What follows belongs to an exercise in optimizing a design on an open flow for small area; a production flow would make more cautious choices.
RTL that was checked went through simulation tests only; none was proved equivalent to the original.
The series may have gaps, and a smaller design here may also do less where the tests do not look.
The RTL of runs 2 and 4 was laid out without a check of its function.
The flow treats the clock pin as an ideal source, which a real chip does not have.

[flow/design.v]
module uart_rx #(parameter CLKS_PER_BIT = 870)(
    input i_Clock,
    input i_Reset,
    input i_Rx_Serial,
    output o_Rx_DV,
    output [7:0] o_Rx_Byte
);
    parameter s_IDLE         = 3'b000;
    parameter s_RX_START_BIT = 3'b001;
    parameter s_RX_DATA_BITS = 3'b010;
    parameter s_RX_STOP_BIT  = 3'b011;
    parameter s_CLEANUP      = 3'b100;
    reg r_Rx_Data_R;
    reg r_Rx_Data;
    reg [31:0] r_Clock_Count;
    reg [2:0] r_Bit_Index;  
    reg [7:0] r_Rx_Byte;
    reg r_Rx_DV;
    reg [2:0] r_SM_Main;
    always @(posedge i_Clock)
    begin
        if (i_Reset)
        begin
            r_Rx_Data_R <= 1'b1;
            r_Rx_Data   <= 1'b1;
        end
        else
        begin
            r_Rx_Data_R <= i_Rx_Serial;
            r_Rx_Data   <= r_Rx_Data_R;
        end
    end
    always @(posedge i_Clock)
    begin
        if (i_Reset)
        begin
            r_Clock_Count <= 0;
            r_Bit_Index   <= 0;
            r_Rx_Byte     <= 0;
            r_Rx_DV       <= 1'b0;
            r_SM_Main     <= s_IDLE;
        end
        else
        case (r_SM_Main)
            s_IDLE :
            begin
                r_Rx_DV       <= 1'b0;
                r_Clock_Count <= 0;
                r_Bit_Index   <= 0;
                if (r_Rx_Data == 1'b0)  
                    r_SM_Main <= s_RX_START_BIT;
                else
                    r_SM_Main <= s_IDLE;
            end
            s_RX_START_BIT :
            begin
                if (r_Clock_Count == (CLKS_PER_BIT-1)/2)
                begin
                    if (r_Rx_Data == 1'b0)
                    begin
                        r_Clock_Count <= 0;  
                        r_SM_Main     <= s_RX_DATA_BITS;
                    end
                    else
                        r_SM_Main <= s_IDLE;
                end
                else
                begin
                    r_Clock_Count <= r_Clock_Count + 1;
                    r_SM_Main     <= s_RX_START_BIT;
                end
            end  
            s_RX_DATA_BITS :
            begin
                if (r_Clock_Count < CLKS_PER_BIT-1)
                begin
                    r_Clock_Count <= r_Clock_Count + 1;
                    r_SM_Main     <= s_RX_DATA_BITS;
                end
                else
                begin
                    r_Clock_Count          <= 0;
                    r_Rx_Byte[r_Bit_Index] <= r_Rx_Data;
                    if (r_Bit_Index < 7)
                    begin
                        r_Bit_Index <= r_Bit_Index + 1;
                        r_SM_Main   <= s_RX_DATA_BITS;
                    end
                    else
                    begin
                        r_Bit_Index <= 0;
                        r_SM_Main   <= s_RX_STOP_BIT;
                    end
                end
            end  
            s_RX_STOP_BIT :
            begin
                if (r_Clock_Count < CLKS_PER_BIT-1)
                begin
                    r_Clock_Count <= r_Clock_Count + 1;
                    r_SM_Main     <= s_RX_STOP_BIT;
                end
                else
                begin
                    r_Rx_DV       <= 1'b1;
                    r_Clock_Count <= 0;
                    r_SM_Main     <= s_CLEANUP;
                end
            end  
            s_CLEANUP :
            begin
                r_SM_Main <= s_IDLE;
                r_Rx_DV   <= 1'b0;
            end
            default :
            r_SM_Main <= s_IDLE;
        endcase
    end
    assign o_Rx_DV   = r_Rx_DV;
    assign o_Rx_Byte = r_Rx_Byte;
endmodule
module uart_tx #(parameter CLKS_PER_BIT = 870) (
    input i_Clock,
    input i_Reset,
    input i_Tx_DV,
    input [7:0] i_Tx_Byte,
    output o_Tx_Active,
    output reg o_Tx_Serial,
    output o_Tx_Done
);
    parameter s_IDLE         = 3'b000;
    parameter s_TX_START_BIT = 3'b001;
    parameter s_TX_DATA_BITS = 3'b010;
    parameter s_TX_STOP_BIT  = 3'b011;
    parameter s_CLEANUP      = 3'b100;
    reg [2:0] r_SM_Main;
    reg [31:0] r_Clock_Count;
    reg [2:0] r_Bit_Index;
    reg [7:0] r_Tx_Data;
    reg r_Tx_Done;
    reg r_Tx_Active;
    always @(posedge i_Clock)
    begin
        if (i_Reset)
        begin
            o_Tx_Serial   <= 1'b1;
            r_SM_Main     <= s_IDLE;
            r_Clock_Count <= 0;
            r_Bit_Index   <= 0;
            r_Tx_Data     <= 0;
            r_Tx_Done     <= 1'b0;
            r_Tx_Active   <= 1'b0;
        end
        else
        case (r_SM_Main)
            s_IDLE :
            begin
                o_Tx_Serial   <= 1'b1;  
                r_Tx_Done     <= 1'b0;
                r_Clock_Count <= 0;
                r_Bit_Index   <= 0;
                if (i_Tx_DV == 1'b1)
                begin
                    r_Tx_Active <= 1'b1;
                    r_Tx_Data   <= i_Tx_Byte;
                    r_SM_Main   <= s_TX_START_BIT;
                end
                else
                    r_SM_Main <= s_IDLE;
            end  
            s_TX_START_BIT :
            begin
                o_Tx_Serial <= 1'b0;
                if (r_Clock_Count < CLKS_PER_BIT-1)
                begin
                    r_Clock_Count <= r_Clock_Count + 1;
                    r_SM_Main     <= s_TX_START_BIT;
                end
                else
                begin
                    r_Clock_Count <= 0;
                    r_SM_Main     <= s_TX_DATA_BITS;
                end
            end  
            s_TX_DATA_BITS :
            begin
                o_Tx_Serial <= r_Tx_Data[r_Bit_Index];
                if (r_Clock_Count < CLKS_PER_BIT-1)
                begin
                    r_Clock_Count <= r_Clock_Count + 1;
                    r_SM_Main     <= s_TX_DATA_BITS;
                end
                else
                begin
                    r_Clock_Count <= 0;
                    if (r_Bit_Index < 7)
                    begin
                        r_Bit_Index <= r_Bit_Index + 1;
                        r_SM_Main   <= s_TX_DATA_BITS;
                    end
                    else
                    begin
                        r_Bit_Index <= 0;
                        r_SM_Main   <= s_TX_STOP_BIT;
                    end
                end
            end  
            s_TX_STOP_BIT :
            begin
                o_Tx_Serial <= 1'b1;
                if (r_Clock_Count < CLKS_PER_BIT-1)
                begin
                    r_Clock_Count <= r_Clock_Count + 1;
                    r_SM_Main     <= s_TX_STOP_BIT;
                end
                else
                begin
                    r_Tx_Done     <= 1'b1;
                    r_Clock_Count <= 0;
                    r_SM_Main     <= s_CLEANUP;
                    r_Tx_Active   <= 1'b0;
                end
            end  
            s_CLEANUP :
            begin
                r_Tx_Done <= 1'b1;
                r_SM_Main <= s_IDLE;
            end
            default :
            r_SM_Main <= s_IDLE;
        endcase
    end
    assign o_Tx_Active = r_Tx_Active;
    assign o_Tx_Done   = r_Tx_Done;
endmodule
module uart_rx_typed_chunker #(
	parameter CONTENT_BUFFER_BYTE_SIZE = 3,
	parameter CONTENT_BUFFER_INDEX_SIZE = 32
)(
	input CLK,
	input rst,
	input [7:0] rx_data,
	input is_rx_ready,
	output [7:0] chunk_type,
	output [(CONTENT_BUFFER_BYTE_SIZE * 8) - 1:0] chunk_bytes,
	output [CONTENT_BUFFER_INDEX_SIZE - 1:0] chunk_byte_size,
	output is_chunk_ready
);
	reg r_is_chunk_done;
	reg [7:0] r_chunk_type;
	reg [(CONTENT_BUFFER_BYTE_SIZE * 8) - 1:0] r_chunk_bytes;
	reg [CONTENT_BUFFER_INDEX_SIZE - 1:0] r_next_byte_index;
	parameter R_CHUNKER_STATE_SIZE = 3;
	parameter R_CHUNKER_IDLE = 0;
	parameter R_CHUNKER_READING_TYPE = 1;
	parameter R_CHUNKER_READING_BYTE = 2;
	parameter R_CHUNKER_READING_ESCAPED_BYTE = 3;
	parameter R_CHUNKER_FINISHED_CHUNK = 4;  
	parameter R_CHUNKER_PARSE_ERROR = 5;	 
	reg [R_CHUNKER_STATE_SIZE - 1:0] r_chunker_state;
	integer buffer_iterator;
	always @(posedge CLK)
	begin
		if (rst) begin
			r_chunk_type <= 0;
			r_chunk_bytes <= 0;
			r_next_byte_index <= 0;
			r_chunker_state <= R_CHUNKER_IDLE;
		end else
		case (r_chunker_state)
			R_CHUNKER_IDLE: begin
				if (is_rx_ready == 1 && rx_data == 0) begin
					r_chunker_state <= R_CHUNKER_READING_TYPE;
				end
			end
			R_CHUNKER_READING_TYPE: begin
				if (is_rx_ready == 1 && rx_data == 0) begin
					r_chunker_state <= R_CHUNKER_PARSE_ERROR;
				end else if (is_rx_ready == 1 && rx_data != 0) begin
					r_chunk_type <= rx_data;
					r_chunker_state <= R_CHUNKER_READING_BYTE;
				end
			end
			R_CHUNKER_READING_BYTE: begin
				if (is_rx_ready == 1 && rx_data == 0) begin
					r_chunker_state <= R_CHUNKER_READING_ESCAPED_BYTE;
				end else if (is_rx_ready == 1 && rx_data != 0) begin
					for (buffer_iterator = 0; buffer_iterator < CONTENT_BUFFER_BYTE_SIZE; buffer_iterator = buffer_iterator + 1)
						if (r_next_byte_index == buffer_iterator) begin
							r_chunk_bytes[buffer_iterator * 8 +: 8] <= rx_data;
							r_next_byte_index <= buffer_iterator + 1;
						end
					r_chunker_state <= R_CHUNKER_READING_BYTE;
				end
			end
			R_CHUNKER_READING_ESCAPED_BYTE: begin
				if (is_rx_ready == 1 && rx_data == 0) begin
					for (buffer_iterator = 0; buffer_iterator < CONTENT_BUFFER_BYTE_SIZE; buffer_iterator = buffer_iterator + 1)
						if (r_next_byte_index == buffer_iterator) begin
							r_chunk_bytes[buffer_iterator * 8 +: 8] <= 0;
							r_next_byte_index <= buffer_iterator + 1;
						end
					r_chunker_state <= R_CHUNKER_READING_BYTE;
				end else if (is_rx_ready == 1 && rx_data == 1) begin
					r_chunker_state <= R_CHUNKER_FINISHED_CHUNK;
				end else if (is_rx_ready) begin
					r_chunker_state <= R_CHUNKER_PARSE_ERROR;
				end
			end
			R_CHUNKER_FINISHED_CHUNK: begin
				r_chunker_state <= R_CHUNKER_IDLE;
				r_next_byte_index <= 0;
			end
			R_CHUNKER_PARSE_ERROR: begin
				r_chunker_state <= R_CHUNKER_IDLE;
				r_next_byte_index <= 0;
			end
		endcase
	end
	assign chunk_type = r_chunk_type;
	assign chunk_bytes = r_chunk_bytes;
	assign chunk_byte_size = r_next_byte_index;
	assign is_chunk_ready = r_chunker_state == R_CHUNKER_FINISHED_CHUNK;
endmodule
module uart_tx_typed_chunker #(
	parameter CONTENT_BUFFER_BYTE_SIZE = 3,
	parameter CONTENT_BUFFER_INDEX_SIZE = 32
)(
	input CLK,
	input rst,
	input is_chunk_ready,
	input [CONTENT_BUFFER_INDEX_SIZE - 1:0] chunk_byte_size,
	input is_tx_done,
	input [(CONTENT_BUFFER_BYTE_SIZE * 8) - 1:0] chunk_bytes,
	input [7:0] chunk_type,
	output is_tx_ready,
	output [7:0] tx_data,
	output is_chunker_done
);
	reg r_tx_ready;
	reg [7:0] r_tx_data;
	reg [CONTENT_BUFFER_INDEX_SIZE - 1:0] r_chunk_final_byte_index;
	reg [CONTENT_BUFFER_INDEX_SIZE - 1:0] r_chunk_byte_index;
	reg r_did_we_escape_null_already;
	reg is_type_escape_sent;
	reg is_type_value_sent;
	reg is_eoc_escape_sent;
	reg is_eoc_value_sent;
	parameter R_CHUNKER_STATE_SIZE = 3;
	parameter R_CHUNKER_IDLE = 0;
	parameter R_CHUNKER_LOADING = 1;
	parameter R_CHUNKER_TRIGGERING = 2;
	parameter R_CHUNKER_TRIGGERED = 3;
	parameter R_CHUNKER_TRANSMITTING = 4;
	reg [R_CHUNKER_STATE_SIZE - 1:0] r_chunker_state;
	wire [7:0] active_chunk;
	assign active_chunk[0] = chunk_bytes[(r_chunk_byte_index * 8) + 0];
	assign active_chunk[1] = chunk_bytes[(r_chunk_byte_index * 8) + 1];
	assign active_chunk[2] = chunk_bytes[(r_chunk_byte_index * 8) + 2];
	assign active_chunk[3] = chunk_bytes[(r_chunk_byte_index * 8) + 3];
	assign active_chunk[4] = chunk_bytes[(r_chunk_byte_index * 8) + 4];
	assign active_chunk[5] = chunk_bytes[(r_chunk_byte_index * 8) + 5];
	assign active_chunk[6] = chunk_bytes[(r_chunk_byte_index * 8) + 6];
	assign active_chunk[7] = chunk_bytes[(r_chunk_byte_index * 8) + 7];
	always @(posedge CLK) begin
		if (rst) begin
			r_tx_ready <= 0;
			r_tx_data <= 0;
			r_chunk_final_byte_index <= 0;
			r_chunk_byte_index <= 0;
			r_did_we_escape_null_already <= 0;
			is_type_escape_sent <= 0;
			is_type_value_sent <= 0;
			is_eoc_escape_sent <= 0;
			is_eoc_value_sent <= 0;
			r_chunker_state <= R_CHUNKER_IDLE;
		end else
		case (r_chunker_state)
			R_CHUNKER_IDLE: begin
				if (is_chunk_ready == 1) begin
					r_chunker_state <= R_CHUNKER_LOADING;
					r_chunk_final_byte_index <= chunk_byte_size - 1;
				end
			end
			R_CHUNKER_LOADING: begin
				if (!is_type_escape_sent) begin
					r_tx_data <= 0;
				end else if (!is_type_value_sent) begin
					r_tx_data <= chunk_type;
				end else if (r_chunk_byte_index == (r_chunk_final_byte_index + 1) && !is_eoc_escape_sent) begin
					r_tx_data <= 0;
					is_eoc_escape_sent <= 1;
				end else if (r_chunk_byte_index == (r_chunk_final_byte_index + 1) && !is_eoc_value_sent) begin
					r_tx_data <= 1;
					is_eoc_value_sent <= 1;
				end else if (active_chunk == 0 && r_did_we_escape_null_already == 0) begin
					r_tx_data <= 0;
				end else begin
					r_tx_data <= active_chunk;
				end
				r_chunker_state <= R_CHUNKER_TRIGGERING;
			end
			R_CHUNKER_TRIGGERING: begin
				r_tx_ready <= 1;
				r_chunker_state <= R_CHUNKER_TRIGGERED;
			end
			R_CHUNKER_TRIGGERED: begin
				r_tx_ready <= 0;
				r_chunker_state <= R_CHUNKER_TRANSMITTING;
			end
			R_CHUNKER_TRANSMITTING: begin
				if (is_tx_done == 1) begin
					if (!is_type_escape_sent) begin
						is_type_escape_sent <= 1;
						r_chunker_state <= R_CHUNKER_LOADING;
					end else if (!is_type_value_sent) begin
						is_type_value_sent <= 1;
						r_chunker_state <= R_CHUNKER_LOADING;
					end else if (active_chunk == 0 && r_did_we_escape_null_already == 0) begin
						r_did_we_escape_null_already <= 1;
						r_chunker_state <= R_CHUNKER_LOADING;
					end else if (r_chunk_byte_index <= r_chunk_final_byte_index) begin
						r_did_we_escape_null_already <= 0;
						r_chunk_byte_index <= r_chunk_byte_index + 1;
						r_chunker_state <= R_CHUNKER_LOADING;
					end else if (r_chunk_byte_index == (r_chunk_final_byte_index + 1)) begin
						if (!is_eoc_escape_sent) begin
							r_chunker_state <= R_CHUNKER_LOADING;
						end else if (!is_eoc_value_sent) begin
							r_chunker_state <= R_CHUNKER_LOADING;
						end else begin
							r_did_we_escape_null_already <= 0;
							r_chunker_state <= R_CHUNKER_IDLE;
							r_chunk_byte_index <= 0;
							is_type_escape_sent <= 0;
							is_type_value_sent <= 0;
							is_eoc_escape_sent <= 0;
							is_eoc_value_sent <= 0;
						end
					end
				end
			end
		endcase
	end
	assign is_tx_ready = r_tx_ready;
	assign tx_data = r_tx_data;
	assign is_chunker_done = r_chunker_state == R_CHUNKER_IDLE;
endmodule
module v_leds #(
	parameter [7:0] INTERFACE_TX_CHUNK_TYPE = 2
)(
	input CLK,
	input rst,
	input [7:0] leds,
	output should_update,
	output [7:0] tx_chunk_type,
	output [7:0] tx_chunk_bytes,
	input reset
);
	reg [7:0] r_last_leds;
	wire [7:0] r_tx_chunk_type = INTERFACE_TX_CHUNK_TYPE;
	parameter R_VLEDS_STATE_SIZE = 1;
	parameter R_VLEDS_IDLE = 0;
	parameter R_VLEDS_SHOULD_UPDATE = 1;
	reg [R_VLEDS_STATE_SIZE - 1:0] r_vleds_state;
	always @(posedge CLK)
	begin
		if (rst) begin
			r_last_leds <= 0;
			r_vleds_state <= R_VLEDS_SHOULD_UPDATE;
		end else
		case (r_vleds_state)
			R_VLEDS_IDLE: begin
				if (leds != r_last_leds) begin
					r_last_leds <= leds;
					r_vleds_state <= R_VLEDS_SHOULD_UPDATE; 
				end
			end
			R_VLEDS_SHOULD_UPDATE: begin
				if (reset) begin
					r_vleds_state <= R_VLEDS_IDLE;
				end
			end
		endcase
	end
	assign should_update = r_vleds_state == R_VLEDS_SHOULD_UPDATE;
	assign tx_chunk_type = r_tx_chunk_type;
	assign tx_chunk_bytes = r_last_leds;
endmodule
module v_switches #(
	parameter [7:0] INTERFACE_RX_CHUNK_TYPE = 4,
	parameter RX_CONTENT_BUFFER_BYTE_SIZE = 3,
	parameter RX_CONTENT_BUFFER_INDEX_SIZE = 32
)(
	input CLK,
	input rst,
	input [7:0] rx_chunk_type,
	input [(RX_CONTENT_BUFFER_BYTE_SIZE * 8) - 1:0] rx_chunk_bytes,
	input [RX_CONTENT_BUFFER_INDEX_SIZE - 1:0] rx_chunk_byte_size,
	input rx_is_chunk_ready,
	output [7:0] switches
);
	reg [7:0] r_last_switches;
	wire [7:0] r_rx_chunk_type = INTERFACE_RX_CHUNK_TYPE;
	always @(posedge CLK)
	begin
		if (rst) begin
			r_last_switches <= 0;
		end else if (rx_is_chunk_ready && rx_chunk_type == r_rx_chunk_type && rx_chunk_byte_size == 1) begin
			r_last_switches[7:0] <= rx_chunk_bytes[7:0];
		end
	end
	assign switches = r_last_switches;
endmodule
module v_display #(
	parameter [7:0] INTERFACE_TX_CHUNK_TYPE = 6,
	parameter DISPLAY_BUFFER_BYTE_SIZE = 64,
	parameter DISPLAY_BUFFER_INDEX_SIZE = 8
)(
	input CLK,
	input rst,
	input [(DISPLAY_BUFFER_BYTE_SIZE * 8) - 1:0] display,
	output should_update,
	output [7:0] tx_chunk_type,
	output [15:0] tx_chunk_bytes,
	input reset
);
	reg [(DISPLAY_BUFFER_BYTE_SIZE * 8) - 1:0] r_new_display;
	reg [(DISPLAY_BUFFER_BYTE_SIZE * 8) - 1:0] r_display;
	reg [DISPLAY_BUFFER_INDEX_SIZE - 1:0] r_update_index;
	reg [15:0] r_update_value;
	wire [7:0] r_tx_chunk_type = INTERFACE_TX_CHUNK_TYPE;
	parameter R_VDISPLAY_STATE_SIZE = 3;
	parameter R_VDISPLAY_IDLE = 0;
	parameter R_VDISPLAY_SHOULD_PREPARE_UPDATE = 1;
	parameter R_VDISPLAY_SHOULD_UPDATE = 2;
	parameter R_VDISPLAY_FINISH = 3;
	reg [R_VDISPLAY_STATE_SIZE - 1:0] r_vdisplay_state;
 	integer buffer_iterator;
	always @(posedge CLK)
	begin
		if (rst) begin
			r_new_display <= 0;
			r_display <= 0;
			r_update_index <= 0;
			r_update_value <= 0;
			r_vdisplay_state <= R_VDISPLAY_IDLE;
		end else
		case (r_vdisplay_state)
			R_VDISPLAY_IDLE: begin
				if (display != r_display) begin
					r_new_display <= display;
					r_update_index <= 0;
					r_vdisplay_state <= R_VDISPLAY_SHOULD_PREPARE_UPDATE;
				end
			end
			R_VDISPLAY_SHOULD_PREPARE_UPDATE: begin
				for (buffer_iterator = 0; buffer_iterator < DISPLAY_BUFFER_BYTE_SIZE; buffer_iterator = buffer_iterator + 1)
					if (r_update_index == buffer_iterator) begin
						r_update_value[7:0] <= r_update_index;
						r_update_value[15:8] <= r_new_display[buffer_iterator * 8 +: 8];
					end
				r_vdisplay_state <= R_VDISPLAY_SHOULD_UPDATE;
			end
			R_VDISPLAY_SHOULD_UPDATE: begin
				if (reset) begin
					if (r_update_index <= (DISPLAY_BUFFER_BYTE_SIZE - 1)) begin
						r_update_index <= r_update_index + 1;
						r_vdisplay_state <= R_VDISPLAY_SHOULD_PREPARE_UPDATE;
					end else begin
						r_vdisplay_state <= R_VDISPLAY_FINISH;
					end
				end
			end
			R_VDISPLAY_FINISH: begin
				r_display <= r_new_display;
				r_vdisplay_state <= R_VDISPLAY_IDLE;
			end
		endcase
	end
	assign should_update = r_vdisplay_state == R_VDISPLAY_SHOULD_UPDATE;
	assign tx_chunk_type = r_tx_chunk_type;
	assign tx_chunk_bytes = r_update_value;
endmodule
module v_buttons #(
	parameter [7:0] INTERFACE_RX_CHUNK_TYPE = 3,
	parameter RX_CONTENT_BUFFER_BYTE_SIZE = 3,
	parameter RX_CONTENT_BUFFER_INDEX_SIZE = 32
)(
	input CLK,
	input rst,
	input [7:0] rx_chunk_type,
	input [(RX_CONTENT_BUFFER_BYTE_SIZE * 8) - 1:0] rx_chunk_bytes,
	input [RX_CONTENT_BUFFER_INDEX_SIZE - 1:0] rx_chunk_byte_size,
	input rx_is_chunk_ready,
	output [7:0] button_index,
	output button_pressed
);
	reg [7:0] r_button_index;
	wire [7:0] r_rx_chunk_type = INTERFACE_RX_CHUNK_TYPE;
	parameter R_VBUTTONS_STATE_SIZE = 1;
	parameter R_VBUTTONS_IDLE = 0;
	parameter R_VBUTTONS_BUTTON_PRESSED = 1;
	reg [R_VBUTTONS_STATE_SIZE - 1:0] r_vbuttons_state;
	always @(posedge CLK)
	begin
		if (rst) begin
			r_button_index <= 0;
			r_vbuttons_state <= R_VBUTTONS_IDLE;
		end else
		case (r_vbuttons_state)
			R_VBUTTONS_IDLE: begin
				if (rx_is_chunk_ready && rx_chunk_type == r_rx_chunk_type && rx_chunk_byte_size == 1) begin
					r_button_index[7:0] <= rx_chunk_bytes[7:0];
					r_vbuttons_state <= R_VBUTTONS_BUTTON_PRESSED;
				end
			end
			R_VBUTTONS_BUTTON_PRESSED: begin
				r_vbuttons_state <= R_VBUTTONS_IDLE;
			end
		endcase
	end
	assign button_index = r_button_index;
	assign button_pressed = r_vbuttons_state == R_VBUTTONS_BUTTON_PRESSED;
endmodule
module min_os(
	input CLK,
	input rst,
	input T19,
	output T20,
	input [7:0] leds,
	input [511:0] display,  
	output [7:0] switches,
	output [7:0] button_index,
	output button_pressed
);
	parameter UART_CLKS_PER_BIT = 16;
	wire [7:0] rx_data;
	wire rx_ready;
	uart_rx #(
		.CLKS_PER_BIT(UART_CLKS_PER_BIT)
	) uart_rx_instance (
		.i_Clock(CLK),
		.i_Reset(rst),
		.i_Rx_Serial(T19),
		.o_Rx_DV(rx_ready),
		.o_Rx_Byte(rx_data)
	);
	parameter RX_CONTENT_BUFFER_BYTE_SIZE = 3;
	parameter RX_CONTENT_BUFFER_INDEX_SIZE = 32;
	wire [7:0] rx_chunk_type;
	wire [(RX_CONTENT_BUFFER_BYTE_SIZE * 8) - 1:0] rx_chunk_bytes;
	wire [RX_CONTENT_BUFFER_INDEX_SIZE - 1:0] rx_chunk_byte_size;
	wire rx_is_chunk_ready;
	uart_rx_typed_chunker #(
		.CONTENT_BUFFER_BYTE_SIZE(RX_CONTENT_BUFFER_BYTE_SIZE),
		.CONTENT_BUFFER_INDEX_SIZE(RX_CONTENT_BUFFER_INDEX_SIZE)
	) uart_rx_typed_chunker_instance (
		.CLK(CLK),
		.rst(rst),
		.rx_data(rx_data),
		.is_rx_ready(rx_ready),
		.chunk_type(rx_chunk_type),
		.chunk_bytes(rx_chunk_bytes),
		.chunk_byte_size(rx_chunk_byte_size),
		.is_chunk_ready(rx_is_chunk_ready)
	);
	wire is_tx_ready;
	wire [7:0] tx_data;
	wire is_tx_done;
	uart_tx #(
		.CLKS_PER_BIT(UART_CLKS_PER_BIT)
	) uart_tx_instance (
		.i_Clock(CLK),
		.i_Reset(rst),
		.i_Tx_DV(is_tx_ready),
		.i_Tx_Byte(tx_data),
		.o_Tx_Active(),
		.o_Tx_Serial(T20),
		.o_Tx_Done(is_tx_done)
	);
	parameter TX_CONTENT_BUFFER_BYTE_SIZE = 5;
	parameter TX_CONTENT_BUFFER_INDEX_SIZE = 32;
	reg r_tx_is_chunk_ready;
	reg [7:0] r_tx_chunk_type;
	reg [TX_CONTENT_BUFFER_INDEX_SIZE - 1:0] r_tx_chunk_byte_size;
	reg [(TX_CONTENT_BUFFER_BYTE_SIZE * 8) - 1:0] r_tx_chunk_bytes;
	wire chunk_is_tx_ready;
	wire [7:0] chunk_tx_data;
	wire is_tx_chunker_done;
	uart_tx_typed_chunker #(
		.CONTENT_BUFFER_BYTE_SIZE(TX_CONTENT_BUFFER_BYTE_SIZE),
		.CONTENT_BUFFER_INDEX_SIZE(TX_CONTENT_BUFFER_INDEX_SIZE)
	) uart_tx_typed_chunker_instance (
		.CLK(CLK),
		.rst(rst),
		.is_chunk_ready(r_tx_is_chunk_ready),
		.chunk_byte_size(r_tx_chunk_byte_size),
		.is_tx_done(is_tx_done),
		.chunk_bytes(r_tx_chunk_bytes),
		.chunk_type(r_tx_chunk_type),
		.is_tx_ready(chunk_is_tx_ready),
		.tx_data(chunk_tx_data),
		.is_chunker_done(is_tx_chunker_done)
	);
	assign is_tx_ready = chunk_is_tx_ready;
	assign tx_data = chunk_tx_data;
	parameter LEDS_INTERFACE_TX_CHUNK_TYPE = 2;
	reg r_leds_reset;
	wire leds_should_update;
	wire [7:0] leds_tx_chunk_type;
	wire [7:0] leds_tx_chunk_bytes;
	v_leds #(
		.INTERFACE_TX_CHUNK_TYPE(LEDS_INTERFACE_TX_CHUNK_TYPE)
	) v_leds_instance (
		.CLK(CLK),
		.rst(rst),
		.leds(leds),
		.should_update(leds_should_update),
		.tx_chunk_type(leds_tx_chunk_type),
		.tx_chunk_bytes(leds_tx_chunk_bytes),
		.reset(r_leds_reset)
	);
	parameter DISPLAY_INTERFACE_TX_CHUNK_TYPE = 6;
	parameter DISPLAY_BUFFER_BYTE_SIZE = 64;
	parameter DISPLAY_BUFFER_INDEX_SIZE = 32;
	reg r_display_reset;
	wire display_should_update;
	wire [7:0] display_tx_chunk_type;
	wire [15:0] display_tx_chunk_bytes;
	v_display #(
		.INTERFACE_TX_CHUNK_TYPE(DISPLAY_INTERFACE_TX_CHUNK_TYPE),
		.DISPLAY_BUFFER_BYTE_SIZE(DISPLAY_BUFFER_BYTE_SIZE),
		.DISPLAY_BUFFER_INDEX_SIZE(DISPLAY_BUFFER_INDEX_SIZE)
	) v_display_instance (
		.CLK(CLK),
		.rst(rst),
		.display(display),
		.should_update(display_should_update),
		.tx_chunk_type(display_tx_chunk_type),
		.tx_chunk_bytes(display_tx_chunk_bytes),
		.reset(r_display_reset)
	);
	parameter SWITCHES_INTERFACE_RX_CHUNK_TYPE = 4;
	v_switches #(
		.INTERFACE_RX_CHUNK_TYPE(SWITCHES_INTERFACE_RX_CHUNK_TYPE),
		.RX_CONTENT_BUFFER_BYTE_SIZE(RX_CONTENT_BUFFER_BYTE_SIZE),
		.RX_CONTENT_BUFFER_INDEX_SIZE(RX_CONTENT_BUFFER_INDEX_SIZE)
	) v_switches_instance (
		.CLK(CLK),
		.rst(rst),
		.rx_chunk_type(rx_chunk_type),
		.rx_chunk_bytes(rx_chunk_bytes),
		.rx_chunk_byte_size(rx_chunk_byte_size),
		.rx_is_chunk_ready(rx_is_chunk_ready),
		.switches(switches)
	);
	parameter BUTTONS_INTERFACE_RX_CHUNK_TYPE = 3;
	v_buttons #(
		.INTERFACE_RX_CHUNK_TYPE(BUTTONS_INTERFACE_RX_CHUNK_TYPE),
		.RX_CONTENT_BUFFER_BYTE_SIZE(RX_CONTENT_BUFFER_BYTE_SIZE),
		.RX_CONTENT_BUFFER_INDEX_SIZE(RX_CONTENT_BUFFER_INDEX_SIZE)
	) v_buttons_instance (
		.CLK(CLK),
		.rst(rst),
		.rx_chunk_type(rx_chunk_type),
		.rx_chunk_bytes(rx_chunk_bytes),
		.rx_chunk_byte_size(rx_chunk_byte_size),
		.rx_is_chunk_ready(rx_is_chunk_ready),
		.button_index(button_index),
		.button_pressed(button_pressed)
	);
	parameter R_MINOS_STATE_SIZE = 4;
	parameter R_MINOS_IDLE = 0;
	parameter R_MINOS_LEDS_CHECK = 1;
	parameter R_MINOS_LEDS_START_WRITING = 2;
	parameter R_MINOS_LEDS_STOP_WRITING = 3;
	parameter R_MINOS_LEDS_WAIT_TRANSMISSION = 4;
	parameter R_MINOS_DISPLAY_CHECK = 5;
	parameter R_MINOS_DISPLAY_START_WRITING = 6;
	parameter R_MINOS_DISPLAY_STOP_WRITING = 7;
	parameter R_MINOS_DISPLAY_WAIT_TRANSMISSION = 8;
	parameter R_MINOS_FINISHED = 9;
	reg [R_MINOS_STATE_SIZE - 1:0] r_minos_state;
	always @(posedge CLK)
	begin
		if (rst) begin
			r_tx_is_chunk_ready <= 0;
			r_tx_chunk_type <= 0;
			r_tx_chunk_byte_size <= 0;
			r_tx_chunk_bytes <= 0;
			r_leds_reset <= 0;
			r_display_reset <= 0;
			r_minos_state <= R_MINOS_IDLE;
		end else
		case (r_minos_state)
			R_MINOS_IDLE: begin
				if (leds_should_update || display_should_update) begin
					r_minos_state <= R_MINOS_LEDS_CHECK;
				end
			end
			R_MINOS_LEDS_CHECK: begin
				if (leds_should_update) begin
					r_minos_state <= R_MINOS_LEDS_START_WRITING;
				end else begin
					r_minos_state <= R_MINOS_DISPLAY_CHECK;
				end
			end
			R_MINOS_LEDS_START_WRITING: begin
				r_tx_chunk_type <= leds_tx_chunk_type;
				r_tx_chunk_bytes[7:0] <= leds_tx_chunk_bytes;
				r_tx_is_chunk_ready <= 1;
				r_tx_chunk_byte_size <= 1;
				r_leds_reset <= 1;
				r_minos_state <= R_MINOS_LEDS_STOP_WRITING;
			end
			R_MINOS_LEDS_STOP_WRITING: begin
				r_tx_is_chunk_ready <= 0;
				r_tx_chunk_byte_size <= 0;
				r_leds_reset <= 0;
				r_minos_state <= R_MINOS_LEDS_WAIT_TRANSMISSION;
			end
			R_MINOS_LEDS_WAIT_TRANSMISSION: begin
				if (is_tx_chunker_done) begin
					r_minos_state <= R_MINOS_DISPLAY_CHECK;
				end
			end
			R_MINOS_DISPLAY_CHECK: begin
				if (display_should_update) begin
					r_minos_state <= R_MINOS_DISPLAY_START_WRITING;
				end else begin
					r_minos_state <= R_MINOS_FINISHED;
				end
			end
			R_MINOS_DISPLAY_START_WRITING: begin
				r_tx_chunk_type <= display_tx_chunk_type;
				r_tx_chunk_bytes[15:0] <= display_tx_chunk_bytes;
				r_tx_is_chunk_ready <= 1;
				r_tx_chunk_byte_size <= 2;
				r_display_reset <= 1;
				r_minos_state <= R_MINOS_DISPLAY_STOP_WRITING;
			end
			R_MINOS_DISPLAY_STOP_WRITING: begin
				r_tx_is_chunk_ready <= 0;
				r_tx_chunk_byte_size <= 0;
				r_display_reset <= 0;
				r_minos_state <= R_MINOS_DISPLAY_WAIT_TRANSMISSION;
			end
			R_MINOS_DISPLAY_WAIT_TRANSMISSION: begin
				if (is_tx_chunker_done) begin
					r_minos_state <= R_MINOS_FINISHED;
				end
			end
			R_MINOS_FINISHED: begin
				r_minos_state <= R_MINOS_IDLE;
			end
		endcase
	end
endmodule
module main(
	input CLK,
	input rst,
	input T19,
	output T20,
	output LD0,
	output LD1,
	output LD2,
	output LD3,
	output LD4,
	output LD5,
	output LD6,
	output LD7
);
	reg [7:0] r_counter; 
	reg r_flipper;
	reg r_flipper_changed;
	parameter sleep_ticks = 32'd20000;
	reg [31:0] r_ticks;
	always @(posedge CLK)
	begin
		if (rst) begin
			r_counter <= 0;
			r_flipper <= 0;
			r_flipper_changed <= 0;
			r_ticks = 0;
		end else if (r_ticks < sleep_ticks) begin
			r_ticks = r_ticks + 1;
		end else if (r_ticks == sleep_ticks) begin
			r_ticks = r_ticks + 1;
			r_counter <= r_counter + 1;
			r_flipper <= !r_flipper;
			r_flipper_changed <= 1;
		end else if (r_ticks > sleep_ticks) begin
			r_ticks = 0;
			r_flipper_changed <= 0;
		end
	end
	wire [7:0] output_byte = switches == 0 ? r_counter : switches;
	reg r_indexes_changed;
	reg [7:0] a_index;
	parameter A_LEFT = 8;
	parameter A_RIGHT = 10;
	parameter A_UP = 1;
	parameter A_DOWN = 9;
	reg [7:0] b_index;
	parameter B_LEFT = 11;
	parameter B_RIGHT = 13;
	parameter B_UP = 4;
	parameter B_DOWN = 12;
	always @(posedge CLK)
	begin
		if (rst) begin
			a_index <= 9;
			b_index <= 14;
			r_indexes_changed <= 0;
		end else if (button_pressed) begin
			if (button_index == A_LEFT && (a_index % 8) > 0) begin
				a_index <= a_index - 1;
			end else if (button_pressed && button_index == A_RIGHT && (a_index % 8) < 7) begin
				a_index <= a_index + 1;
			end else if (button_pressed && button_index == A_UP && (a_index / 8) > 0) begin
				a_index <= a_index - 8;
			end else if (button_pressed && button_index == A_DOWN && (a_index / 8) < 7) begin
				a_index <= a_index + 8;
			end else if (button_index == B_LEFT && (b_index % 8) > 0) begin
				b_index <= b_index - 1;
			end else if (button_pressed && button_index == B_RIGHT && (b_index % 8) < 7) begin
				b_index <= b_index + 1;
			end else if (button_pressed && button_index == B_UP && (b_index / 8) > 0) begin
				b_index <= b_index - 8;
			end else if (button_pressed && button_index == B_DOWN && (b_index / 8) < 7) begin
				b_index <= b_index + 8;
			end 
			r_indexes_changed <= 1;
		end else if (display_logic_changed) begin
			r_indexes_changed <= 0;
		end
	end
	wire display_logic_changed = r_flipper_changed || r_indexes_changed;
	reg [511:0] r_display;  
	integer display_iterator;
	always @(posedge CLK)
	begin
		if (rst)
			r_display <= 0;
		else
		for (display_iterator = 0; display_iterator < 64; display_iterator = display_iterator + 1)
			if (display_logic_changed) begin
				if (a_index == display_iterator) begin
					r_display[display_iterator * 8 +: 8] <= 8'b00111111;
				end else if (b_index == display_iterator) begin
					r_display[display_iterator * 8 +: 8] <= 8'b00010101;
				end else if (0 == display_iterator && r_flipper) begin
					r_display[display_iterator * 8 +: 8] <= 8'b00110000;
				end else if (7 == display_iterator && r_flipper) begin
					r_display[display_iterator * 8 +: 8] <= 8'b00001100;
				end else if (56 == display_iterator && r_flipper) begin
					r_display[display_iterator * 8 +: 8] <= 8'b00000011;
				end else begin
					r_display[display_iterator * 8 +: 8] <= 8'b00000000;
				end
			end
	end
	wire [7:0] switches;
	wire [7:0] button_index;
	wire button_pressed;
	min_os min_os_instance (
		.CLK(CLK),
		.rst(rst),
		.T19(T19),
		.T20(T20),
		.leds(output_byte),
		.display(r_display),
		.switches(switches),
		.button_index(button_index),
		.button_pressed(button_pressed)
	);
	assign LD0 = output_byte[0];
	assign LD1 = output_byte[1];
	assign LD2 = output_byte[2];
	assign LD3 = output_byte[3];
	assign LD4 = output_byte[4];
	assign LD5 = output_byte[5];
	assign LD6 = output_byte[6];
	assign LD7 = output_byte[7];
endmodule
[flow/run.sh]
#!/bin/bash
# synth_recipe.tcl (not shown) runs the flow's synth.tcl, then flattens the netlist and writes it again
# the make line also repeats each setting of config.mk as NAME=value (left out here)
make -C /OpenROAD-flow-scripts/flow DESIGN_CONFIG=/design/flow/config.mk WORK_HOME=/design/flow/orfs CLKGATE_MAP_FILE= SYNTH_SCRIPT=/design/flow/synth_recipe.tcl finish
[flow/config.mk]
export PLATFORM = sky130hd
export DESIGN_NAME = main
export DESIGN_NICKNAME = main
export VERILOG_FILES = /design/flow/design.v
export SDC_FILE = /design/flow/constraint.sdc
export NUM_CORES = 4
export LEC_CHECK = 0
export CAP_MARGIN = 20
export CORE_MARGIN = 2
export CORE_UTILIZATION = 40
export SLEW_MARGIN = 20
[flow/constraint.sdc]
create_clock -name core_clock -period 10.0 [get_ports {CLK}]
set_input_delay 2.0000 -clock core_clock [delete_from_list [all_inputs] [get_ports {CLK}]]
set_output_delay 2.0000 -clock core_clock [all_outputs]
set_load 0.01 [all_outputs]
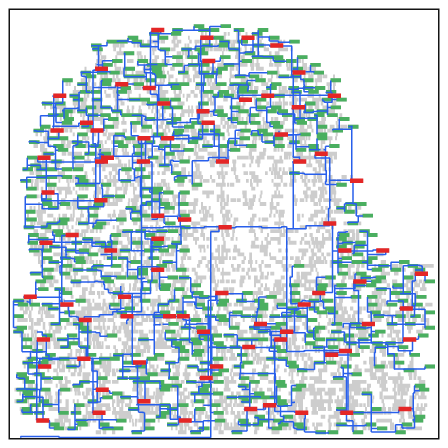
(run_1/clock_map.png)
[cells driving clock nets] red | count: 82
[clock wires] blue | length: 9,760 µm
[flip-flops] green | count: 730
flops lie: all over the die
worst skew pair latency: 0.67 ns

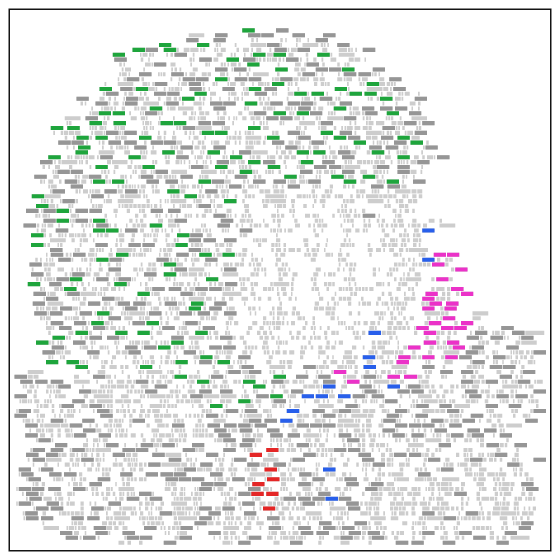
(run_1/registers.png)
Other sequential cells in the stronger grey, the rest of the logic in the fainter grey.
| netlist name | colour | flops |
|---|---|---|
| `r_display` | green | 134 |
| `min_os_instance.v_display_instance.r_update_value` | blue | 14 |
| `min_os_instance.v_switches_instance.r_last_switches` | red | 8 |
| `min_os_instance.v_display_instance.r_update_index` | magenta | 32 |
Seq. cell area: 14,600 µm²
fin util: 0.448

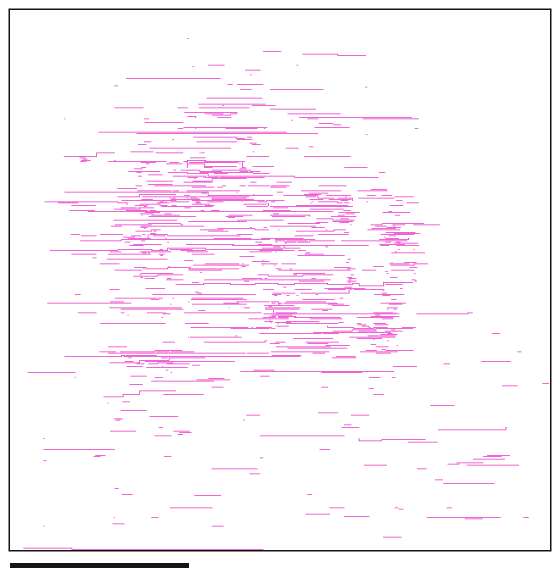
(run_1/met3.png)
The bar under the picture is 100 µm long.
wire length on this layer: 9,060 µm
share of all routed wire: 7.8%
longest straight run: 137 µm
main direction: horizontal

==> reports/metrics.yaml, run 1 <==
global_routing:
  met1_usage: 0.349
  grt.overflow.total: 0
  grt_max_degree: 169
  use_met3: 0.0490
  grt.busiest_layer: "met2"
  use_met2: 0.372
cells_and_area:
  layout.nets: 4362
  multi_input_area_share: 0.496
  n_clock_buffer: 115
  area_dominant_class: "multi-input gates"
  layout_commonest_cell: "dfxtp_1"
  num_antenna_cells: 0
  final_cell_area_um2: 39100
  buffer_area_frac: 0.0128
  reg.largest.list: "min_os_instance.v_display_instance.r_display x134, min_os_instance.v_display_instance.r_new_display x134, r_display x134"
  seq_cell_count: 730
  nNonClkInverters: 82
  drive_gt1_frac: 0.0532
  multi_input_area_um2: 19400
  final_cell_mix: "729 x dfxtp_1, 647 x nor2_1, 570 x nand2_1"
detailed_routing:
  viasPerCell: 5.80
  drc: 0
  top_layer_used: "met5"
  vias: 32000
  wl_mm: 117
  drt-pass1-iter-count: 6
  dr_wl_met2_mm: 49.5
  wire_per_inst_um: 21.2
  detail-route-antenna-nets: 0
die:
  die_y_um: 301
  start_util: 0.405
timing:
  slew_viol_final: 0
  hold_viol: 0
  finClkSkew_ns: 0.0557
  fin_crit_ns: 5.11
  rsz0062_at_grt: "false"
clock_network:
  numCtsBuffers: 82
  cts_tree: "done"
  postCtsSetupBuffers: 0
  cts.htree.levels: 3
  cts_buffer_depth: 3
  clkSinkCount: 730
critical_path:
  cp.buffers_inverters: 2
  crit_arrival_ns: 5.58
  crit_family: "simple AND/OR/NAND/NOR gates"
  cp-startpoint: "r_display[52]$_SDFFE_PP0P_"
  r2r_setup_slack_ns: 4.89
  slowest_stage: "nor4_1"
  critPathLaunchType: "flip-flop"
  crit_type: "flip-flop to flip-flop"
  r2r_cells: 9
  worstPathMaxFanout: 124
  crit_path_max_incr_delay_ns: 0.98
  cp.depth: 9
placed_design:
  dp_hpwl_mm: 80.9
  place_ws_ns: 5.25
yosys:
  ys_seq_area_frac: 0.414
  synth.top_cells.by_count: "730 x dfxtp_1, 648 x nor2_1, 571 x nand2_1"
  syn_area_per_cell_um2: 7.98
  yosys-top-cells-area: "dfxtp_1 41%, nor2_1 6.9%, a21oi_1 6.3%"
  synth_top_family_by_area: "simple AND/OR/NAND/NOR gates"
  synth_top_cell_area_share: 0.414
  synth_cell_types: 87
  synth_fa_ha_area_frac: 0.0238
  synth_compound_area_frac: 0.170
run:
  cap_violations: 0
worst_hold_path:
  min_to: "min_os_instance.uart_rx_instance.r_Rx_Data$_SDFF_PP1_"
run_status:
  status: "finished clean"
==> run_1/port_nets.png <==
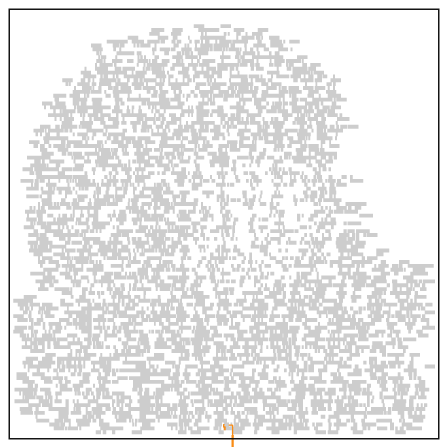

--- run 2 (changed files replaced; the others as in run 1) ---
removed: flow/run.sh
==> flow/design.v <==
module main(
	input CLK,
	input rst,
	input T19,
	output T20,
	output LD0,
	output LD1,
	output LD2,
	output LD3,
	output LD4,
	output LD5,
	output LD6,
	output LD7
);
	localparam RX_IDLE = 3'd0, RX_START = 3'd1, RX_DATA = 3'd2, RX_STOP = 3'd3, RX_CLEAN = 3'd4;
	reg rx_r, rx_d;
	reg [2:0] rx_st;
	reg [6:0] rx_cnt;  
	reg [7:0] rx_byte;
	always @(posedge CLK)
		if (rst) begin
			rx_r <= 1'b1;
			rx_d <= 1'b1;
		end else begin
			rx_r <= T19;
			rx_d <= rx_r;
		end
	always @(posedge CLK)
		if (rst)
			rx_st <= RX_IDLE;
		else case (rx_st)
			RX_IDLE:  if (!rx_d) rx_st <= RX_START;
			RX_START: if (rx_cnt[2:0] == 3'd7) rx_st <= rx_d ? RX_IDLE : RX_DATA;
			RX_DATA:  if (rx_cnt == 7'h7f) rx_st <= RX_STOP;
			RX_STOP:  if (rx_cnt[3:0] == 4'hf) rx_st <= RX_CLEAN;
			default:  rx_st <= RX_IDLE;
		endcase
	always @(posedge CLK)
		if (rx_st == RX_IDLE || (rx_st == RX_START && rx_cnt[2:0] == 3'd7))
			rx_cnt <= 0;
		else
			rx_cnt <= rx_cnt + 1'b1;
	always @(posedge CLK)
		if (rx_st == RX_DATA && rx_cnt[3:0] == 4'hf)
			rx_byte <= {rx_d, rx_byte[7:1]};
	wire rx_dv = rx_st == RX_CLEAN;
	wire rx_zero = rx_byte == 8'd0;
	wire rx_one = rx_byte == 8'd1;
	localparam CK_IDLE = 3'd0, CK_TYPE = 3'd1, CK_BYTE = 3'd2, CK_ESC = 3'd3,
		CK_FIN = 3'd4, CK_F2 = 3'd5, CK_F3 = 3'd6;
	reg [2:0] ck_st;
	reg typ3;          
	reg [1:0] ck_idx;  
	reg [7:0] b0;
	always @(posedge CLK)
		if (rst)
			ck_st <= CK_IDLE;
		else case (ck_st)
			CK_IDLE: if (rx_dv && rx_zero) ck_st <= CK_TYPE;
			CK_TYPE: if (rx_dv) ck_st <= rx_zero ? CK_IDLE : CK_BYTE;
			CK_BYTE: if (rx_dv && rx_zero) ck_st <= CK_ESC;
			CK_ESC:  if (rx_dv) ck_st <= rx_zero ? CK_BYTE : (rx_one ? CK_FIN : CK_IDLE);
			CK_FIN:  ck_st <= CK_F2;
			CK_F2:   ck_st <= CK_F3;
			default: ck_st <= CK_IDLE;
		endcase
	wire ck_write = rx_dv && ((ck_st == CK_BYTE && !rx_zero) || (ck_st == CK_ESC && rx_zero));
	always @(posedge CLK) begin
		if (ck_st == CK_TYPE && rx_dv) begin
			typ3 <= rx_byte == 8'd3;
			ck_idx <= (rx_byte == 8'd3 || rx_byte == 8'd4) ? 2'd0 : 2'd2;
		end else if (ck_write) begin
			ck_idx <= {ck_idx != 2'd0, ck_idx == 2'd0};
		end
		if (ck_write && ck_idx == 2'd0)
			b0 <= rx_byte;
	end
	wire ck_one = ck_idx == 2'd1;
	reg [7:0] sw;
	always @(posedge CLK)
		if (rst)
			sw <= 8'd0;
		else if (ck_st == CK_FIN && !typ3 && ck_one)
			sw <= b0;
	wire press = ck_st == CK_F3 && typ3 && ck_one;
	reg [14:0] ticks;
	reg t20001;
	reg [7:0] counter;
	wire t20000 = ticks == 15'h45e6;
	always @(posedge CLK)
		if (rst || t20001)
			ticks <= 0;
		else
			ticks <= {ticks[13:0], ~(ticks[14] ^ ticks[13])};
	always @(posedge CLK)
		t20001 <= !rst && t20000;
	always @(posedge CLK)
		if (rst)
			counter <= 0;
		else if (t20000)
			counter <= counter + 1'b1;
	wire [7:0] leds = (sw == 8'd0) ? counter : sw;
	assign {LD7, LD6, LD5, LD4, LD3, LD2, LD1, LD0} = leds;
	reg v, f;
	reg [2:0] ar, ac, br, bc;
	always @(posedge CLK)
		if (rst) begin
			v <= 1'b0;
			f <= 1'b0;
			ar <= 3'd1; ac <= 3'd1;  
			br <= 3'd1; bc <= 3'd6;  
		end else begin
			if (t20001 || press) v <= 1'b1;
			if (t20001) f <= !f;
			if (press) begin
				if (b0 == 8'd8  && ac != 3'd0) ac <= ac - 1'b1;
				if (b0 == 8'd10 && ac != 3'd7) ac <= ac + 1'b1;
				if (b0 == 8'd1  && ar != 3'd0) ar <= ar - 1'b1;
				if (b0 == 8'd9  && ar != 3'd7) ar <= ar + 1'b1;
				if (b0 == 8'd11 && bc != 3'd0) bc <= bc - 1'b1;
				if (b0 == 8'd13 && bc != 3'd7) bc <= bc + 1'b1;
				if (b0 == 8'd4  && br != 3'd0) br <= br - 1'b1;
				if (b0 == 8'd12 && br != 3'd7) br <= br + 1'b1;
			end
		end
	localparam M_IDLE = 4'd0, M_LCHK = 4'd1, M_LSTART = 4'd2, M_LSTOP = 4'd3, M_LWAIT = 4'd4,
		M_DCHK = 4'd5, M_DSTART = 4'd6, M_DSTOP = 4'd7, M_DWAIT = 4'd8, M_FIN = 4'd9;
	reg [3:0] mo;
	reg [7:0] last_leds;
	reg led_su;
	always @(posedge CLK)
		if (rst) begin
			last_leds <= 8'd0;
			led_su <= 1'b1;
		end else if (!led_su) begin
			if (leds != last_leds) begin
				last_leds <= leds;
				led_su <= 1'b1;
			end
		end else if (mo == M_LSTOP)
			led_su <= 1'b0;
	localparam VD_IDLE = 2'd0, VD_PREP = 2'd1, VD_UPD = 2'd2, VD_FIN = 2'd3;
	reg [1:0] vd;
	reg sv, sf;
	reg [5:0] sa, sb;
	reg [6:0] vidx;
	always @(posedge CLK)
		if (rst)
			vidx <= 7'd0;
		else if (mo == M_DWAIT && tx_done)
			vidx <= vidx[6] ? 7'd0 : vidx + 1'b1;
	always @(posedge CLK)
		if (rst) begin
			vd <= VD_IDLE;
			sv <= 1'b0;
		end else case (vd)
			VD_IDLE:
				if (v != sv || (v && {ar, ac, br, bc, f} != {sa, sb, sf})) begin
					{sv, sa, sb, sf} <= {v, ar, ac, br, bc, f};
					vd <= VD_PREP;
				end
			VD_PREP: vd <= VD_UPD;
			VD_UPD:
				if (mo == M_DSTOP)
					vd <= vidx[6] ? VD_FIN : VD_PREP;
			default: vd <= VD_IDLE;
		endcase
	wire disp_su = vd == VD_UPD;
	wire [5:0] pix_i = vidx[5:0] | {6{vidx[6]}};  
	wire pix_a = sv && pix_i == sa;
	wire pix_b = sv && !pix_a && pix_i == sb;
	localparam P_IDLE = 4'd0, P_TESC = 4'd1, P_TYPE = 4'd2, P_ESC0 = 4'd3, P_C0 = 4'd4,
		P_ESC1 = 4'd5, P_C1 = 4'd6, P_EESC = 4'd7, P_EOC = 4'd8;
	reg [3:0] pos;
	wire tx_done = pos == P_IDLE;
	reg [7:0] c0;
	reg c1a, c1b, c1c;
	always @(posedge CLK)
		if (rst)
			mo <= M_IDLE;
		else case (mo)
			M_IDLE:   if (led_su || disp_su) mo <= M_LCHK;
			M_LCHK:   mo <= led_su ? M_LSTART : M_DCHK;
			M_LSTART: mo <= M_LSTOP;
			M_LSTOP:  mo <= M_LWAIT;
			M_LWAIT:  if (tx_done) mo <= M_DCHK;
			M_DCHK:   mo <= disp_su ? M_DSTART : M_FIN;
			M_DSTART: mo <= M_DSTOP;
			M_DSTOP:  mo <= M_DWAIT;
			M_DWAIT:  if (tx_done) mo <= M_FIN;
			default:  mo <= M_IDLE;
		endcase
	always @(posedge CLK)
		if (mo == M_LSTART)
			c0 <= last_leds;
	always @(posedge CLK)
		if (mo == M_DSTART) begin
			c1a <= pix_a;
			c1b <= pix_b;
			c1c <= sv && sf && !pix_a && !pix_b &&
				(pix_i == 6'd0 || pix_i == 6'd7 || pix_i == 6'd56);
		end
	wire is_disp = mo == M_DWAIT;
	wire [7:0] d0 = is_disp ? {2'b00, pix_i} : c0;
	wire c0z = d0 == 8'd0;
	reg [7:0] c1;
	always @(*)
		if (c1a) c1 = 8'h3f;
		else if (c1b) c1 = 8'h15;
		else if (c1c) c1 = pix_i[5] ? 8'h03 : (pix_i[0] ? 8'h0c : 8'h30);
		else c1 = 8'h00;
	wire c1z = !(c1a || c1b || c1c);
	reg [7:0] tc;
	always @(posedge CLK)
		if (pos == P_IDLE)
			tc <= 8'ha0;
		else if (tc == 8'ha3)
			tc <= 8'h00;
		else
			tc <= tc + 1'b1;
	always @(posedge CLK)
		if (rst)
			pos <= P_IDLE;
		else if (pos == P_IDLE) begin
			if (mo == M_LSTOP || mo == M_DSTOP) pos <= P_TESC;
		end else if (tc == 8'h9f) case (pos)
			P_TESC: pos <= P_TYPE;
			P_TYPE: pos <= c0z ? P_ESC0 : P_C0;
			P_ESC0: pos <= P_C0;
			P_C0:   pos <= is_disp ? (c1z ? P_ESC1 : P_C1) : P_EESC;
			P_ESC1: pos <= P_C1;
			P_C1:   pos <= P_EESC;
			P_EESC: pos <= P_EOC;
			default: pos <= P_IDLE;
		endcase
	reg [7:0] tx_byte;
	always @(*)
		case (pos)
			P_TYPE:  tx_byte = is_disp ? 8'd6 : 8'd2;
			P_C0:    tx_byte = d0;
			P_C1:    tx_byte = c1;
			P_EOC:   tx_byte = 8'd1;
			default: tx_byte = 8'd0;
		endcase
	wire [3:0] slot = tc[7:4];
	assign T20 = (pos == P_IDLE) ? 1'b1 :
		(slot == 4'd0) ? 1'b0 :
		(slot <= 4'd8) ? tx_byte[slot - 1'b1] : 1'b1;
endmodule
==> flow/flow/run.sh <==
#!/bin/bash
# Standard ORFS layout (standard.sh, unchanged synthesis) with small port
# buffers and a clock tree of small buffers without dummy loads.
set -euo pipefail
export BUFFER_PORTS_ARGS="-buffer_cell sky130_fd_sc_hd__buf_1"
export CTS_ARGS="-sink_clustering_enable -repair_clock_nets -dont_use_dummy_load -buf_list sky130_fd_sc_hd__clkbuf_8 -sink_clustering_size 16"
bash standard.sh finish > flow.log 2>&1
==> flow/standard.sh <==
#!/bin/bash
# synth_recipe.tcl (not shown) runs the flow's synth.tcl, then flattens the netlist and writes it again
# the make line also repeats each setting of config.mk as NAME=value (left out here)
make -C /OpenROAD-flow-scripts/flow DESIGN_CONFIG=/design/flow/config.mk WORK_HOME=/design/flow/orfs CLKGATE_MAP_FILE= SYNTH_SCRIPT=/design/flow/synth_recipe.tcl "${@:-finish}"
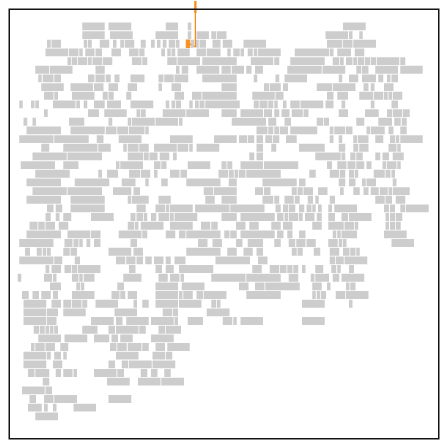
(run_2/port_nets.png)
| port | colour | direction | end cells | wire |
|---|---|---|---|---|
| `LD5` | orange | output | 1 | 12.4 µm |

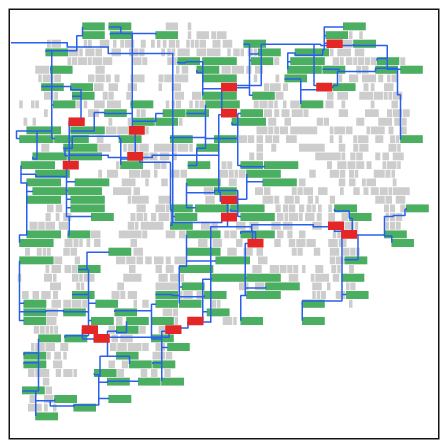
(run_2/clock_map.png)
[flip-flops] green | count: 139
[cells driving clock nets] red | count: 17
[clock wires] blue | length: 1,630 µm
flops lie: all over the die
worst skew pair latency: 0.44 ns

==> run 2 against run 1 <==
  * First-iteration DRC count fell by 92%
  * Largest cell class unchanged
  * Global-route usage fell by 9.5 points
  * Maximum frequency rose by 8.7%
  * Synthesized cell count fell by 84%
  * Die area fell by 80%
==> reports/metrics.yaml, run 2 <==
run_status:
  status: "finished clean"
detailed_routing:
  dr_wl_met2_mm: 6.37
  drc: 0
  wl_mm: 13.4
  drt-pass1-iter-count: 4
  viasPerCell: 5.35
  top_layer_used: "met4"
  detail-route-antenna-nets: 0
timing:
  rsz0062_at_grt: "false"
  slew_viol_final: 0
  finClkSkew_ns: 0.0367
  fin_crit_ns: 4.71
  hold_viol: 0
global_routing:
  use_met2: 0.255
  use_met3: 0.0420
  met1_usage: 0.199
  grt.busiest_layer: "met2"
  grt_max_degree: 70
  grt.overflow.total: 0
cells_and_area:
  multi_input_area_um2: 3410
  buffer_area_frac: 0.00794
  area_dominant_class: "multi-input gates"
  seq_cell_count: 139
  layout_commonest_cell: "dfxtp_1"
  layout.nets: 706
  final_util: 0.437
  n_clock_buffer: 17
  final_cell_mix: "96 x dfxtp_1, 76 x nor2_1, 43 x edfxtp_1"
  drive_gt1_frac: 0.0655
  multi_input_area_share: 0.470
  num_antenna_cells: 0
  nNonClkInverters: 18
critical_path:
  crit_arrival_ns: 2.71
  cp.buffers_inverters: 2
  cp-startpoint: "tc[4]$_SDFF_PP0_"
  worstPathMaxFanout: 10
  r2r_setup_slack_ns: 7.36
  crit_type: "flip-flop to primary output"
  crit_path_max_incr_delay_ns: 0.54
  critPathLaunchType: "flip-flop"
  r2r_cells: 8
  crit_family: "simple AND/OR/NAND/NOR gates"
  slowest_stage: "dfxtp_1"
yosys:
  synth_cell_types: 75
  synth_compound_area_frac: 0.115
  synth.top_cells.by_count: "96 x dfxtp_1, 76 x nor2_1, 43 x edfxtp_1"
  synth_top_cell_area_share: 0.283
  ys_seq_area_frac: 0.473
  yosys-top-cells-area: "dfxtp_1 28%, edfxtp_1 19%, xnor2_1 5.4%"
  syn_area_per_cell_um2: 9.87
  syn-instance-count: 689
placed_design:
  place_ws_ns: 5.72
  dp_hpwl_mm: 9.69
  gp_routability_congestion: 0.910
clock_network:
  cts.htree.levels: 4
  numCtsBuffers: 17
  clkSinkCount: 139
  cts_tree: "done"
run:
  cap_violations: 0
die:
  start_util: 0.410
worst_hold_path:
  min_to: "rx_d$_SDFF_PP1_"
==> run_2/final_congestion.png <==
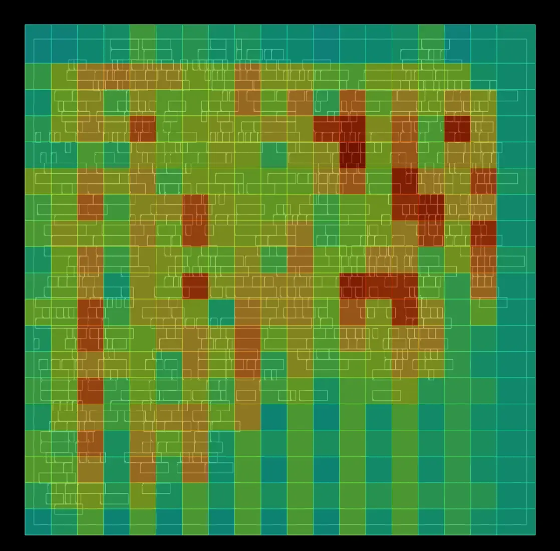

## Run 3: what changed since run 2
--- a/flow/design.v
+++ b/flow/design.v
@@ -49,7 +49,7 @@
 	localparam CK_IDLE = 3'd0, CK_TYPE = 3'd1, CK_BYTE = 3'd2, CK_ESC = 3'd3,
 		CK_FIN = 3'd4, CK_F2 = 3'd5, CK_F3 = 3'd6;
 	reg [2:0] ck_st;
-	reg typ3;          
+	reg typ3, typ4;
 	reg [1:0] ck_idx;  
 	reg [7:0] b0;
 	always @(posedge CLK)
@@ -68,7 +68,8 @@
 	always @(posedge CLK) begin
 		if (ck_st == CK_TYPE && rx_dv) begin
 			typ3 <= rx_byte == 8'd3;
-			ck_idx <= (rx_byte == 8'd3 || rx_byte == 8'd4) ? 2'd0 : 2'd2;
+			typ4 <= rx_byte == 8'd4;
+			ck_idx <= 2'd0;
 		end else if (ck_write) begin
 			ck_idx <= {ck_idx != 2'd0, ck_idx == 2'd0};
 		end
@@ -80,20 +81,18 @@
 	always @(posedge CLK)
 		if (rst)
 			sw <= 8'd0;
-		else if (ck_st == CK_FIN && !typ3 && ck_one)
+		else if (ck_st == CK_FIN && typ4 && ck_one)
 			sw <= b0;
 	wire press = ck_st == CK_F3 && typ3 && ck_one;
-	reg [14:0] ticks;
-	reg t20001;
+	reg [14:0] ticks;  
 	reg [7:0] counter;
-	wire t20000 = ticks == 15'h45e6;
+	wire t20000 = ticks == 15'd20000;
+	wire t20001 = ticks == 15'd20001;
 	always @(posedge CLK)
 		if (rst || t20001)
 			ticks <= 0;
 		else
-			ticks <= {ticks[13:0], ~(ticks[14] ^ ticks[13])};
-	always @(posedge CLK)
-		t20001 <= !rst && t20000;
+			ticks <= ticks + 1'b1;
 	always @(posedge CLK)
 		if (rst)
 			counter <= 0;
@@ -145,24 +144,28 @@
 	reg [5:0] sa, sb;
 	reg [6:0] vidx;
 	always @(posedge CLK)
-		if (rst)
-			vidx <= 7'd0;
-		else if (mo == M_DWAIT && tx_done)
-			vidx <= vidx[6] ? 7'd0 : vidx + 1'b1;
-	always @(posedge CLK)
 		if (rst) begin
 			vd <= VD_IDLE;
 			sv <= 1'b0;
+			sf <= 1'b0;
+			sa <= 6'd9;
+			sb <= 6'd14;
 		end else case (vd)
 			VD_IDLE:
-				if (v != sv || (v && {ar, ac, br, bc, f} != {sa, sb, sf})) begin
+				if ({v, ar, ac, br, bc, f} != {sv, sa, sb, sf}) begin
 					{sv, sa, sb, sf} <= {v, ar, ac, br, bc, f};
+					vidx <= 7'd0;
 					vd <= VD_PREP;
 				end
 			VD_PREP: vd <= VD_UPD;
 			VD_UPD:
-				if (mo == M_DSTOP)
-					vd <= vidx[6] ? VD_FIN : VD_PREP;
+				if (mo == M_DSTOP) begin
+					if (!vidx[6]) begin
+						vidx <= vidx + 1'b1;
+						vd <= VD_PREP;
+					end else
+						vd <= VD_FIN;
+				end
 			default: vd <= VD_IDLE;
 		endcase
 	wire disp_su = vd == VD_UPD;
@@ -174,7 +177,7 @@
 	reg [3:0] pos;
 	wire tx_done = pos == P_IDLE;
 	reg [7:0] c0;
-	reg c1a, c1b, c1c;
+	reg c1a, c1b, c1f;
 	always @(posedge CLK)
 		if (rst)
 			mo <= M_IDLE;
@@ -193,23 +196,23 @@
 	always @(posedge CLK)
 		if (mo == M_LSTART)
 			c0 <= last_leds;
-	always @(posedge CLK)
-		if (mo == M_DSTART) begin
+		else if (mo == M_DSTART) begin
+			c0 <= {2'b00, pix_i};
 			c1a <= pix_a;
 			c1b <= pix_b;
-			c1c <= sv && sf && !pix_a && !pix_b &&
-				(pix_i == 6'd0 || pix_i == 6'd7 || pix_i == 6'd56);
+			c1f <= sv && sf;
 		end
 	wire is_disp = mo == M_DWAIT;
-	wire [7:0] d0 = is_disp ? {2'b00, pix_i} : c0;
-	wire c0z = d0 == 8'd0;
+	wire c0z = c0 == 8'd0;
 	reg [7:0] c1;
 	always @(*)
 		if (c1a) c1 = 8'h3f;
 		else if (c1b) c1 = 8'h15;
-		else if (c1c) c1 = pix_i[5] ? 8'h03 : (pix_i[0] ? 8'h0c : 8'h30);
+		else if (c1f && c0 == 8'd0) c1 = 8'h30;
+		else if (c1f && c0 == 8'd7) c1 = 8'h0c;
+		else if (c1f && c0 == 8'd56) c1 = 8'h03;
 		else c1 = 8'h00;
-	wire c1z = !(c1a || c1b || c1c);
+	wire c1z = c1 == 8'd0;
 	reg [7:0] tc;
 	always @(posedge CLK)
 		if (pos == P_IDLE)
@@ -237,7 +240,7 @@
 	always @(*)
 		case (pos)
 			P_TYPE:  tx_byte = is_disp ? 8'd6 : 8'd2;
-			P_C0:    tx_byte = d0;
+			P_C0:    tx_byte = c0;
 			P_C1:    tx_byte = c1;
 			P_EOC:   tx_byte = 8'd1;
 			default: tx_byte = 8'd0;
==> flow/run.sh (new file) <==
#!/bin/bash
# synth_recipe.tcl (not shown) runs the flow's synth.tcl, then flattens the netlist and writes it again
# the make line also repeats each setting of config.mk as NAME=value (left out here)
make -C /OpenROAD-flow-scripts/flow DESIGN_CONFIG=/design/flow/config.mk WORK_HOME=/design/flow/orfs CLKGATE_MAP_FILE= SYNTH_SCRIPT=/design/flow/synth_recipe.tcl finish
removed: flow/flow/run.sh
removed: flow/standard.sh
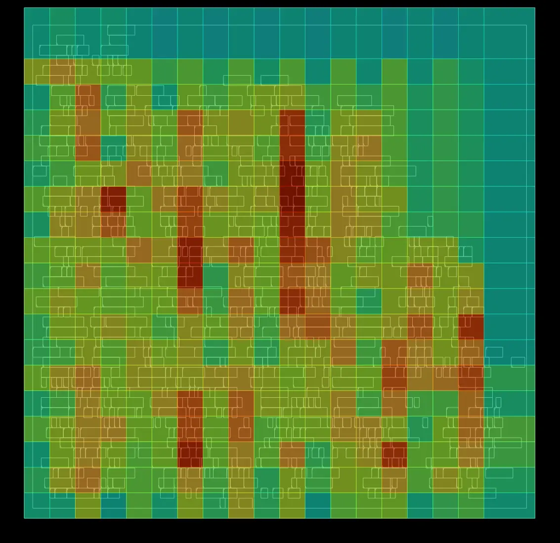
(run_3/final_congestion.png)
layer with the highest usage: met2
wire per inst: 14.7 µm
met1 GRT Util: 0.198

==> run 3 against run 2 <==
  * Die area is 5.5% higher
  * Critical endpoint unchanged
  * Maximum frequency decreased by 4.5%
  * Register-to-register slack lost 0.21 ns
  * Final area increased by 11%
  * Still clean on timing, DRC and antenna
==> reports/metrics.yaml, run 3 <==
worst_hold_path:
  hp-start: "rx_r$_SDFF_PP1_"
  min_to: "rx_d$_SDFF_PP1_"
clock_network:
  clkSinkCount: 139
  cts_tree: "done"
  postCtsSetupBuffers: 0
  numCtsBuffers: 17
  cts_buffer_depth: 2
  cts.htree.levels: 4
  clkLatencyLatePin_ns: 0.42
cells_and_area:
  area.sequential_um2: 3140
  non_clock_buffer_count: 12
  final_cell_area_um2: 8070
  num_antenna_cells: 0
  multi_input_area_share: 0.471
  final_util: 0.463
  seq-cell-share: 0.390
  buffer_area_frac: 0.0140
  nNonClkInverters: 34
  layout_commonest_cell: "nor2_1"
  seq_cell_count: 139
  area_dominant_class: "multi-input gates"
  final_cell_mix: "121 x nor2_1, 103 x dfxtp_1, 46 x xor2_1"
  layout.nets: 782
  multi_input_area_um2: 3800
  drive_gt1_frac: 0.0787
  n_clock_buffer: 17
yosys:
  syn_area_per_cell_um2: 9.42
  ys_seq_area_frac: 0.438
  synth_compound_area_frac: 0.115
  synth_fa_ha_area_frac: 0.0338
  ys_warn_count: 1
  synth_cell_types: 70
  syn-instance-count: 762
  yosys-top-cells-area: "dfxtp_1 29%, edfxtp_1 15%, nor2_1 6.3%"
  synth.top_cells.by_count: "121 x nor2_1, 103 x dfxtp_1, 46 x xor2_1"
  synth_top_cell_area_share: 0.287
  synth_top_family_by_area: "simple AND/OR/NAND/NOR gates"
timing:
  rsz0062_at_grt: "false"
  clock.fmax_mhz: 203
  setup-violations-final: 0
  fin_crit_ns: 4.93
  slew_viol_final: 0
  hold_viol: 0
  finClkSkew_ns: 0.0121
  holdWs_ns: 0.420
critical_path:
  slowest_stage: "clkdlybuf4s50_1"
  cp.buffers_inverters: 1
  crit_top_cell: "or3_1"
  cp.depth: 7
  r2r_cells: 5
  worstPathRequired_ns: 8.00
  crit_arrival_ns: 2.93
  cp-startpoint: "c0[1]$_DFFE_PP_"
  crit_family: "simple AND/OR/NAND/NOR gates"
  worstPathMaxFanout: 5
  crit_type: "flip-flop to primary output"
  critPathLaunchType: "flip-flop"
  r2r_setup_slack_ns: 7.15
  crit_path_max_incr_delay_ns: 0.53
  endpoint: "T20"
global_routing:
  grt.overflow.total: 0
  use_met3: 0.0329
  grt_max_degree: 79
  use_met2: 0.294
run_status:
  status: "finished clean"
detailed_routing:
  wl_mm: 14.7
  vias: 5349
  detail-route-antenna-nets: 0
  drt_iter0_markers: 334
  dr_wl_met2_mm: 7.46
  drt-pass1-iter-count: 4
  viasPerCell: 5.35
  top_layer_used: "met4"
  drc: 0
placed_design:
  place_ws_ns: 5.53
  dp_hpwl_mm: 10.5
  gp_routability_congestion: 0.800
run:
  cap_violations: 0
die:
  start_util: 0.412
  die_area_um2: 19000
  die_y_um: 138
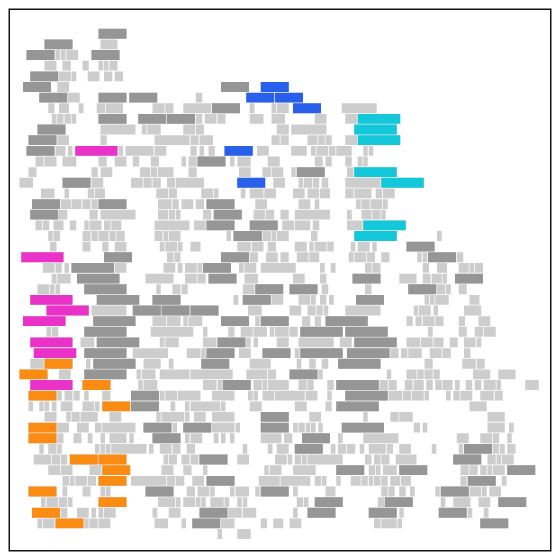
(run_3/registers.png)
Other sequential cells in the stronger grey, the rest of the logic in the fainter grey.
| netlist name | colour | flops |
|---|---|---|
| `vidx` | cyan | 7 |
| `rx_byte` | magenta | 8 |
| `ticks` | orange | 15 |
| `sa` | blue | 6 |

==> run_3/port_nets.png <==
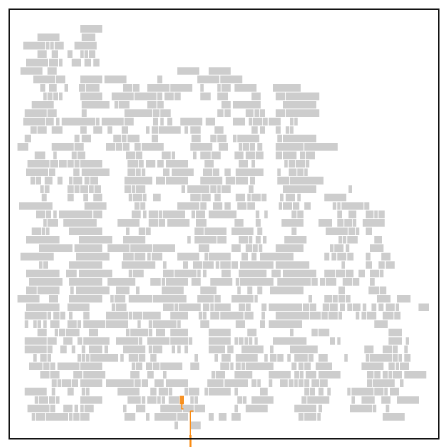

--- run 4 (changed files replaced; the others as in run 3) ---
removed: flow/run.sh
==> flow/design.v <==
module main(
	input CLK,
	input rst,
	input T19,
	output T20,
	output LD0,
	output LD1,
	output LD2,
	output LD3,
	output LD4,
	output LD5,
	output LD6,
	output LD7
);
	localparam RX_IDLE = 3'd0, RX_START = 3'd1, RX_DATA = 3'd2, RX_STOP = 3'd3, RX_CLEAN = 3'd4;
	reg rx_r, rx_d;
	reg [2:0] rx_st;
	reg [6:0] rx_cnt;  
	reg [7:0] rx_byte;
	always @(posedge CLK)
		if (rst) begin
			rx_r <= 1'b1;
			rx_d <= 1'b1;
		end else begin
			rx_r <= T19;
			rx_d <= rx_r;
		end
	always @(posedge CLK)
		if (rst)
			rx_st <= RX_IDLE;
		else case (rx_st)
			RX_IDLE:  if (!rx_d) rx_st <= RX_START;
			RX_START: if (rx_cnt[2:0] == 3'd7) rx_st <= rx_d ? RX_IDLE : RX_DATA;
			RX_DATA:  if (rx_cnt == 7'h7f) rx_st <= RX_STOP;
			RX_STOP:  if (rx_cnt[3:0] == 4'hf) rx_st <= RX_CLEAN;
			default:  rx_st <= RX_IDLE;
		endcase
	always @(posedge CLK)
		if (rx_st == RX_IDLE || (rx_st == RX_START && rx_cnt[2:0] == 3'd7))
			rx_cnt <= 0;
		else
			rx_cnt <= rx_cnt + 1'b1;
	always @(posedge CLK)
		if (rx_st == RX_DATA && rx_cnt[3:0] == 4'hf)
			rx_byte <= {rx_d, rx_byte[7:1]};
	wire rx_dv = rx_st == RX_CLEAN;
	wire rx_zero = rx_byte == 8'd0;
	wire rx_one = rx_byte == 8'd1;
	localparam CK_IDLE = 3'd0, CK_TYPE = 3'd1, CK_BYTE = 3'd2, CK_ESC = 3'd3,
		CK_FIN = 3'd4, CK_F2 = 3'd5, CK_F3 = 3'd6;
	reg [2:0] ck_st;
	reg typ3;          
	reg [1:0] ck_idx;  
	reg [7:0] b0;
	always @(posedge CLK)
		if (rst)
			ck_st <= CK_IDLE;
		else case (ck_st)
			CK_IDLE: if (rx_dv && rx_zero) ck_st <= CK_TYPE;
			CK_TYPE: if (rx_dv) ck_st <= rx_zero ? CK_IDLE : CK_BYTE;
			CK_BYTE: if (rx_dv && rx_zero) ck_st <= CK_ESC;
			CK_ESC:  if (rx_dv) ck_st <= rx_zero ? CK_BYTE : (rx_one ? CK_FIN : CK_IDLE);
			CK_FIN:  ck_st <= CK_F2;
			CK_F2:   ck_st <= CK_F3;
			default: ck_st <= CK_IDLE;
		endcase
	wire ck_write = rx_dv && ((ck_st == CK_BYTE && !rx_zero) || (ck_st == CK_ESC && rx_zero));
	always @(posedge CLK) begin
		if (ck_st == CK_TYPE && rx_dv) begin
			typ3 <= rx_byte == 8'd3;
			ck_idx <= (rx_byte == 8'd3 || rx_byte == 8'd4) ? 2'd0 : 2'd2;
		end else if (ck_write) begin
			ck_idx <= {ck_idx != 2'd0, ck_idx == 2'd0};
		end
		if (ck_write && ck_idx == 2'd0)
			b0 <= rx_byte;
	end
	wire ck_one = ck_idx == 2'd1;
	reg [7:0] sw;
	always @(posedge CLK)
		if (rst)
			sw <= 8'd0;
		else if (ck_st == CK_FIN && !typ3 && ck_one)
			sw <= b0;
	wire press = ck_st == CK_F3 && typ3 && ck_one;
	reg [14:0] ticks;
	reg t20001;
	reg [7:0] counter;
	wire t20000 = ticks == 15'h45e6;
	always @(posedge CLK)
		if (rst || t20001)
			ticks <= 0;
		else
			ticks <= {ticks[13:0], ~(ticks[14] ^ ticks[13])};
	always @(posedge CLK)
		t20001 <= !rst && t20000;
	always @(posedge CLK)
		if (rst)
			counter <= 0;
		else if (t20000)
			counter <= counter + 1'b1;
	wire [7:0] leds = (sw == 8'd0) ? counter : sw;
	assign {LD7, LD6, LD5, LD4, LD3, LD2, LD1, LD0} = leds;
	reg v, f;
	reg [2:0] ar, ac, br, bc;
	always @(posedge CLK)
		if (rst) begin
			v <= 1'b0;
			f <= 1'b0;
			ar <= 3'd1; ac <= 3'd1;  
			br <= 3'd1; bc <= 3'd6;  
		end else begin
			if (t20001 || press) v <= 1'b1;
			if (t20001) f <= !f;
			if (press) begin
				if (b0 == 8'd8  && ac != 3'd0) ac <= ac - 1'b1;
				if (b0 == 8'd10 && ac != 3'd7) ac <= ac + 1'b1;
				if (b0 == 8'd1  && ar != 3'd0) ar <= ar - 1'b1;
				if (b0 == 8'd9  && ar != 3'd7) ar <= ar + 1'b1;
				if (b0 == 8'd11 && bc != 3'd0) bc <= bc - 1'b1;
				if (b0 == 8'd13 && bc != 3'd7) bc <= bc + 1'b1;
				if (b0 == 8'd4  && br != 3'd0) br <= br - 1'b1;
				if (b0 == 8'd12 && br != 3'd7) br <= br + 1'b1;
			end
		end
	localparam M_IDLE = 4'd0, M_LCHK = 4'd1, M_LSTART = 4'd2, M_LSTOP = 4'd3, M_LWAIT = 4'd4,
		M_DCHK = 4'd5, M_DSTART = 4'd6, M_DSTOP = 4'd7, M_DWAIT = 4'd8, M_FIN = 4'd9;
	reg [3:0] mo;
	reg [7:0] last_leds;
	reg led_su;
	always @(posedge CLK)
		if (rst) begin
			last_leds <= 8'd0;
			led_su <= 1'b1;
		end else if (!led_su) begin
			if (leds != last_leds) begin
				last_leds <= leds;
				led_su <= 1'b1;
			end
		end else if (mo == M_LSTOP)
			led_su <= 1'b0;
	localparam VD_IDLE = 2'd0, VD_PREP = 2'd1, VD_UPD = 2'd2, VD_FIN = 2'd3;
	reg [1:0] vd;
	reg sv, sf;
	reg [5:0] sa, sb;
	reg [6:0] vidx;
	always @(posedge CLK)
		if (rst)
			vidx <= 7'd0;
		else if (mo == M_DWAIT && tx_done)
			vidx <= vidx[6] ? 7'd0 : vidx + 1'b1;
	always @(posedge CLK)
		if (rst) begin
			vd <= VD_IDLE;
			sv <= 1'b0;
		end else case (vd)
			VD_IDLE:
				if (v != sv || (v && {ar, ac, br, bc, f} != {sa, sb, sf})) begin
					{sv, sa, sb, sf} <= {v, ar, ac, br, bc, f};
					vd <= VD_PREP;
				end
			VD_PREP: vd <= VD_UPD;
			VD_UPD:
				if (mo == M_DSTOP)
					vd <= vidx[6] ? VD_FIN : VD_PREP;
			default: vd <= VD_IDLE;
		endcase
	wire disp_su = vd == VD_UPD;
	wire [5:0] pix_i = vidx[5:0] | {6{vidx[6]}};  
	wire pix_a = sv && pix_i == sa;
	wire pix_b = sv && !pix_a && pix_i == sb;
	localparam P_IDLE = 4'd0, P_TESC = 4'd1, P_TYPE = 4'd2, P_ESC0 = 4'd3, P_C0 = 4'd4,
		P_ESC1 = 4'd5, P_C1 = 4'd6, P_EESC = 4'd7, P_EOC = 4'd8;
	reg [3:0] pos;
	wire tx_done = pos == P_IDLE;
	reg [7:0] c0;
	reg c1a, c1b, c1c;
	always @(posedge CLK)
		if (rst)
			mo <= M_IDLE;
		else case (mo)
			M_IDLE:   if (led_su || disp_su) mo <= M_LCHK;
			M_LCHK:   mo <= led_su ? M_LSTART : M_DCHK;
			M_LSTART: mo <= M_LSTOP;
			M_LSTOP:  mo <= M_LWAIT;
			M_LWAIT:  if (tx_done) mo <= M_DCHK;
			M_DCHK:   mo <= disp_su ? M_DSTART : M_FIN;
			M_DSTART: mo <= M_DSTOP;
			M_DSTOP:  mo <= M_DWAIT;
			M_DWAIT:  if (tx_done) mo <= M_FIN;
			default:  mo <= M_IDLE;
		endcase
	always @(posedge CLK)
		if (mo == M_LSTART)
			c0 <= last_leds;
	always @(posedge CLK)
		if (mo == M_DSTART) begin
			c1a <= pix_a;
			c1b <= pix_b;
			c1c <= sv && sf && !pix_a && !pix_b &&
				(pix_i == 6'd0 || pix_i == 6'd7 || pix_i == 6'd56);
		end
	wire is_disp = mo == M_DWAIT;
	wire [7:0] d0 = is_disp ? {2'b00, pix_i} : c0;
	wire c0z = d0 == 8'd0;
	reg [7:0] c1;
	always @(*)
		if (c1a) c1 = 8'h3f;
		else if (c1b) c1 = 8'h15;
		else if (c1c) c1 = pix_i[5] ? 8'h03 : (pix_i[0] ? 8'h0c : 8'h30);
		else c1 = 8'h00;
	wire c1z = !(c1a || c1b || c1c);
	reg [7:0] tc;
	always @(posedge CLK)
		if (pos == P_IDLE)
			tc <= 8'ha0;
		else if (tc == 8'ha3)
			tc <= 8'h00;
		else
			tc <= tc + 1'b1;
	always @(posedge CLK)
		if (rst)
			pos <= P_IDLE;
		else if (pos == P_IDLE) begin
			if (mo == M_LSTOP || mo == M_DSTOP) pos <= P_TESC;
		end else if (tc == 8'h9f) case (pos)
			P_TESC: pos <= P_TYPE;
			P_TYPE: pos <= c0z ? P_ESC0 : P_C0;
			P_ESC0: pos <= P_C0;
			P_C0:   pos <= is_disp ? (c1z ? P_ESC1 : P_C1) : P_EESC;
			P_ESC1: pos <= P_C1;
			P_C1:   pos <= P_EESC;
			P_EESC: pos <= P_EOC;
			default: pos <= P_IDLE;
		endcase
	reg [7:0] tx_byte;
	always @(*)
		case (pos)
			P_TYPE:  tx_byte = is_disp ? 8'd6 : 8'd2;
			P_C0:    tx_byte = d0;
			P_C1:    tx_byte = c1;
			P_EOC:   tx_byte = 8'd1;
			default: tx_byte = 8'd0;
		endcase
	wire [3:0] slot = tc[7:4];
	assign T20 = (pos == P_IDLE) ? 1'b1 :
		(slot == 4'd0) ? 1'b0 :
		(slot <= 4'd8) ? tx_byte[slot - 1'b1] : 1'b1;
endmodule
==> flow/flow/run.sh <==
#!/bin/bash
# Own layout flow: the standard ORFS flow (standard.sh) with
#  - the standard synthesis, whose combinational logic is then re-mapped
#    for area by yosys/abc (flip-flops untouched),
#  - 1x buffers on the ports,
#  - a clock tree of clkbuf_8 without dummy loads.
# Each tool's output goes to a log file in this folder.
set -euo pipefail
HERE=$(pwd)
LIB=$FLOW_HOME/platforms/sky130hd/lib/sky130_fd_sc_hd__tt_025C_1v80.lib
R=$HERE/orfs/results/$FLOW_PLATFORM/main/base
YOSYS=$FLOW_HOME/../tools/install/yosys/bin/yosys
[ -x "$YOSYS" ] || YOSYS=yosys
export BUFFER_PORTS_ARGS="-buffer_cell sky130_fd_sc_hd__buf_1"
export CTS_ARGS="-sink_clustering_enable -repair_clock_nets -dont_use_dummy_load -buf_list sky130_fd_sc_hd__clkbuf_8 -sink_clustering_size 16"

bash standard.sh synth > synth.log 2>&1
python3 flow/libmodels.py "$LIB" > comb_models.v 2> libmodels.log
cp "$R/1_2_yosys.v" std_1_2_yosys.v
sed -e "s#@LIB@#$LIB#g" -e "s#@IN@#std_1_2_yosys.v#" -e "s#@OUT@#$R/1_2_yosys.v#" flow/resyn.ys > resyn.ys
"$YOSYS" -s resyn.ys > resyn.log 2>&1
rm -f "$R/1_synth.odb" "$R/1_synth.sdc"
bash standard.sh finish > flow.log 2>&1
==> flow/flow/libmodels.py <==
# Emit Verilog models of the combinational cells of a liberty file.
import re, sys
src = open(sys.argv[1]).read()
out = []
pos = 0
for m in re.finditer(r'\n\s*cell\s*\(\s*"?(\w+)"?\s*\)\s*\{', src):
    name = m.group(1)
    # find the cell body by brace matching
    i = m.end(); depth = 1
    while depth:
        c = src[i]
        if c == '{': depth += 1
        elif c == '}': depth -= 1
        i += 1
    body = src[m.end():i]
    if re.search(r'\b(ff|latch|statetable)\s*\(', body): continue
    pins = []
    for pm in re.finditer(r'\bpin\s*\(\s*"?(\w+)"?\s*\)\s*\{', body):
        j = pm.end(); d = 1
        while d:
            c = body[j]
            if c == '{': d += 1
            elif c == '}': d -= 1
            j += 1
        pb = body[pm.end():j]
        dm = re.search(r'direction\s*:\s*"?(\w+)"?', pb)
        fm = re.search(r'\bfunction\s*:\s*"([^"]*)"', pb)
        pins.append((pm.group(1), dm.group(1) if dm else None, fm.group(1) if fm else None))
    outs = [p for p in pins if p[1] == 'output']
    ins = [p for p in pins if p[1] == 'input']
    if not outs or any(o[2] is None for o in outs): continue
    def conv(f):
        f = f.replace('!', '~').replace('*', '&').replace('+', '|').replace('^', '^')
        f = re.sub(r"(\w+)'", r"(~\1)", f)
        # implicit AND: "A B" -> "A & B"
        f = re.sub(r'(\w|\))\s+(?=[\w(~])', r'\1 & ', f)
        return f
    ports = ', '.join([p[0] for p in ins] + [p[0] for p in outs])
    out.append('module %s(%s);' % (name, ports))
    for p in ins: out.append('  input %s;' % p[0])
    for p in outs: out.append('  output %s;' % p[0])
    for p in outs: out.append('  assign %s = %s;' % (p[0], conv(p[2])))
    out.append('endmodule')
print('\n'.join(out))
==> flow/flow/resyn.ys <==
# Re-map the combinational logic of the standard synthesis for area.
# The flip-flops stay as they are (same instances, names and cell types).
read_verilog comb_models.v
read_liberty -lib -ignore_redef @LIB@
read_verilog @IN@
hierarchy -check -top main
flatten
techmap
opt -fast -full
abc -liberty @LIB@ -dont_use *lpflow* -dont_use *probe* -dont_use *clkbuf* -dont_use *dly* -dont_use *einv* -dont_use *ebuf* -dont_use *conb* -script +strash;&get,-n;&deepsyn,-T,60;&put;dch,-f;amap;topo
read_liberty -lib -ignore_redef @LIB@
splitnets
opt_clean -purge
hilomap -singleton -hicell sky130_fd_sc_hd__conb_1 HI -locell sky130_fd_sc_hd__conb_1 LO
insbuf -buf sky130_fd_sc_hd__buf_1 A X
check -assert
tee -o resyn_stat.txt stat -liberty @LIB@
write_verilog -noattr -nohex -nodec @OUT@
==> flow/standard.sh <==
#!/bin/bash
# synth_recipe.tcl (not shown) runs the flow's synth.tcl, then flattens the netlist and writes it again
# the make line also repeats each setting of config.mk as NAME=value (left out here)
make -C /OpenROAD-flow-scripts/flow DESIGN_CONFIG=/design/flow/config.mk WORK_HOME=/design/flow/orfs CLKGATE_MAP_FILE= SYNTH_SCRIPT=/design/flow/synth_recipe.tcl "${@:-finish}"
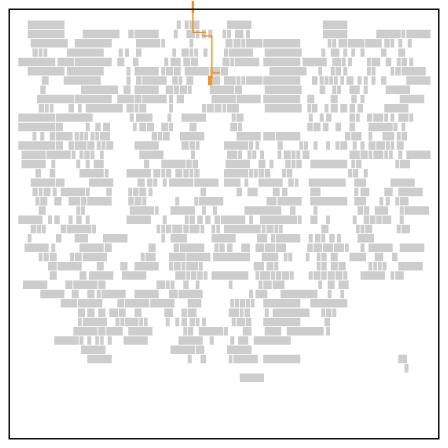
(run_4/port_nets.png)
| port | colour | direction | end cells | wire |
|---|---|---|---|---|
| `LD5` | orange | output | 1 | 28.1 µm |
IO Pins: 12
port bufs: 11

==> run 4 against run 3 <==
  * Core utilization down 1.9 points
  * Hold slack worse by 0.013 ns
  * Routed wire length down 12%
  * Sequential share of layout area up 11 points
  * Critical endpoint unchanged
  * Non-clock buffer count up 3
==> reports/metrics.yaml, run 4 <==
run_status:
  status: "finished clean"
detailed_routing:
  wl_met1_mm: 5.84
  top_layer_used: "met4"
  drc: 0
  dr_wl_met2_mm: 6.25
  wl_mm: 13.0
  viasPerCell: 5.56
  drt_iter0_markers: 456
  vias: 4896
  detail-route-antenna-nets: 0
  wire_per_inst_um: 14.7
  drt-pass1-iter-count: 5
  dr_wl_met3_um: 626
clock_network:
  postCtsSetupBuffers: 0
  cts.htree.levels: 4
  numCtsBuffers: 17
  clockRootBuffer: "clkbuf_8"
  cts_buffer_depth: 2
  path_clk_slew_ns: 0.07
  clkSinkCount: 139
  clkLatencyLatePin_ns: 0.45
  cts_tree: "done"
die:
  coreArea_um2: 14500
  die_area_um2: 15700
  die_y_um: 125
  rows: 44
  start_util: 0.407
yosys:
  ys_warn_count: 1
  syn_area_per_cell_um2: 8.87
  syn-instance-count: 664
cells_and_area:
  nNonClkInverters: 95
  final_cell_area_um2: 6430
  fin_cells: 880
  multi_input_area_um2: 2320
  multi_input_area_share: 0.361
  buffer_area_frac: 0.0111
  largest_reg_flops: 15
  final_cell_mix: "111 x nor2_1, 96 x dfxtp_1, 95 x clkinv_1"
  drive_gt1_frac: 0.0302
  seq_cell_count: 139
  seq-cell-share: 0.500
  area_dominant_class: "sequential cells"
  num_antenna_cells: 0
  final_util: 0.444
  non_clock_buffer_count: 15
  multi_input_gates: 430
  layout_commonest_cell: "nor2_1"
  layout.nets: 701
  n_clock_buffer: 17
critical_path:
  slowest_stage: "dfxtp_1"
  worstPathRequired_ns: 8.00
  r2r_start: "ck_idx[1]$_DFFE_PP_"
  cp.buffers_inverters: 3
  path_cells: "clkinv_1, nand4_1, clkinv_1, nand2_1, o22ai_1, nand3_1, o221ai_1, a21oi_1, nor2_1, nor2_1, nor2_1, o21ai_0, buf_1"
  crit_family: "buffers and inverters"
  crit_type: "flip-flop to primary output"
  worstPathMaxFanout: 13
  crit_path_max_incr_delay_ns: 0.40
  r2r_setup_slack_ns: 7.41
  cp-startpoint: "mo[2]$_SDFFE_PP0P_"
  cp.depth: 13
  r2r_cells: 11
  crit_arrival_ns: 2.72
  critPathLaunchType: "flip-flop"
  endpoint: "T20"
  crit_top_cell: "nor2_1"
global_routing:
  grt.busiest_layer: "met2"
  grt_usage: 0.175
  grt_pass1_vias: 4662
  grt_max_degree: 27
  met1_usage: 0.212
  antenna_found_initial: 0
  grt.overflow.total: 0
  use_met3: 0.0509
  use_met2: 0.294
placed_design:
  gp_routability_congestion: 0.864
  place_inst: 863
  dp_hpwl_mm: 9.80
  place_ws_ns: 5.55
timing:
  finClkSkew_ns: 0.0236
  fin_ws_ns: 5.28
  fin_crit_ns: 4.72
  holdWs_ns: 0.407
  tns_ns: 0
  hold_viol: 0
  rsz0062_at_grt: "false"
  tightest_slew_ns: 0.902
  setup-violations-final: 0
  slew_viol_final: 0
  clock.fmax_mhz: 212
  relSlewSlack: 0.392
worst_hold_path:
  min_path_type: "flip-flop to flip-flop"
  min_to: "rx_d$_SDFF_PP1_"
  hp-start: "rx_r$_SDFF_PP1_"
run:
  cap_violations: 0
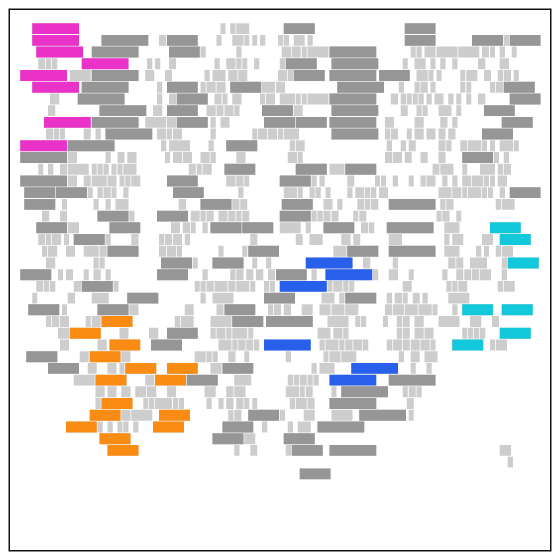
(run_4/registers.png)
Other sequential cells in the stronger grey, the rest of the logic in the fainter grey.
| netlist name | colour | flops |
|---|---|---|
| `ticks` | orange | 15 |
| `rx_byte` | magenta | 8 |
| `vidx` | cyan | 7 |
| `sa` | blue | 6 |
not coloured: 103
Seq. cell area: 3210 µm²

==> run_4/clock_map.png <==
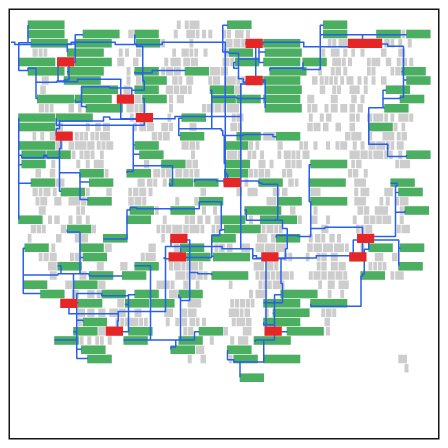

--- run 5 (changed files replaced; the others as in run 4) ---
==> flow/design.v <==
module main(
	input CLK,
	input rst,
	input T19,
	output T20,
	output LD0,
	output LD1,
	output LD2,
	output LD3,
	output LD4,
	output LD5,
	output LD6,
	output LD7
);
	reg rx_r, rx_d;
	reg [7:0] rx_c;
	reg [7:0] rx_byte;
	always @(posedge CLK)
		if (rst) begin
			rx_r <= 1'b1;
			rx_d <= 1'b1;
		end else begin
			rx_r <= T19;
			rx_d <= rx_r;
		end
	wire rx_dv = rx_c == 8'ha0;
	always @(posedge CLK)
		if (rst || rx_dv || (rx_d && (rx_c == 8'h07 || rx_c == 8'h0f)))
			rx_c <= 8'h07;
		else
			rx_c <= rx_c + 1'b1;
	always @(posedge CLK)
		if (rx_c[3:0] == 4'hf && rx_c[7:4] != 4'd0 && rx_c[7:4] <= 4'd8)
			rx_byte <= {rx_d, rx_byte[7:1]};
	wire rx_zero = rx_byte == 8'd0;
	wire rx_one = rx_byte == 8'd1;
	localparam CK_IDLE = 3'd0, CK_TYPE = 3'd1, CK_BYTE = 3'd2, CK_ESC = 3'd3,
		CK_FIN = 3'd4, CK_F2 = 3'd5, CK_F3 = 3'd6;
	reg [2:0] ck_st;
	reg typ3;          
	reg [1:0] ck_idx;  
	reg [7:0] b0;
	always @(posedge CLK)
		if (rst)
			ck_st <= CK_IDLE;
		else case (ck_st)
			CK_IDLE: if (rx_dv && rx_zero) ck_st <= CK_TYPE;
			CK_TYPE: if (rx_dv) ck_st <= rx_zero ? CK_IDLE : CK_BYTE;
			CK_BYTE: if (rx_dv && rx_zero) ck_st <= CK_ESC;
			CK_ESC:  if (rx_dv) ck_st <= rx_zero ? CK_BYTE : (rx_one ? CK_FIN : CK_IDLE);
			CK_FIN:  ck_st <= CK_F2;
			CK_F2:   ck_st <= CK_F3;
			default: ck_st <= CK_IDLE;
		endcase
	wire ck_write = rx_dv && ((ck_st == CK_BYTE && !rx_zero) || (ck_st == CK_ESC && rx_zero));
	always @(posedge CLK) begin
		if (ck_st == CK_TYPE && rx_dv) begin
			typ3 <= rx_byte == 8'd3;
			ck_idx <= (rx_byte == 8'd3 || rx_byte == 8'd4) ? 2'd0 : 2'd2;
		end else if (ck_write) begin
			ck_idx <= {ck_idx != 2'd0, ck_idx == 2'd0};
		end
		if (ck_write && ck_idx == 2'd0)
			b0 <= rx_byte;
	end
	wire ck_one = ck_idx == 2'd1;
	reg [7:0] sw;
	always @(posedge CLK)
		if (rst)
			sw <= 8'd0;
		else if (ck_st == CK_FIN && !typ3 && ck_one)
			sw <= b0;
	wire press = ck_st == CK_F3 && typ3 && ck_one;
	reg [14:0] ticks;
	reg t20001;
	reg [7:0] counter;
	wire t20000 = ticks == 15'h45e6;
	always @(posedge CLK)
		if (rst || t20001)
			ticks <= 0;
		else
			ticks <= {ticks[13:0], ~(ticks[14] ^ ticks[13])};
	always @(posedge CLK)
		t20001 <= !rst && t20000;
	always @(posedge CLK)
		if (rst)
			counter <= 0;
		else if (t20000)
			counter <= counter + 1'b1;
	wire [7:0] leds = (sw == 8'd0) ? counter : sw;
	assign {LD7, LD6, LD5, LD4, LD3, LD2, LD1, LD0} = leds;
	reg v, f;
	reg [2:0] ar, ac, br, bc;
	always @(posedge CLK)
		if (rst) begin
			v <= 1'b0;
			f <= 1'b0;
			ar <= 3'd1; ac <= 3'd1;  
			br <= 3'd1; bc <= 3'd6;  
		end else begin
			if (t20001 || press) v <= 1'b1;
			if (t20001) f <= !f;
			if (mv_ac) ac <= mv_y;
			if (mv_ar) ar <= mv_y;
			if (mv_bc) bc <= mv_y;
			if (mv_br) br <= mv_y;
		end
	wire bt = press && b0[7:4] == 4'd0;
	wire s_ac = bt && (b0[3:0] == 4'd8 || b0[3:0] == 4'd10);
	wire s_ar = bt && (b0[3:0] == 4'd1 || b0[3:0] == 4'd9);
	wire s_bc = bt && (b0[3:0] == 4'd11 || b0[3:0] == 4'd13);
	wire s_br = bt && (b0[3:0] == 4'd4 || b0[3:0] == 4'd12);
	wire mv_up = b0[3:0] == 4'd10 || b0[3:0] == 4'd9 || b0[3:0] == 4'd13 || b0[3:0] == 4'd12;
	wire [2:0] mv_x = s_ac ? ac : s_ar ? ar : s_bc ? bc : br;
	wire mv_ok = mv_up ? mv_x != 3'd7 : mv_x != 3'd0;
	wire [2:0] mv_y = mv_up ? mv_x + 1'b1 : mv_x - 1'b1;
	wire mv_ac = s_ac && mv_ok;
	wire mv_ar = s_ar && mv_ok;
	wire mv_bc = s_bc && mv_ok;
	wire mv_br = s_br && mv_ok;
	localparam M_IDLE = 4'b0000, M_LCHK = 4'b0001, M_LSTART = 4'b0010, M_LSTOP = 4'b0011, M_LWAIT = 4'b0100,
		M_DCHK = 4'b1001, M_DSTART = 4'b1010, M_DSTOP = 4'b1011, M_DWAIT = 4'b1100, M_FIN = 4'b1000;
	reg [3:0] mo;
	wire mo_stop = mo[2:0] == 3'b011;
	wire mo_wait = mo[2:0] == 3'b100;
	reg [7:0] last_leds;
	reg led_su;
	always @(posedge CLK)
		if (rst) begin
			last_leds <= 8'd0;
			led_su <= 1'b1;
		end else if (!led_su) begin
			last_leds <= leds;
			if (leds != last_leds)
				led_su <= 1'b1;
		end else if (mo == M_LSTOP)
			led_su <= 1'b0;
	localparam VD_IDLE = 2'd0, VD_PREP = 2'd1, VD_UPD = 2'd2, VD_FIN = 2'd3;
	reg [1:0] vd;
	reg sv, sf;
	reg [5:0] sa, sb;
	reg [6:0] vidx;
	always @(posedge CLK)
		if (rst)
			vidx <= 7'd0;
		else if (mo == M_DWAIT && tx_done)
			vidx <= vidx[6] ? 7'd0 : vidx + 1'b1;
	always @(posedge CLK)
		if (rst) begin
			vd <= VD_IDLE;
			sv <= 1'b0;
		end else case (vd)
			VD_IDLE:
			begin
				{sv, sa, sb, sf} <= {v, ar, ac, br, bc, f};
				if (v != sv || (v && {ar, ac, br, bc, f} != {sa, sb, sf}))
					vd <= VD_PREP;
			end
			VD_PREP: vd <= VD_UPD;
			VD_UPD:
				if (mo == M_DSTOP)
					vd <= vidx[6] ? VD_FIN : VD_PREP;
			default: vd <= VD_IDLE;
		endcase
	wire disp_su = vd == VD_UPD;
	wire [5:0] pix_i = vidx[5:0] | {6{vidx[6]}};  
	wire pix_a = sv && pix_i == sa;
	wire pix_b = sv && !pix_a && pix_i == sb;
	reg [3:0] pos;
	wire tx_done = !pos[3];
	reg [7:0] c0;
	reg c1a, c1b, c1c;
	always @(posedge CLK)
		if (rst)
			mo <= M_IDLE;
		else case (mo)
			M_IDLE:   if (led_su || disp_su) mo <= M_LCHK;
			M_LCHK:   mo <= led_su ? M_LSTART : M_DCHK;
			M_LSTART: mo <= M_LSTOP;
			M_LSTOP:  mo <= M_LWAIT;
			M_LWAIT:  if (tx_done) mo <= M_DCHK;
			M_DCHK:   mo <= disp_su ? M_DSTART : M_FIN;
			M_DSTART: mo <= M_DSTOP;
			M_DSTOP:  mo <= M_DWAIT;
			M_DWAIT:  if (tx_done) mo <= M_FIN;
			default:  mo <= M_IDLE;
		endcase
	always @(posedge CLK)
		if (mo == M_LSTART)
			c0 <= last_leds;
	always @(posedge CLK)
		if (mo == M_DSTART) begin
			c1a <= pix_a;
			c1b <= pix_b;
			c1c <= sv && sf && !pix_a && !pix_b &&
				(pix_i == 6'd0 || pix_i == 6'd7 || pix_i == 6'd56);
		end
	wire is_disp = mo[3];
	wire [7:0] d0 = is_disp ? {2'b00, pix_i} : c0;
	wire c0z = d0 == 8'd0;
	reg [7:0] c1;
	always @(*)
		if (c1a) c1 = 8'h3f;
		else if (c1b) c1 = 8'h15;
		else if (c1c) c1 = pix_i[5] ? 8'h03 : (pix_i[0] ? 8'h0c : 8'h30);
		else c1 = 8'h00;
	wire c1z = !(c1a || c1b || c1c);
	reg [7:0] tc;
	always @(posedge CLK)
		if (!pos[3])
			tc <= 8'ha0;
		else if (tc == 8'ha3)
			tc <= 8'h00;
		else
			tc <= tc + 1'b1;
	always @(posedge CLK)
		if (rst)
			pos <= 4'b0000;
		else if (!pos[3]) begin
			if (mo_stop) pos <= 4'b1100;  
		end else if (tc == 8'h9f) begin
			if (pos[2])                   
				pos[2] <= 1'b0;
			else case (pos[1:0])
				2'd0: pos <= {2'b10 | c0z, 2'd1};
				2'd1: pos <= is_disp ? {2'b10 | c1z, 2'd2} : 4'b1111;
				2'd2: pos <= 4'b1111;
				2'd3: pos <= 4'b0000;
			endcase
		end
	reg [7:0] tx_byte;
	always @(*)
		if (pos[2])
			tx_byte = 8'd0;
		else case (pos[1:0])
			2'd0: tx_byte = is_disp ? 8'd6 : 8'd2;
			2'd1: tx_byte = d0;
			2'd2: tx_byte = c1;
			default: tx_byte = 8'd1;
		endcase
	wire [3:0] slot = tc[7:4];
	assign T20 = !pos[3] ? 1'b1 :
		(slot == 4'd0) ? 1'b0 :
		(slot <= 4'd8) ? tx_byte[slot - 1'b1] : 1'b1;
endmodule
==> flow/flow/resyn.ys <==
# Re-map the combinational logic of the standard synthesis for area.
# The flip-flops stay as they are (same instances, names and cell types).
read_verilog comb_models.v
read_liberty -lib -ignore_redef @LIB@
read_verilog @IN@
hierarchy -check -top main
flatten
techmap
opt -fast -full
abc -liberty @LIB@ -dont_use *lpflow* -dont_use *probe* -dont_use *clkbuf* -dont_use *dly* -dont_use *einv* -dont_use *ebuf* -dont_use *conb* -script +strash;&get,-n;&deepsyn,-J,50,-T,300;&put;dch,-f;amap;topo
read_liberty -lib -ignore_redef @LIB@
splitnets
opt_clean -purge
hilomap -singleton -hicell sky130_fd_sc_hd__conb_1 HI -locell sky130_fd_sc_hd__conb_1 LO
insbuf -buf sky130_fd_sc_hd__buf_1 A X
check -assert
tee -o resyn_stat.txt stat -liberty @LIB@
write_verilog -noattr -nohex -nodec @OUT@
==> flow/config.mk <==
export PLATFORM = sky130hd
export DESIGN_NAME = main
export DESIGN_NICKNAME = main
export VERILOG_FILES = /design/flow/design.v
export SDC_FILE = /design/flow/constraint.sdc
export NUM_CORES = 4
export LEC_CHECK = 0
export CAP_MARGIN = 20
export CORE_MARGIN = 2
export CORE_UTILIZATION = 65
export SLEW_MARGIN = 20
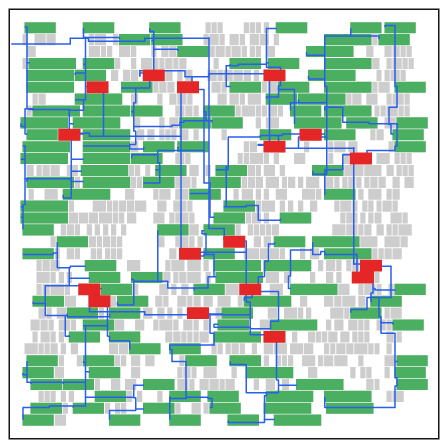
(run_5/clock_map.png)
[flip-flops] green | count: 137
[cells driving clock nets] red | count: 17
[clock wires] blue | length: 1,500 µm
flops lie: all over the die

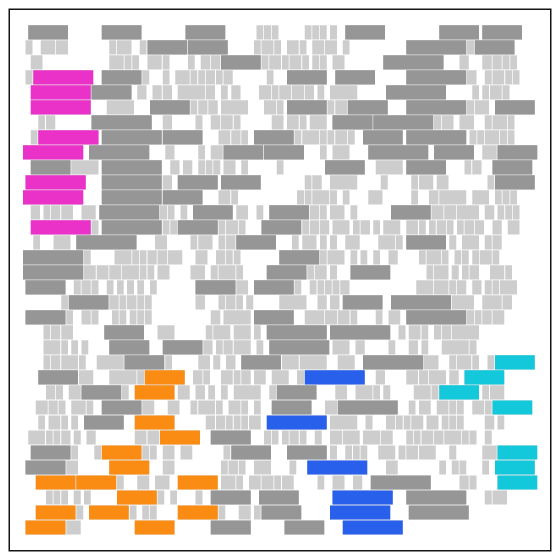
(run_5/registers.png)
Other sequential cells in the stronger grey, the rest of the logic in the fainter grey.
| netlist name | colour | flops |
|---|---|---|
| `ticks` | orange | 15 |
| `sa` | blue | 6 |
| `vidx` | cyan | 7 |
| `rx_byte` | magenta | 8 |
not coloured: 101
Seq. cell area: 3170 µm²
fin util: 0.714
sequential share of cell area: 0.515

==> run 5 against run 4 <==
  * Core utilization grew 27 points
  * Cell count shrank 11%
  * Worst setup slack gained 0.19 ns
  * Clock skew grew 0.0056 ns
  * First-iteration DRC count shrank 48%
  * Clock-buffer cell count is the same
  * Area after synthesis shrank 2.7%
  * Largest cell class unchanged
==> reports/metrics.yaml, run 5 <==
critical_path:
  crit_family: "simple AND/OR/NAND/NOR gates"
  crit_arrival_ns: 2.53
  cp-startpoint: "mo[3]$_SDFFE_PP0P_"
  worstPathMaxFanout: 12
  r2r_start: "b0[2]$_DFFE_PP_"
  path_cells: "clkinv_1, nor2_1, clkinv_1, o221a_1, nor3_1, nor3_1, a21oi_1, o21ai_0, buf_1"
  endpoint: "T20"
  r2r_setup_slack_ns: 6.64
  worstPathRequired_ns: 8.00
  cp.buffers_inverters: 3
  crit_type: "flip-flop to primary output"
  crit_path_max_incr_delay_ns: 0.55
  r2r_cells: 13
  critPathLaunchType: "flip-flop"
  slowest_stage: "dfxtp_1"
  cp.depth: 9
cells_and_area:
  drive_gt1_frac: 0.0309
  num_antenna_cells: 0
  nNonClkInverters: 117
  layout_commonest_cell: "clkinv_1"
  fin_cells: 787
  multi_input_gates: 394
  largest_reg_flops: 15
  multi_input_area_share: 0.344
  non_clock_buffer_count: 14
  area_dominant_class: "sequential cells"
  final_cell_area_um2: 6170
  n_clock_buffer: 17
  layout.nets: 684
  final_cell_mix: "117 x clkinv_1, 104 x nor2_1, 94 x dfxtp_1"
  multi_input_area_um2: 2120
  largest-register: "ticks"
  seq_cell_count: 137
  buffer_area_frac: 0.00994
yosys:
  syn-instance-count: 648
  syn_area_per_cell_um2: 8.85
  ys_warn_count: 1
global_routing:
  use_met3: 0.0744
  grt.busiest_layer: "met2"
  grt_max_degree: 29
  use_met2: 0.464
  grt_usage: 0.273
  met1_usage: 0.328
  grt_pass1_vias: 4600
  grt.overflow.total: 0
  antenna_found_initial: 0
detailed_routing:
  viasPerCell: 6.09
  wl_mm: 12.4
  top_layer_used: "met4"
  dr_wl_met3_um: 632
  drt-pass1-iter-count: 5
  detail-route-antenna-nets: 0
  wire_per_inst_um: 15.8
  drt_iter0_markers: 239
  drc: 0
  dr_wl_met2_mm: 6.26
  wl_met1_mm: 5.25
  vias: 4789
clock_network:
  clockRootBuffer: "clkbuf_8"
  numCtsBuffers: 17
  clkSinkCount: 137
  path_clk_slew_ns: 0.06
  cts_buffer_depth: 2
  cts.htree.levels: 4
  cts_tree: "done"
  postCtsSetupBuffers: 0
  clkLatencyLatePin_ns: 0.44
placed_design:
  place_ws_ns: 5.70
  dp_hpwl_mm: 9.20
  gp_routability_congestion: 0.952
  io_buffers: 11
  place_inst: 769
timing:
  tightest_slew_ns: 1.03
  setup-violations-final: 0
  fin_crit_ns: 4.53
  clock.fmax_mhz: 221
  fin_ws_ns: 5.47
  relSlewSlack: 0.309
  tns_ns: 0
  rsz0062_at_grt: "false"
  finClkSkew_ns: 0.0292
  hold_viol: 0
  holdWs_ns: 0.403
  slew_viol_final: 0
worst_hold_path:
  min_to: "rx_c[0]$_SDFF_PP1_"
  min_path_type: "flip-flop to flip-flop"
  hp-start: "rx_c[0]$_SDFF_PP1_"
die:
  die_y_um: 97.9
  coreArea_um2: 8640
  die_area_um2: 9590
  dieWidth_um: 97.9
  ioPinCount: 12
  start_util: 0.664
  rows: 34
run:
  cap_violations: 0
run_status:
  status: "finished clean"
==> run_5/met3.png <==
The bar under the picture is 20 µm long.
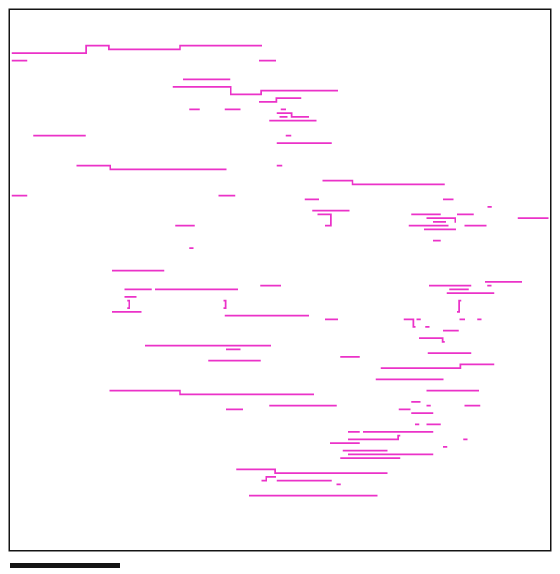

## Run 6: what changed since run 5
--- a/flow/flow/resyn.ys
+++ b/flow/flow/resyn.ys
@@ -7,7 +7,7 @@
 flatten
 techmap
 opt -fast -full
-abc -liberty @LIB@ -dont_use *lpflow* -dont_use *probe* -dont_use *clkbuf* -dont_use *dly* -dont_use *einv* -dont_use *ebuf* -dont_use *conb* -script +strash;&get,-n;&deepsyn,-J,50,-T,300;&put;dch,-f;amap;topo
+abc -liberty @LIB@ -dont_use *lpflow* -dont_use *probe* -dont_use *clkbuf* -dont_use *dly* -dont_use *einv* -dont_use *ebuf* -dont_use *conb* -script +strash;&get,-n;&deepsyn,-T,60;&put;dch,-f;amap;topo
 read_liberty -lib -ignore_redef @LIB@
 splitnets
 opt_clean -purge
--- a/flow/config.mk
+++ b/flow/config.mk
@@ -7,5 +7,5 @@
 export LEC_CHECK = 0
 export CAP_MARGIN = 20
 export CORE_MARGIN = 2
-export CORE_UTILIZATION = 65
+export CORE_UTILIZATION = 40
 export SLEW_MARGIN = 20
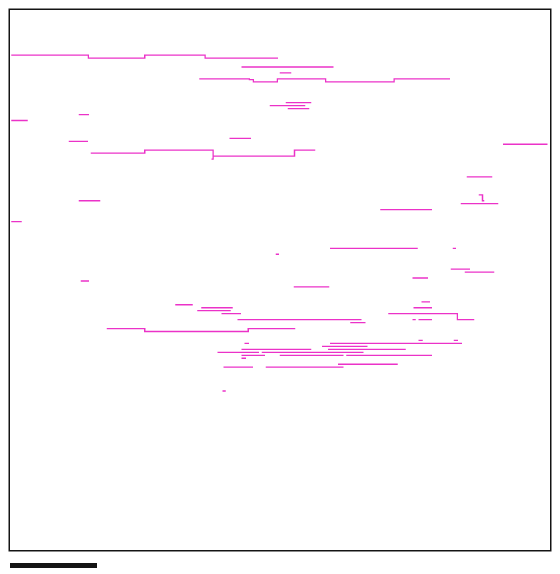
(run_6/met3.png)
The bar under the picture is 20 µm long.
wire length on this layer: 632 µm
nets with wire on the layer: 45
main direction: horizontal
share of all routed wire: 5.1%
GR Util met3: 0.0521
vias: 4,683

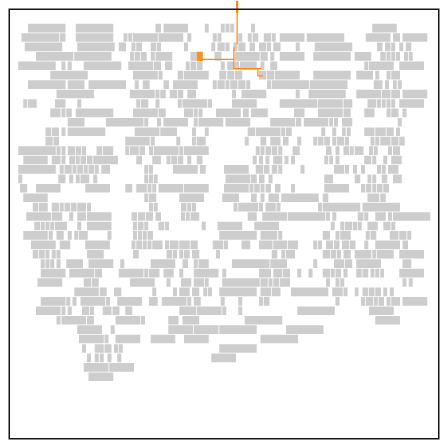
(run_6/port_nets.png)
| port | colour | direction | end cells | wire |
|---|---|---|---|---|
| `LD5` | orange | output | 1 | 36.6 µm |

==> run 6 against run 5 <==
  * Worst setup slack worse by 0.30 ns
  * Hold slack worse by 0.0036 ns
  * Register-to-register slack better by 0.50 ns
  * Critical path type unchanged
==> reports/metrics.yaml, run 6 <==
yosys:
  ys_warn_count: 1
  syn-instance-count: 643
timing:
  tns_ns: 0
  holdWs_ns: 0.400
  fin_ws_ns: 5.17
  clock.fmax_mhz: 207
  fin_crit_ns: 4.83
  tightest_slew_ns: 0.763
  slew_viol_final: 0
detailed_routing:
  drc: 0
  dr_wl_met3_um: 631
  wire_per_inst_um: 14.6
  wl_mm: 12.4
  drt_iter0_markers: 333
global_routing:
  grt.busiest_layer: "met2"
  use_met2: 0.286
  grt.overflow.total: 0
cells_and_area:
  final_cell_mix: "111 x clkinv_1, 103 x nor2_1, 94 x dfxtp_1"
  num_antenna_cells: 0
  multi_input_area_um2: 2140
  drive_gt1_frac: 0.0312
  area.sequential_um2: 3170
  largest_reg_flops: 15
clock_network:
  cts_buffer_depth: 2
  numCtsBuffers: 17
die:
  coreArea_um2: 13900
  dieWidth_um: 124
  die_y_um: 124
placed_design:
  io_buffers: 11
  place_ws_ns: 5.71
  gp_routability_congestion: 0.904
critical_path:
  crit_arrival_ns: 2.83
  worstPathRequired_ns: 8.00
  cp-startpoint: "mo[3]$_SDFFE_PP0P_"
  cp.buffers_inverters: 3
  endpoint: "T20"
  r2r_setup_slack_ns: 7.14
run_status:
  status: "finished clean"
worst_hold_path:
  hp-start: "rx_c[0]$_SDFF_PP1_"
  min_path_type: "flip-flop to flip-flop"
==> run_6/final_congestion.png <==
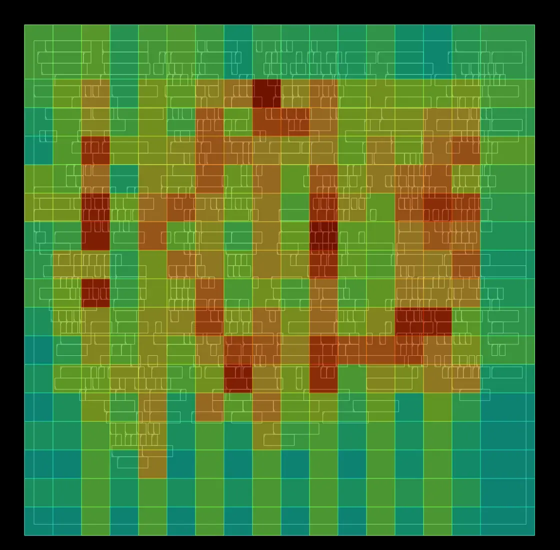

## Run 7: what changed since run 6
--- a/flow/design.v
+++ b/flow/design.v
@@ -29,48 +29,57 @@
 			rx_c <= 8'h07;
 		else
 			rx_c <= rx_c + 1'b1;
-	always @(posedge CLK)
-		if (rx_c[3:0] == 4'hf && rx_c[7:4] != 4'd0 && rx_c[7:4] <= 4'd8)
+	wire rx_samp = rx_c[3:0] == 4'hf && rx_c[7:4] != 4'd0 && rx_c[7:4] <= 4'd8;
+	wire rx_first = rx_c[7:4] == 4'd1;
+	wire rx_hold;
+	reg rx_z, rx_o;
+	always @(posedge CLK)
+		if (rx_samp) begin
+			rx_z <= !rx_d && (rx_first || rx_z);
+			rx_o <= rx_first ? rx_d : (rx_o && !rx_d);
+		end
+	always @(posedge CLK)
+		if (rx_samp && !rx_hold)
 			rx_byte <= {rx_d, rx_byte[7:1]};
-	wire rx_zero = rx_byte == 8'd0;
-	wire rx_one = rx_byte == 8'd1;
-	localparam CK_IDLE = 3'd0, CK_TYPE = 3'd1, CK_BYTE = 3'd2, CK_ESC = 3'd3,
-		CK_FIN = 3'd4, CK_F2 = 3'd5, CK_F3 = 3'd6;
-	reg [2:0] ck_st;
-	reg typ3;          
-	reg [1:0] ck_idx;  
-	reg [7:0] b0;
-	always @(posedge CLK)
-		if (rst)
-			ck_st <= CK_IDLE;
-		else case (ck_st)
-			CK_IDLE: if (rx_dv && rx_zero) ck_st <= CK_TYPE;
-			CK_TYPE: if (rx_dv) ck_st <= rx_zero ? CK_IDLE : CK_BYTE;
-			CK_BYTE: if (rx_dv && rx_zero) ck_st <= CK_ESC;
-			CK_ESC:  if (rx_dv) ck_st <= rx_zero ? CK_BYTE : (rx_one ? CK_FIN : CK_IDLE);
-			CK_FIN:  ck_st <= CK_F2;
-			CK_F2:   ck_st <= CK_F3;
-			default: ck_st <= CK_IDLE;
-		endcase
-	wire ck_write = rx_dv && ((ck_st == CK_BYTE && !rx_zero) || (ck_st == CK_ESC && rx_zero));
-	always @(posedge CLK) begin
-		if (ck_st == CK_TYPE && rx_dv) begin
-			typ3 <= rx_byte == 8'd3;
-			ck_idx <= (rx_byte == 8'd3 || rx_byte == 8'd4) ? 2'd0 : 2'd2;
-		end else if (ck_write) begin
-			ck_idx <= {ck_idx != 2'd0, ck_idx == 2'd0};
-		end
-		if (ck_write && ck_idx == 2'd0)
-			b0 <= rx_byte;
-	end
-	wire ck_one = ck_idx == 2'd1;
+	wire rx_zero = rx_z;
+	wire rx_one = rx_o;
+	reg [3:0] ck;
+	wire [7:0] b0 = rx_byte;
+	assign rx_hold = (ck[3] && ck[2]) || (!ck[3] && (ck[2] || ck[1]));
+	always @(posedge CLK)
+		if (rst)
+			ck <= 4'b0000;
+		else if (ck[3]) begin
+			if (rx_dv) begin
+				if (!ck[0]) begin
+					if (rx_zero) ck[0] <= 1'b1;
+					else ck <= ck[2] ? 4'b0010 : (4'b1100 | {2'b00, ck[1], 1'b0});
+				end else if (rx_zero)
+					ck <= ck[2] ? 4'b0010 : (4'b1100 | {2'b00, ck[1], 1'b0});
+				else if (rx_one && ck[2])
+					ck <= ck[1] ? 4'b0101 : 4'b0100;
+				else
+					ck <= 4'b0000;
+			end
+		end else case (ck[2:0])
+			3'b000: if (rx_dv && rx_zero) ck <= 4'b0001;
+			3'b001: if (rx_dv)
+					ck <= rx_zero ? 4'b0000 :
+						(rx_byte == 8'd3) ? 4'b1010 :
+						(rx_byte == 8'd4) ? 4'b1000 : 4'b0010;
+			3'b010: if (rx_dv && rx_zero) ck <= 4'b0011;
+			3'b011: if (rx_dv) ck <= rx_zero ? 4'b0010 : 4'b0000;
+			3'b101: ck <= 4'b0110;
+			3'b110: ck <= 4'b0111;
+			default: ck <= 4'b0000;  
+		endcase
 	reg [7:0] sw;
 	always @(posedge CLK)
 		if (rst)
 			sw <= 8'd0;
-		else if (ck_st == CK_FIN && !typ3 && ck_one)
+		else if (ck == 4'b0100)
 			sw <= b0;
-	wire press = ck_st == CK_F3 && typ3 && ck_one;
+	wire press = ck == 4'b0111;
 	reg [14:0] ticks;
 	reg t20001;
 	reg [7:0] counter;
--- a/flow/flow/run.sh
+++ b/flow/flow/run.sh
@@ -3,7 +3,8 @@
 #  - the standard synthesis, whose combinational logic is then re-mapped
 #    for area by yosys/abc (flip-flops untouched),
 #  - 1x buffers on the ports,
-#  - a clock tree of clkbuf_8 without dummy loads.
+#  - a clock tree of clkbuf_8 without dummy loads, whose buffers are then
+#    downsized where the flip-flops' clock slew stays low (clk_downsize.tcl).
 # Each tool's output goes to a log file in this folder.
 set -euo pipefail
 HERE=$(pwd)
@@ -14,6 +15,8 @@
 export BUFFER_PORTS_ARGS="-buffer_cell sky130_fd_sc_hd__buf_1"
 export CTS_ARGS="-sink_clustering_enable -repair_clock_nets -dont_use_dummy_load -buf_list sky130_fd_sc_hd__clkbuf_8 -sink_clustering_size 16"
 
+export POST_CTS_TCL=$HERE/flow/clk_downsize.tcl
+
 bash standard.sh synth > synth.log 2>&1
 python3 flow/libmodels.py "$LIB" > comb_models.v 2> libmodels.log
 cp "$R/1_2_yosys.v" std_1_2_yosys.v
==> flow/flow/clk_downsize.tcl (new file) <==
# Downsize the clock tree's buffers, one at a time, to the smallest of
# clkbuf_2 / clkbuf_4 / clkbuf_8 that keeps every flip-flop clock pin's
# slew (placement estimate) under my_clk_slew_limit.
proc my_worst_clk_slew {} {
  set worst 0
  foreach pin [get_pins -hierarchical */CLK] {
    set s [get_property $pin slew_max]
    if {$s > $worst} { set worst $s }
  }
  return $worst
}
set my_clk_slew_limit 0.110
estimate_parasitics -placement
foreach inst [get_cells clkbuf_*] {
  set orig [get_property $inst ref_name]
  foreach cand {sky130_fd_sc_hd__clkbuf_2 sky130_fd_sc_hd__clkbuf_4 sky130_fd_sc_hd__clkbuf_8} {
    if {$cand eq $orig} { break }
    replace_cell $inst $cand
    estimate_parasitics -placement
    if {[my_worst_clk_slew] <= $my_clk_slew_limit} { break }
    replace_cell $inst $orig
    estimate_parasitics -placement
  }
  puts "clock buffer [get_property $inst full_name]: $orig -> [get_property $inst ref_name]"
}
puts "worst clock pin slew [my_worst_clk_slew]"
--- a/flow/flow/resyn.ys
+++ b/flow/flow/resyn.ys
@@ -7,7 +7,7 @@
 flatten
 techmap
 opt -fast -full
-abc -liberty @LIB@ -dont_use *lpflow* -dont_use *probe* -dont_use *clkbuf* -dont_use *dly* -dont_use *einv* -dont_use *ebuf* -dont_use *conb* -script +strash;&get,-n;&deepsyn,-T,60;&put;dch,-f;amap;topo
+abc -liberty @LIB@ -dont_use *lpflow* -dont_use *probe* -dont_use *clkbuf* -dont_use *dly* -dont_use *einv* -dont_use *ebuf* -dont_use *conb* -script +strash;&get,-n;&deepsyn,-J,50,-T,300;&put;dch,-f;amap;topo
 read_liberty -lib -ignore_redef @LIB@
 splitnets
 opt_clean -purge
--- a/flow/config.mk
+++ b/flow/config.mk
@@ -7,5 +7,5 @@
 export LEC_CHECK = 0
 export CAP_MARGIN = 20
 export CORE_MARGIN = 2
-export CORE_UTILIZATION = 40
+export CORE_UTILIZATION = 60
 export SLEW_MARGIN = 20
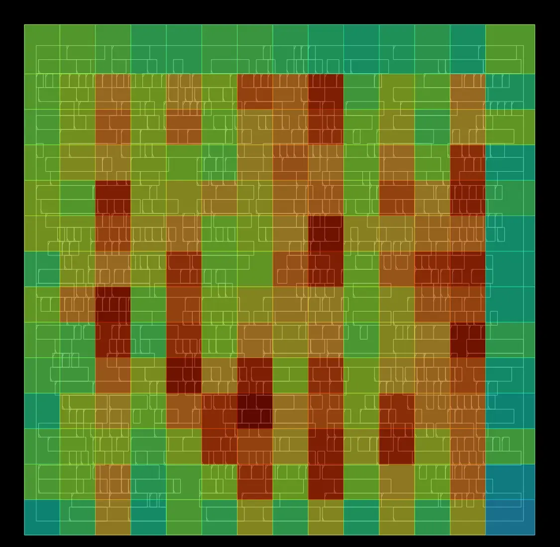
(run_7/final_congestion.png)
total track usage: 0.265
fin util: 0.661
GR Util met3: 0.0611
wire per inst: 16.3 µm

==> run 7 against run 6 <==
  * Cell count decreased by 12%
  * Non-clock buffer count unchanged
  * Maximum frequency decreased by 0.63%
  * Register-to-register slack got worse by 0.16 ns
  * Clock skew increased by 0.050 ns
==> reports/metrics.yaml, run 7 <==
critical_path:
  crit_arrival_ns: 2.86
  crit_top_cell: "o21ai_0"
  r2r_setup_slack_ns: 6.98
  worstPathRequired_ns: 8.00
  r2r_start: "rx_byte[0]$_DFFE_PP_"
  crit_path_max_incr_delay_ns: 0.38
  crit_type: "flip-flop to primary output"
  cp.depth: 12
  slowest_stage: "dfxtp_1"
cells_and_area:
  multi_input_gates: 395
  area.sequential_um2: 2920
  n_clock_buffer: 17
  nNonClkInverters: 92
  final_cell_mix: "102 x nor2_1, 95 x dfxtp_1, 92 x clkinv_1"
  non_clock_buffer_count: 13
  fin_cells: 754
global_routing:
  grt_max_degree: 29
  grt_pass1_vias: 4544
  antenna_found_initial: 0
  use_met2: 0.436
  grt.busiest_layer: "met2"
detailed_routing:
  detail-route-antenna-nets: 0
  dr_wl_met3_um: 588
  drc: 0
  wl_mm: 12.3
  vias: 4659
die:
  die_y_um: 99.3
  ioPinCount: 12
  rows: 34
run_status:
  status: "finished clean"
timing:
  rsz0062_at_grt: "false"
  tns_ns: 0
  tightest_slew_ns: 0.866
  slew_viol_final: 0
clock_network:
  path_clk_slew_ns: 0.10
  clkSinkCount: 129
worst_hold_path:
  min_path_type: "flip-flop to flip-flop"
  min_to: "c0[3]$_DFFE_PP_"
placed_design:
  place_inst: 737
  io_buffers: 11
yosys:
  syn-instance-count: 616
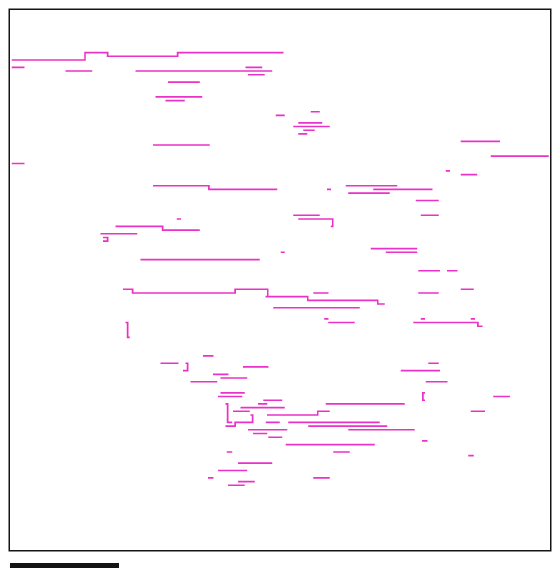
(run_7/met3.png)
The bar under the picture is 20 µm long.
wire length on this layer: 588 µm
longest straight run: 24.8 µm
share of all routed wire: 4.8%

==> run_7/clock_map.png <==
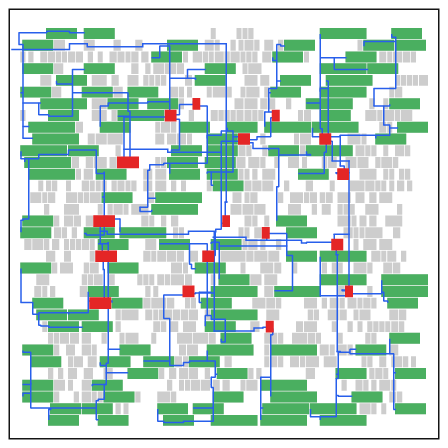

## Run 8: what changed since run 7
--- a/flow/flow/clk_downsize.tcl
+++ b/flow/flow/clk_downsize.tcl
@@ -9,7 +9,7 @@
   }
   return $worst
 }
-set my_clk_slew_limit 0.110
+set my_clk_slew_limit 0.105
 estimate_parasitics -placement
 foreach inst [get_cells clkbuf_*] {
   set orig [get_property $inst ref_name]
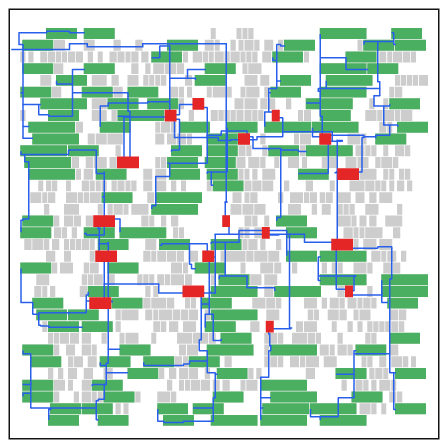
(run_8/clock_map.png)
[clock wires] blue | length: 1,370 µm
[cells driving clock nets] red | count: 17
[flip-flops] green | count: 129
flops lie: all over the die
clk_skew: 0.0610 ns
worst skew pair latency: 0.69 ns

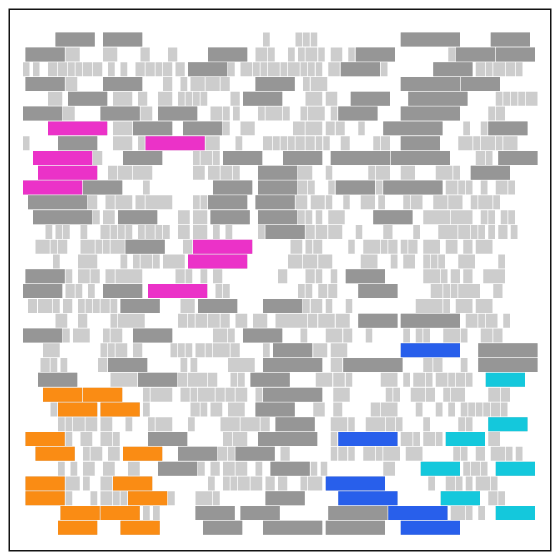
(run_8/registers.png)
Other sequential cells in the stronger grey, the rest of the logic in the fainter grey.
| netlist name | colour | flops |
|---|---|---|
| `rx_byte` | magenta | 8 |
| `vidx` | cyan | 7 |
| `ticks` | orange | 15 |
| `sa` | blue | 6 |
Seq. cell area: 2920 µm²
fin util: 0.663
sequential share of cell area: 0.503

==> run 8 against run 7 <==
  * Still clean
  * Routed wire length down 0.76%
  * Synthesized cell count unchanged
  * Sequential share of layout area down 0.18 points
  * Cell count unchanged
  * Non-clock buffer count unchanged
  * Die area unchanged
  * Clock-buffer cell count unchanged
==> reports/metrics.yaml, run 8 <==
detailed_routing:
  viasPerCell: 6.14
  detail-route-antenna-nets: 0
  drt_iter0_markers: 330
  dr_wl_met2_mm: 6.02
  wire_per_inst_um: 16.2
  wl_met1_mm: 5.38
  drc: 0
  vias: 4631
  dr_wl_met3_um: 558
  drt-pass1-iter-count: 7
cells_and_area:
  seq_cell_count: 129
  buffer_area_frac: 0.00968
  drive_gt1_frac: 0.0325
  layout.nets: 651
  largest_reg_flops: 15
  largest-register: "ticks"
  nNonClkInverters: 92
  multi_input_area_share: 0.378
  n_clock_buffer: 17
  final_cell_area_um2: 5810
  final_cell_mix: "102 x nor2_1, 95 x dfxtp_1, 92 x clkinv_1"
  multi_input_gates: 395
  multi_input_area_um2: 2200
  fin_cells: 754
  area_dominant_class: "sequential cells"
  num_antenna_cells: 0
worst_hold_path:
  hp-start: "last_leds[3]$_SDFFE_PP0N_"
  min_to: "c0[3]$_DFFE_PP_"
  min_path_type: "flip-flop to flip-flop"
timing:
  setup-violations-final: 0
  clock.fmax_mhz: 207
  fin_crit_ns: 4.83
  rsz0062_at_grt: "false"
  holdWs_ns: 0.403
  relSlewSlack: 0.410
  tightest_slew_ns: 0.876
  hold_viol: 0
  tns_ns: 0
  slew_viol_final: 0
  fin_ws_ns: 5.17
global_routing:
  grt_pass1_vias: 4527
  antenna_found_initial: 0
  met1_usage: 0.336
  grt.busiest_layer: "met2"
  grt_usage: 0.266
  use_met3: 0.0647
critical_path:
  r2r_start: "rx_byte[2]$_DFFE_PP_"
  worstPathRequired_ns: 8.00
  endpoint: "T20"
  crit_family: "compound AO/OA/AOI/OAI gates"
  critPathLaunchType: "flip-flop"
  r2r_setup_slack_ns: 6.93
  r2r_cells: 11
  cp-startpoint: "vidx[6]$_SDFFE_PP0P_"
  crit_arrival_ns: 2.83
  cp.buffers_inverters: 2
  crit_top_cell: "o21ai_0"
  cp.depth: 12
  path_cells: "nor2_1, clkinv_1, o21ai_0, a21oi_1, a2111o_1, o21ai_0, a21oi_1, a31oi_1, nor4_1, nor2_1, o21ai_0, buf_1"
yosys:
  ys_warn_count: 1
  syn-instance-count: 616
  syn_area_per_cell_um2: 8.84
placed_design:
  io_buffers: 11
  dp_hpwl_mm: 9.01
  gp_routability_congestion: 0.879
  place_ws_ns: 5.90
  place_inst: 737
die:
  ioPinCount: 12
  rows: 34
  die_y_um: 99.3
  dieWidth_um: 99.3
  start_util: 0.622
  die_area_um2: 9860
clock_network:
  clkSinkCount: 129
  path_clk_slew_ns: 0.09
run_status:
  status: "finished clean"
==> run_8/final_congestion.png <==
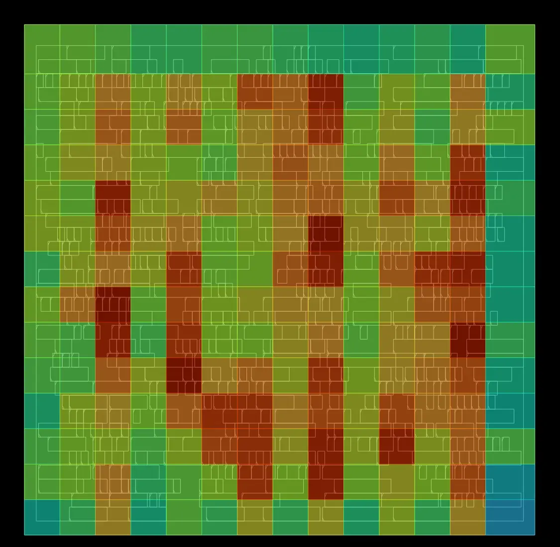

## Run 9: what changed since run 8
--- a/flow/flow/resyn.ys
+++ b/flow/flow/resyn.ys
@@ -7,7 +7,7 @@
 flatten
 techmap
 opt -fast -full
-abc -liberty @LIB@ -dont_use *lpflow* -dont_use *probe* -dont_use *clkbuf* -dont_use *dly* -dont_use *einv* -dont_use *ebuf* -dont_use *conb* -script +strash;&get,-n;&deepsyn,-J,50,-T,300;&put;dch,-f;amap;topo
+abc -liberty @LIB@ -dont_use *lpflow* -dont_use *probe* -dont_use *clkbuf* -dont_use *dly* -dont_use *einv* -dont_use *ebuf* -dont_use *conb* -script +strash;&get,-n;&deepsyn,-J,50,-T,300;&put;&get,-n;&dch,-f;&nf,-p,-a,-C,32,-R,1000;&put;topo
 read_liberty -lib -ignore_redef @LIB@
 splitnets
 opt_clean -purge
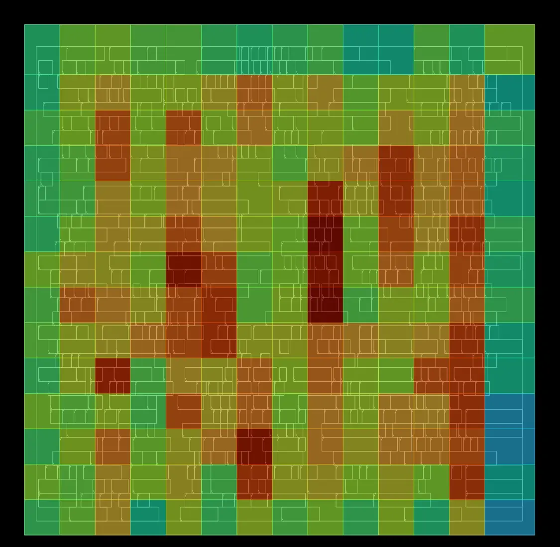
(run_9/final_congestion.png)
wire per inst: 16.1 µm
met1 GRT Util: 0.324

==> run 9 against run 8 <==
  * Highest routed layer unchanged
  * Global-route usage is 2.1 points lower
  * Maximum frequency is 5.5% lower
  * Die area is 0.35% higher
  * Final area is 0.45% higher
  * Worst setup slack worse by 0.28 ns
  * Largest cell class unchanged
  * Sequential share of layout area is 0.23 points lower
  * Sequential cell count stayed put
  * Clock-buffer cell count stayed put
  * Non-clock buffer count is 1 higher
  * Via count is 4.7% lower
==> reports/metrics.yaml, run 9 <==
die:
  ioPinCount: 12
  rows: 34
  start_util: 0.624
  coreArea_um2: 8760
  dieWidth_um: 99.5
  die_area_um2: 9890
yosys:
  syn-instance-count: 572
  ys_warn_count: 1
critical_path:
  cp.buffers_inverters: 1
  cp.depth: 11
  path_cells: "nor2b_1, nor2b_1, a31oi_1, o22ai_1, nor2_1, o21ai_0, a32oi_1, a31oi_1, or4_1, nand3_1, buf_1"
  cp-startpoint: "mo[3]$_SDFFE_PP0P_"
  crit_path_max_incr_delay_ns: 0.71
  endpoint: "T20"
  critPathLaunchType: "flip-flop"
  crit_family: "simple AND/OR/NAND/NOR gates"
  r2r_start: "rx_byte[1]$_DFFE_PP_"
  crit_arrival_ns: 3.11
  r2r_cells: 10
  crit_type: "flip-flop to primary output"
  slowest_stage: "dfxtp_1"
timing:
  tns_ns: 0
  holdWs_ns: 0.420
  finClkSkew_ns: 0.0554
  hold_viol: 0
  tightest_slew_ns: 1.01
  clock.fmax_mhz: 196
  fin_crit_ns: 5.11
cells_and_area:
  multi_input_area_um2: 2450
  layout_commonest_cell: "dfxtp_1"
  largest-register: "ticks"
  multi_input_area_share: 0.420
  seq-cell-share: 0.500
  area.sequential_um2: 2920
  non_clock_buffer_count: 14
  largest_reg_flops: 15
  n_clock_buffer: 17
  seq_cell_count: 129
  final_cell_mix: "95 x dfxtp_1, 59 x nor2_1, 46 x a21oi_1"
  final_util: 0.666
  num_antenna_cells: 1
  layout.nets: 608
  area_dominant_class: "sequential cells"
  drive_gt1_frac: 0.0398
  multi_input_gates: 414
  nNonClkInverters: 29
global_routing:
  grt.busiest_layer: "met2"
  grt.overflow.total: 0
  grt_pass1_vias: 4099
  use_met2: 0.400
  grt_max_degree: 52
placed_design:
  place_inst: 694
  io_buffers: 11
  dp_hpwl_mm: 8.23
  gp_routability_congestion: 0.902
detailed_routing:
  dr_wl_met3_um: 509
  drt_iter0_markers: 234
  wl_mm: 11.5
  detail-route-antenna-nets: 0
  top_layer_used: "met4"
  viasPerCell: 6.20
run_status:
  status: "finished clean"
clock_network:
  clkLatencyLatePin_ns: 0.66
  path_clk_slew_ns: 0.09
run:
  cap_violations: 0
worst_hold_path:
  hp-start: "rx_c[0]$_SDFF_PP1_"
  min_to: "rx_c[0]$_SDFF_PP1_"
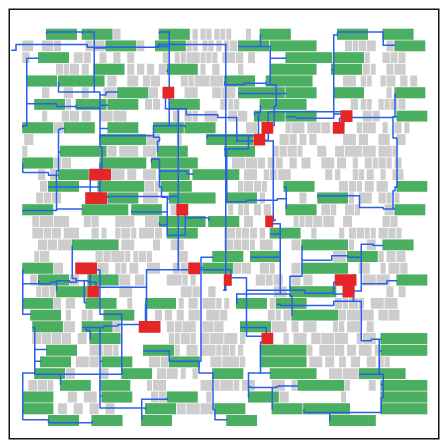
(run_9/clock_map.png)
[cells driving clock nets] red | count: 17
[clock wires] blue | length: 1,420 µm
[flip-flops] green | count: 129
flops lie: all over the die

==> run_9/port_nets.png <==
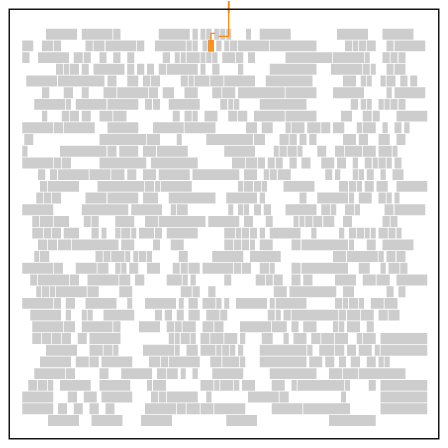

## Run 10: what changed since run 9
--- a/flow/flow/run.sh
+++ b/flow/flow/run.sh
@@ -1,7 +1,8 @@
 #!/bin/bash
 # Own layout flow: the standard ORFS flow (standard.sh) with
 #  - the standard synthesis, whose combinational logic is then re-mapped
-#    for area by yosys/abc (flip-flops untouched),
+#    for area by yosys/abc (flip-flops untouched; the smallest of several
+#    abc runs is kept),
 #  - 1x buffers on the ports,
 #  - a clock tree of clkbuf_8 without dummy loads, whose buffers are then
 #    downsized where the flip-flops' clock slew stays low (clk_downsize.tcl).
@@ -20,7 +21,32 @@
 bash standard.sh synth > synth.log 2>&1
 python3 flow/libmodels.py "$LIB" > comb_models.v 2> libmodels.log
 cp "$R/1_2_yosys.v" std_1_2_yosys.v
-sed -e "s#@LIB@#$LIB#g" -e "s#@IN@#std_1_2_yosys.v#" -e "s#@OUT@#$R/1_2_yosys.v#" flow/resyn.ys > resyn.ys
-"$YOSYS" -s resyn.ys > resyn.log 2>&1
+# Several abc runs (deepsyn seeds, two mappers); keep the smallest netlist.
+MAPS=("dch,-f;amap;topo" "&get,-n;&dch,-f;&nf,-p,-a,-C,32,-R,1000;&put;topo")
+runs=()
+for seed in 0 1 2 3; do
+  for m in 0 1; do
+    tag=s${seed}m${m}
+    sed -e "s#@LIB@#$LIB#g" -e "s#@IN@#std_1_2_yosys.v#" -e "s#@OUT@#resyn_$tag.v#" \
+        -e "s#resyn_stat.txt#resyn_stat_$tag.txt#" \
+        -e "s#@SCRIPT@#+strash;\&get,-n;\&deepsyn,-J,50,-S,$seed,-T,300;\&put;${MAPS[$m]}#" \
+        flow/resyn.ys > resyn_$tag.ys
+    runs+=($tag)
+  done
+done
+for tag in "${runs[@]}"; do
+  "$YOSYS" -s resyn_$tag.ys > resyn_$tag.log 2>&1 &
+  while [ "$(jobs -rp | wc -l)" -ge "${NUM_CORES:-4}" ]; do sleep 1; done
+done
+wait
+best=""; best_area=""
+for tag in "${runs[@]}"; do
+  [ -s resyn_$tag.v ] || continue
+  a=$(awk '/Chip area/ {print $NF}' resyn_stat_$tag.txt)
+  echo "$tag $a" >> resyn_areas.txt
+  if [ -z "$best" ] || awk -v a="$a" -v b="$best_area" 'BEGIN {exit !(a < b)}'; then best=$tag; best_area=$a; fi
+done
+echo "best $best $best_area" >> resyn_areas.txt
+cp resyn_$best.v "$R/1_2_yosys.v"
 rm -f "$R/1_synth.odb" "$R/1_synth.sdc"
 bash standard.sh finish > flow.log 2>&1
==> flow/flow/resyn.ys (replaced) <==
# Re-map the combinational logic of the standard synthesis for area
# (run.sh fills in the abc script, tries several and keeps the smallest).
# The flip-flops stay as they are (same instances, names and cell types).
read_verilog comb_models.v
read_liberty -lib -ignore_redef @LIB@
read_verilog @IN@
hierarchy -check -top main
flatten
techmap
opt -fast -full
abc -liberty @LIB@ -dont_use *lpflow* -dont_use *probe* -dont_use *clkbuf* -dont_use *dly* -dont_use *einv* -dont_use *ebuf* -dont_use *conb* -script @SCRIPT@
read_liberty -lib -ignore_redef @LIB@
splitnets
opt_clean -purge
hilomap -singleton -hicell sky130_fd_sc_hd__conb_1 HI -locell sky130_fd_sc_hd__conb_1 LO
insbuf -buf sky130_fd_sc_hd__buf_1 A X
check -assert
tee -o resyn_stat.txt stat -liberty @LIB@
write_verilog -noattr -nohex -nodec @OUT@
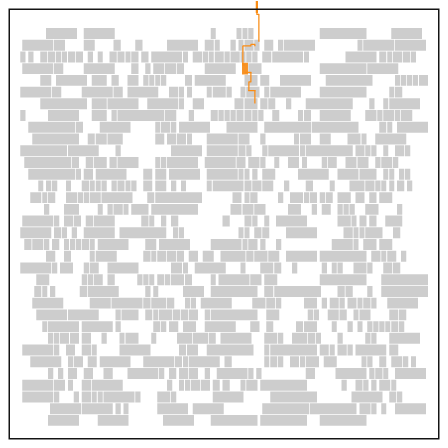
(run_10/port_nets.png)
| port | colour | direction | end cells | wire |
|---|---|---|---|---|
| `LD5` | orange | output | 1 | 26.1 µm |

==> run 10 against run 9 <==
  * Via count is 4.9% higher
  * First-iteration DRC count is 41% higher
  * Area after synthesis is 0.37% lower
  * Non-clock buffer count is 1 lower
  * Highest routed layer unchanged
  * Worst setup slack better by 0.28 ns
  * Critical path type unchanged
  * Maximum frequency is 5.8% higher
  * Synthesized cell count is 7.7% higher
  * Sequential share of layout area is 0.23 points higher
  * Die area is 0.35% lower
==> reports/metrics.yaml, run 10 <==
placed_design:
  io_buffers: 11
  dp_hpwl_mm: 9.01
  place_inst: 737
detailed_routing:
  detail-route-antenna-nets: 0
  viasPerCell: 6.14
  wl_met1_mm: 5.38
  drt_iter0_markers: 330
  top_layer_used: "met4"
  dr_wl_met2_mm: 6.02
  wl_mm: 12.2
critical_path:
  worstPathRequired_ns: 8.00
  crit_family: "compound AO/OA/AOI/OAI gates"
  crit_type: "flip-flop to primary output"
  cp.depth: 12
  r2r_start: "rx_byte[2]$_DFFE_PP_"
  r2r_cells: 11
  crit_top_cell: "o21ai_0"
  crit_arrival_ns: 2.83
  path_cells: "nor2_1, clkinv_1, o21ai_0, a21oi_1, a2111o_1, o21ai_0, a21oi_1, a31oi_1, nor4_1, nor2_1, o21ai_0, buf_1"
  crit_path_max_incr_delay_ns: 0.37
  worstPathMaxFanout: 8
  critPathLaunchType: "flip-flop"
cells_and_area:
  final_util: 0.663
  final_cell_mix: "102 x nor2_1, 95 x dfxtp_1, 92 x clkinv_1"
  buffer_area_frac: 0.00968
  nNonClkInverters: 92
  multi_input_area_um2: 2200
  area_dominant_class: "sequential cells"
  largest-register: "ticks"
  n_clock_buffer: 17
  layout_commonest_cell: "nor2_1"
  area.sequential_um2: 2920
  multi_input_gates: 395
  seq_cell_count: 129
  multi_input_area_share: 0.378
  layout.nets: 651
  final_cell_area_um2: 5810
timing:
  rsz0062_at_grt: "false"
  clock.fmax_mhz: 207
  fin_ws_ns: 5.17
  hold_viol: 0
  holdWs_ns: 0.403
  tightest_slew_ns: 0.876
global_routing:
  use_met2: 0.436
  grt.busiest_layer: "met2"
  antenna_found_initial: 0
  grt.overflow.total: 0
  grt_usage: 0.266
  grt_max_degree: 29
  grt_pass1_vias: 4527
  met1_usage: 0.336
die:
  rows: 34
  die_area_um2: 9860
  coreArea_um2: 8760
  start_util: 0.622
  ioPinCount: 12
  die_y_um: 99.3
run:
  cap_violations: 0
worst_hold_path:
  min_path_type: "flip-flop to flip-flop"
  min_to: "c0[3]$_DFFE_PP_"
clock_network:
  clkSinkCount: 129
  cts_tree: "done"
run_status:
  status: "finished clean"
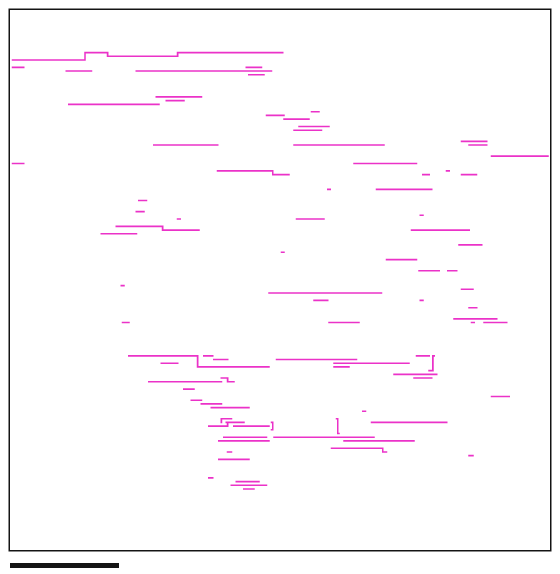
(run_10/met3.png)
The bar under the picture is 20 µm long.
wire length on this layer: 559 µm
longest straight run: 24.8 µm
share of all routed wire: 4.6%
main direction: horizontal
nets with wire on the layer: 62

## Run 11: what changed since run 10
--- a/flow/flow/run.sh
+++ b/flow/flow/run.sh
@@ -22,9 +22,9 @@
 python3 flow/libmodels.py "$LIB" > comb_models.v 2> libmodels.log
 cp "$R/1_2_yosys.v" std_1_2_yosys.v
 # Several abc runs (deepsyn seeds, two mappers); keep the smallest netlist.
-MAPS=("dch,-f;amap;topo" "&get,-n;&dch,-f;&nf,-p,-a,-C,32,-R,1000;&put;topo")
+MAPS=("dch,-f;amap;topo" "\&get,-n;\&dch,-f;\&nf,-p,-a,-C,32,-R,1000;\&put;topo")
 runs=()
-for seed in 0 1 2 3; do
+for seed in 0 1 2 3 4 5; do
   for m in 0 1; do
     tag=s${seed}m${m}
     sed -e "s#@LIB@#$LIB#g" -e "s#@IN@#std_1_2_yosys.v#" -e "s#@OUT@#resyn_$tag.v#" \
--- a/flow/flow/clk_downsize.tcl
+++ b/flow/flow/clk_downsize.tcl
@@ -9,7 +9,7 @@
   }
   return $worst
 }
-set my_clk_slew_limit 0.105
+set my_clk_slew_limit 0.110
 estimate_parasitics -placement
 foreach inst [get_cells clkbuf_*] {
   set orig [get_property $inst ref_name]
--- a/flow/config.mk
+++ b/flow/config.mk
@@ -7,5 +7,5 @@
 export LEC_CHECK = 0
 export CAP_MARGIN = 20
 export CORE_MARGIN = 2
-export CORE_UTILIZATION = 60
+export CORE_UTILIZATION = 72
 export SLEW_MARGIN = 20
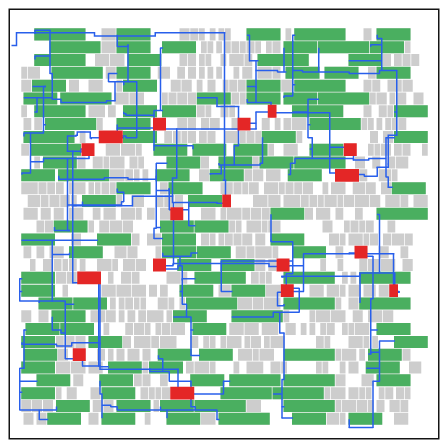
(run_11/clock_map.png)
[flip-flops] green | count: 129
[cells driving clock nets] red | count: 17
[clock wires] blue | length: 1,390 µm
routed clock nets: 18
flops lie: all over the die

==> run 11 against run 10 <==
  * Still clean
  * Worst setup slack better by 0.045 ns
  * Sequential cell count unchanged
  * Global-route usage up 4.6 points
  * Hold slack better by 0.025 ns
  * Largest cell class unchanged
==> reports/metrics.yaml, run 11 <==
run_status:
  status: "finished clean"
detailed_routing:
  drt-pass1-iter-count: 6
  viasPerCell: 6.51
  wl_mm: 12.3
  dr_wl_met2_mm: 6.10
  top_layer_used: "met4"
  drt_iter0_markers: 399
timing:
  fin_crit_ns: 4.78
  tns_ns: 0
  finClkSkew_ns: 0.0540
  slew_viol_final: 0
  hold_viol: 0
die:
  start_util: 0.745
  die_y_um: 90.9
  ioPinCount: 12
  rows: 31
  coreArea_um2: 7290
global_routing:
  grt.busiest_layer: "met2"
  grt.overflow.total: 0
  grt_usage: 0.311
  met1_usage: 0.365
cells_and_area:
  final_cell_mix: "95 x dfxtp_1, 54 x nand2_1, 53 x nor2_1"
  seq-cell-share: 0.507
  multi_input_area_share: 0.418
  area_dominant_class: "sequential cells"
  buffer_area_frac: 0.00977
  non_clock_buffer_count: 13
  area.sequential_um2: 2920
  largest-register: "ticks"
  seq_cell_count: 129
run:
  cap_violations: 0
critical_path:
  r2r_start: "rx_byte[1]$_DFFE_PP_"
  endpoint: "T20"
  path_cells: "nand2b_1, o221ai_1, a22oi_1, o221ai_1, a32oi_1, a31oi_1, o211ai_1, buf_1"
  cp.buffers_inverters: 1
  crit_path_max_incr_delay_ns: 0.73
  crit_arrival_ns: 2.78
  slowest_stage: "dfxtp_1"
  worstPathMaxFanout: 22
  r2r_cells: 9
  crit_family: "compound AO/OA/AOI/OAI gates"
placed_design:
  place_inst: 683
  dp_hpwl_mm: 8.78
yosys:
  syn-instance-count: 572
  ys_warn_count: 1
clock_network:
  cts_tree: "done"
worst_hold_path:
  hp-start: "rx_c[0]$_SDFF_PP1_"
  min_path_type: "flip-flop to flip-flop"
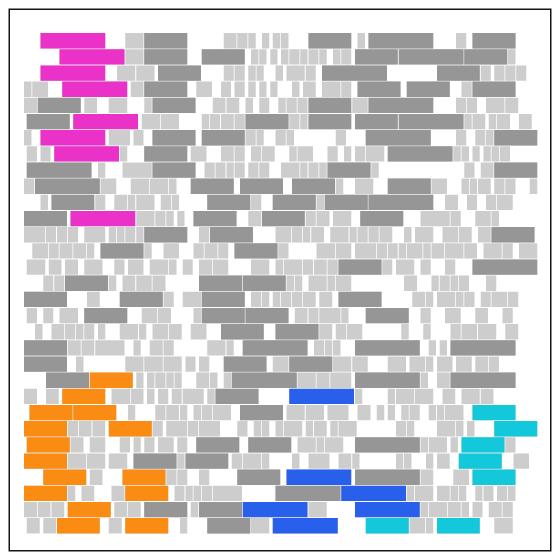
(run_11/registers.png)
Other sequential cells in the stronger grey, the rest of the logic in the fainter grey.
| netlist name | colour | flops | where |
|---|---|---|---|
| `ticks` | orange | 15 | south-west |
| `rx_byte` | magenta | 8 | north-west |
| `sa` | blue | 6 | south |
| `vidx` | cyan | 7 | south-east |
not coloured: 93

==> run_11/met3.png <==
The bar under the picture is 20 µm long.
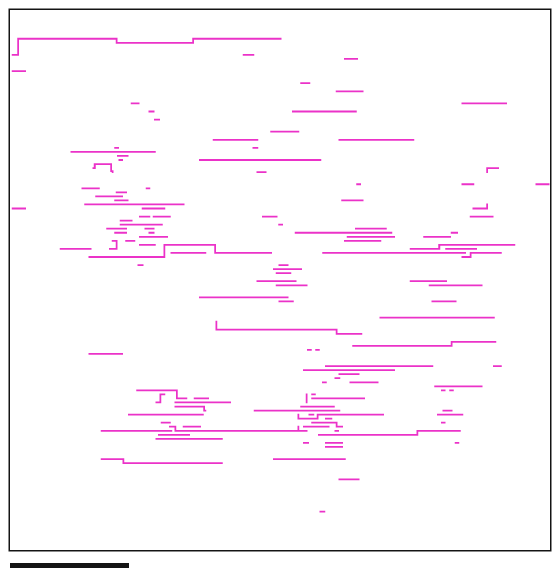

## Run 12: what changed since run 11
--- a/flow/config.mk
+++ b/flow/config.mk
@@ -7,5 +7,5 @@
 export LEC_CHECK = 0
 export CAP_MARGIN = 20
 export CORE_MARGIN = 2
-export CORE_UTILIZATION = 72
+export CORE_UTILIZATION = 60
 export SLEW_MARGIN = 20
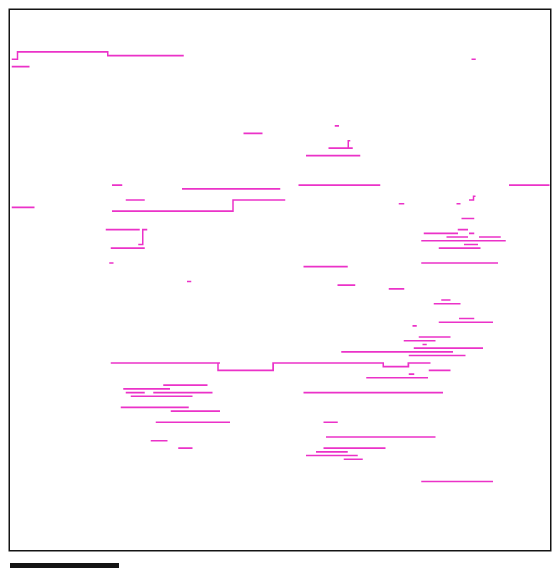
(run_12/met3.png)
The bar under the picture is 20 µm long.
share of all routed wire: 4.7%
main direction: horizontal
nets with wire on the layer: 54
wire length on this layer: 546 µm
longest straight run: 25.3 µm

==> run 12 against run 11 <==
  * Worst setup slack improved by 0.12 ns
  * Final area is 0.13% higher
  * Routed wire length shrank 5.1%
  * Synthesized cell count did not move
  * Critical endpoint unchanged
  * Maximum frequency is 2.7% higher
  * Via count shrank 2.9%
  * Sequential cell count stayed put
  * Sequential share of layout area down 0.066 points
  * Area after synthesis unchanged
  * Global-route usage decreased by 6.0 points
==> reports/metrics.yaml, run 12 <==
cells_and_area:
  nNonClkInverters: 28
  area.sequential_um2: 2920
  non_clock_buffer_count: 12
  final_cell_area_um2: 5770
  buffer_area_frac: 0.00846
  area_dominant_class: "sequential cells"
  fin_cells: 709
  n_clock_buffer: 17
  num_antenna_cells: 0
  largest_reg_flops: 15
  drive_gt1_frac: 0.0316
  final_cell_mix: "95 x dfxtp_1, 54 x nand2_1, 53 x nor2_1"
  seq-cell-share: 0.507
  seq_cell_count: 129
  multi_input_area_um2: 2410
  layout.nets: 606
  largest-register: "ticks"
  multi_input_area_share: 0.419
clock_network:
  cts_tree: "done"
  clkLatencyLatePin_ns: 0.65
  clkSinkCount: 129
  path_clk_slew_ns: 0.08
detailed_routing:
  dr_wl_met2_mm: 5.78
  vias: 4436
  wl_met1_mm: 5.15
  top_layer_used: "met4"
  dr_wl_met3_um: 546
  drt-pass1-iter-count: 5
  wl_mm: 11.6
  detail-route-antenna-nets: 0
  viasPerCell: 6.26
  drc: 0
placed_design:
  place_inst: 692
  place_ws_ns: 5.96
  gp_routability_congestion: 0.857
  io_buffers: 11
critical_path:
  slowest_stage: "dfxtp_1"
  r2r_end: "ac[0]$_SDFFE_PP1P_"
  worstPathRequired_ns: 8.00
  endpoint: "T20"
  r2r_setup_slack_ns: 6.94
  critPathLaunchType: "flip-flop"
  crit_path_max_incr_delay_ns: 0.60
  cp-startpoint: "vidx[6]$_SDFFE_PP0P_"
  r2r_cells: 9
  crit_arrival_ns: 2.66
  cp.depth: 9
  crit_type: "flip-flop to primary output"
  path_cells: "nor2_1, a21oi_1, o21ai_0, a22oi_1, o221ai_1, a32oi_1, a31oi_1, o211ai_1, buf_1"
timing:
  relSlewSlack: 0.465
  setup-violations-final: 0
  hold_viol: 0
  holdWs_ns: 0.408
  tns_ns: 0
  fin_crit_ns: 4.66
  fin_ws_ns: 5.34
  finClkSkew_ns: 0.0628
  clock.fmax_mhz: 215
  tightest_slew_ns: 0.796
  slew_viol_final: 0
  rsz0062_at_grt: "false"
yosys:
  ys_warn_count: 1
  syn_area_per_cell_um2: 9.50
  syn-instance-count: 572
die:
  ioPinCount: 12
  die_y_um: 99.1
  start_util: 0.620
  coreArea_um2: 8760
  dieWidth_um: 99.1
  rows: 34
global_routing:
  grt_max_degree: 36
  grt_pass1_vias: 4184
  grt_usage: 0.251
  antenna_found_initial: 0
  grt.overflow.total: 0
run_status:
  status: "finished clean"
worst_hold_path:
  hp-start: "rx_c[0]$_SDFF_PP1_"
  min_to: "rx_c[0]$_SDFF_PP1_"
  min_path_type: "flip-flop to flip-flop"
run:
  cap_violations: 0
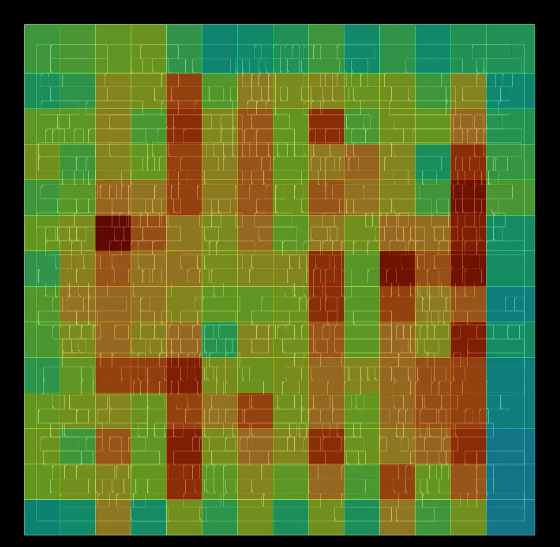
(run_12/final_congestion.png)
fin util: 0.658
met1 GRT Util: 0.314
met2 GRT Util: 0.428
wire per inst: 16.4 µm
GR Util met3: 0.0618

==> run_12/port_nets.png <==
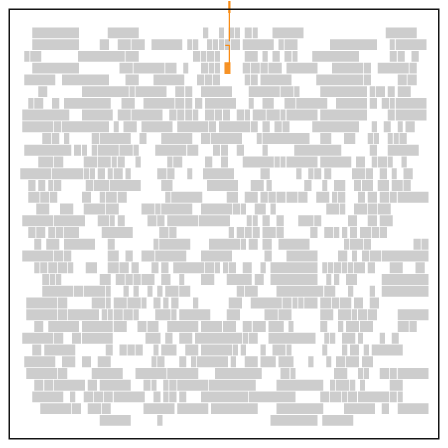

## Run 13: what changed since run 12
--- a/flow/design.v
+++ b/flow/design.v
@@ -174,7 +174,7 @@
 	wire disp_su = vd == VD_UPD;
 	wire [5:0] pix_i = vidx[5:0] | {6{vidx[6]}};  
 	wire pix_a = sv && pix_i == sa;
-	wire pix_b = sv && !pix_a && pix_i == sb;
+	wire pix_b = sv && pix_i == sb;
 	reg [3:0] pos;
 	wire tx_done = !pos[3];
 	reg [7:0] c0;
@@ -201,8 +201,7 @@
 		if (mo == M_DSTART) begin
 			c1a <= pix_a;
 			c1b <= pix_b;
-			c1c <= sv && sf && !pix_a && !pix_b &&
-				(pix_i == 6'd0 || pix_i == 6'd7 || pix_i == 6'd56);
+			c1c <= sv && sf && (pix_i == 6'd0 || pix_i == 6'd7 || pix_i == 6'd56);
 		end
 	wire is_disp = mo[3];
 	wire [7:0] d0 = is_disp ? {2'b00, pix_i} : c0;
--- a/flow/flow/run.sh
+++ b/flow/flow/run.sh
@@ -24,12 +24,14 @@
 # Several abc runs (deepsyn seeds, two mappers); keep the smallest netlist.
 MAPS=("dch,-f;amap;topo" "\&get,-n;\&dch,-f;\&nf,-p,-a,-C,32,-R,1000;\&put;topo")
 runs=()
-for seed in 0 1 2 3 4 5; do
+for run in 0 1 2 3 4 5 6 7 8; do
+  # deepsyn: seeds 0-5 with 50 steps without gain, seeds 0-2 with 200
+  seed=$((run % 6)); steps=50; [ $run -ge 6 ] && steps=200
   for m in 0 1; do
-    tag=s${seed}m${m}
+    tag=r${run}m${m}
     sed -e "s#@LIB@#$LIB#g" -e "s#@IN@#std_1_2_yosys.v#" -e "s#@OUT@#resyn_$tag.v#" \
         -e "s#resyn_stat.txt#resyn_stat_$tag.txt#" \
-        -e "s#@SCRIPT@#+strash;\&get,-n;\&deepsyn,-J,50,-S,$seed,-T,300;\&put;${MAPS[$m]}#" \
+        -e "s#@SCRIPT@#+strash;\&get,-n;\&deepsyn,-J,$steps,-S,$seed,-T,300;\&put;${MAPS[$m]}#" \
         flow/resyn.ys > resyn_$tag.ys
     runs+=($tag)
   done
==> flow/flow/clk_downsize.tcl (replaced) <==
# Downsize the clock tree's buffers, one at a time (leaf buffers first, then
# the ones above them), to the smallest clkbuf that keeps every flip-flop
# clock pin's slew (placement estimate) under my_clk_slew_limit.
proc my_worst_clk_slew {} {
  set worst 0
  foreach pin [get_pins -hierarchical */CLK] {
    set s [get_property $pin slew_max]
    if {$s > $worst} { set worst $s }
  }
  return $worst
}
set my_clk_slew_limit 0.110
estimate_parasitics -placement
set my_bufs {}
foreach c [get_cells clkbuf_*] { lappend my_bufs [get_full_name $c] }
set my_bufs [lsort -decreasing -dictionary $my_bufs]
foreach name $my_bufs {
  set inst [get_cells $name]
  set orig [get_property $inst ref_name]
  foreach cand {sky130_fd_sc_hd__clkbuf_1 sky130_fd_sc_hd__clkbuf_2 sky130_fd_sc_hd__clkbuf_4 sky130_fd_sc_hd__clkbuf_8} {
    if {$cand eq $orig} { break }
    replace_cell $inst $cand
    estimate_parasitics -placement
    if {[my_worst_clk_slew] <= $my_clk_slew_limit} { break }
    replace_cell $inst $orig
    estimate_parasitics -placement
  }
  puts "clock buffer $name: $orig -> [get_property $inst ref_name]"
}
puts "worst clock pin slew [my_worst_clk_slew]"
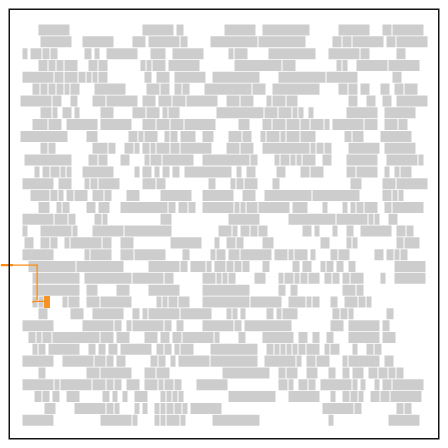
(run_13/port_nets.png)
| port | colour | direction | end cells | wire |
|---|---|---|---|---|
| `LD5` | orange | output | 1 | 17.3 µm |

==> run 13 against run 12 <==
  * Synthesized cell count decreased by 4.5%
  * Sequential share of layout area grew 0.67 points
  * Sequential cell count stayed put
  * Critical path depth is 3 lower
  * Critical path type unchanged
  * Largest cell class unchanged
==> reports/metrics.yaml, run 13 <==
die:
  ioPinCount: 12
  start_util: 0.617
  coreArea_um2: 8680
  dieWidth_um: 98.4
  rows: 34
critical_path:
  r2r_setup_slack_ns: 6.58
  crit_path_max_incr_delay_ns: 0.51
  cp.buffers_inverters: 2
  r2r_start: "rx_byte[1]$_DFFE_PP_"
  cp.depth: 6
  crit_type: "flip-flop to primary output"
  worstPathMaxFanout: 7
  cp-startpoint: "sw[7]$_SDFFE_PP0N_"
  slowest_stage: "or4_1"
  crit_family: "simple AND/OR/NAND/NOR gates"
global_routing:
  antenna_found_initial: 0
  grt_max_degree: 33
  grt.busiest_layer: "met2"
  grt.overflow.total: 0
timing:
  hold_viol: 0
  clock.fmax_mhz: 216
  rsz0062_at_grt: "false"
  fin_ws_ns: 5.38
  slew_viol_final: 0
  finClkSkew_ns: 0.0784
  tightest_slew_ns: 0.765
placed_design:
  gp_routability_congestion: 0.902
  place_inst: 668
  dp_hpwl_mm: 8.25
  place_ws_ns: 6.10
  io_buffers: 11
worst_hold_path:
  min_path_type: "flip-flop to flip-flop"
  hp-start: "rx_c[0]$_SDFF_PP1_"
  min_to: "rx_c[0]$_SDFF_PP1_"
yosys:
  syn_area_per_cell_um2: 9.80
  syn-instance-count: 546
  ys_warn_count: 1
detailed_routing:
  dr_wl_met3_um: 357
  drt_iter0_markers: 180
  drc: 0
  viasPerCell: 6.16
  dr_wl_met2_mm: 5.72
  wire_per_inst_um: 16.9
cells_and_area:
  final_cell_mix: "95 x dfxtp_1, 54 x nor2_1, 51 x a21oi_1"
  final_cell_area_um2: 5690
  buffer_area_frac: 0.0112
  nNonClkInverters: 19
  largest_reg_flops: 15
  num_antenna_cells: 0
  drive_gt1_frac: 0.0364
  multi_input_gates: 398
  fin_cells: 685
  area.sequential_um2: 2920
  seq_cell_count: 129
clock_network:
  clkSinkCount: 129
run:
  cap_violations: 0
run_status:
  status: "finished clean"
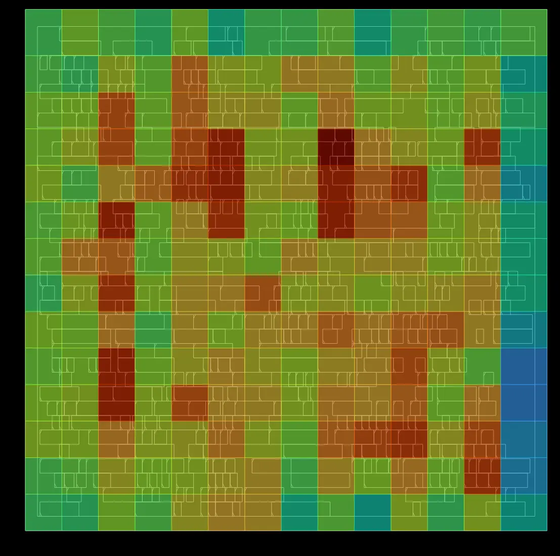
(run_13/final_congestion.png)
met1 GRT Util: 0.329
fin util: 0.656
met2 GRT Util: 0.418
GR Util met3: 0.0475

==> run_13/clock_map.png <==
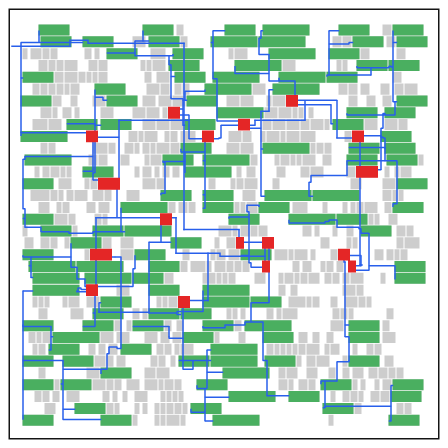

## Run 14: what changed since run 13
--- a/flow/design.v
+++ b/flow/design.v
@@ -98,17 +98,16 @@
 			counter <= counter + 1'b1;
 	wire [7:0] leds = (sw == 8'd0) ? counter : sw;
 	assign {LD7, LD6, LD5, LD4, LD3, LD2, LD1, LD0} = leds;
-	reg v, f;
+	reg v;
+	wire f = counter[0] ^ t20001;
 	reg [2:0] ar, ac, br, bc;
 	always @(posedge CLK)
 		if (rst) begin
 			v <= 1'b0;
-			f <= 1'b0;
 			ar <= 3'd1; ac <= 3'd1;  
 			br <= 3'd1; bc <= 3'd6;  
 		end else begin
 			if (t20001 || press) v <= 1'b1;
-			if (t20001) f <= !f;
 			if (mv_ac) ac <= mv_y;
 			if (mv_ar) ar <= mv_y;
 			if (mv_bc) bc <= mv_y;
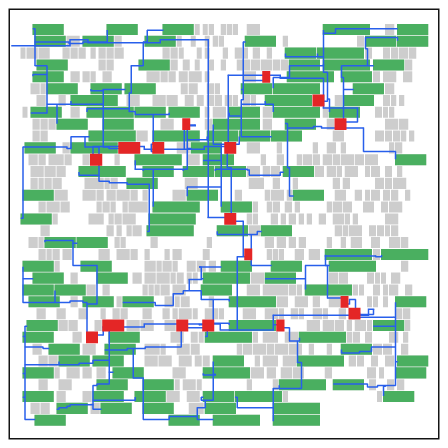
(run_14/clock_map.png)
[flip-flops] green | count: 128
[clock wires] blue | length: 1,380 µm
[cells driving clock nets] red | count: 17
routed clock nets: 18
flops lie: all over the die

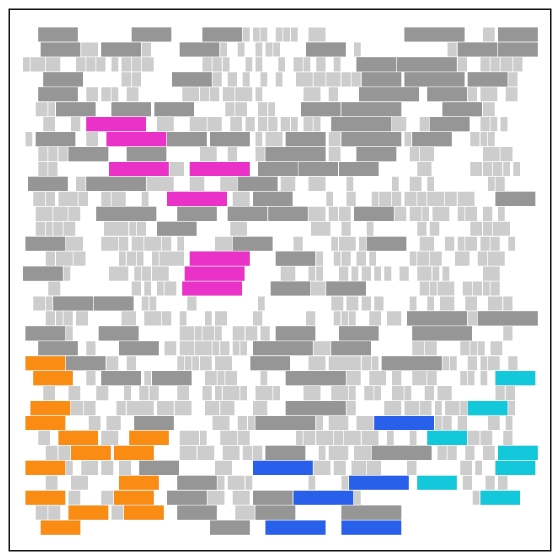
(run_14/registers.png)
Other sequential cells in the stronger grey, the rest of the logic in the fainter grey.
| netlist name | colour | flops |
|---|---|---|
| `vidx` | cyan | 7 |
| `sa` | blue | 6 |
| `ticks` | orange | 15 |
| `rx_byte` | magenta | 8 |
not coloured: 92
sequential share of cell area: 0.512
Seq. cell area: 2900 µm²
fin util: 0.653

==> run 14 against run 13 <==
  * Still clean on timing, DRC and antenna
  * Non-clock buffer count is 2 lower
  * Worst setup slack worse by 0.045 ns
  * Register-to-register slack gained 0.41 ns
  * Maximum frequency down 0.96%
  * Critical path type unchanged
  * Largest cell class unchanged
  * Highest routed layer unchanged
==> reports/metrics.yaml, run 14 <==
timing:
  tns_ns: 0
  hold_viol: 0
  tightest_slew_ns: 0.809
  fin_crit_ns: 4.67
  fin_ws_ns: 5.33
  relSlewSlack: 0.458
  finClkSkew_ns: 0.0722
  holdWs_ns: 0.423
  slew_viol_final: 0
  setup-violations-final: 0
cells_and_area:
  drive_gt1_frac: 0.0358
  seq_cell_count: 128
  multi_input_gates: 404
  n_clock_buffer: 17
  area_dominant_class: "sequential cells"
  non_clock_buffer_count: 12
  buffer_area_frac: 0.00861
  multi_input_area_um2: 2360
  final_cell_area_um2: 5670
  num_antenna_cells: 0
  layout_commonest_cell: "dfxtp_1"
  nNonClkInverters: 26
  final_cell_mix: "94 x dfxtp_1, 57 x nor2_1, 54 x a21oi_1"
  fin_cells: 695
  largest-register: "ticks"
critical_path:
  slowest_stage: "dfxtp_1"
  critPathLaunchType: "flip-flop"
  cp.buffers_inverters: 2
  r2r_start: "rx_byte[2]$_DFFE_PP_"
  crit_arrival_ns: 2.67
  r2r_setup_slack_ns: 6.99
  cp-startpoint: "mo[3]$_SDFFE_PP0P_"
  endpoint: "T20"
  worstPathMaxFanout: 15
  crit_family: "compound AO/OA/AOI/OAI gates"
  worstPathRequired_ns: 8.00
  r2r_end: "ac[2]$_SDFFE_PP0P_"
detailed_routing:
  viasPerCell: 6.31
  drt_iter0_markers: 329
  wl_met1_mm: 5.14
  top_layer_used: "met4"
  drt-pass1-iter-count: 5
  vias: 4384
  drc: 0
  wire_per_inst_um: 16.6
run_status:
  status: "finished clean"
global_routing:
  grt.busiest_layer: "met2"
  met1_usage: 0.329
  grt_pass1_vias: 4185
  grt.overflow.total: 0
  grt_usage: 0.254
  use_met2: 0.430
placed_design:
  place_inst: 678
  dp_hpwl_mm: 8.32
  gp_routability_congestion: 0.924
  io_buffers: 11
clock_network:
  clkLatencyLatePin_ns: 0.50
  cts_tree: "done"
die:
  die_y_um: 98.3
  rows: 34
  ioPinCount: 12
  dieWidth_um: 98.3
  die_area_um2: 9660
yosys:
  syn_area_per_cell_um2: 9.56
==> run_14/met3.png <==
The bar under the picture is 20 µm long.
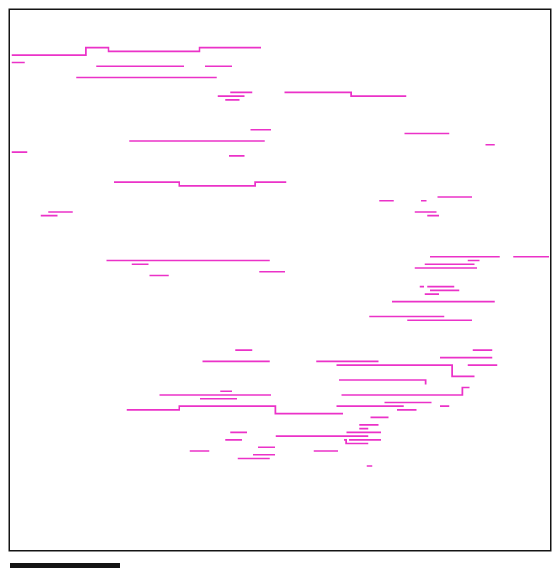

## Run 15: what changed since run 14
--- a/flow/design.v
+++ b/flow/design.v
@@ -177,7 +177,7 @@
 	reg [3:0] pos;
 	wire tx_done = !pos[3];
 	reg [7:0] c0;
-	reg c1a, c1b, c1c;
+	wire c1a = c0[2], c1b = c0[1], c1c = c0[0];
 	always @(posedge CLK)
 		if (rst)
 			mo <= M_IDLE;
@@ -196,12 +196,8 @@
 	always @(posedge CLK)
 		if (mo == M_LSTART)
 			c0 <= last_leds;
-	always @(posedge CLK)
-		if (mo == M_DSTART) begin
-			c1a <= pix_a;
-			c1b <= pix_b;
-			c1c <= sv && sf && (pix_i == 6'd0 || pix_i == 6'd7 || pix_i == 6'd56);
-		end
+		else if (mo == M_DSTART)
+			c0[2:0] <= {pix_a, pix_b, sv && sf && (pix_i == 6'd0 || pix_i == 6'd7 || pix_i == 6'd56)};
 	wire is_disp = mo[3];
 	wire [7:0] d0 = is_disp ? {2'b00, pix_i} : c0;
 	wire c0z = d0 == 8'd0;
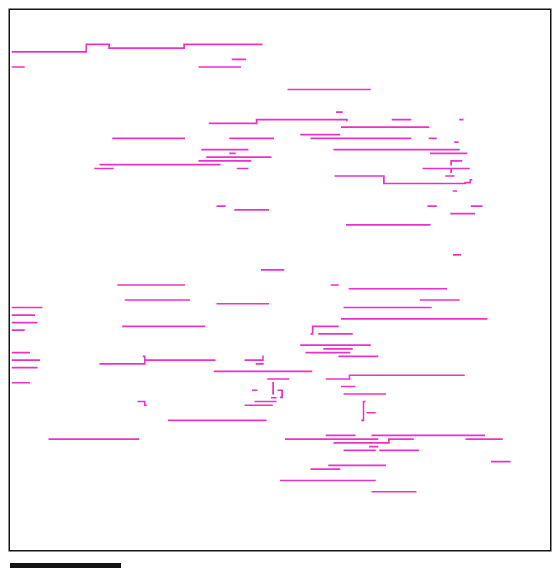
(run_15/met3.png)
The bar under the picture is 20 µm long.
share of all routed wire: 6.8%
longest straight run: 26.2 µm
nets with wire on the layer: 74
main direction: horizontal
vias: 4,289
drt total wl: 11.4 mm
GR Util met3: 0.0619

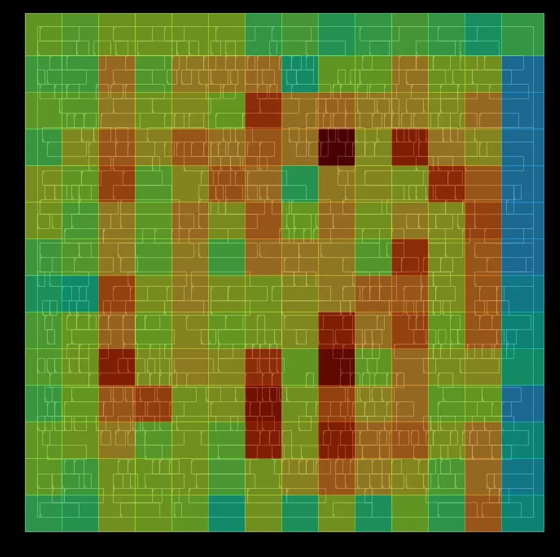
(run_15/final_congestion.png)
fin util: 0.648
total track usage: 0.249
met2 GRT Util: 0.384
met1 GRT Util: 0.348
wire per inst: 16.5 µm

==> run 15 against run 14 <==
  * Synthesized cell count shrank 1.1%
  * Clock-buffer cell count is the same
  * Largest cell class unchanged
  * Area after synthesis shrank 1.3%
  * Critical path type unchanged
  * Critical path depth grew 1
  * Die area shrank 1.3%
  * Via count shrank 2.2%
  * Still clean
==> reports/metrics.yaml, run 15 <==
cells_and_area:
  layout.nets: 586
  area.sequential_um2: 2810
  multi_input_area_share: 0.421
  fin_cells: 689
  final_cell_mix: "94 x dfxtp_1, 58 x nor2_1, 47 x a21oi_1"
  non_clock_buffer_count: 12
  multi_input_gates: 399
  area_dominant_class: "sequential cells"
  seq-cell-share: 0.503
  layout_commonest_cell: "dfxtp_1"
  n_clock_buffer: 17
  final_cell_area_um2: 5600
  num_antenna_cells: 0
  largest-register: "ticks"
  buffer_area_frac: 0.00872
  nNonClkInverters: 28
  drive_gt1_frac: 0.0344
  largest_reg_flops: 15
  seq_cell_count: 125
die:
  start_util: 0.610
  rows: 34
  taps: 108
  die_area_um2: 9540
  coreArea_um2: 8640
  dieWidth_um: 97.7
  die_y_um: 97.7
  ioPinCount: 12
run:
  cap_violations: 0
clock_network:
  path_clk_slew_ns: 0.08
  clkSinkCount: 125
  clkLatencyLatePin_ns: 0.51
  cts_tree: "done"
timing:
  tightest_slew_ns: 1.04
  clock.fmax_mhz: 213
  fin_ws_ns: 5.30
  fin_crit_ns: 4.70
  rsz0062_at_grt: "false"
  tns_ns: 0
  hold_viol: 0
  finClkSkew_ns: 0.0517
  setup-violations-final: 0
critical_path:
  slowest_stage: "dfxtp_1"
  cp.buffers_inverters: 1
  crit_family: "compound AO/OA/AOI/OAI gates"
  crit_arrival_ns: 2.70
  worstPathRequired_ns: 8.00
  r2r_start: "rx_byte[1]$_DFFE_PP_"
  critPathLaunchType: "flip-flop"
  r2r_cells: 10
  path_cells: "nor2b_1, a2111oi_0, o221ai_1, nand3_1, o21ai_0, a32oi_1, o311ai_0, buf_1"
  cp.depth: 8
  crit_path_max_incr_delay_ns: 0.69
  r2r_end: "bc[1]$_SDFFE_PP1P_"
  cp-startpoint: "mo[3]$_SDFFE_PP0P_"
  r2r_setup_slack_ns: 7.09
  worstPathMaxFanout: 20
  crit_type: "flip-flop to primary output"
detailed_routing:
  drt-pass1-iter-count: 16
  detail-route-antenna-nets: 0
  drt_iter0_markers: 299
  dr_wl_met2_mm: 5.18
  viasPerCell: 6.22
  drc: 0
  dr_wl_met3_um: 775
  wl_met1_mm: 5.26
global_routing:
  antenna_found_initial: 0
  grt.busiest_layer: "met2"
  grt_max_degree: 36
  grt_pass1_vias: 4020
  grt.overflow.total: 0
yosys:
  syn_area_per_cell_um2: 9.54
  ys_warn_count: 1
  syn-instance-count: 552
worst_hold_path:
  hp-start: "rx_r$_SDFF_PP1_"
  min_to: "rx_d$_SDFF_PP1_"
  min_path_type: "flip-flop to flip-flop"
placed_design:
  place_inst: 672
  gp_routability_congestion: 0.918
  dp_hpwl_mm: 7.98
  place_ws_ns: 5.86
run_status:
  status: "finished clean"

==> layout pictures side by side <==
Track usage over the die.
Plate I
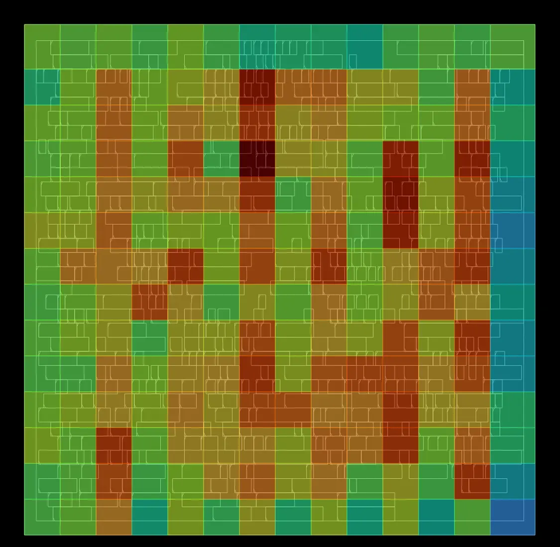
Plate II
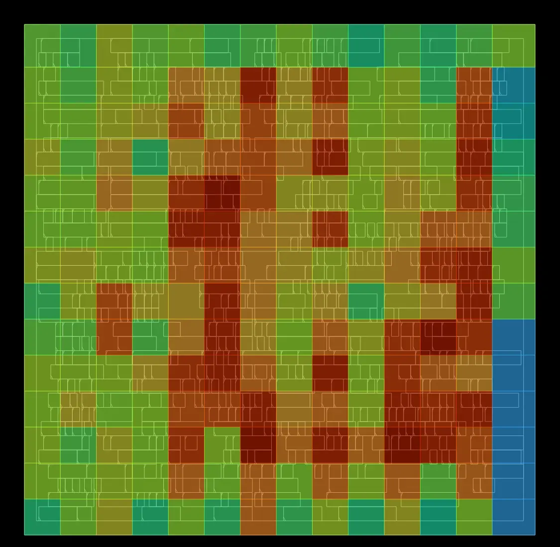
Plate III
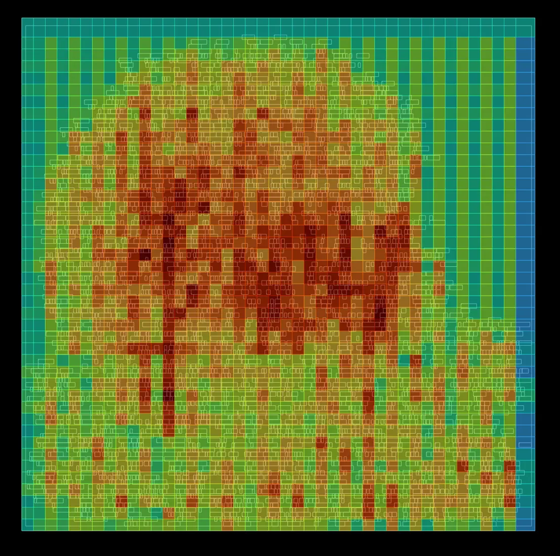
Plate IV
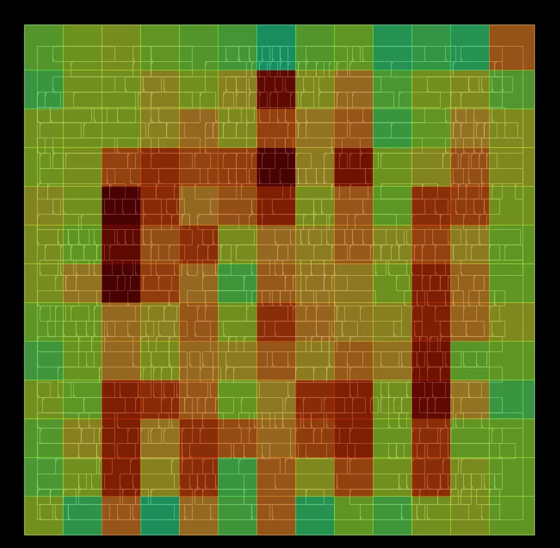
Plate V
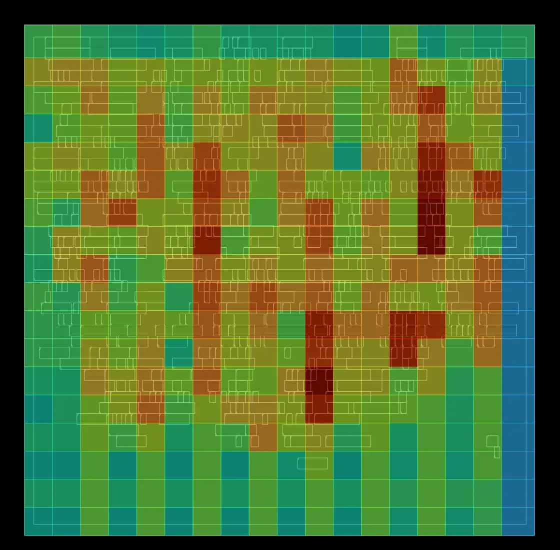
- run 14 = Plate I
- run 1 = Plate III
- run 11 = Plate IV
- run 5 = Plate II
- run 4 = Plate V


## Gallery

Sequential cells grouped by signal name.
Other sequential cells in the stronger grey, the rest of the logic in the fainter grey.
picture 1
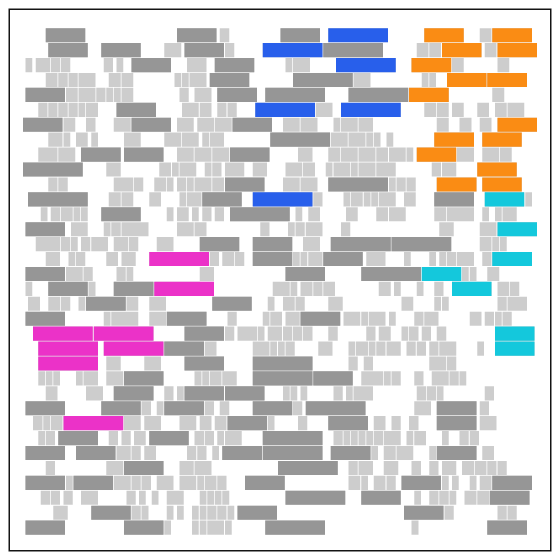
picture 2
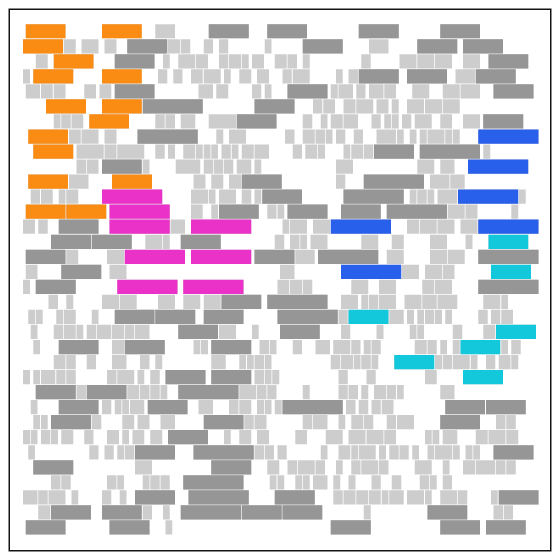
picture 3
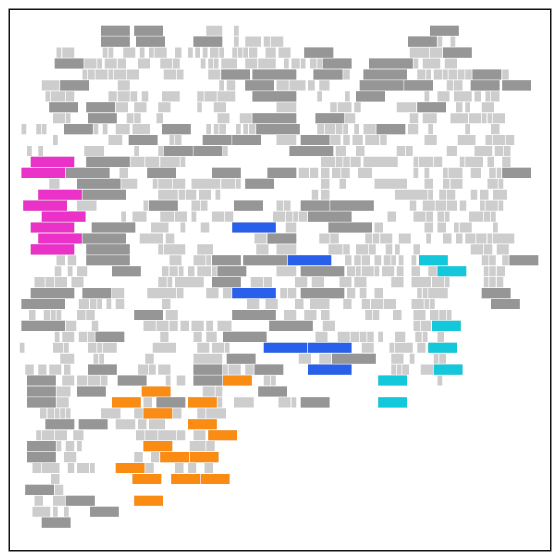
picture 4
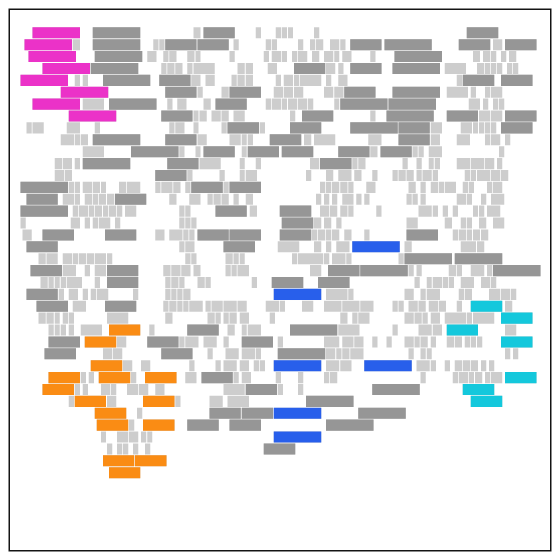
picture 5
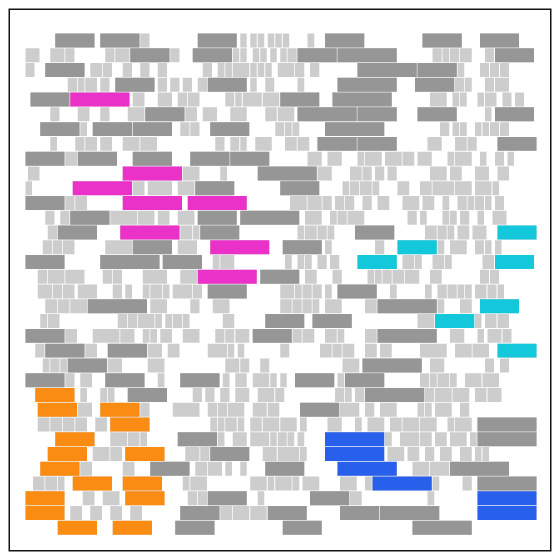
picture 6
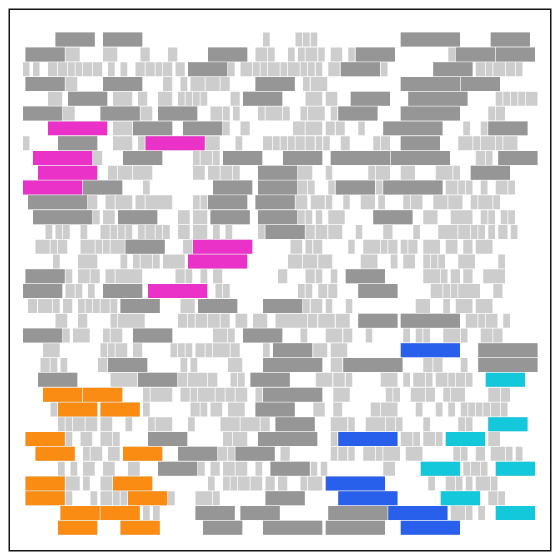
- picture 4 = run 6
- picture 3 = run 2
- picture 6 = run 7
- picture 5 = run 9
- picture 2 = run 15
- picture 1 = run 13

Key to picture 6:
| netlist name | colour | flops |
|---|---|---|
| `sa` | blue | 6 |
| `vidx` | cyan | 7 |
| `rx_byte` | magenta | 8 |
| `ticks` | orange | 15 |

[what the ideal ports hide]
How much do the figures lean on ideal ports? The routed layouts below were timed once more, with nothing changed but the port constraints.
Step 1, drivers: a clkbuf_16 drives CLK and a buf_2 each remaining input, both assumed.
Step 2 times the ports against the registers' clock, not the clock port: input delays grow and output delays shrink by t, the midpoint of the rising clock arrivals with the driver on.
a / b / c = ideal / step 1 / step 2; a / b = the first two.
run | shift t [ns] | setup slack, ns | slew at the worst register clock pin (ns) | worst slew at a driven data input, ns | cell pins on the clock port's net
run 1 | 0.710 | 4.885 / 4.885 / 4.885 | 0.07 / 0.07 | 0.05 | 1
run 2 | 0.461 | 5.293 / 5.253 / 5.714 | 0.09 / 0.09 | 0.03 | 1
run 3 | 0.461 | 5.073 / 5.032 / 5.492 | 0.07 / 0.07 | 0.03 | 1
run 4 | 0.471 | 5.282 / 5.246 / 5.556 | 0.07 / 0.07 | 0.04 | 1
run 5 | 0.465 | 5.470 / 5.436 / 5.667 | 0.09 / 0.09 | 0.04 | 1
run 6 | 0.459 | 5.170 / 5.133 / 5.592 | 0.08 / 0.08 | 0.03 | 1
run 7 | 0.673 | 5.139 / 5.108 / 5.782 | 0.11 / 0.11 | 0.03 | 1
run 8 | 0.690 | 5.171 / 5.140 / 5.830 | 0.11 / 0.11 | 0.03 | 1
run 9 | 0.669 | 4.892 / 4.857 / 5.527 | 0.10 / 0.10 | 0.03 | 1
run 10 | 0.690 | 5.171 / 5.140 / 5.830 | 0.11 / 0.11 | 0.03 | 1
run 11 | 0.702 | 5.216 / 5.186 / 5.820 | 0.11 / 0.11 | 0.03 | 1
run 12 | 0.643 | 5.341 / 5.313 / 5.955 | 0.10 / 0.10 | 0.04 | 1
run 13 | 0.643 | 5.377 / 5.346 / 5.989 | 0.11 / 0.11 | 0.03 | 1
run 14 | 0.497 | 5.332 / 5.300 / 5.797 | 0.11 / 0.11 | 0.03 | 1
run 15 | 0.520 | 5.302 / 5.270 / 5.790 | 0.11 / 0.11 | 0.03 | 1
After both steps setup and hold are still met in every run listed.
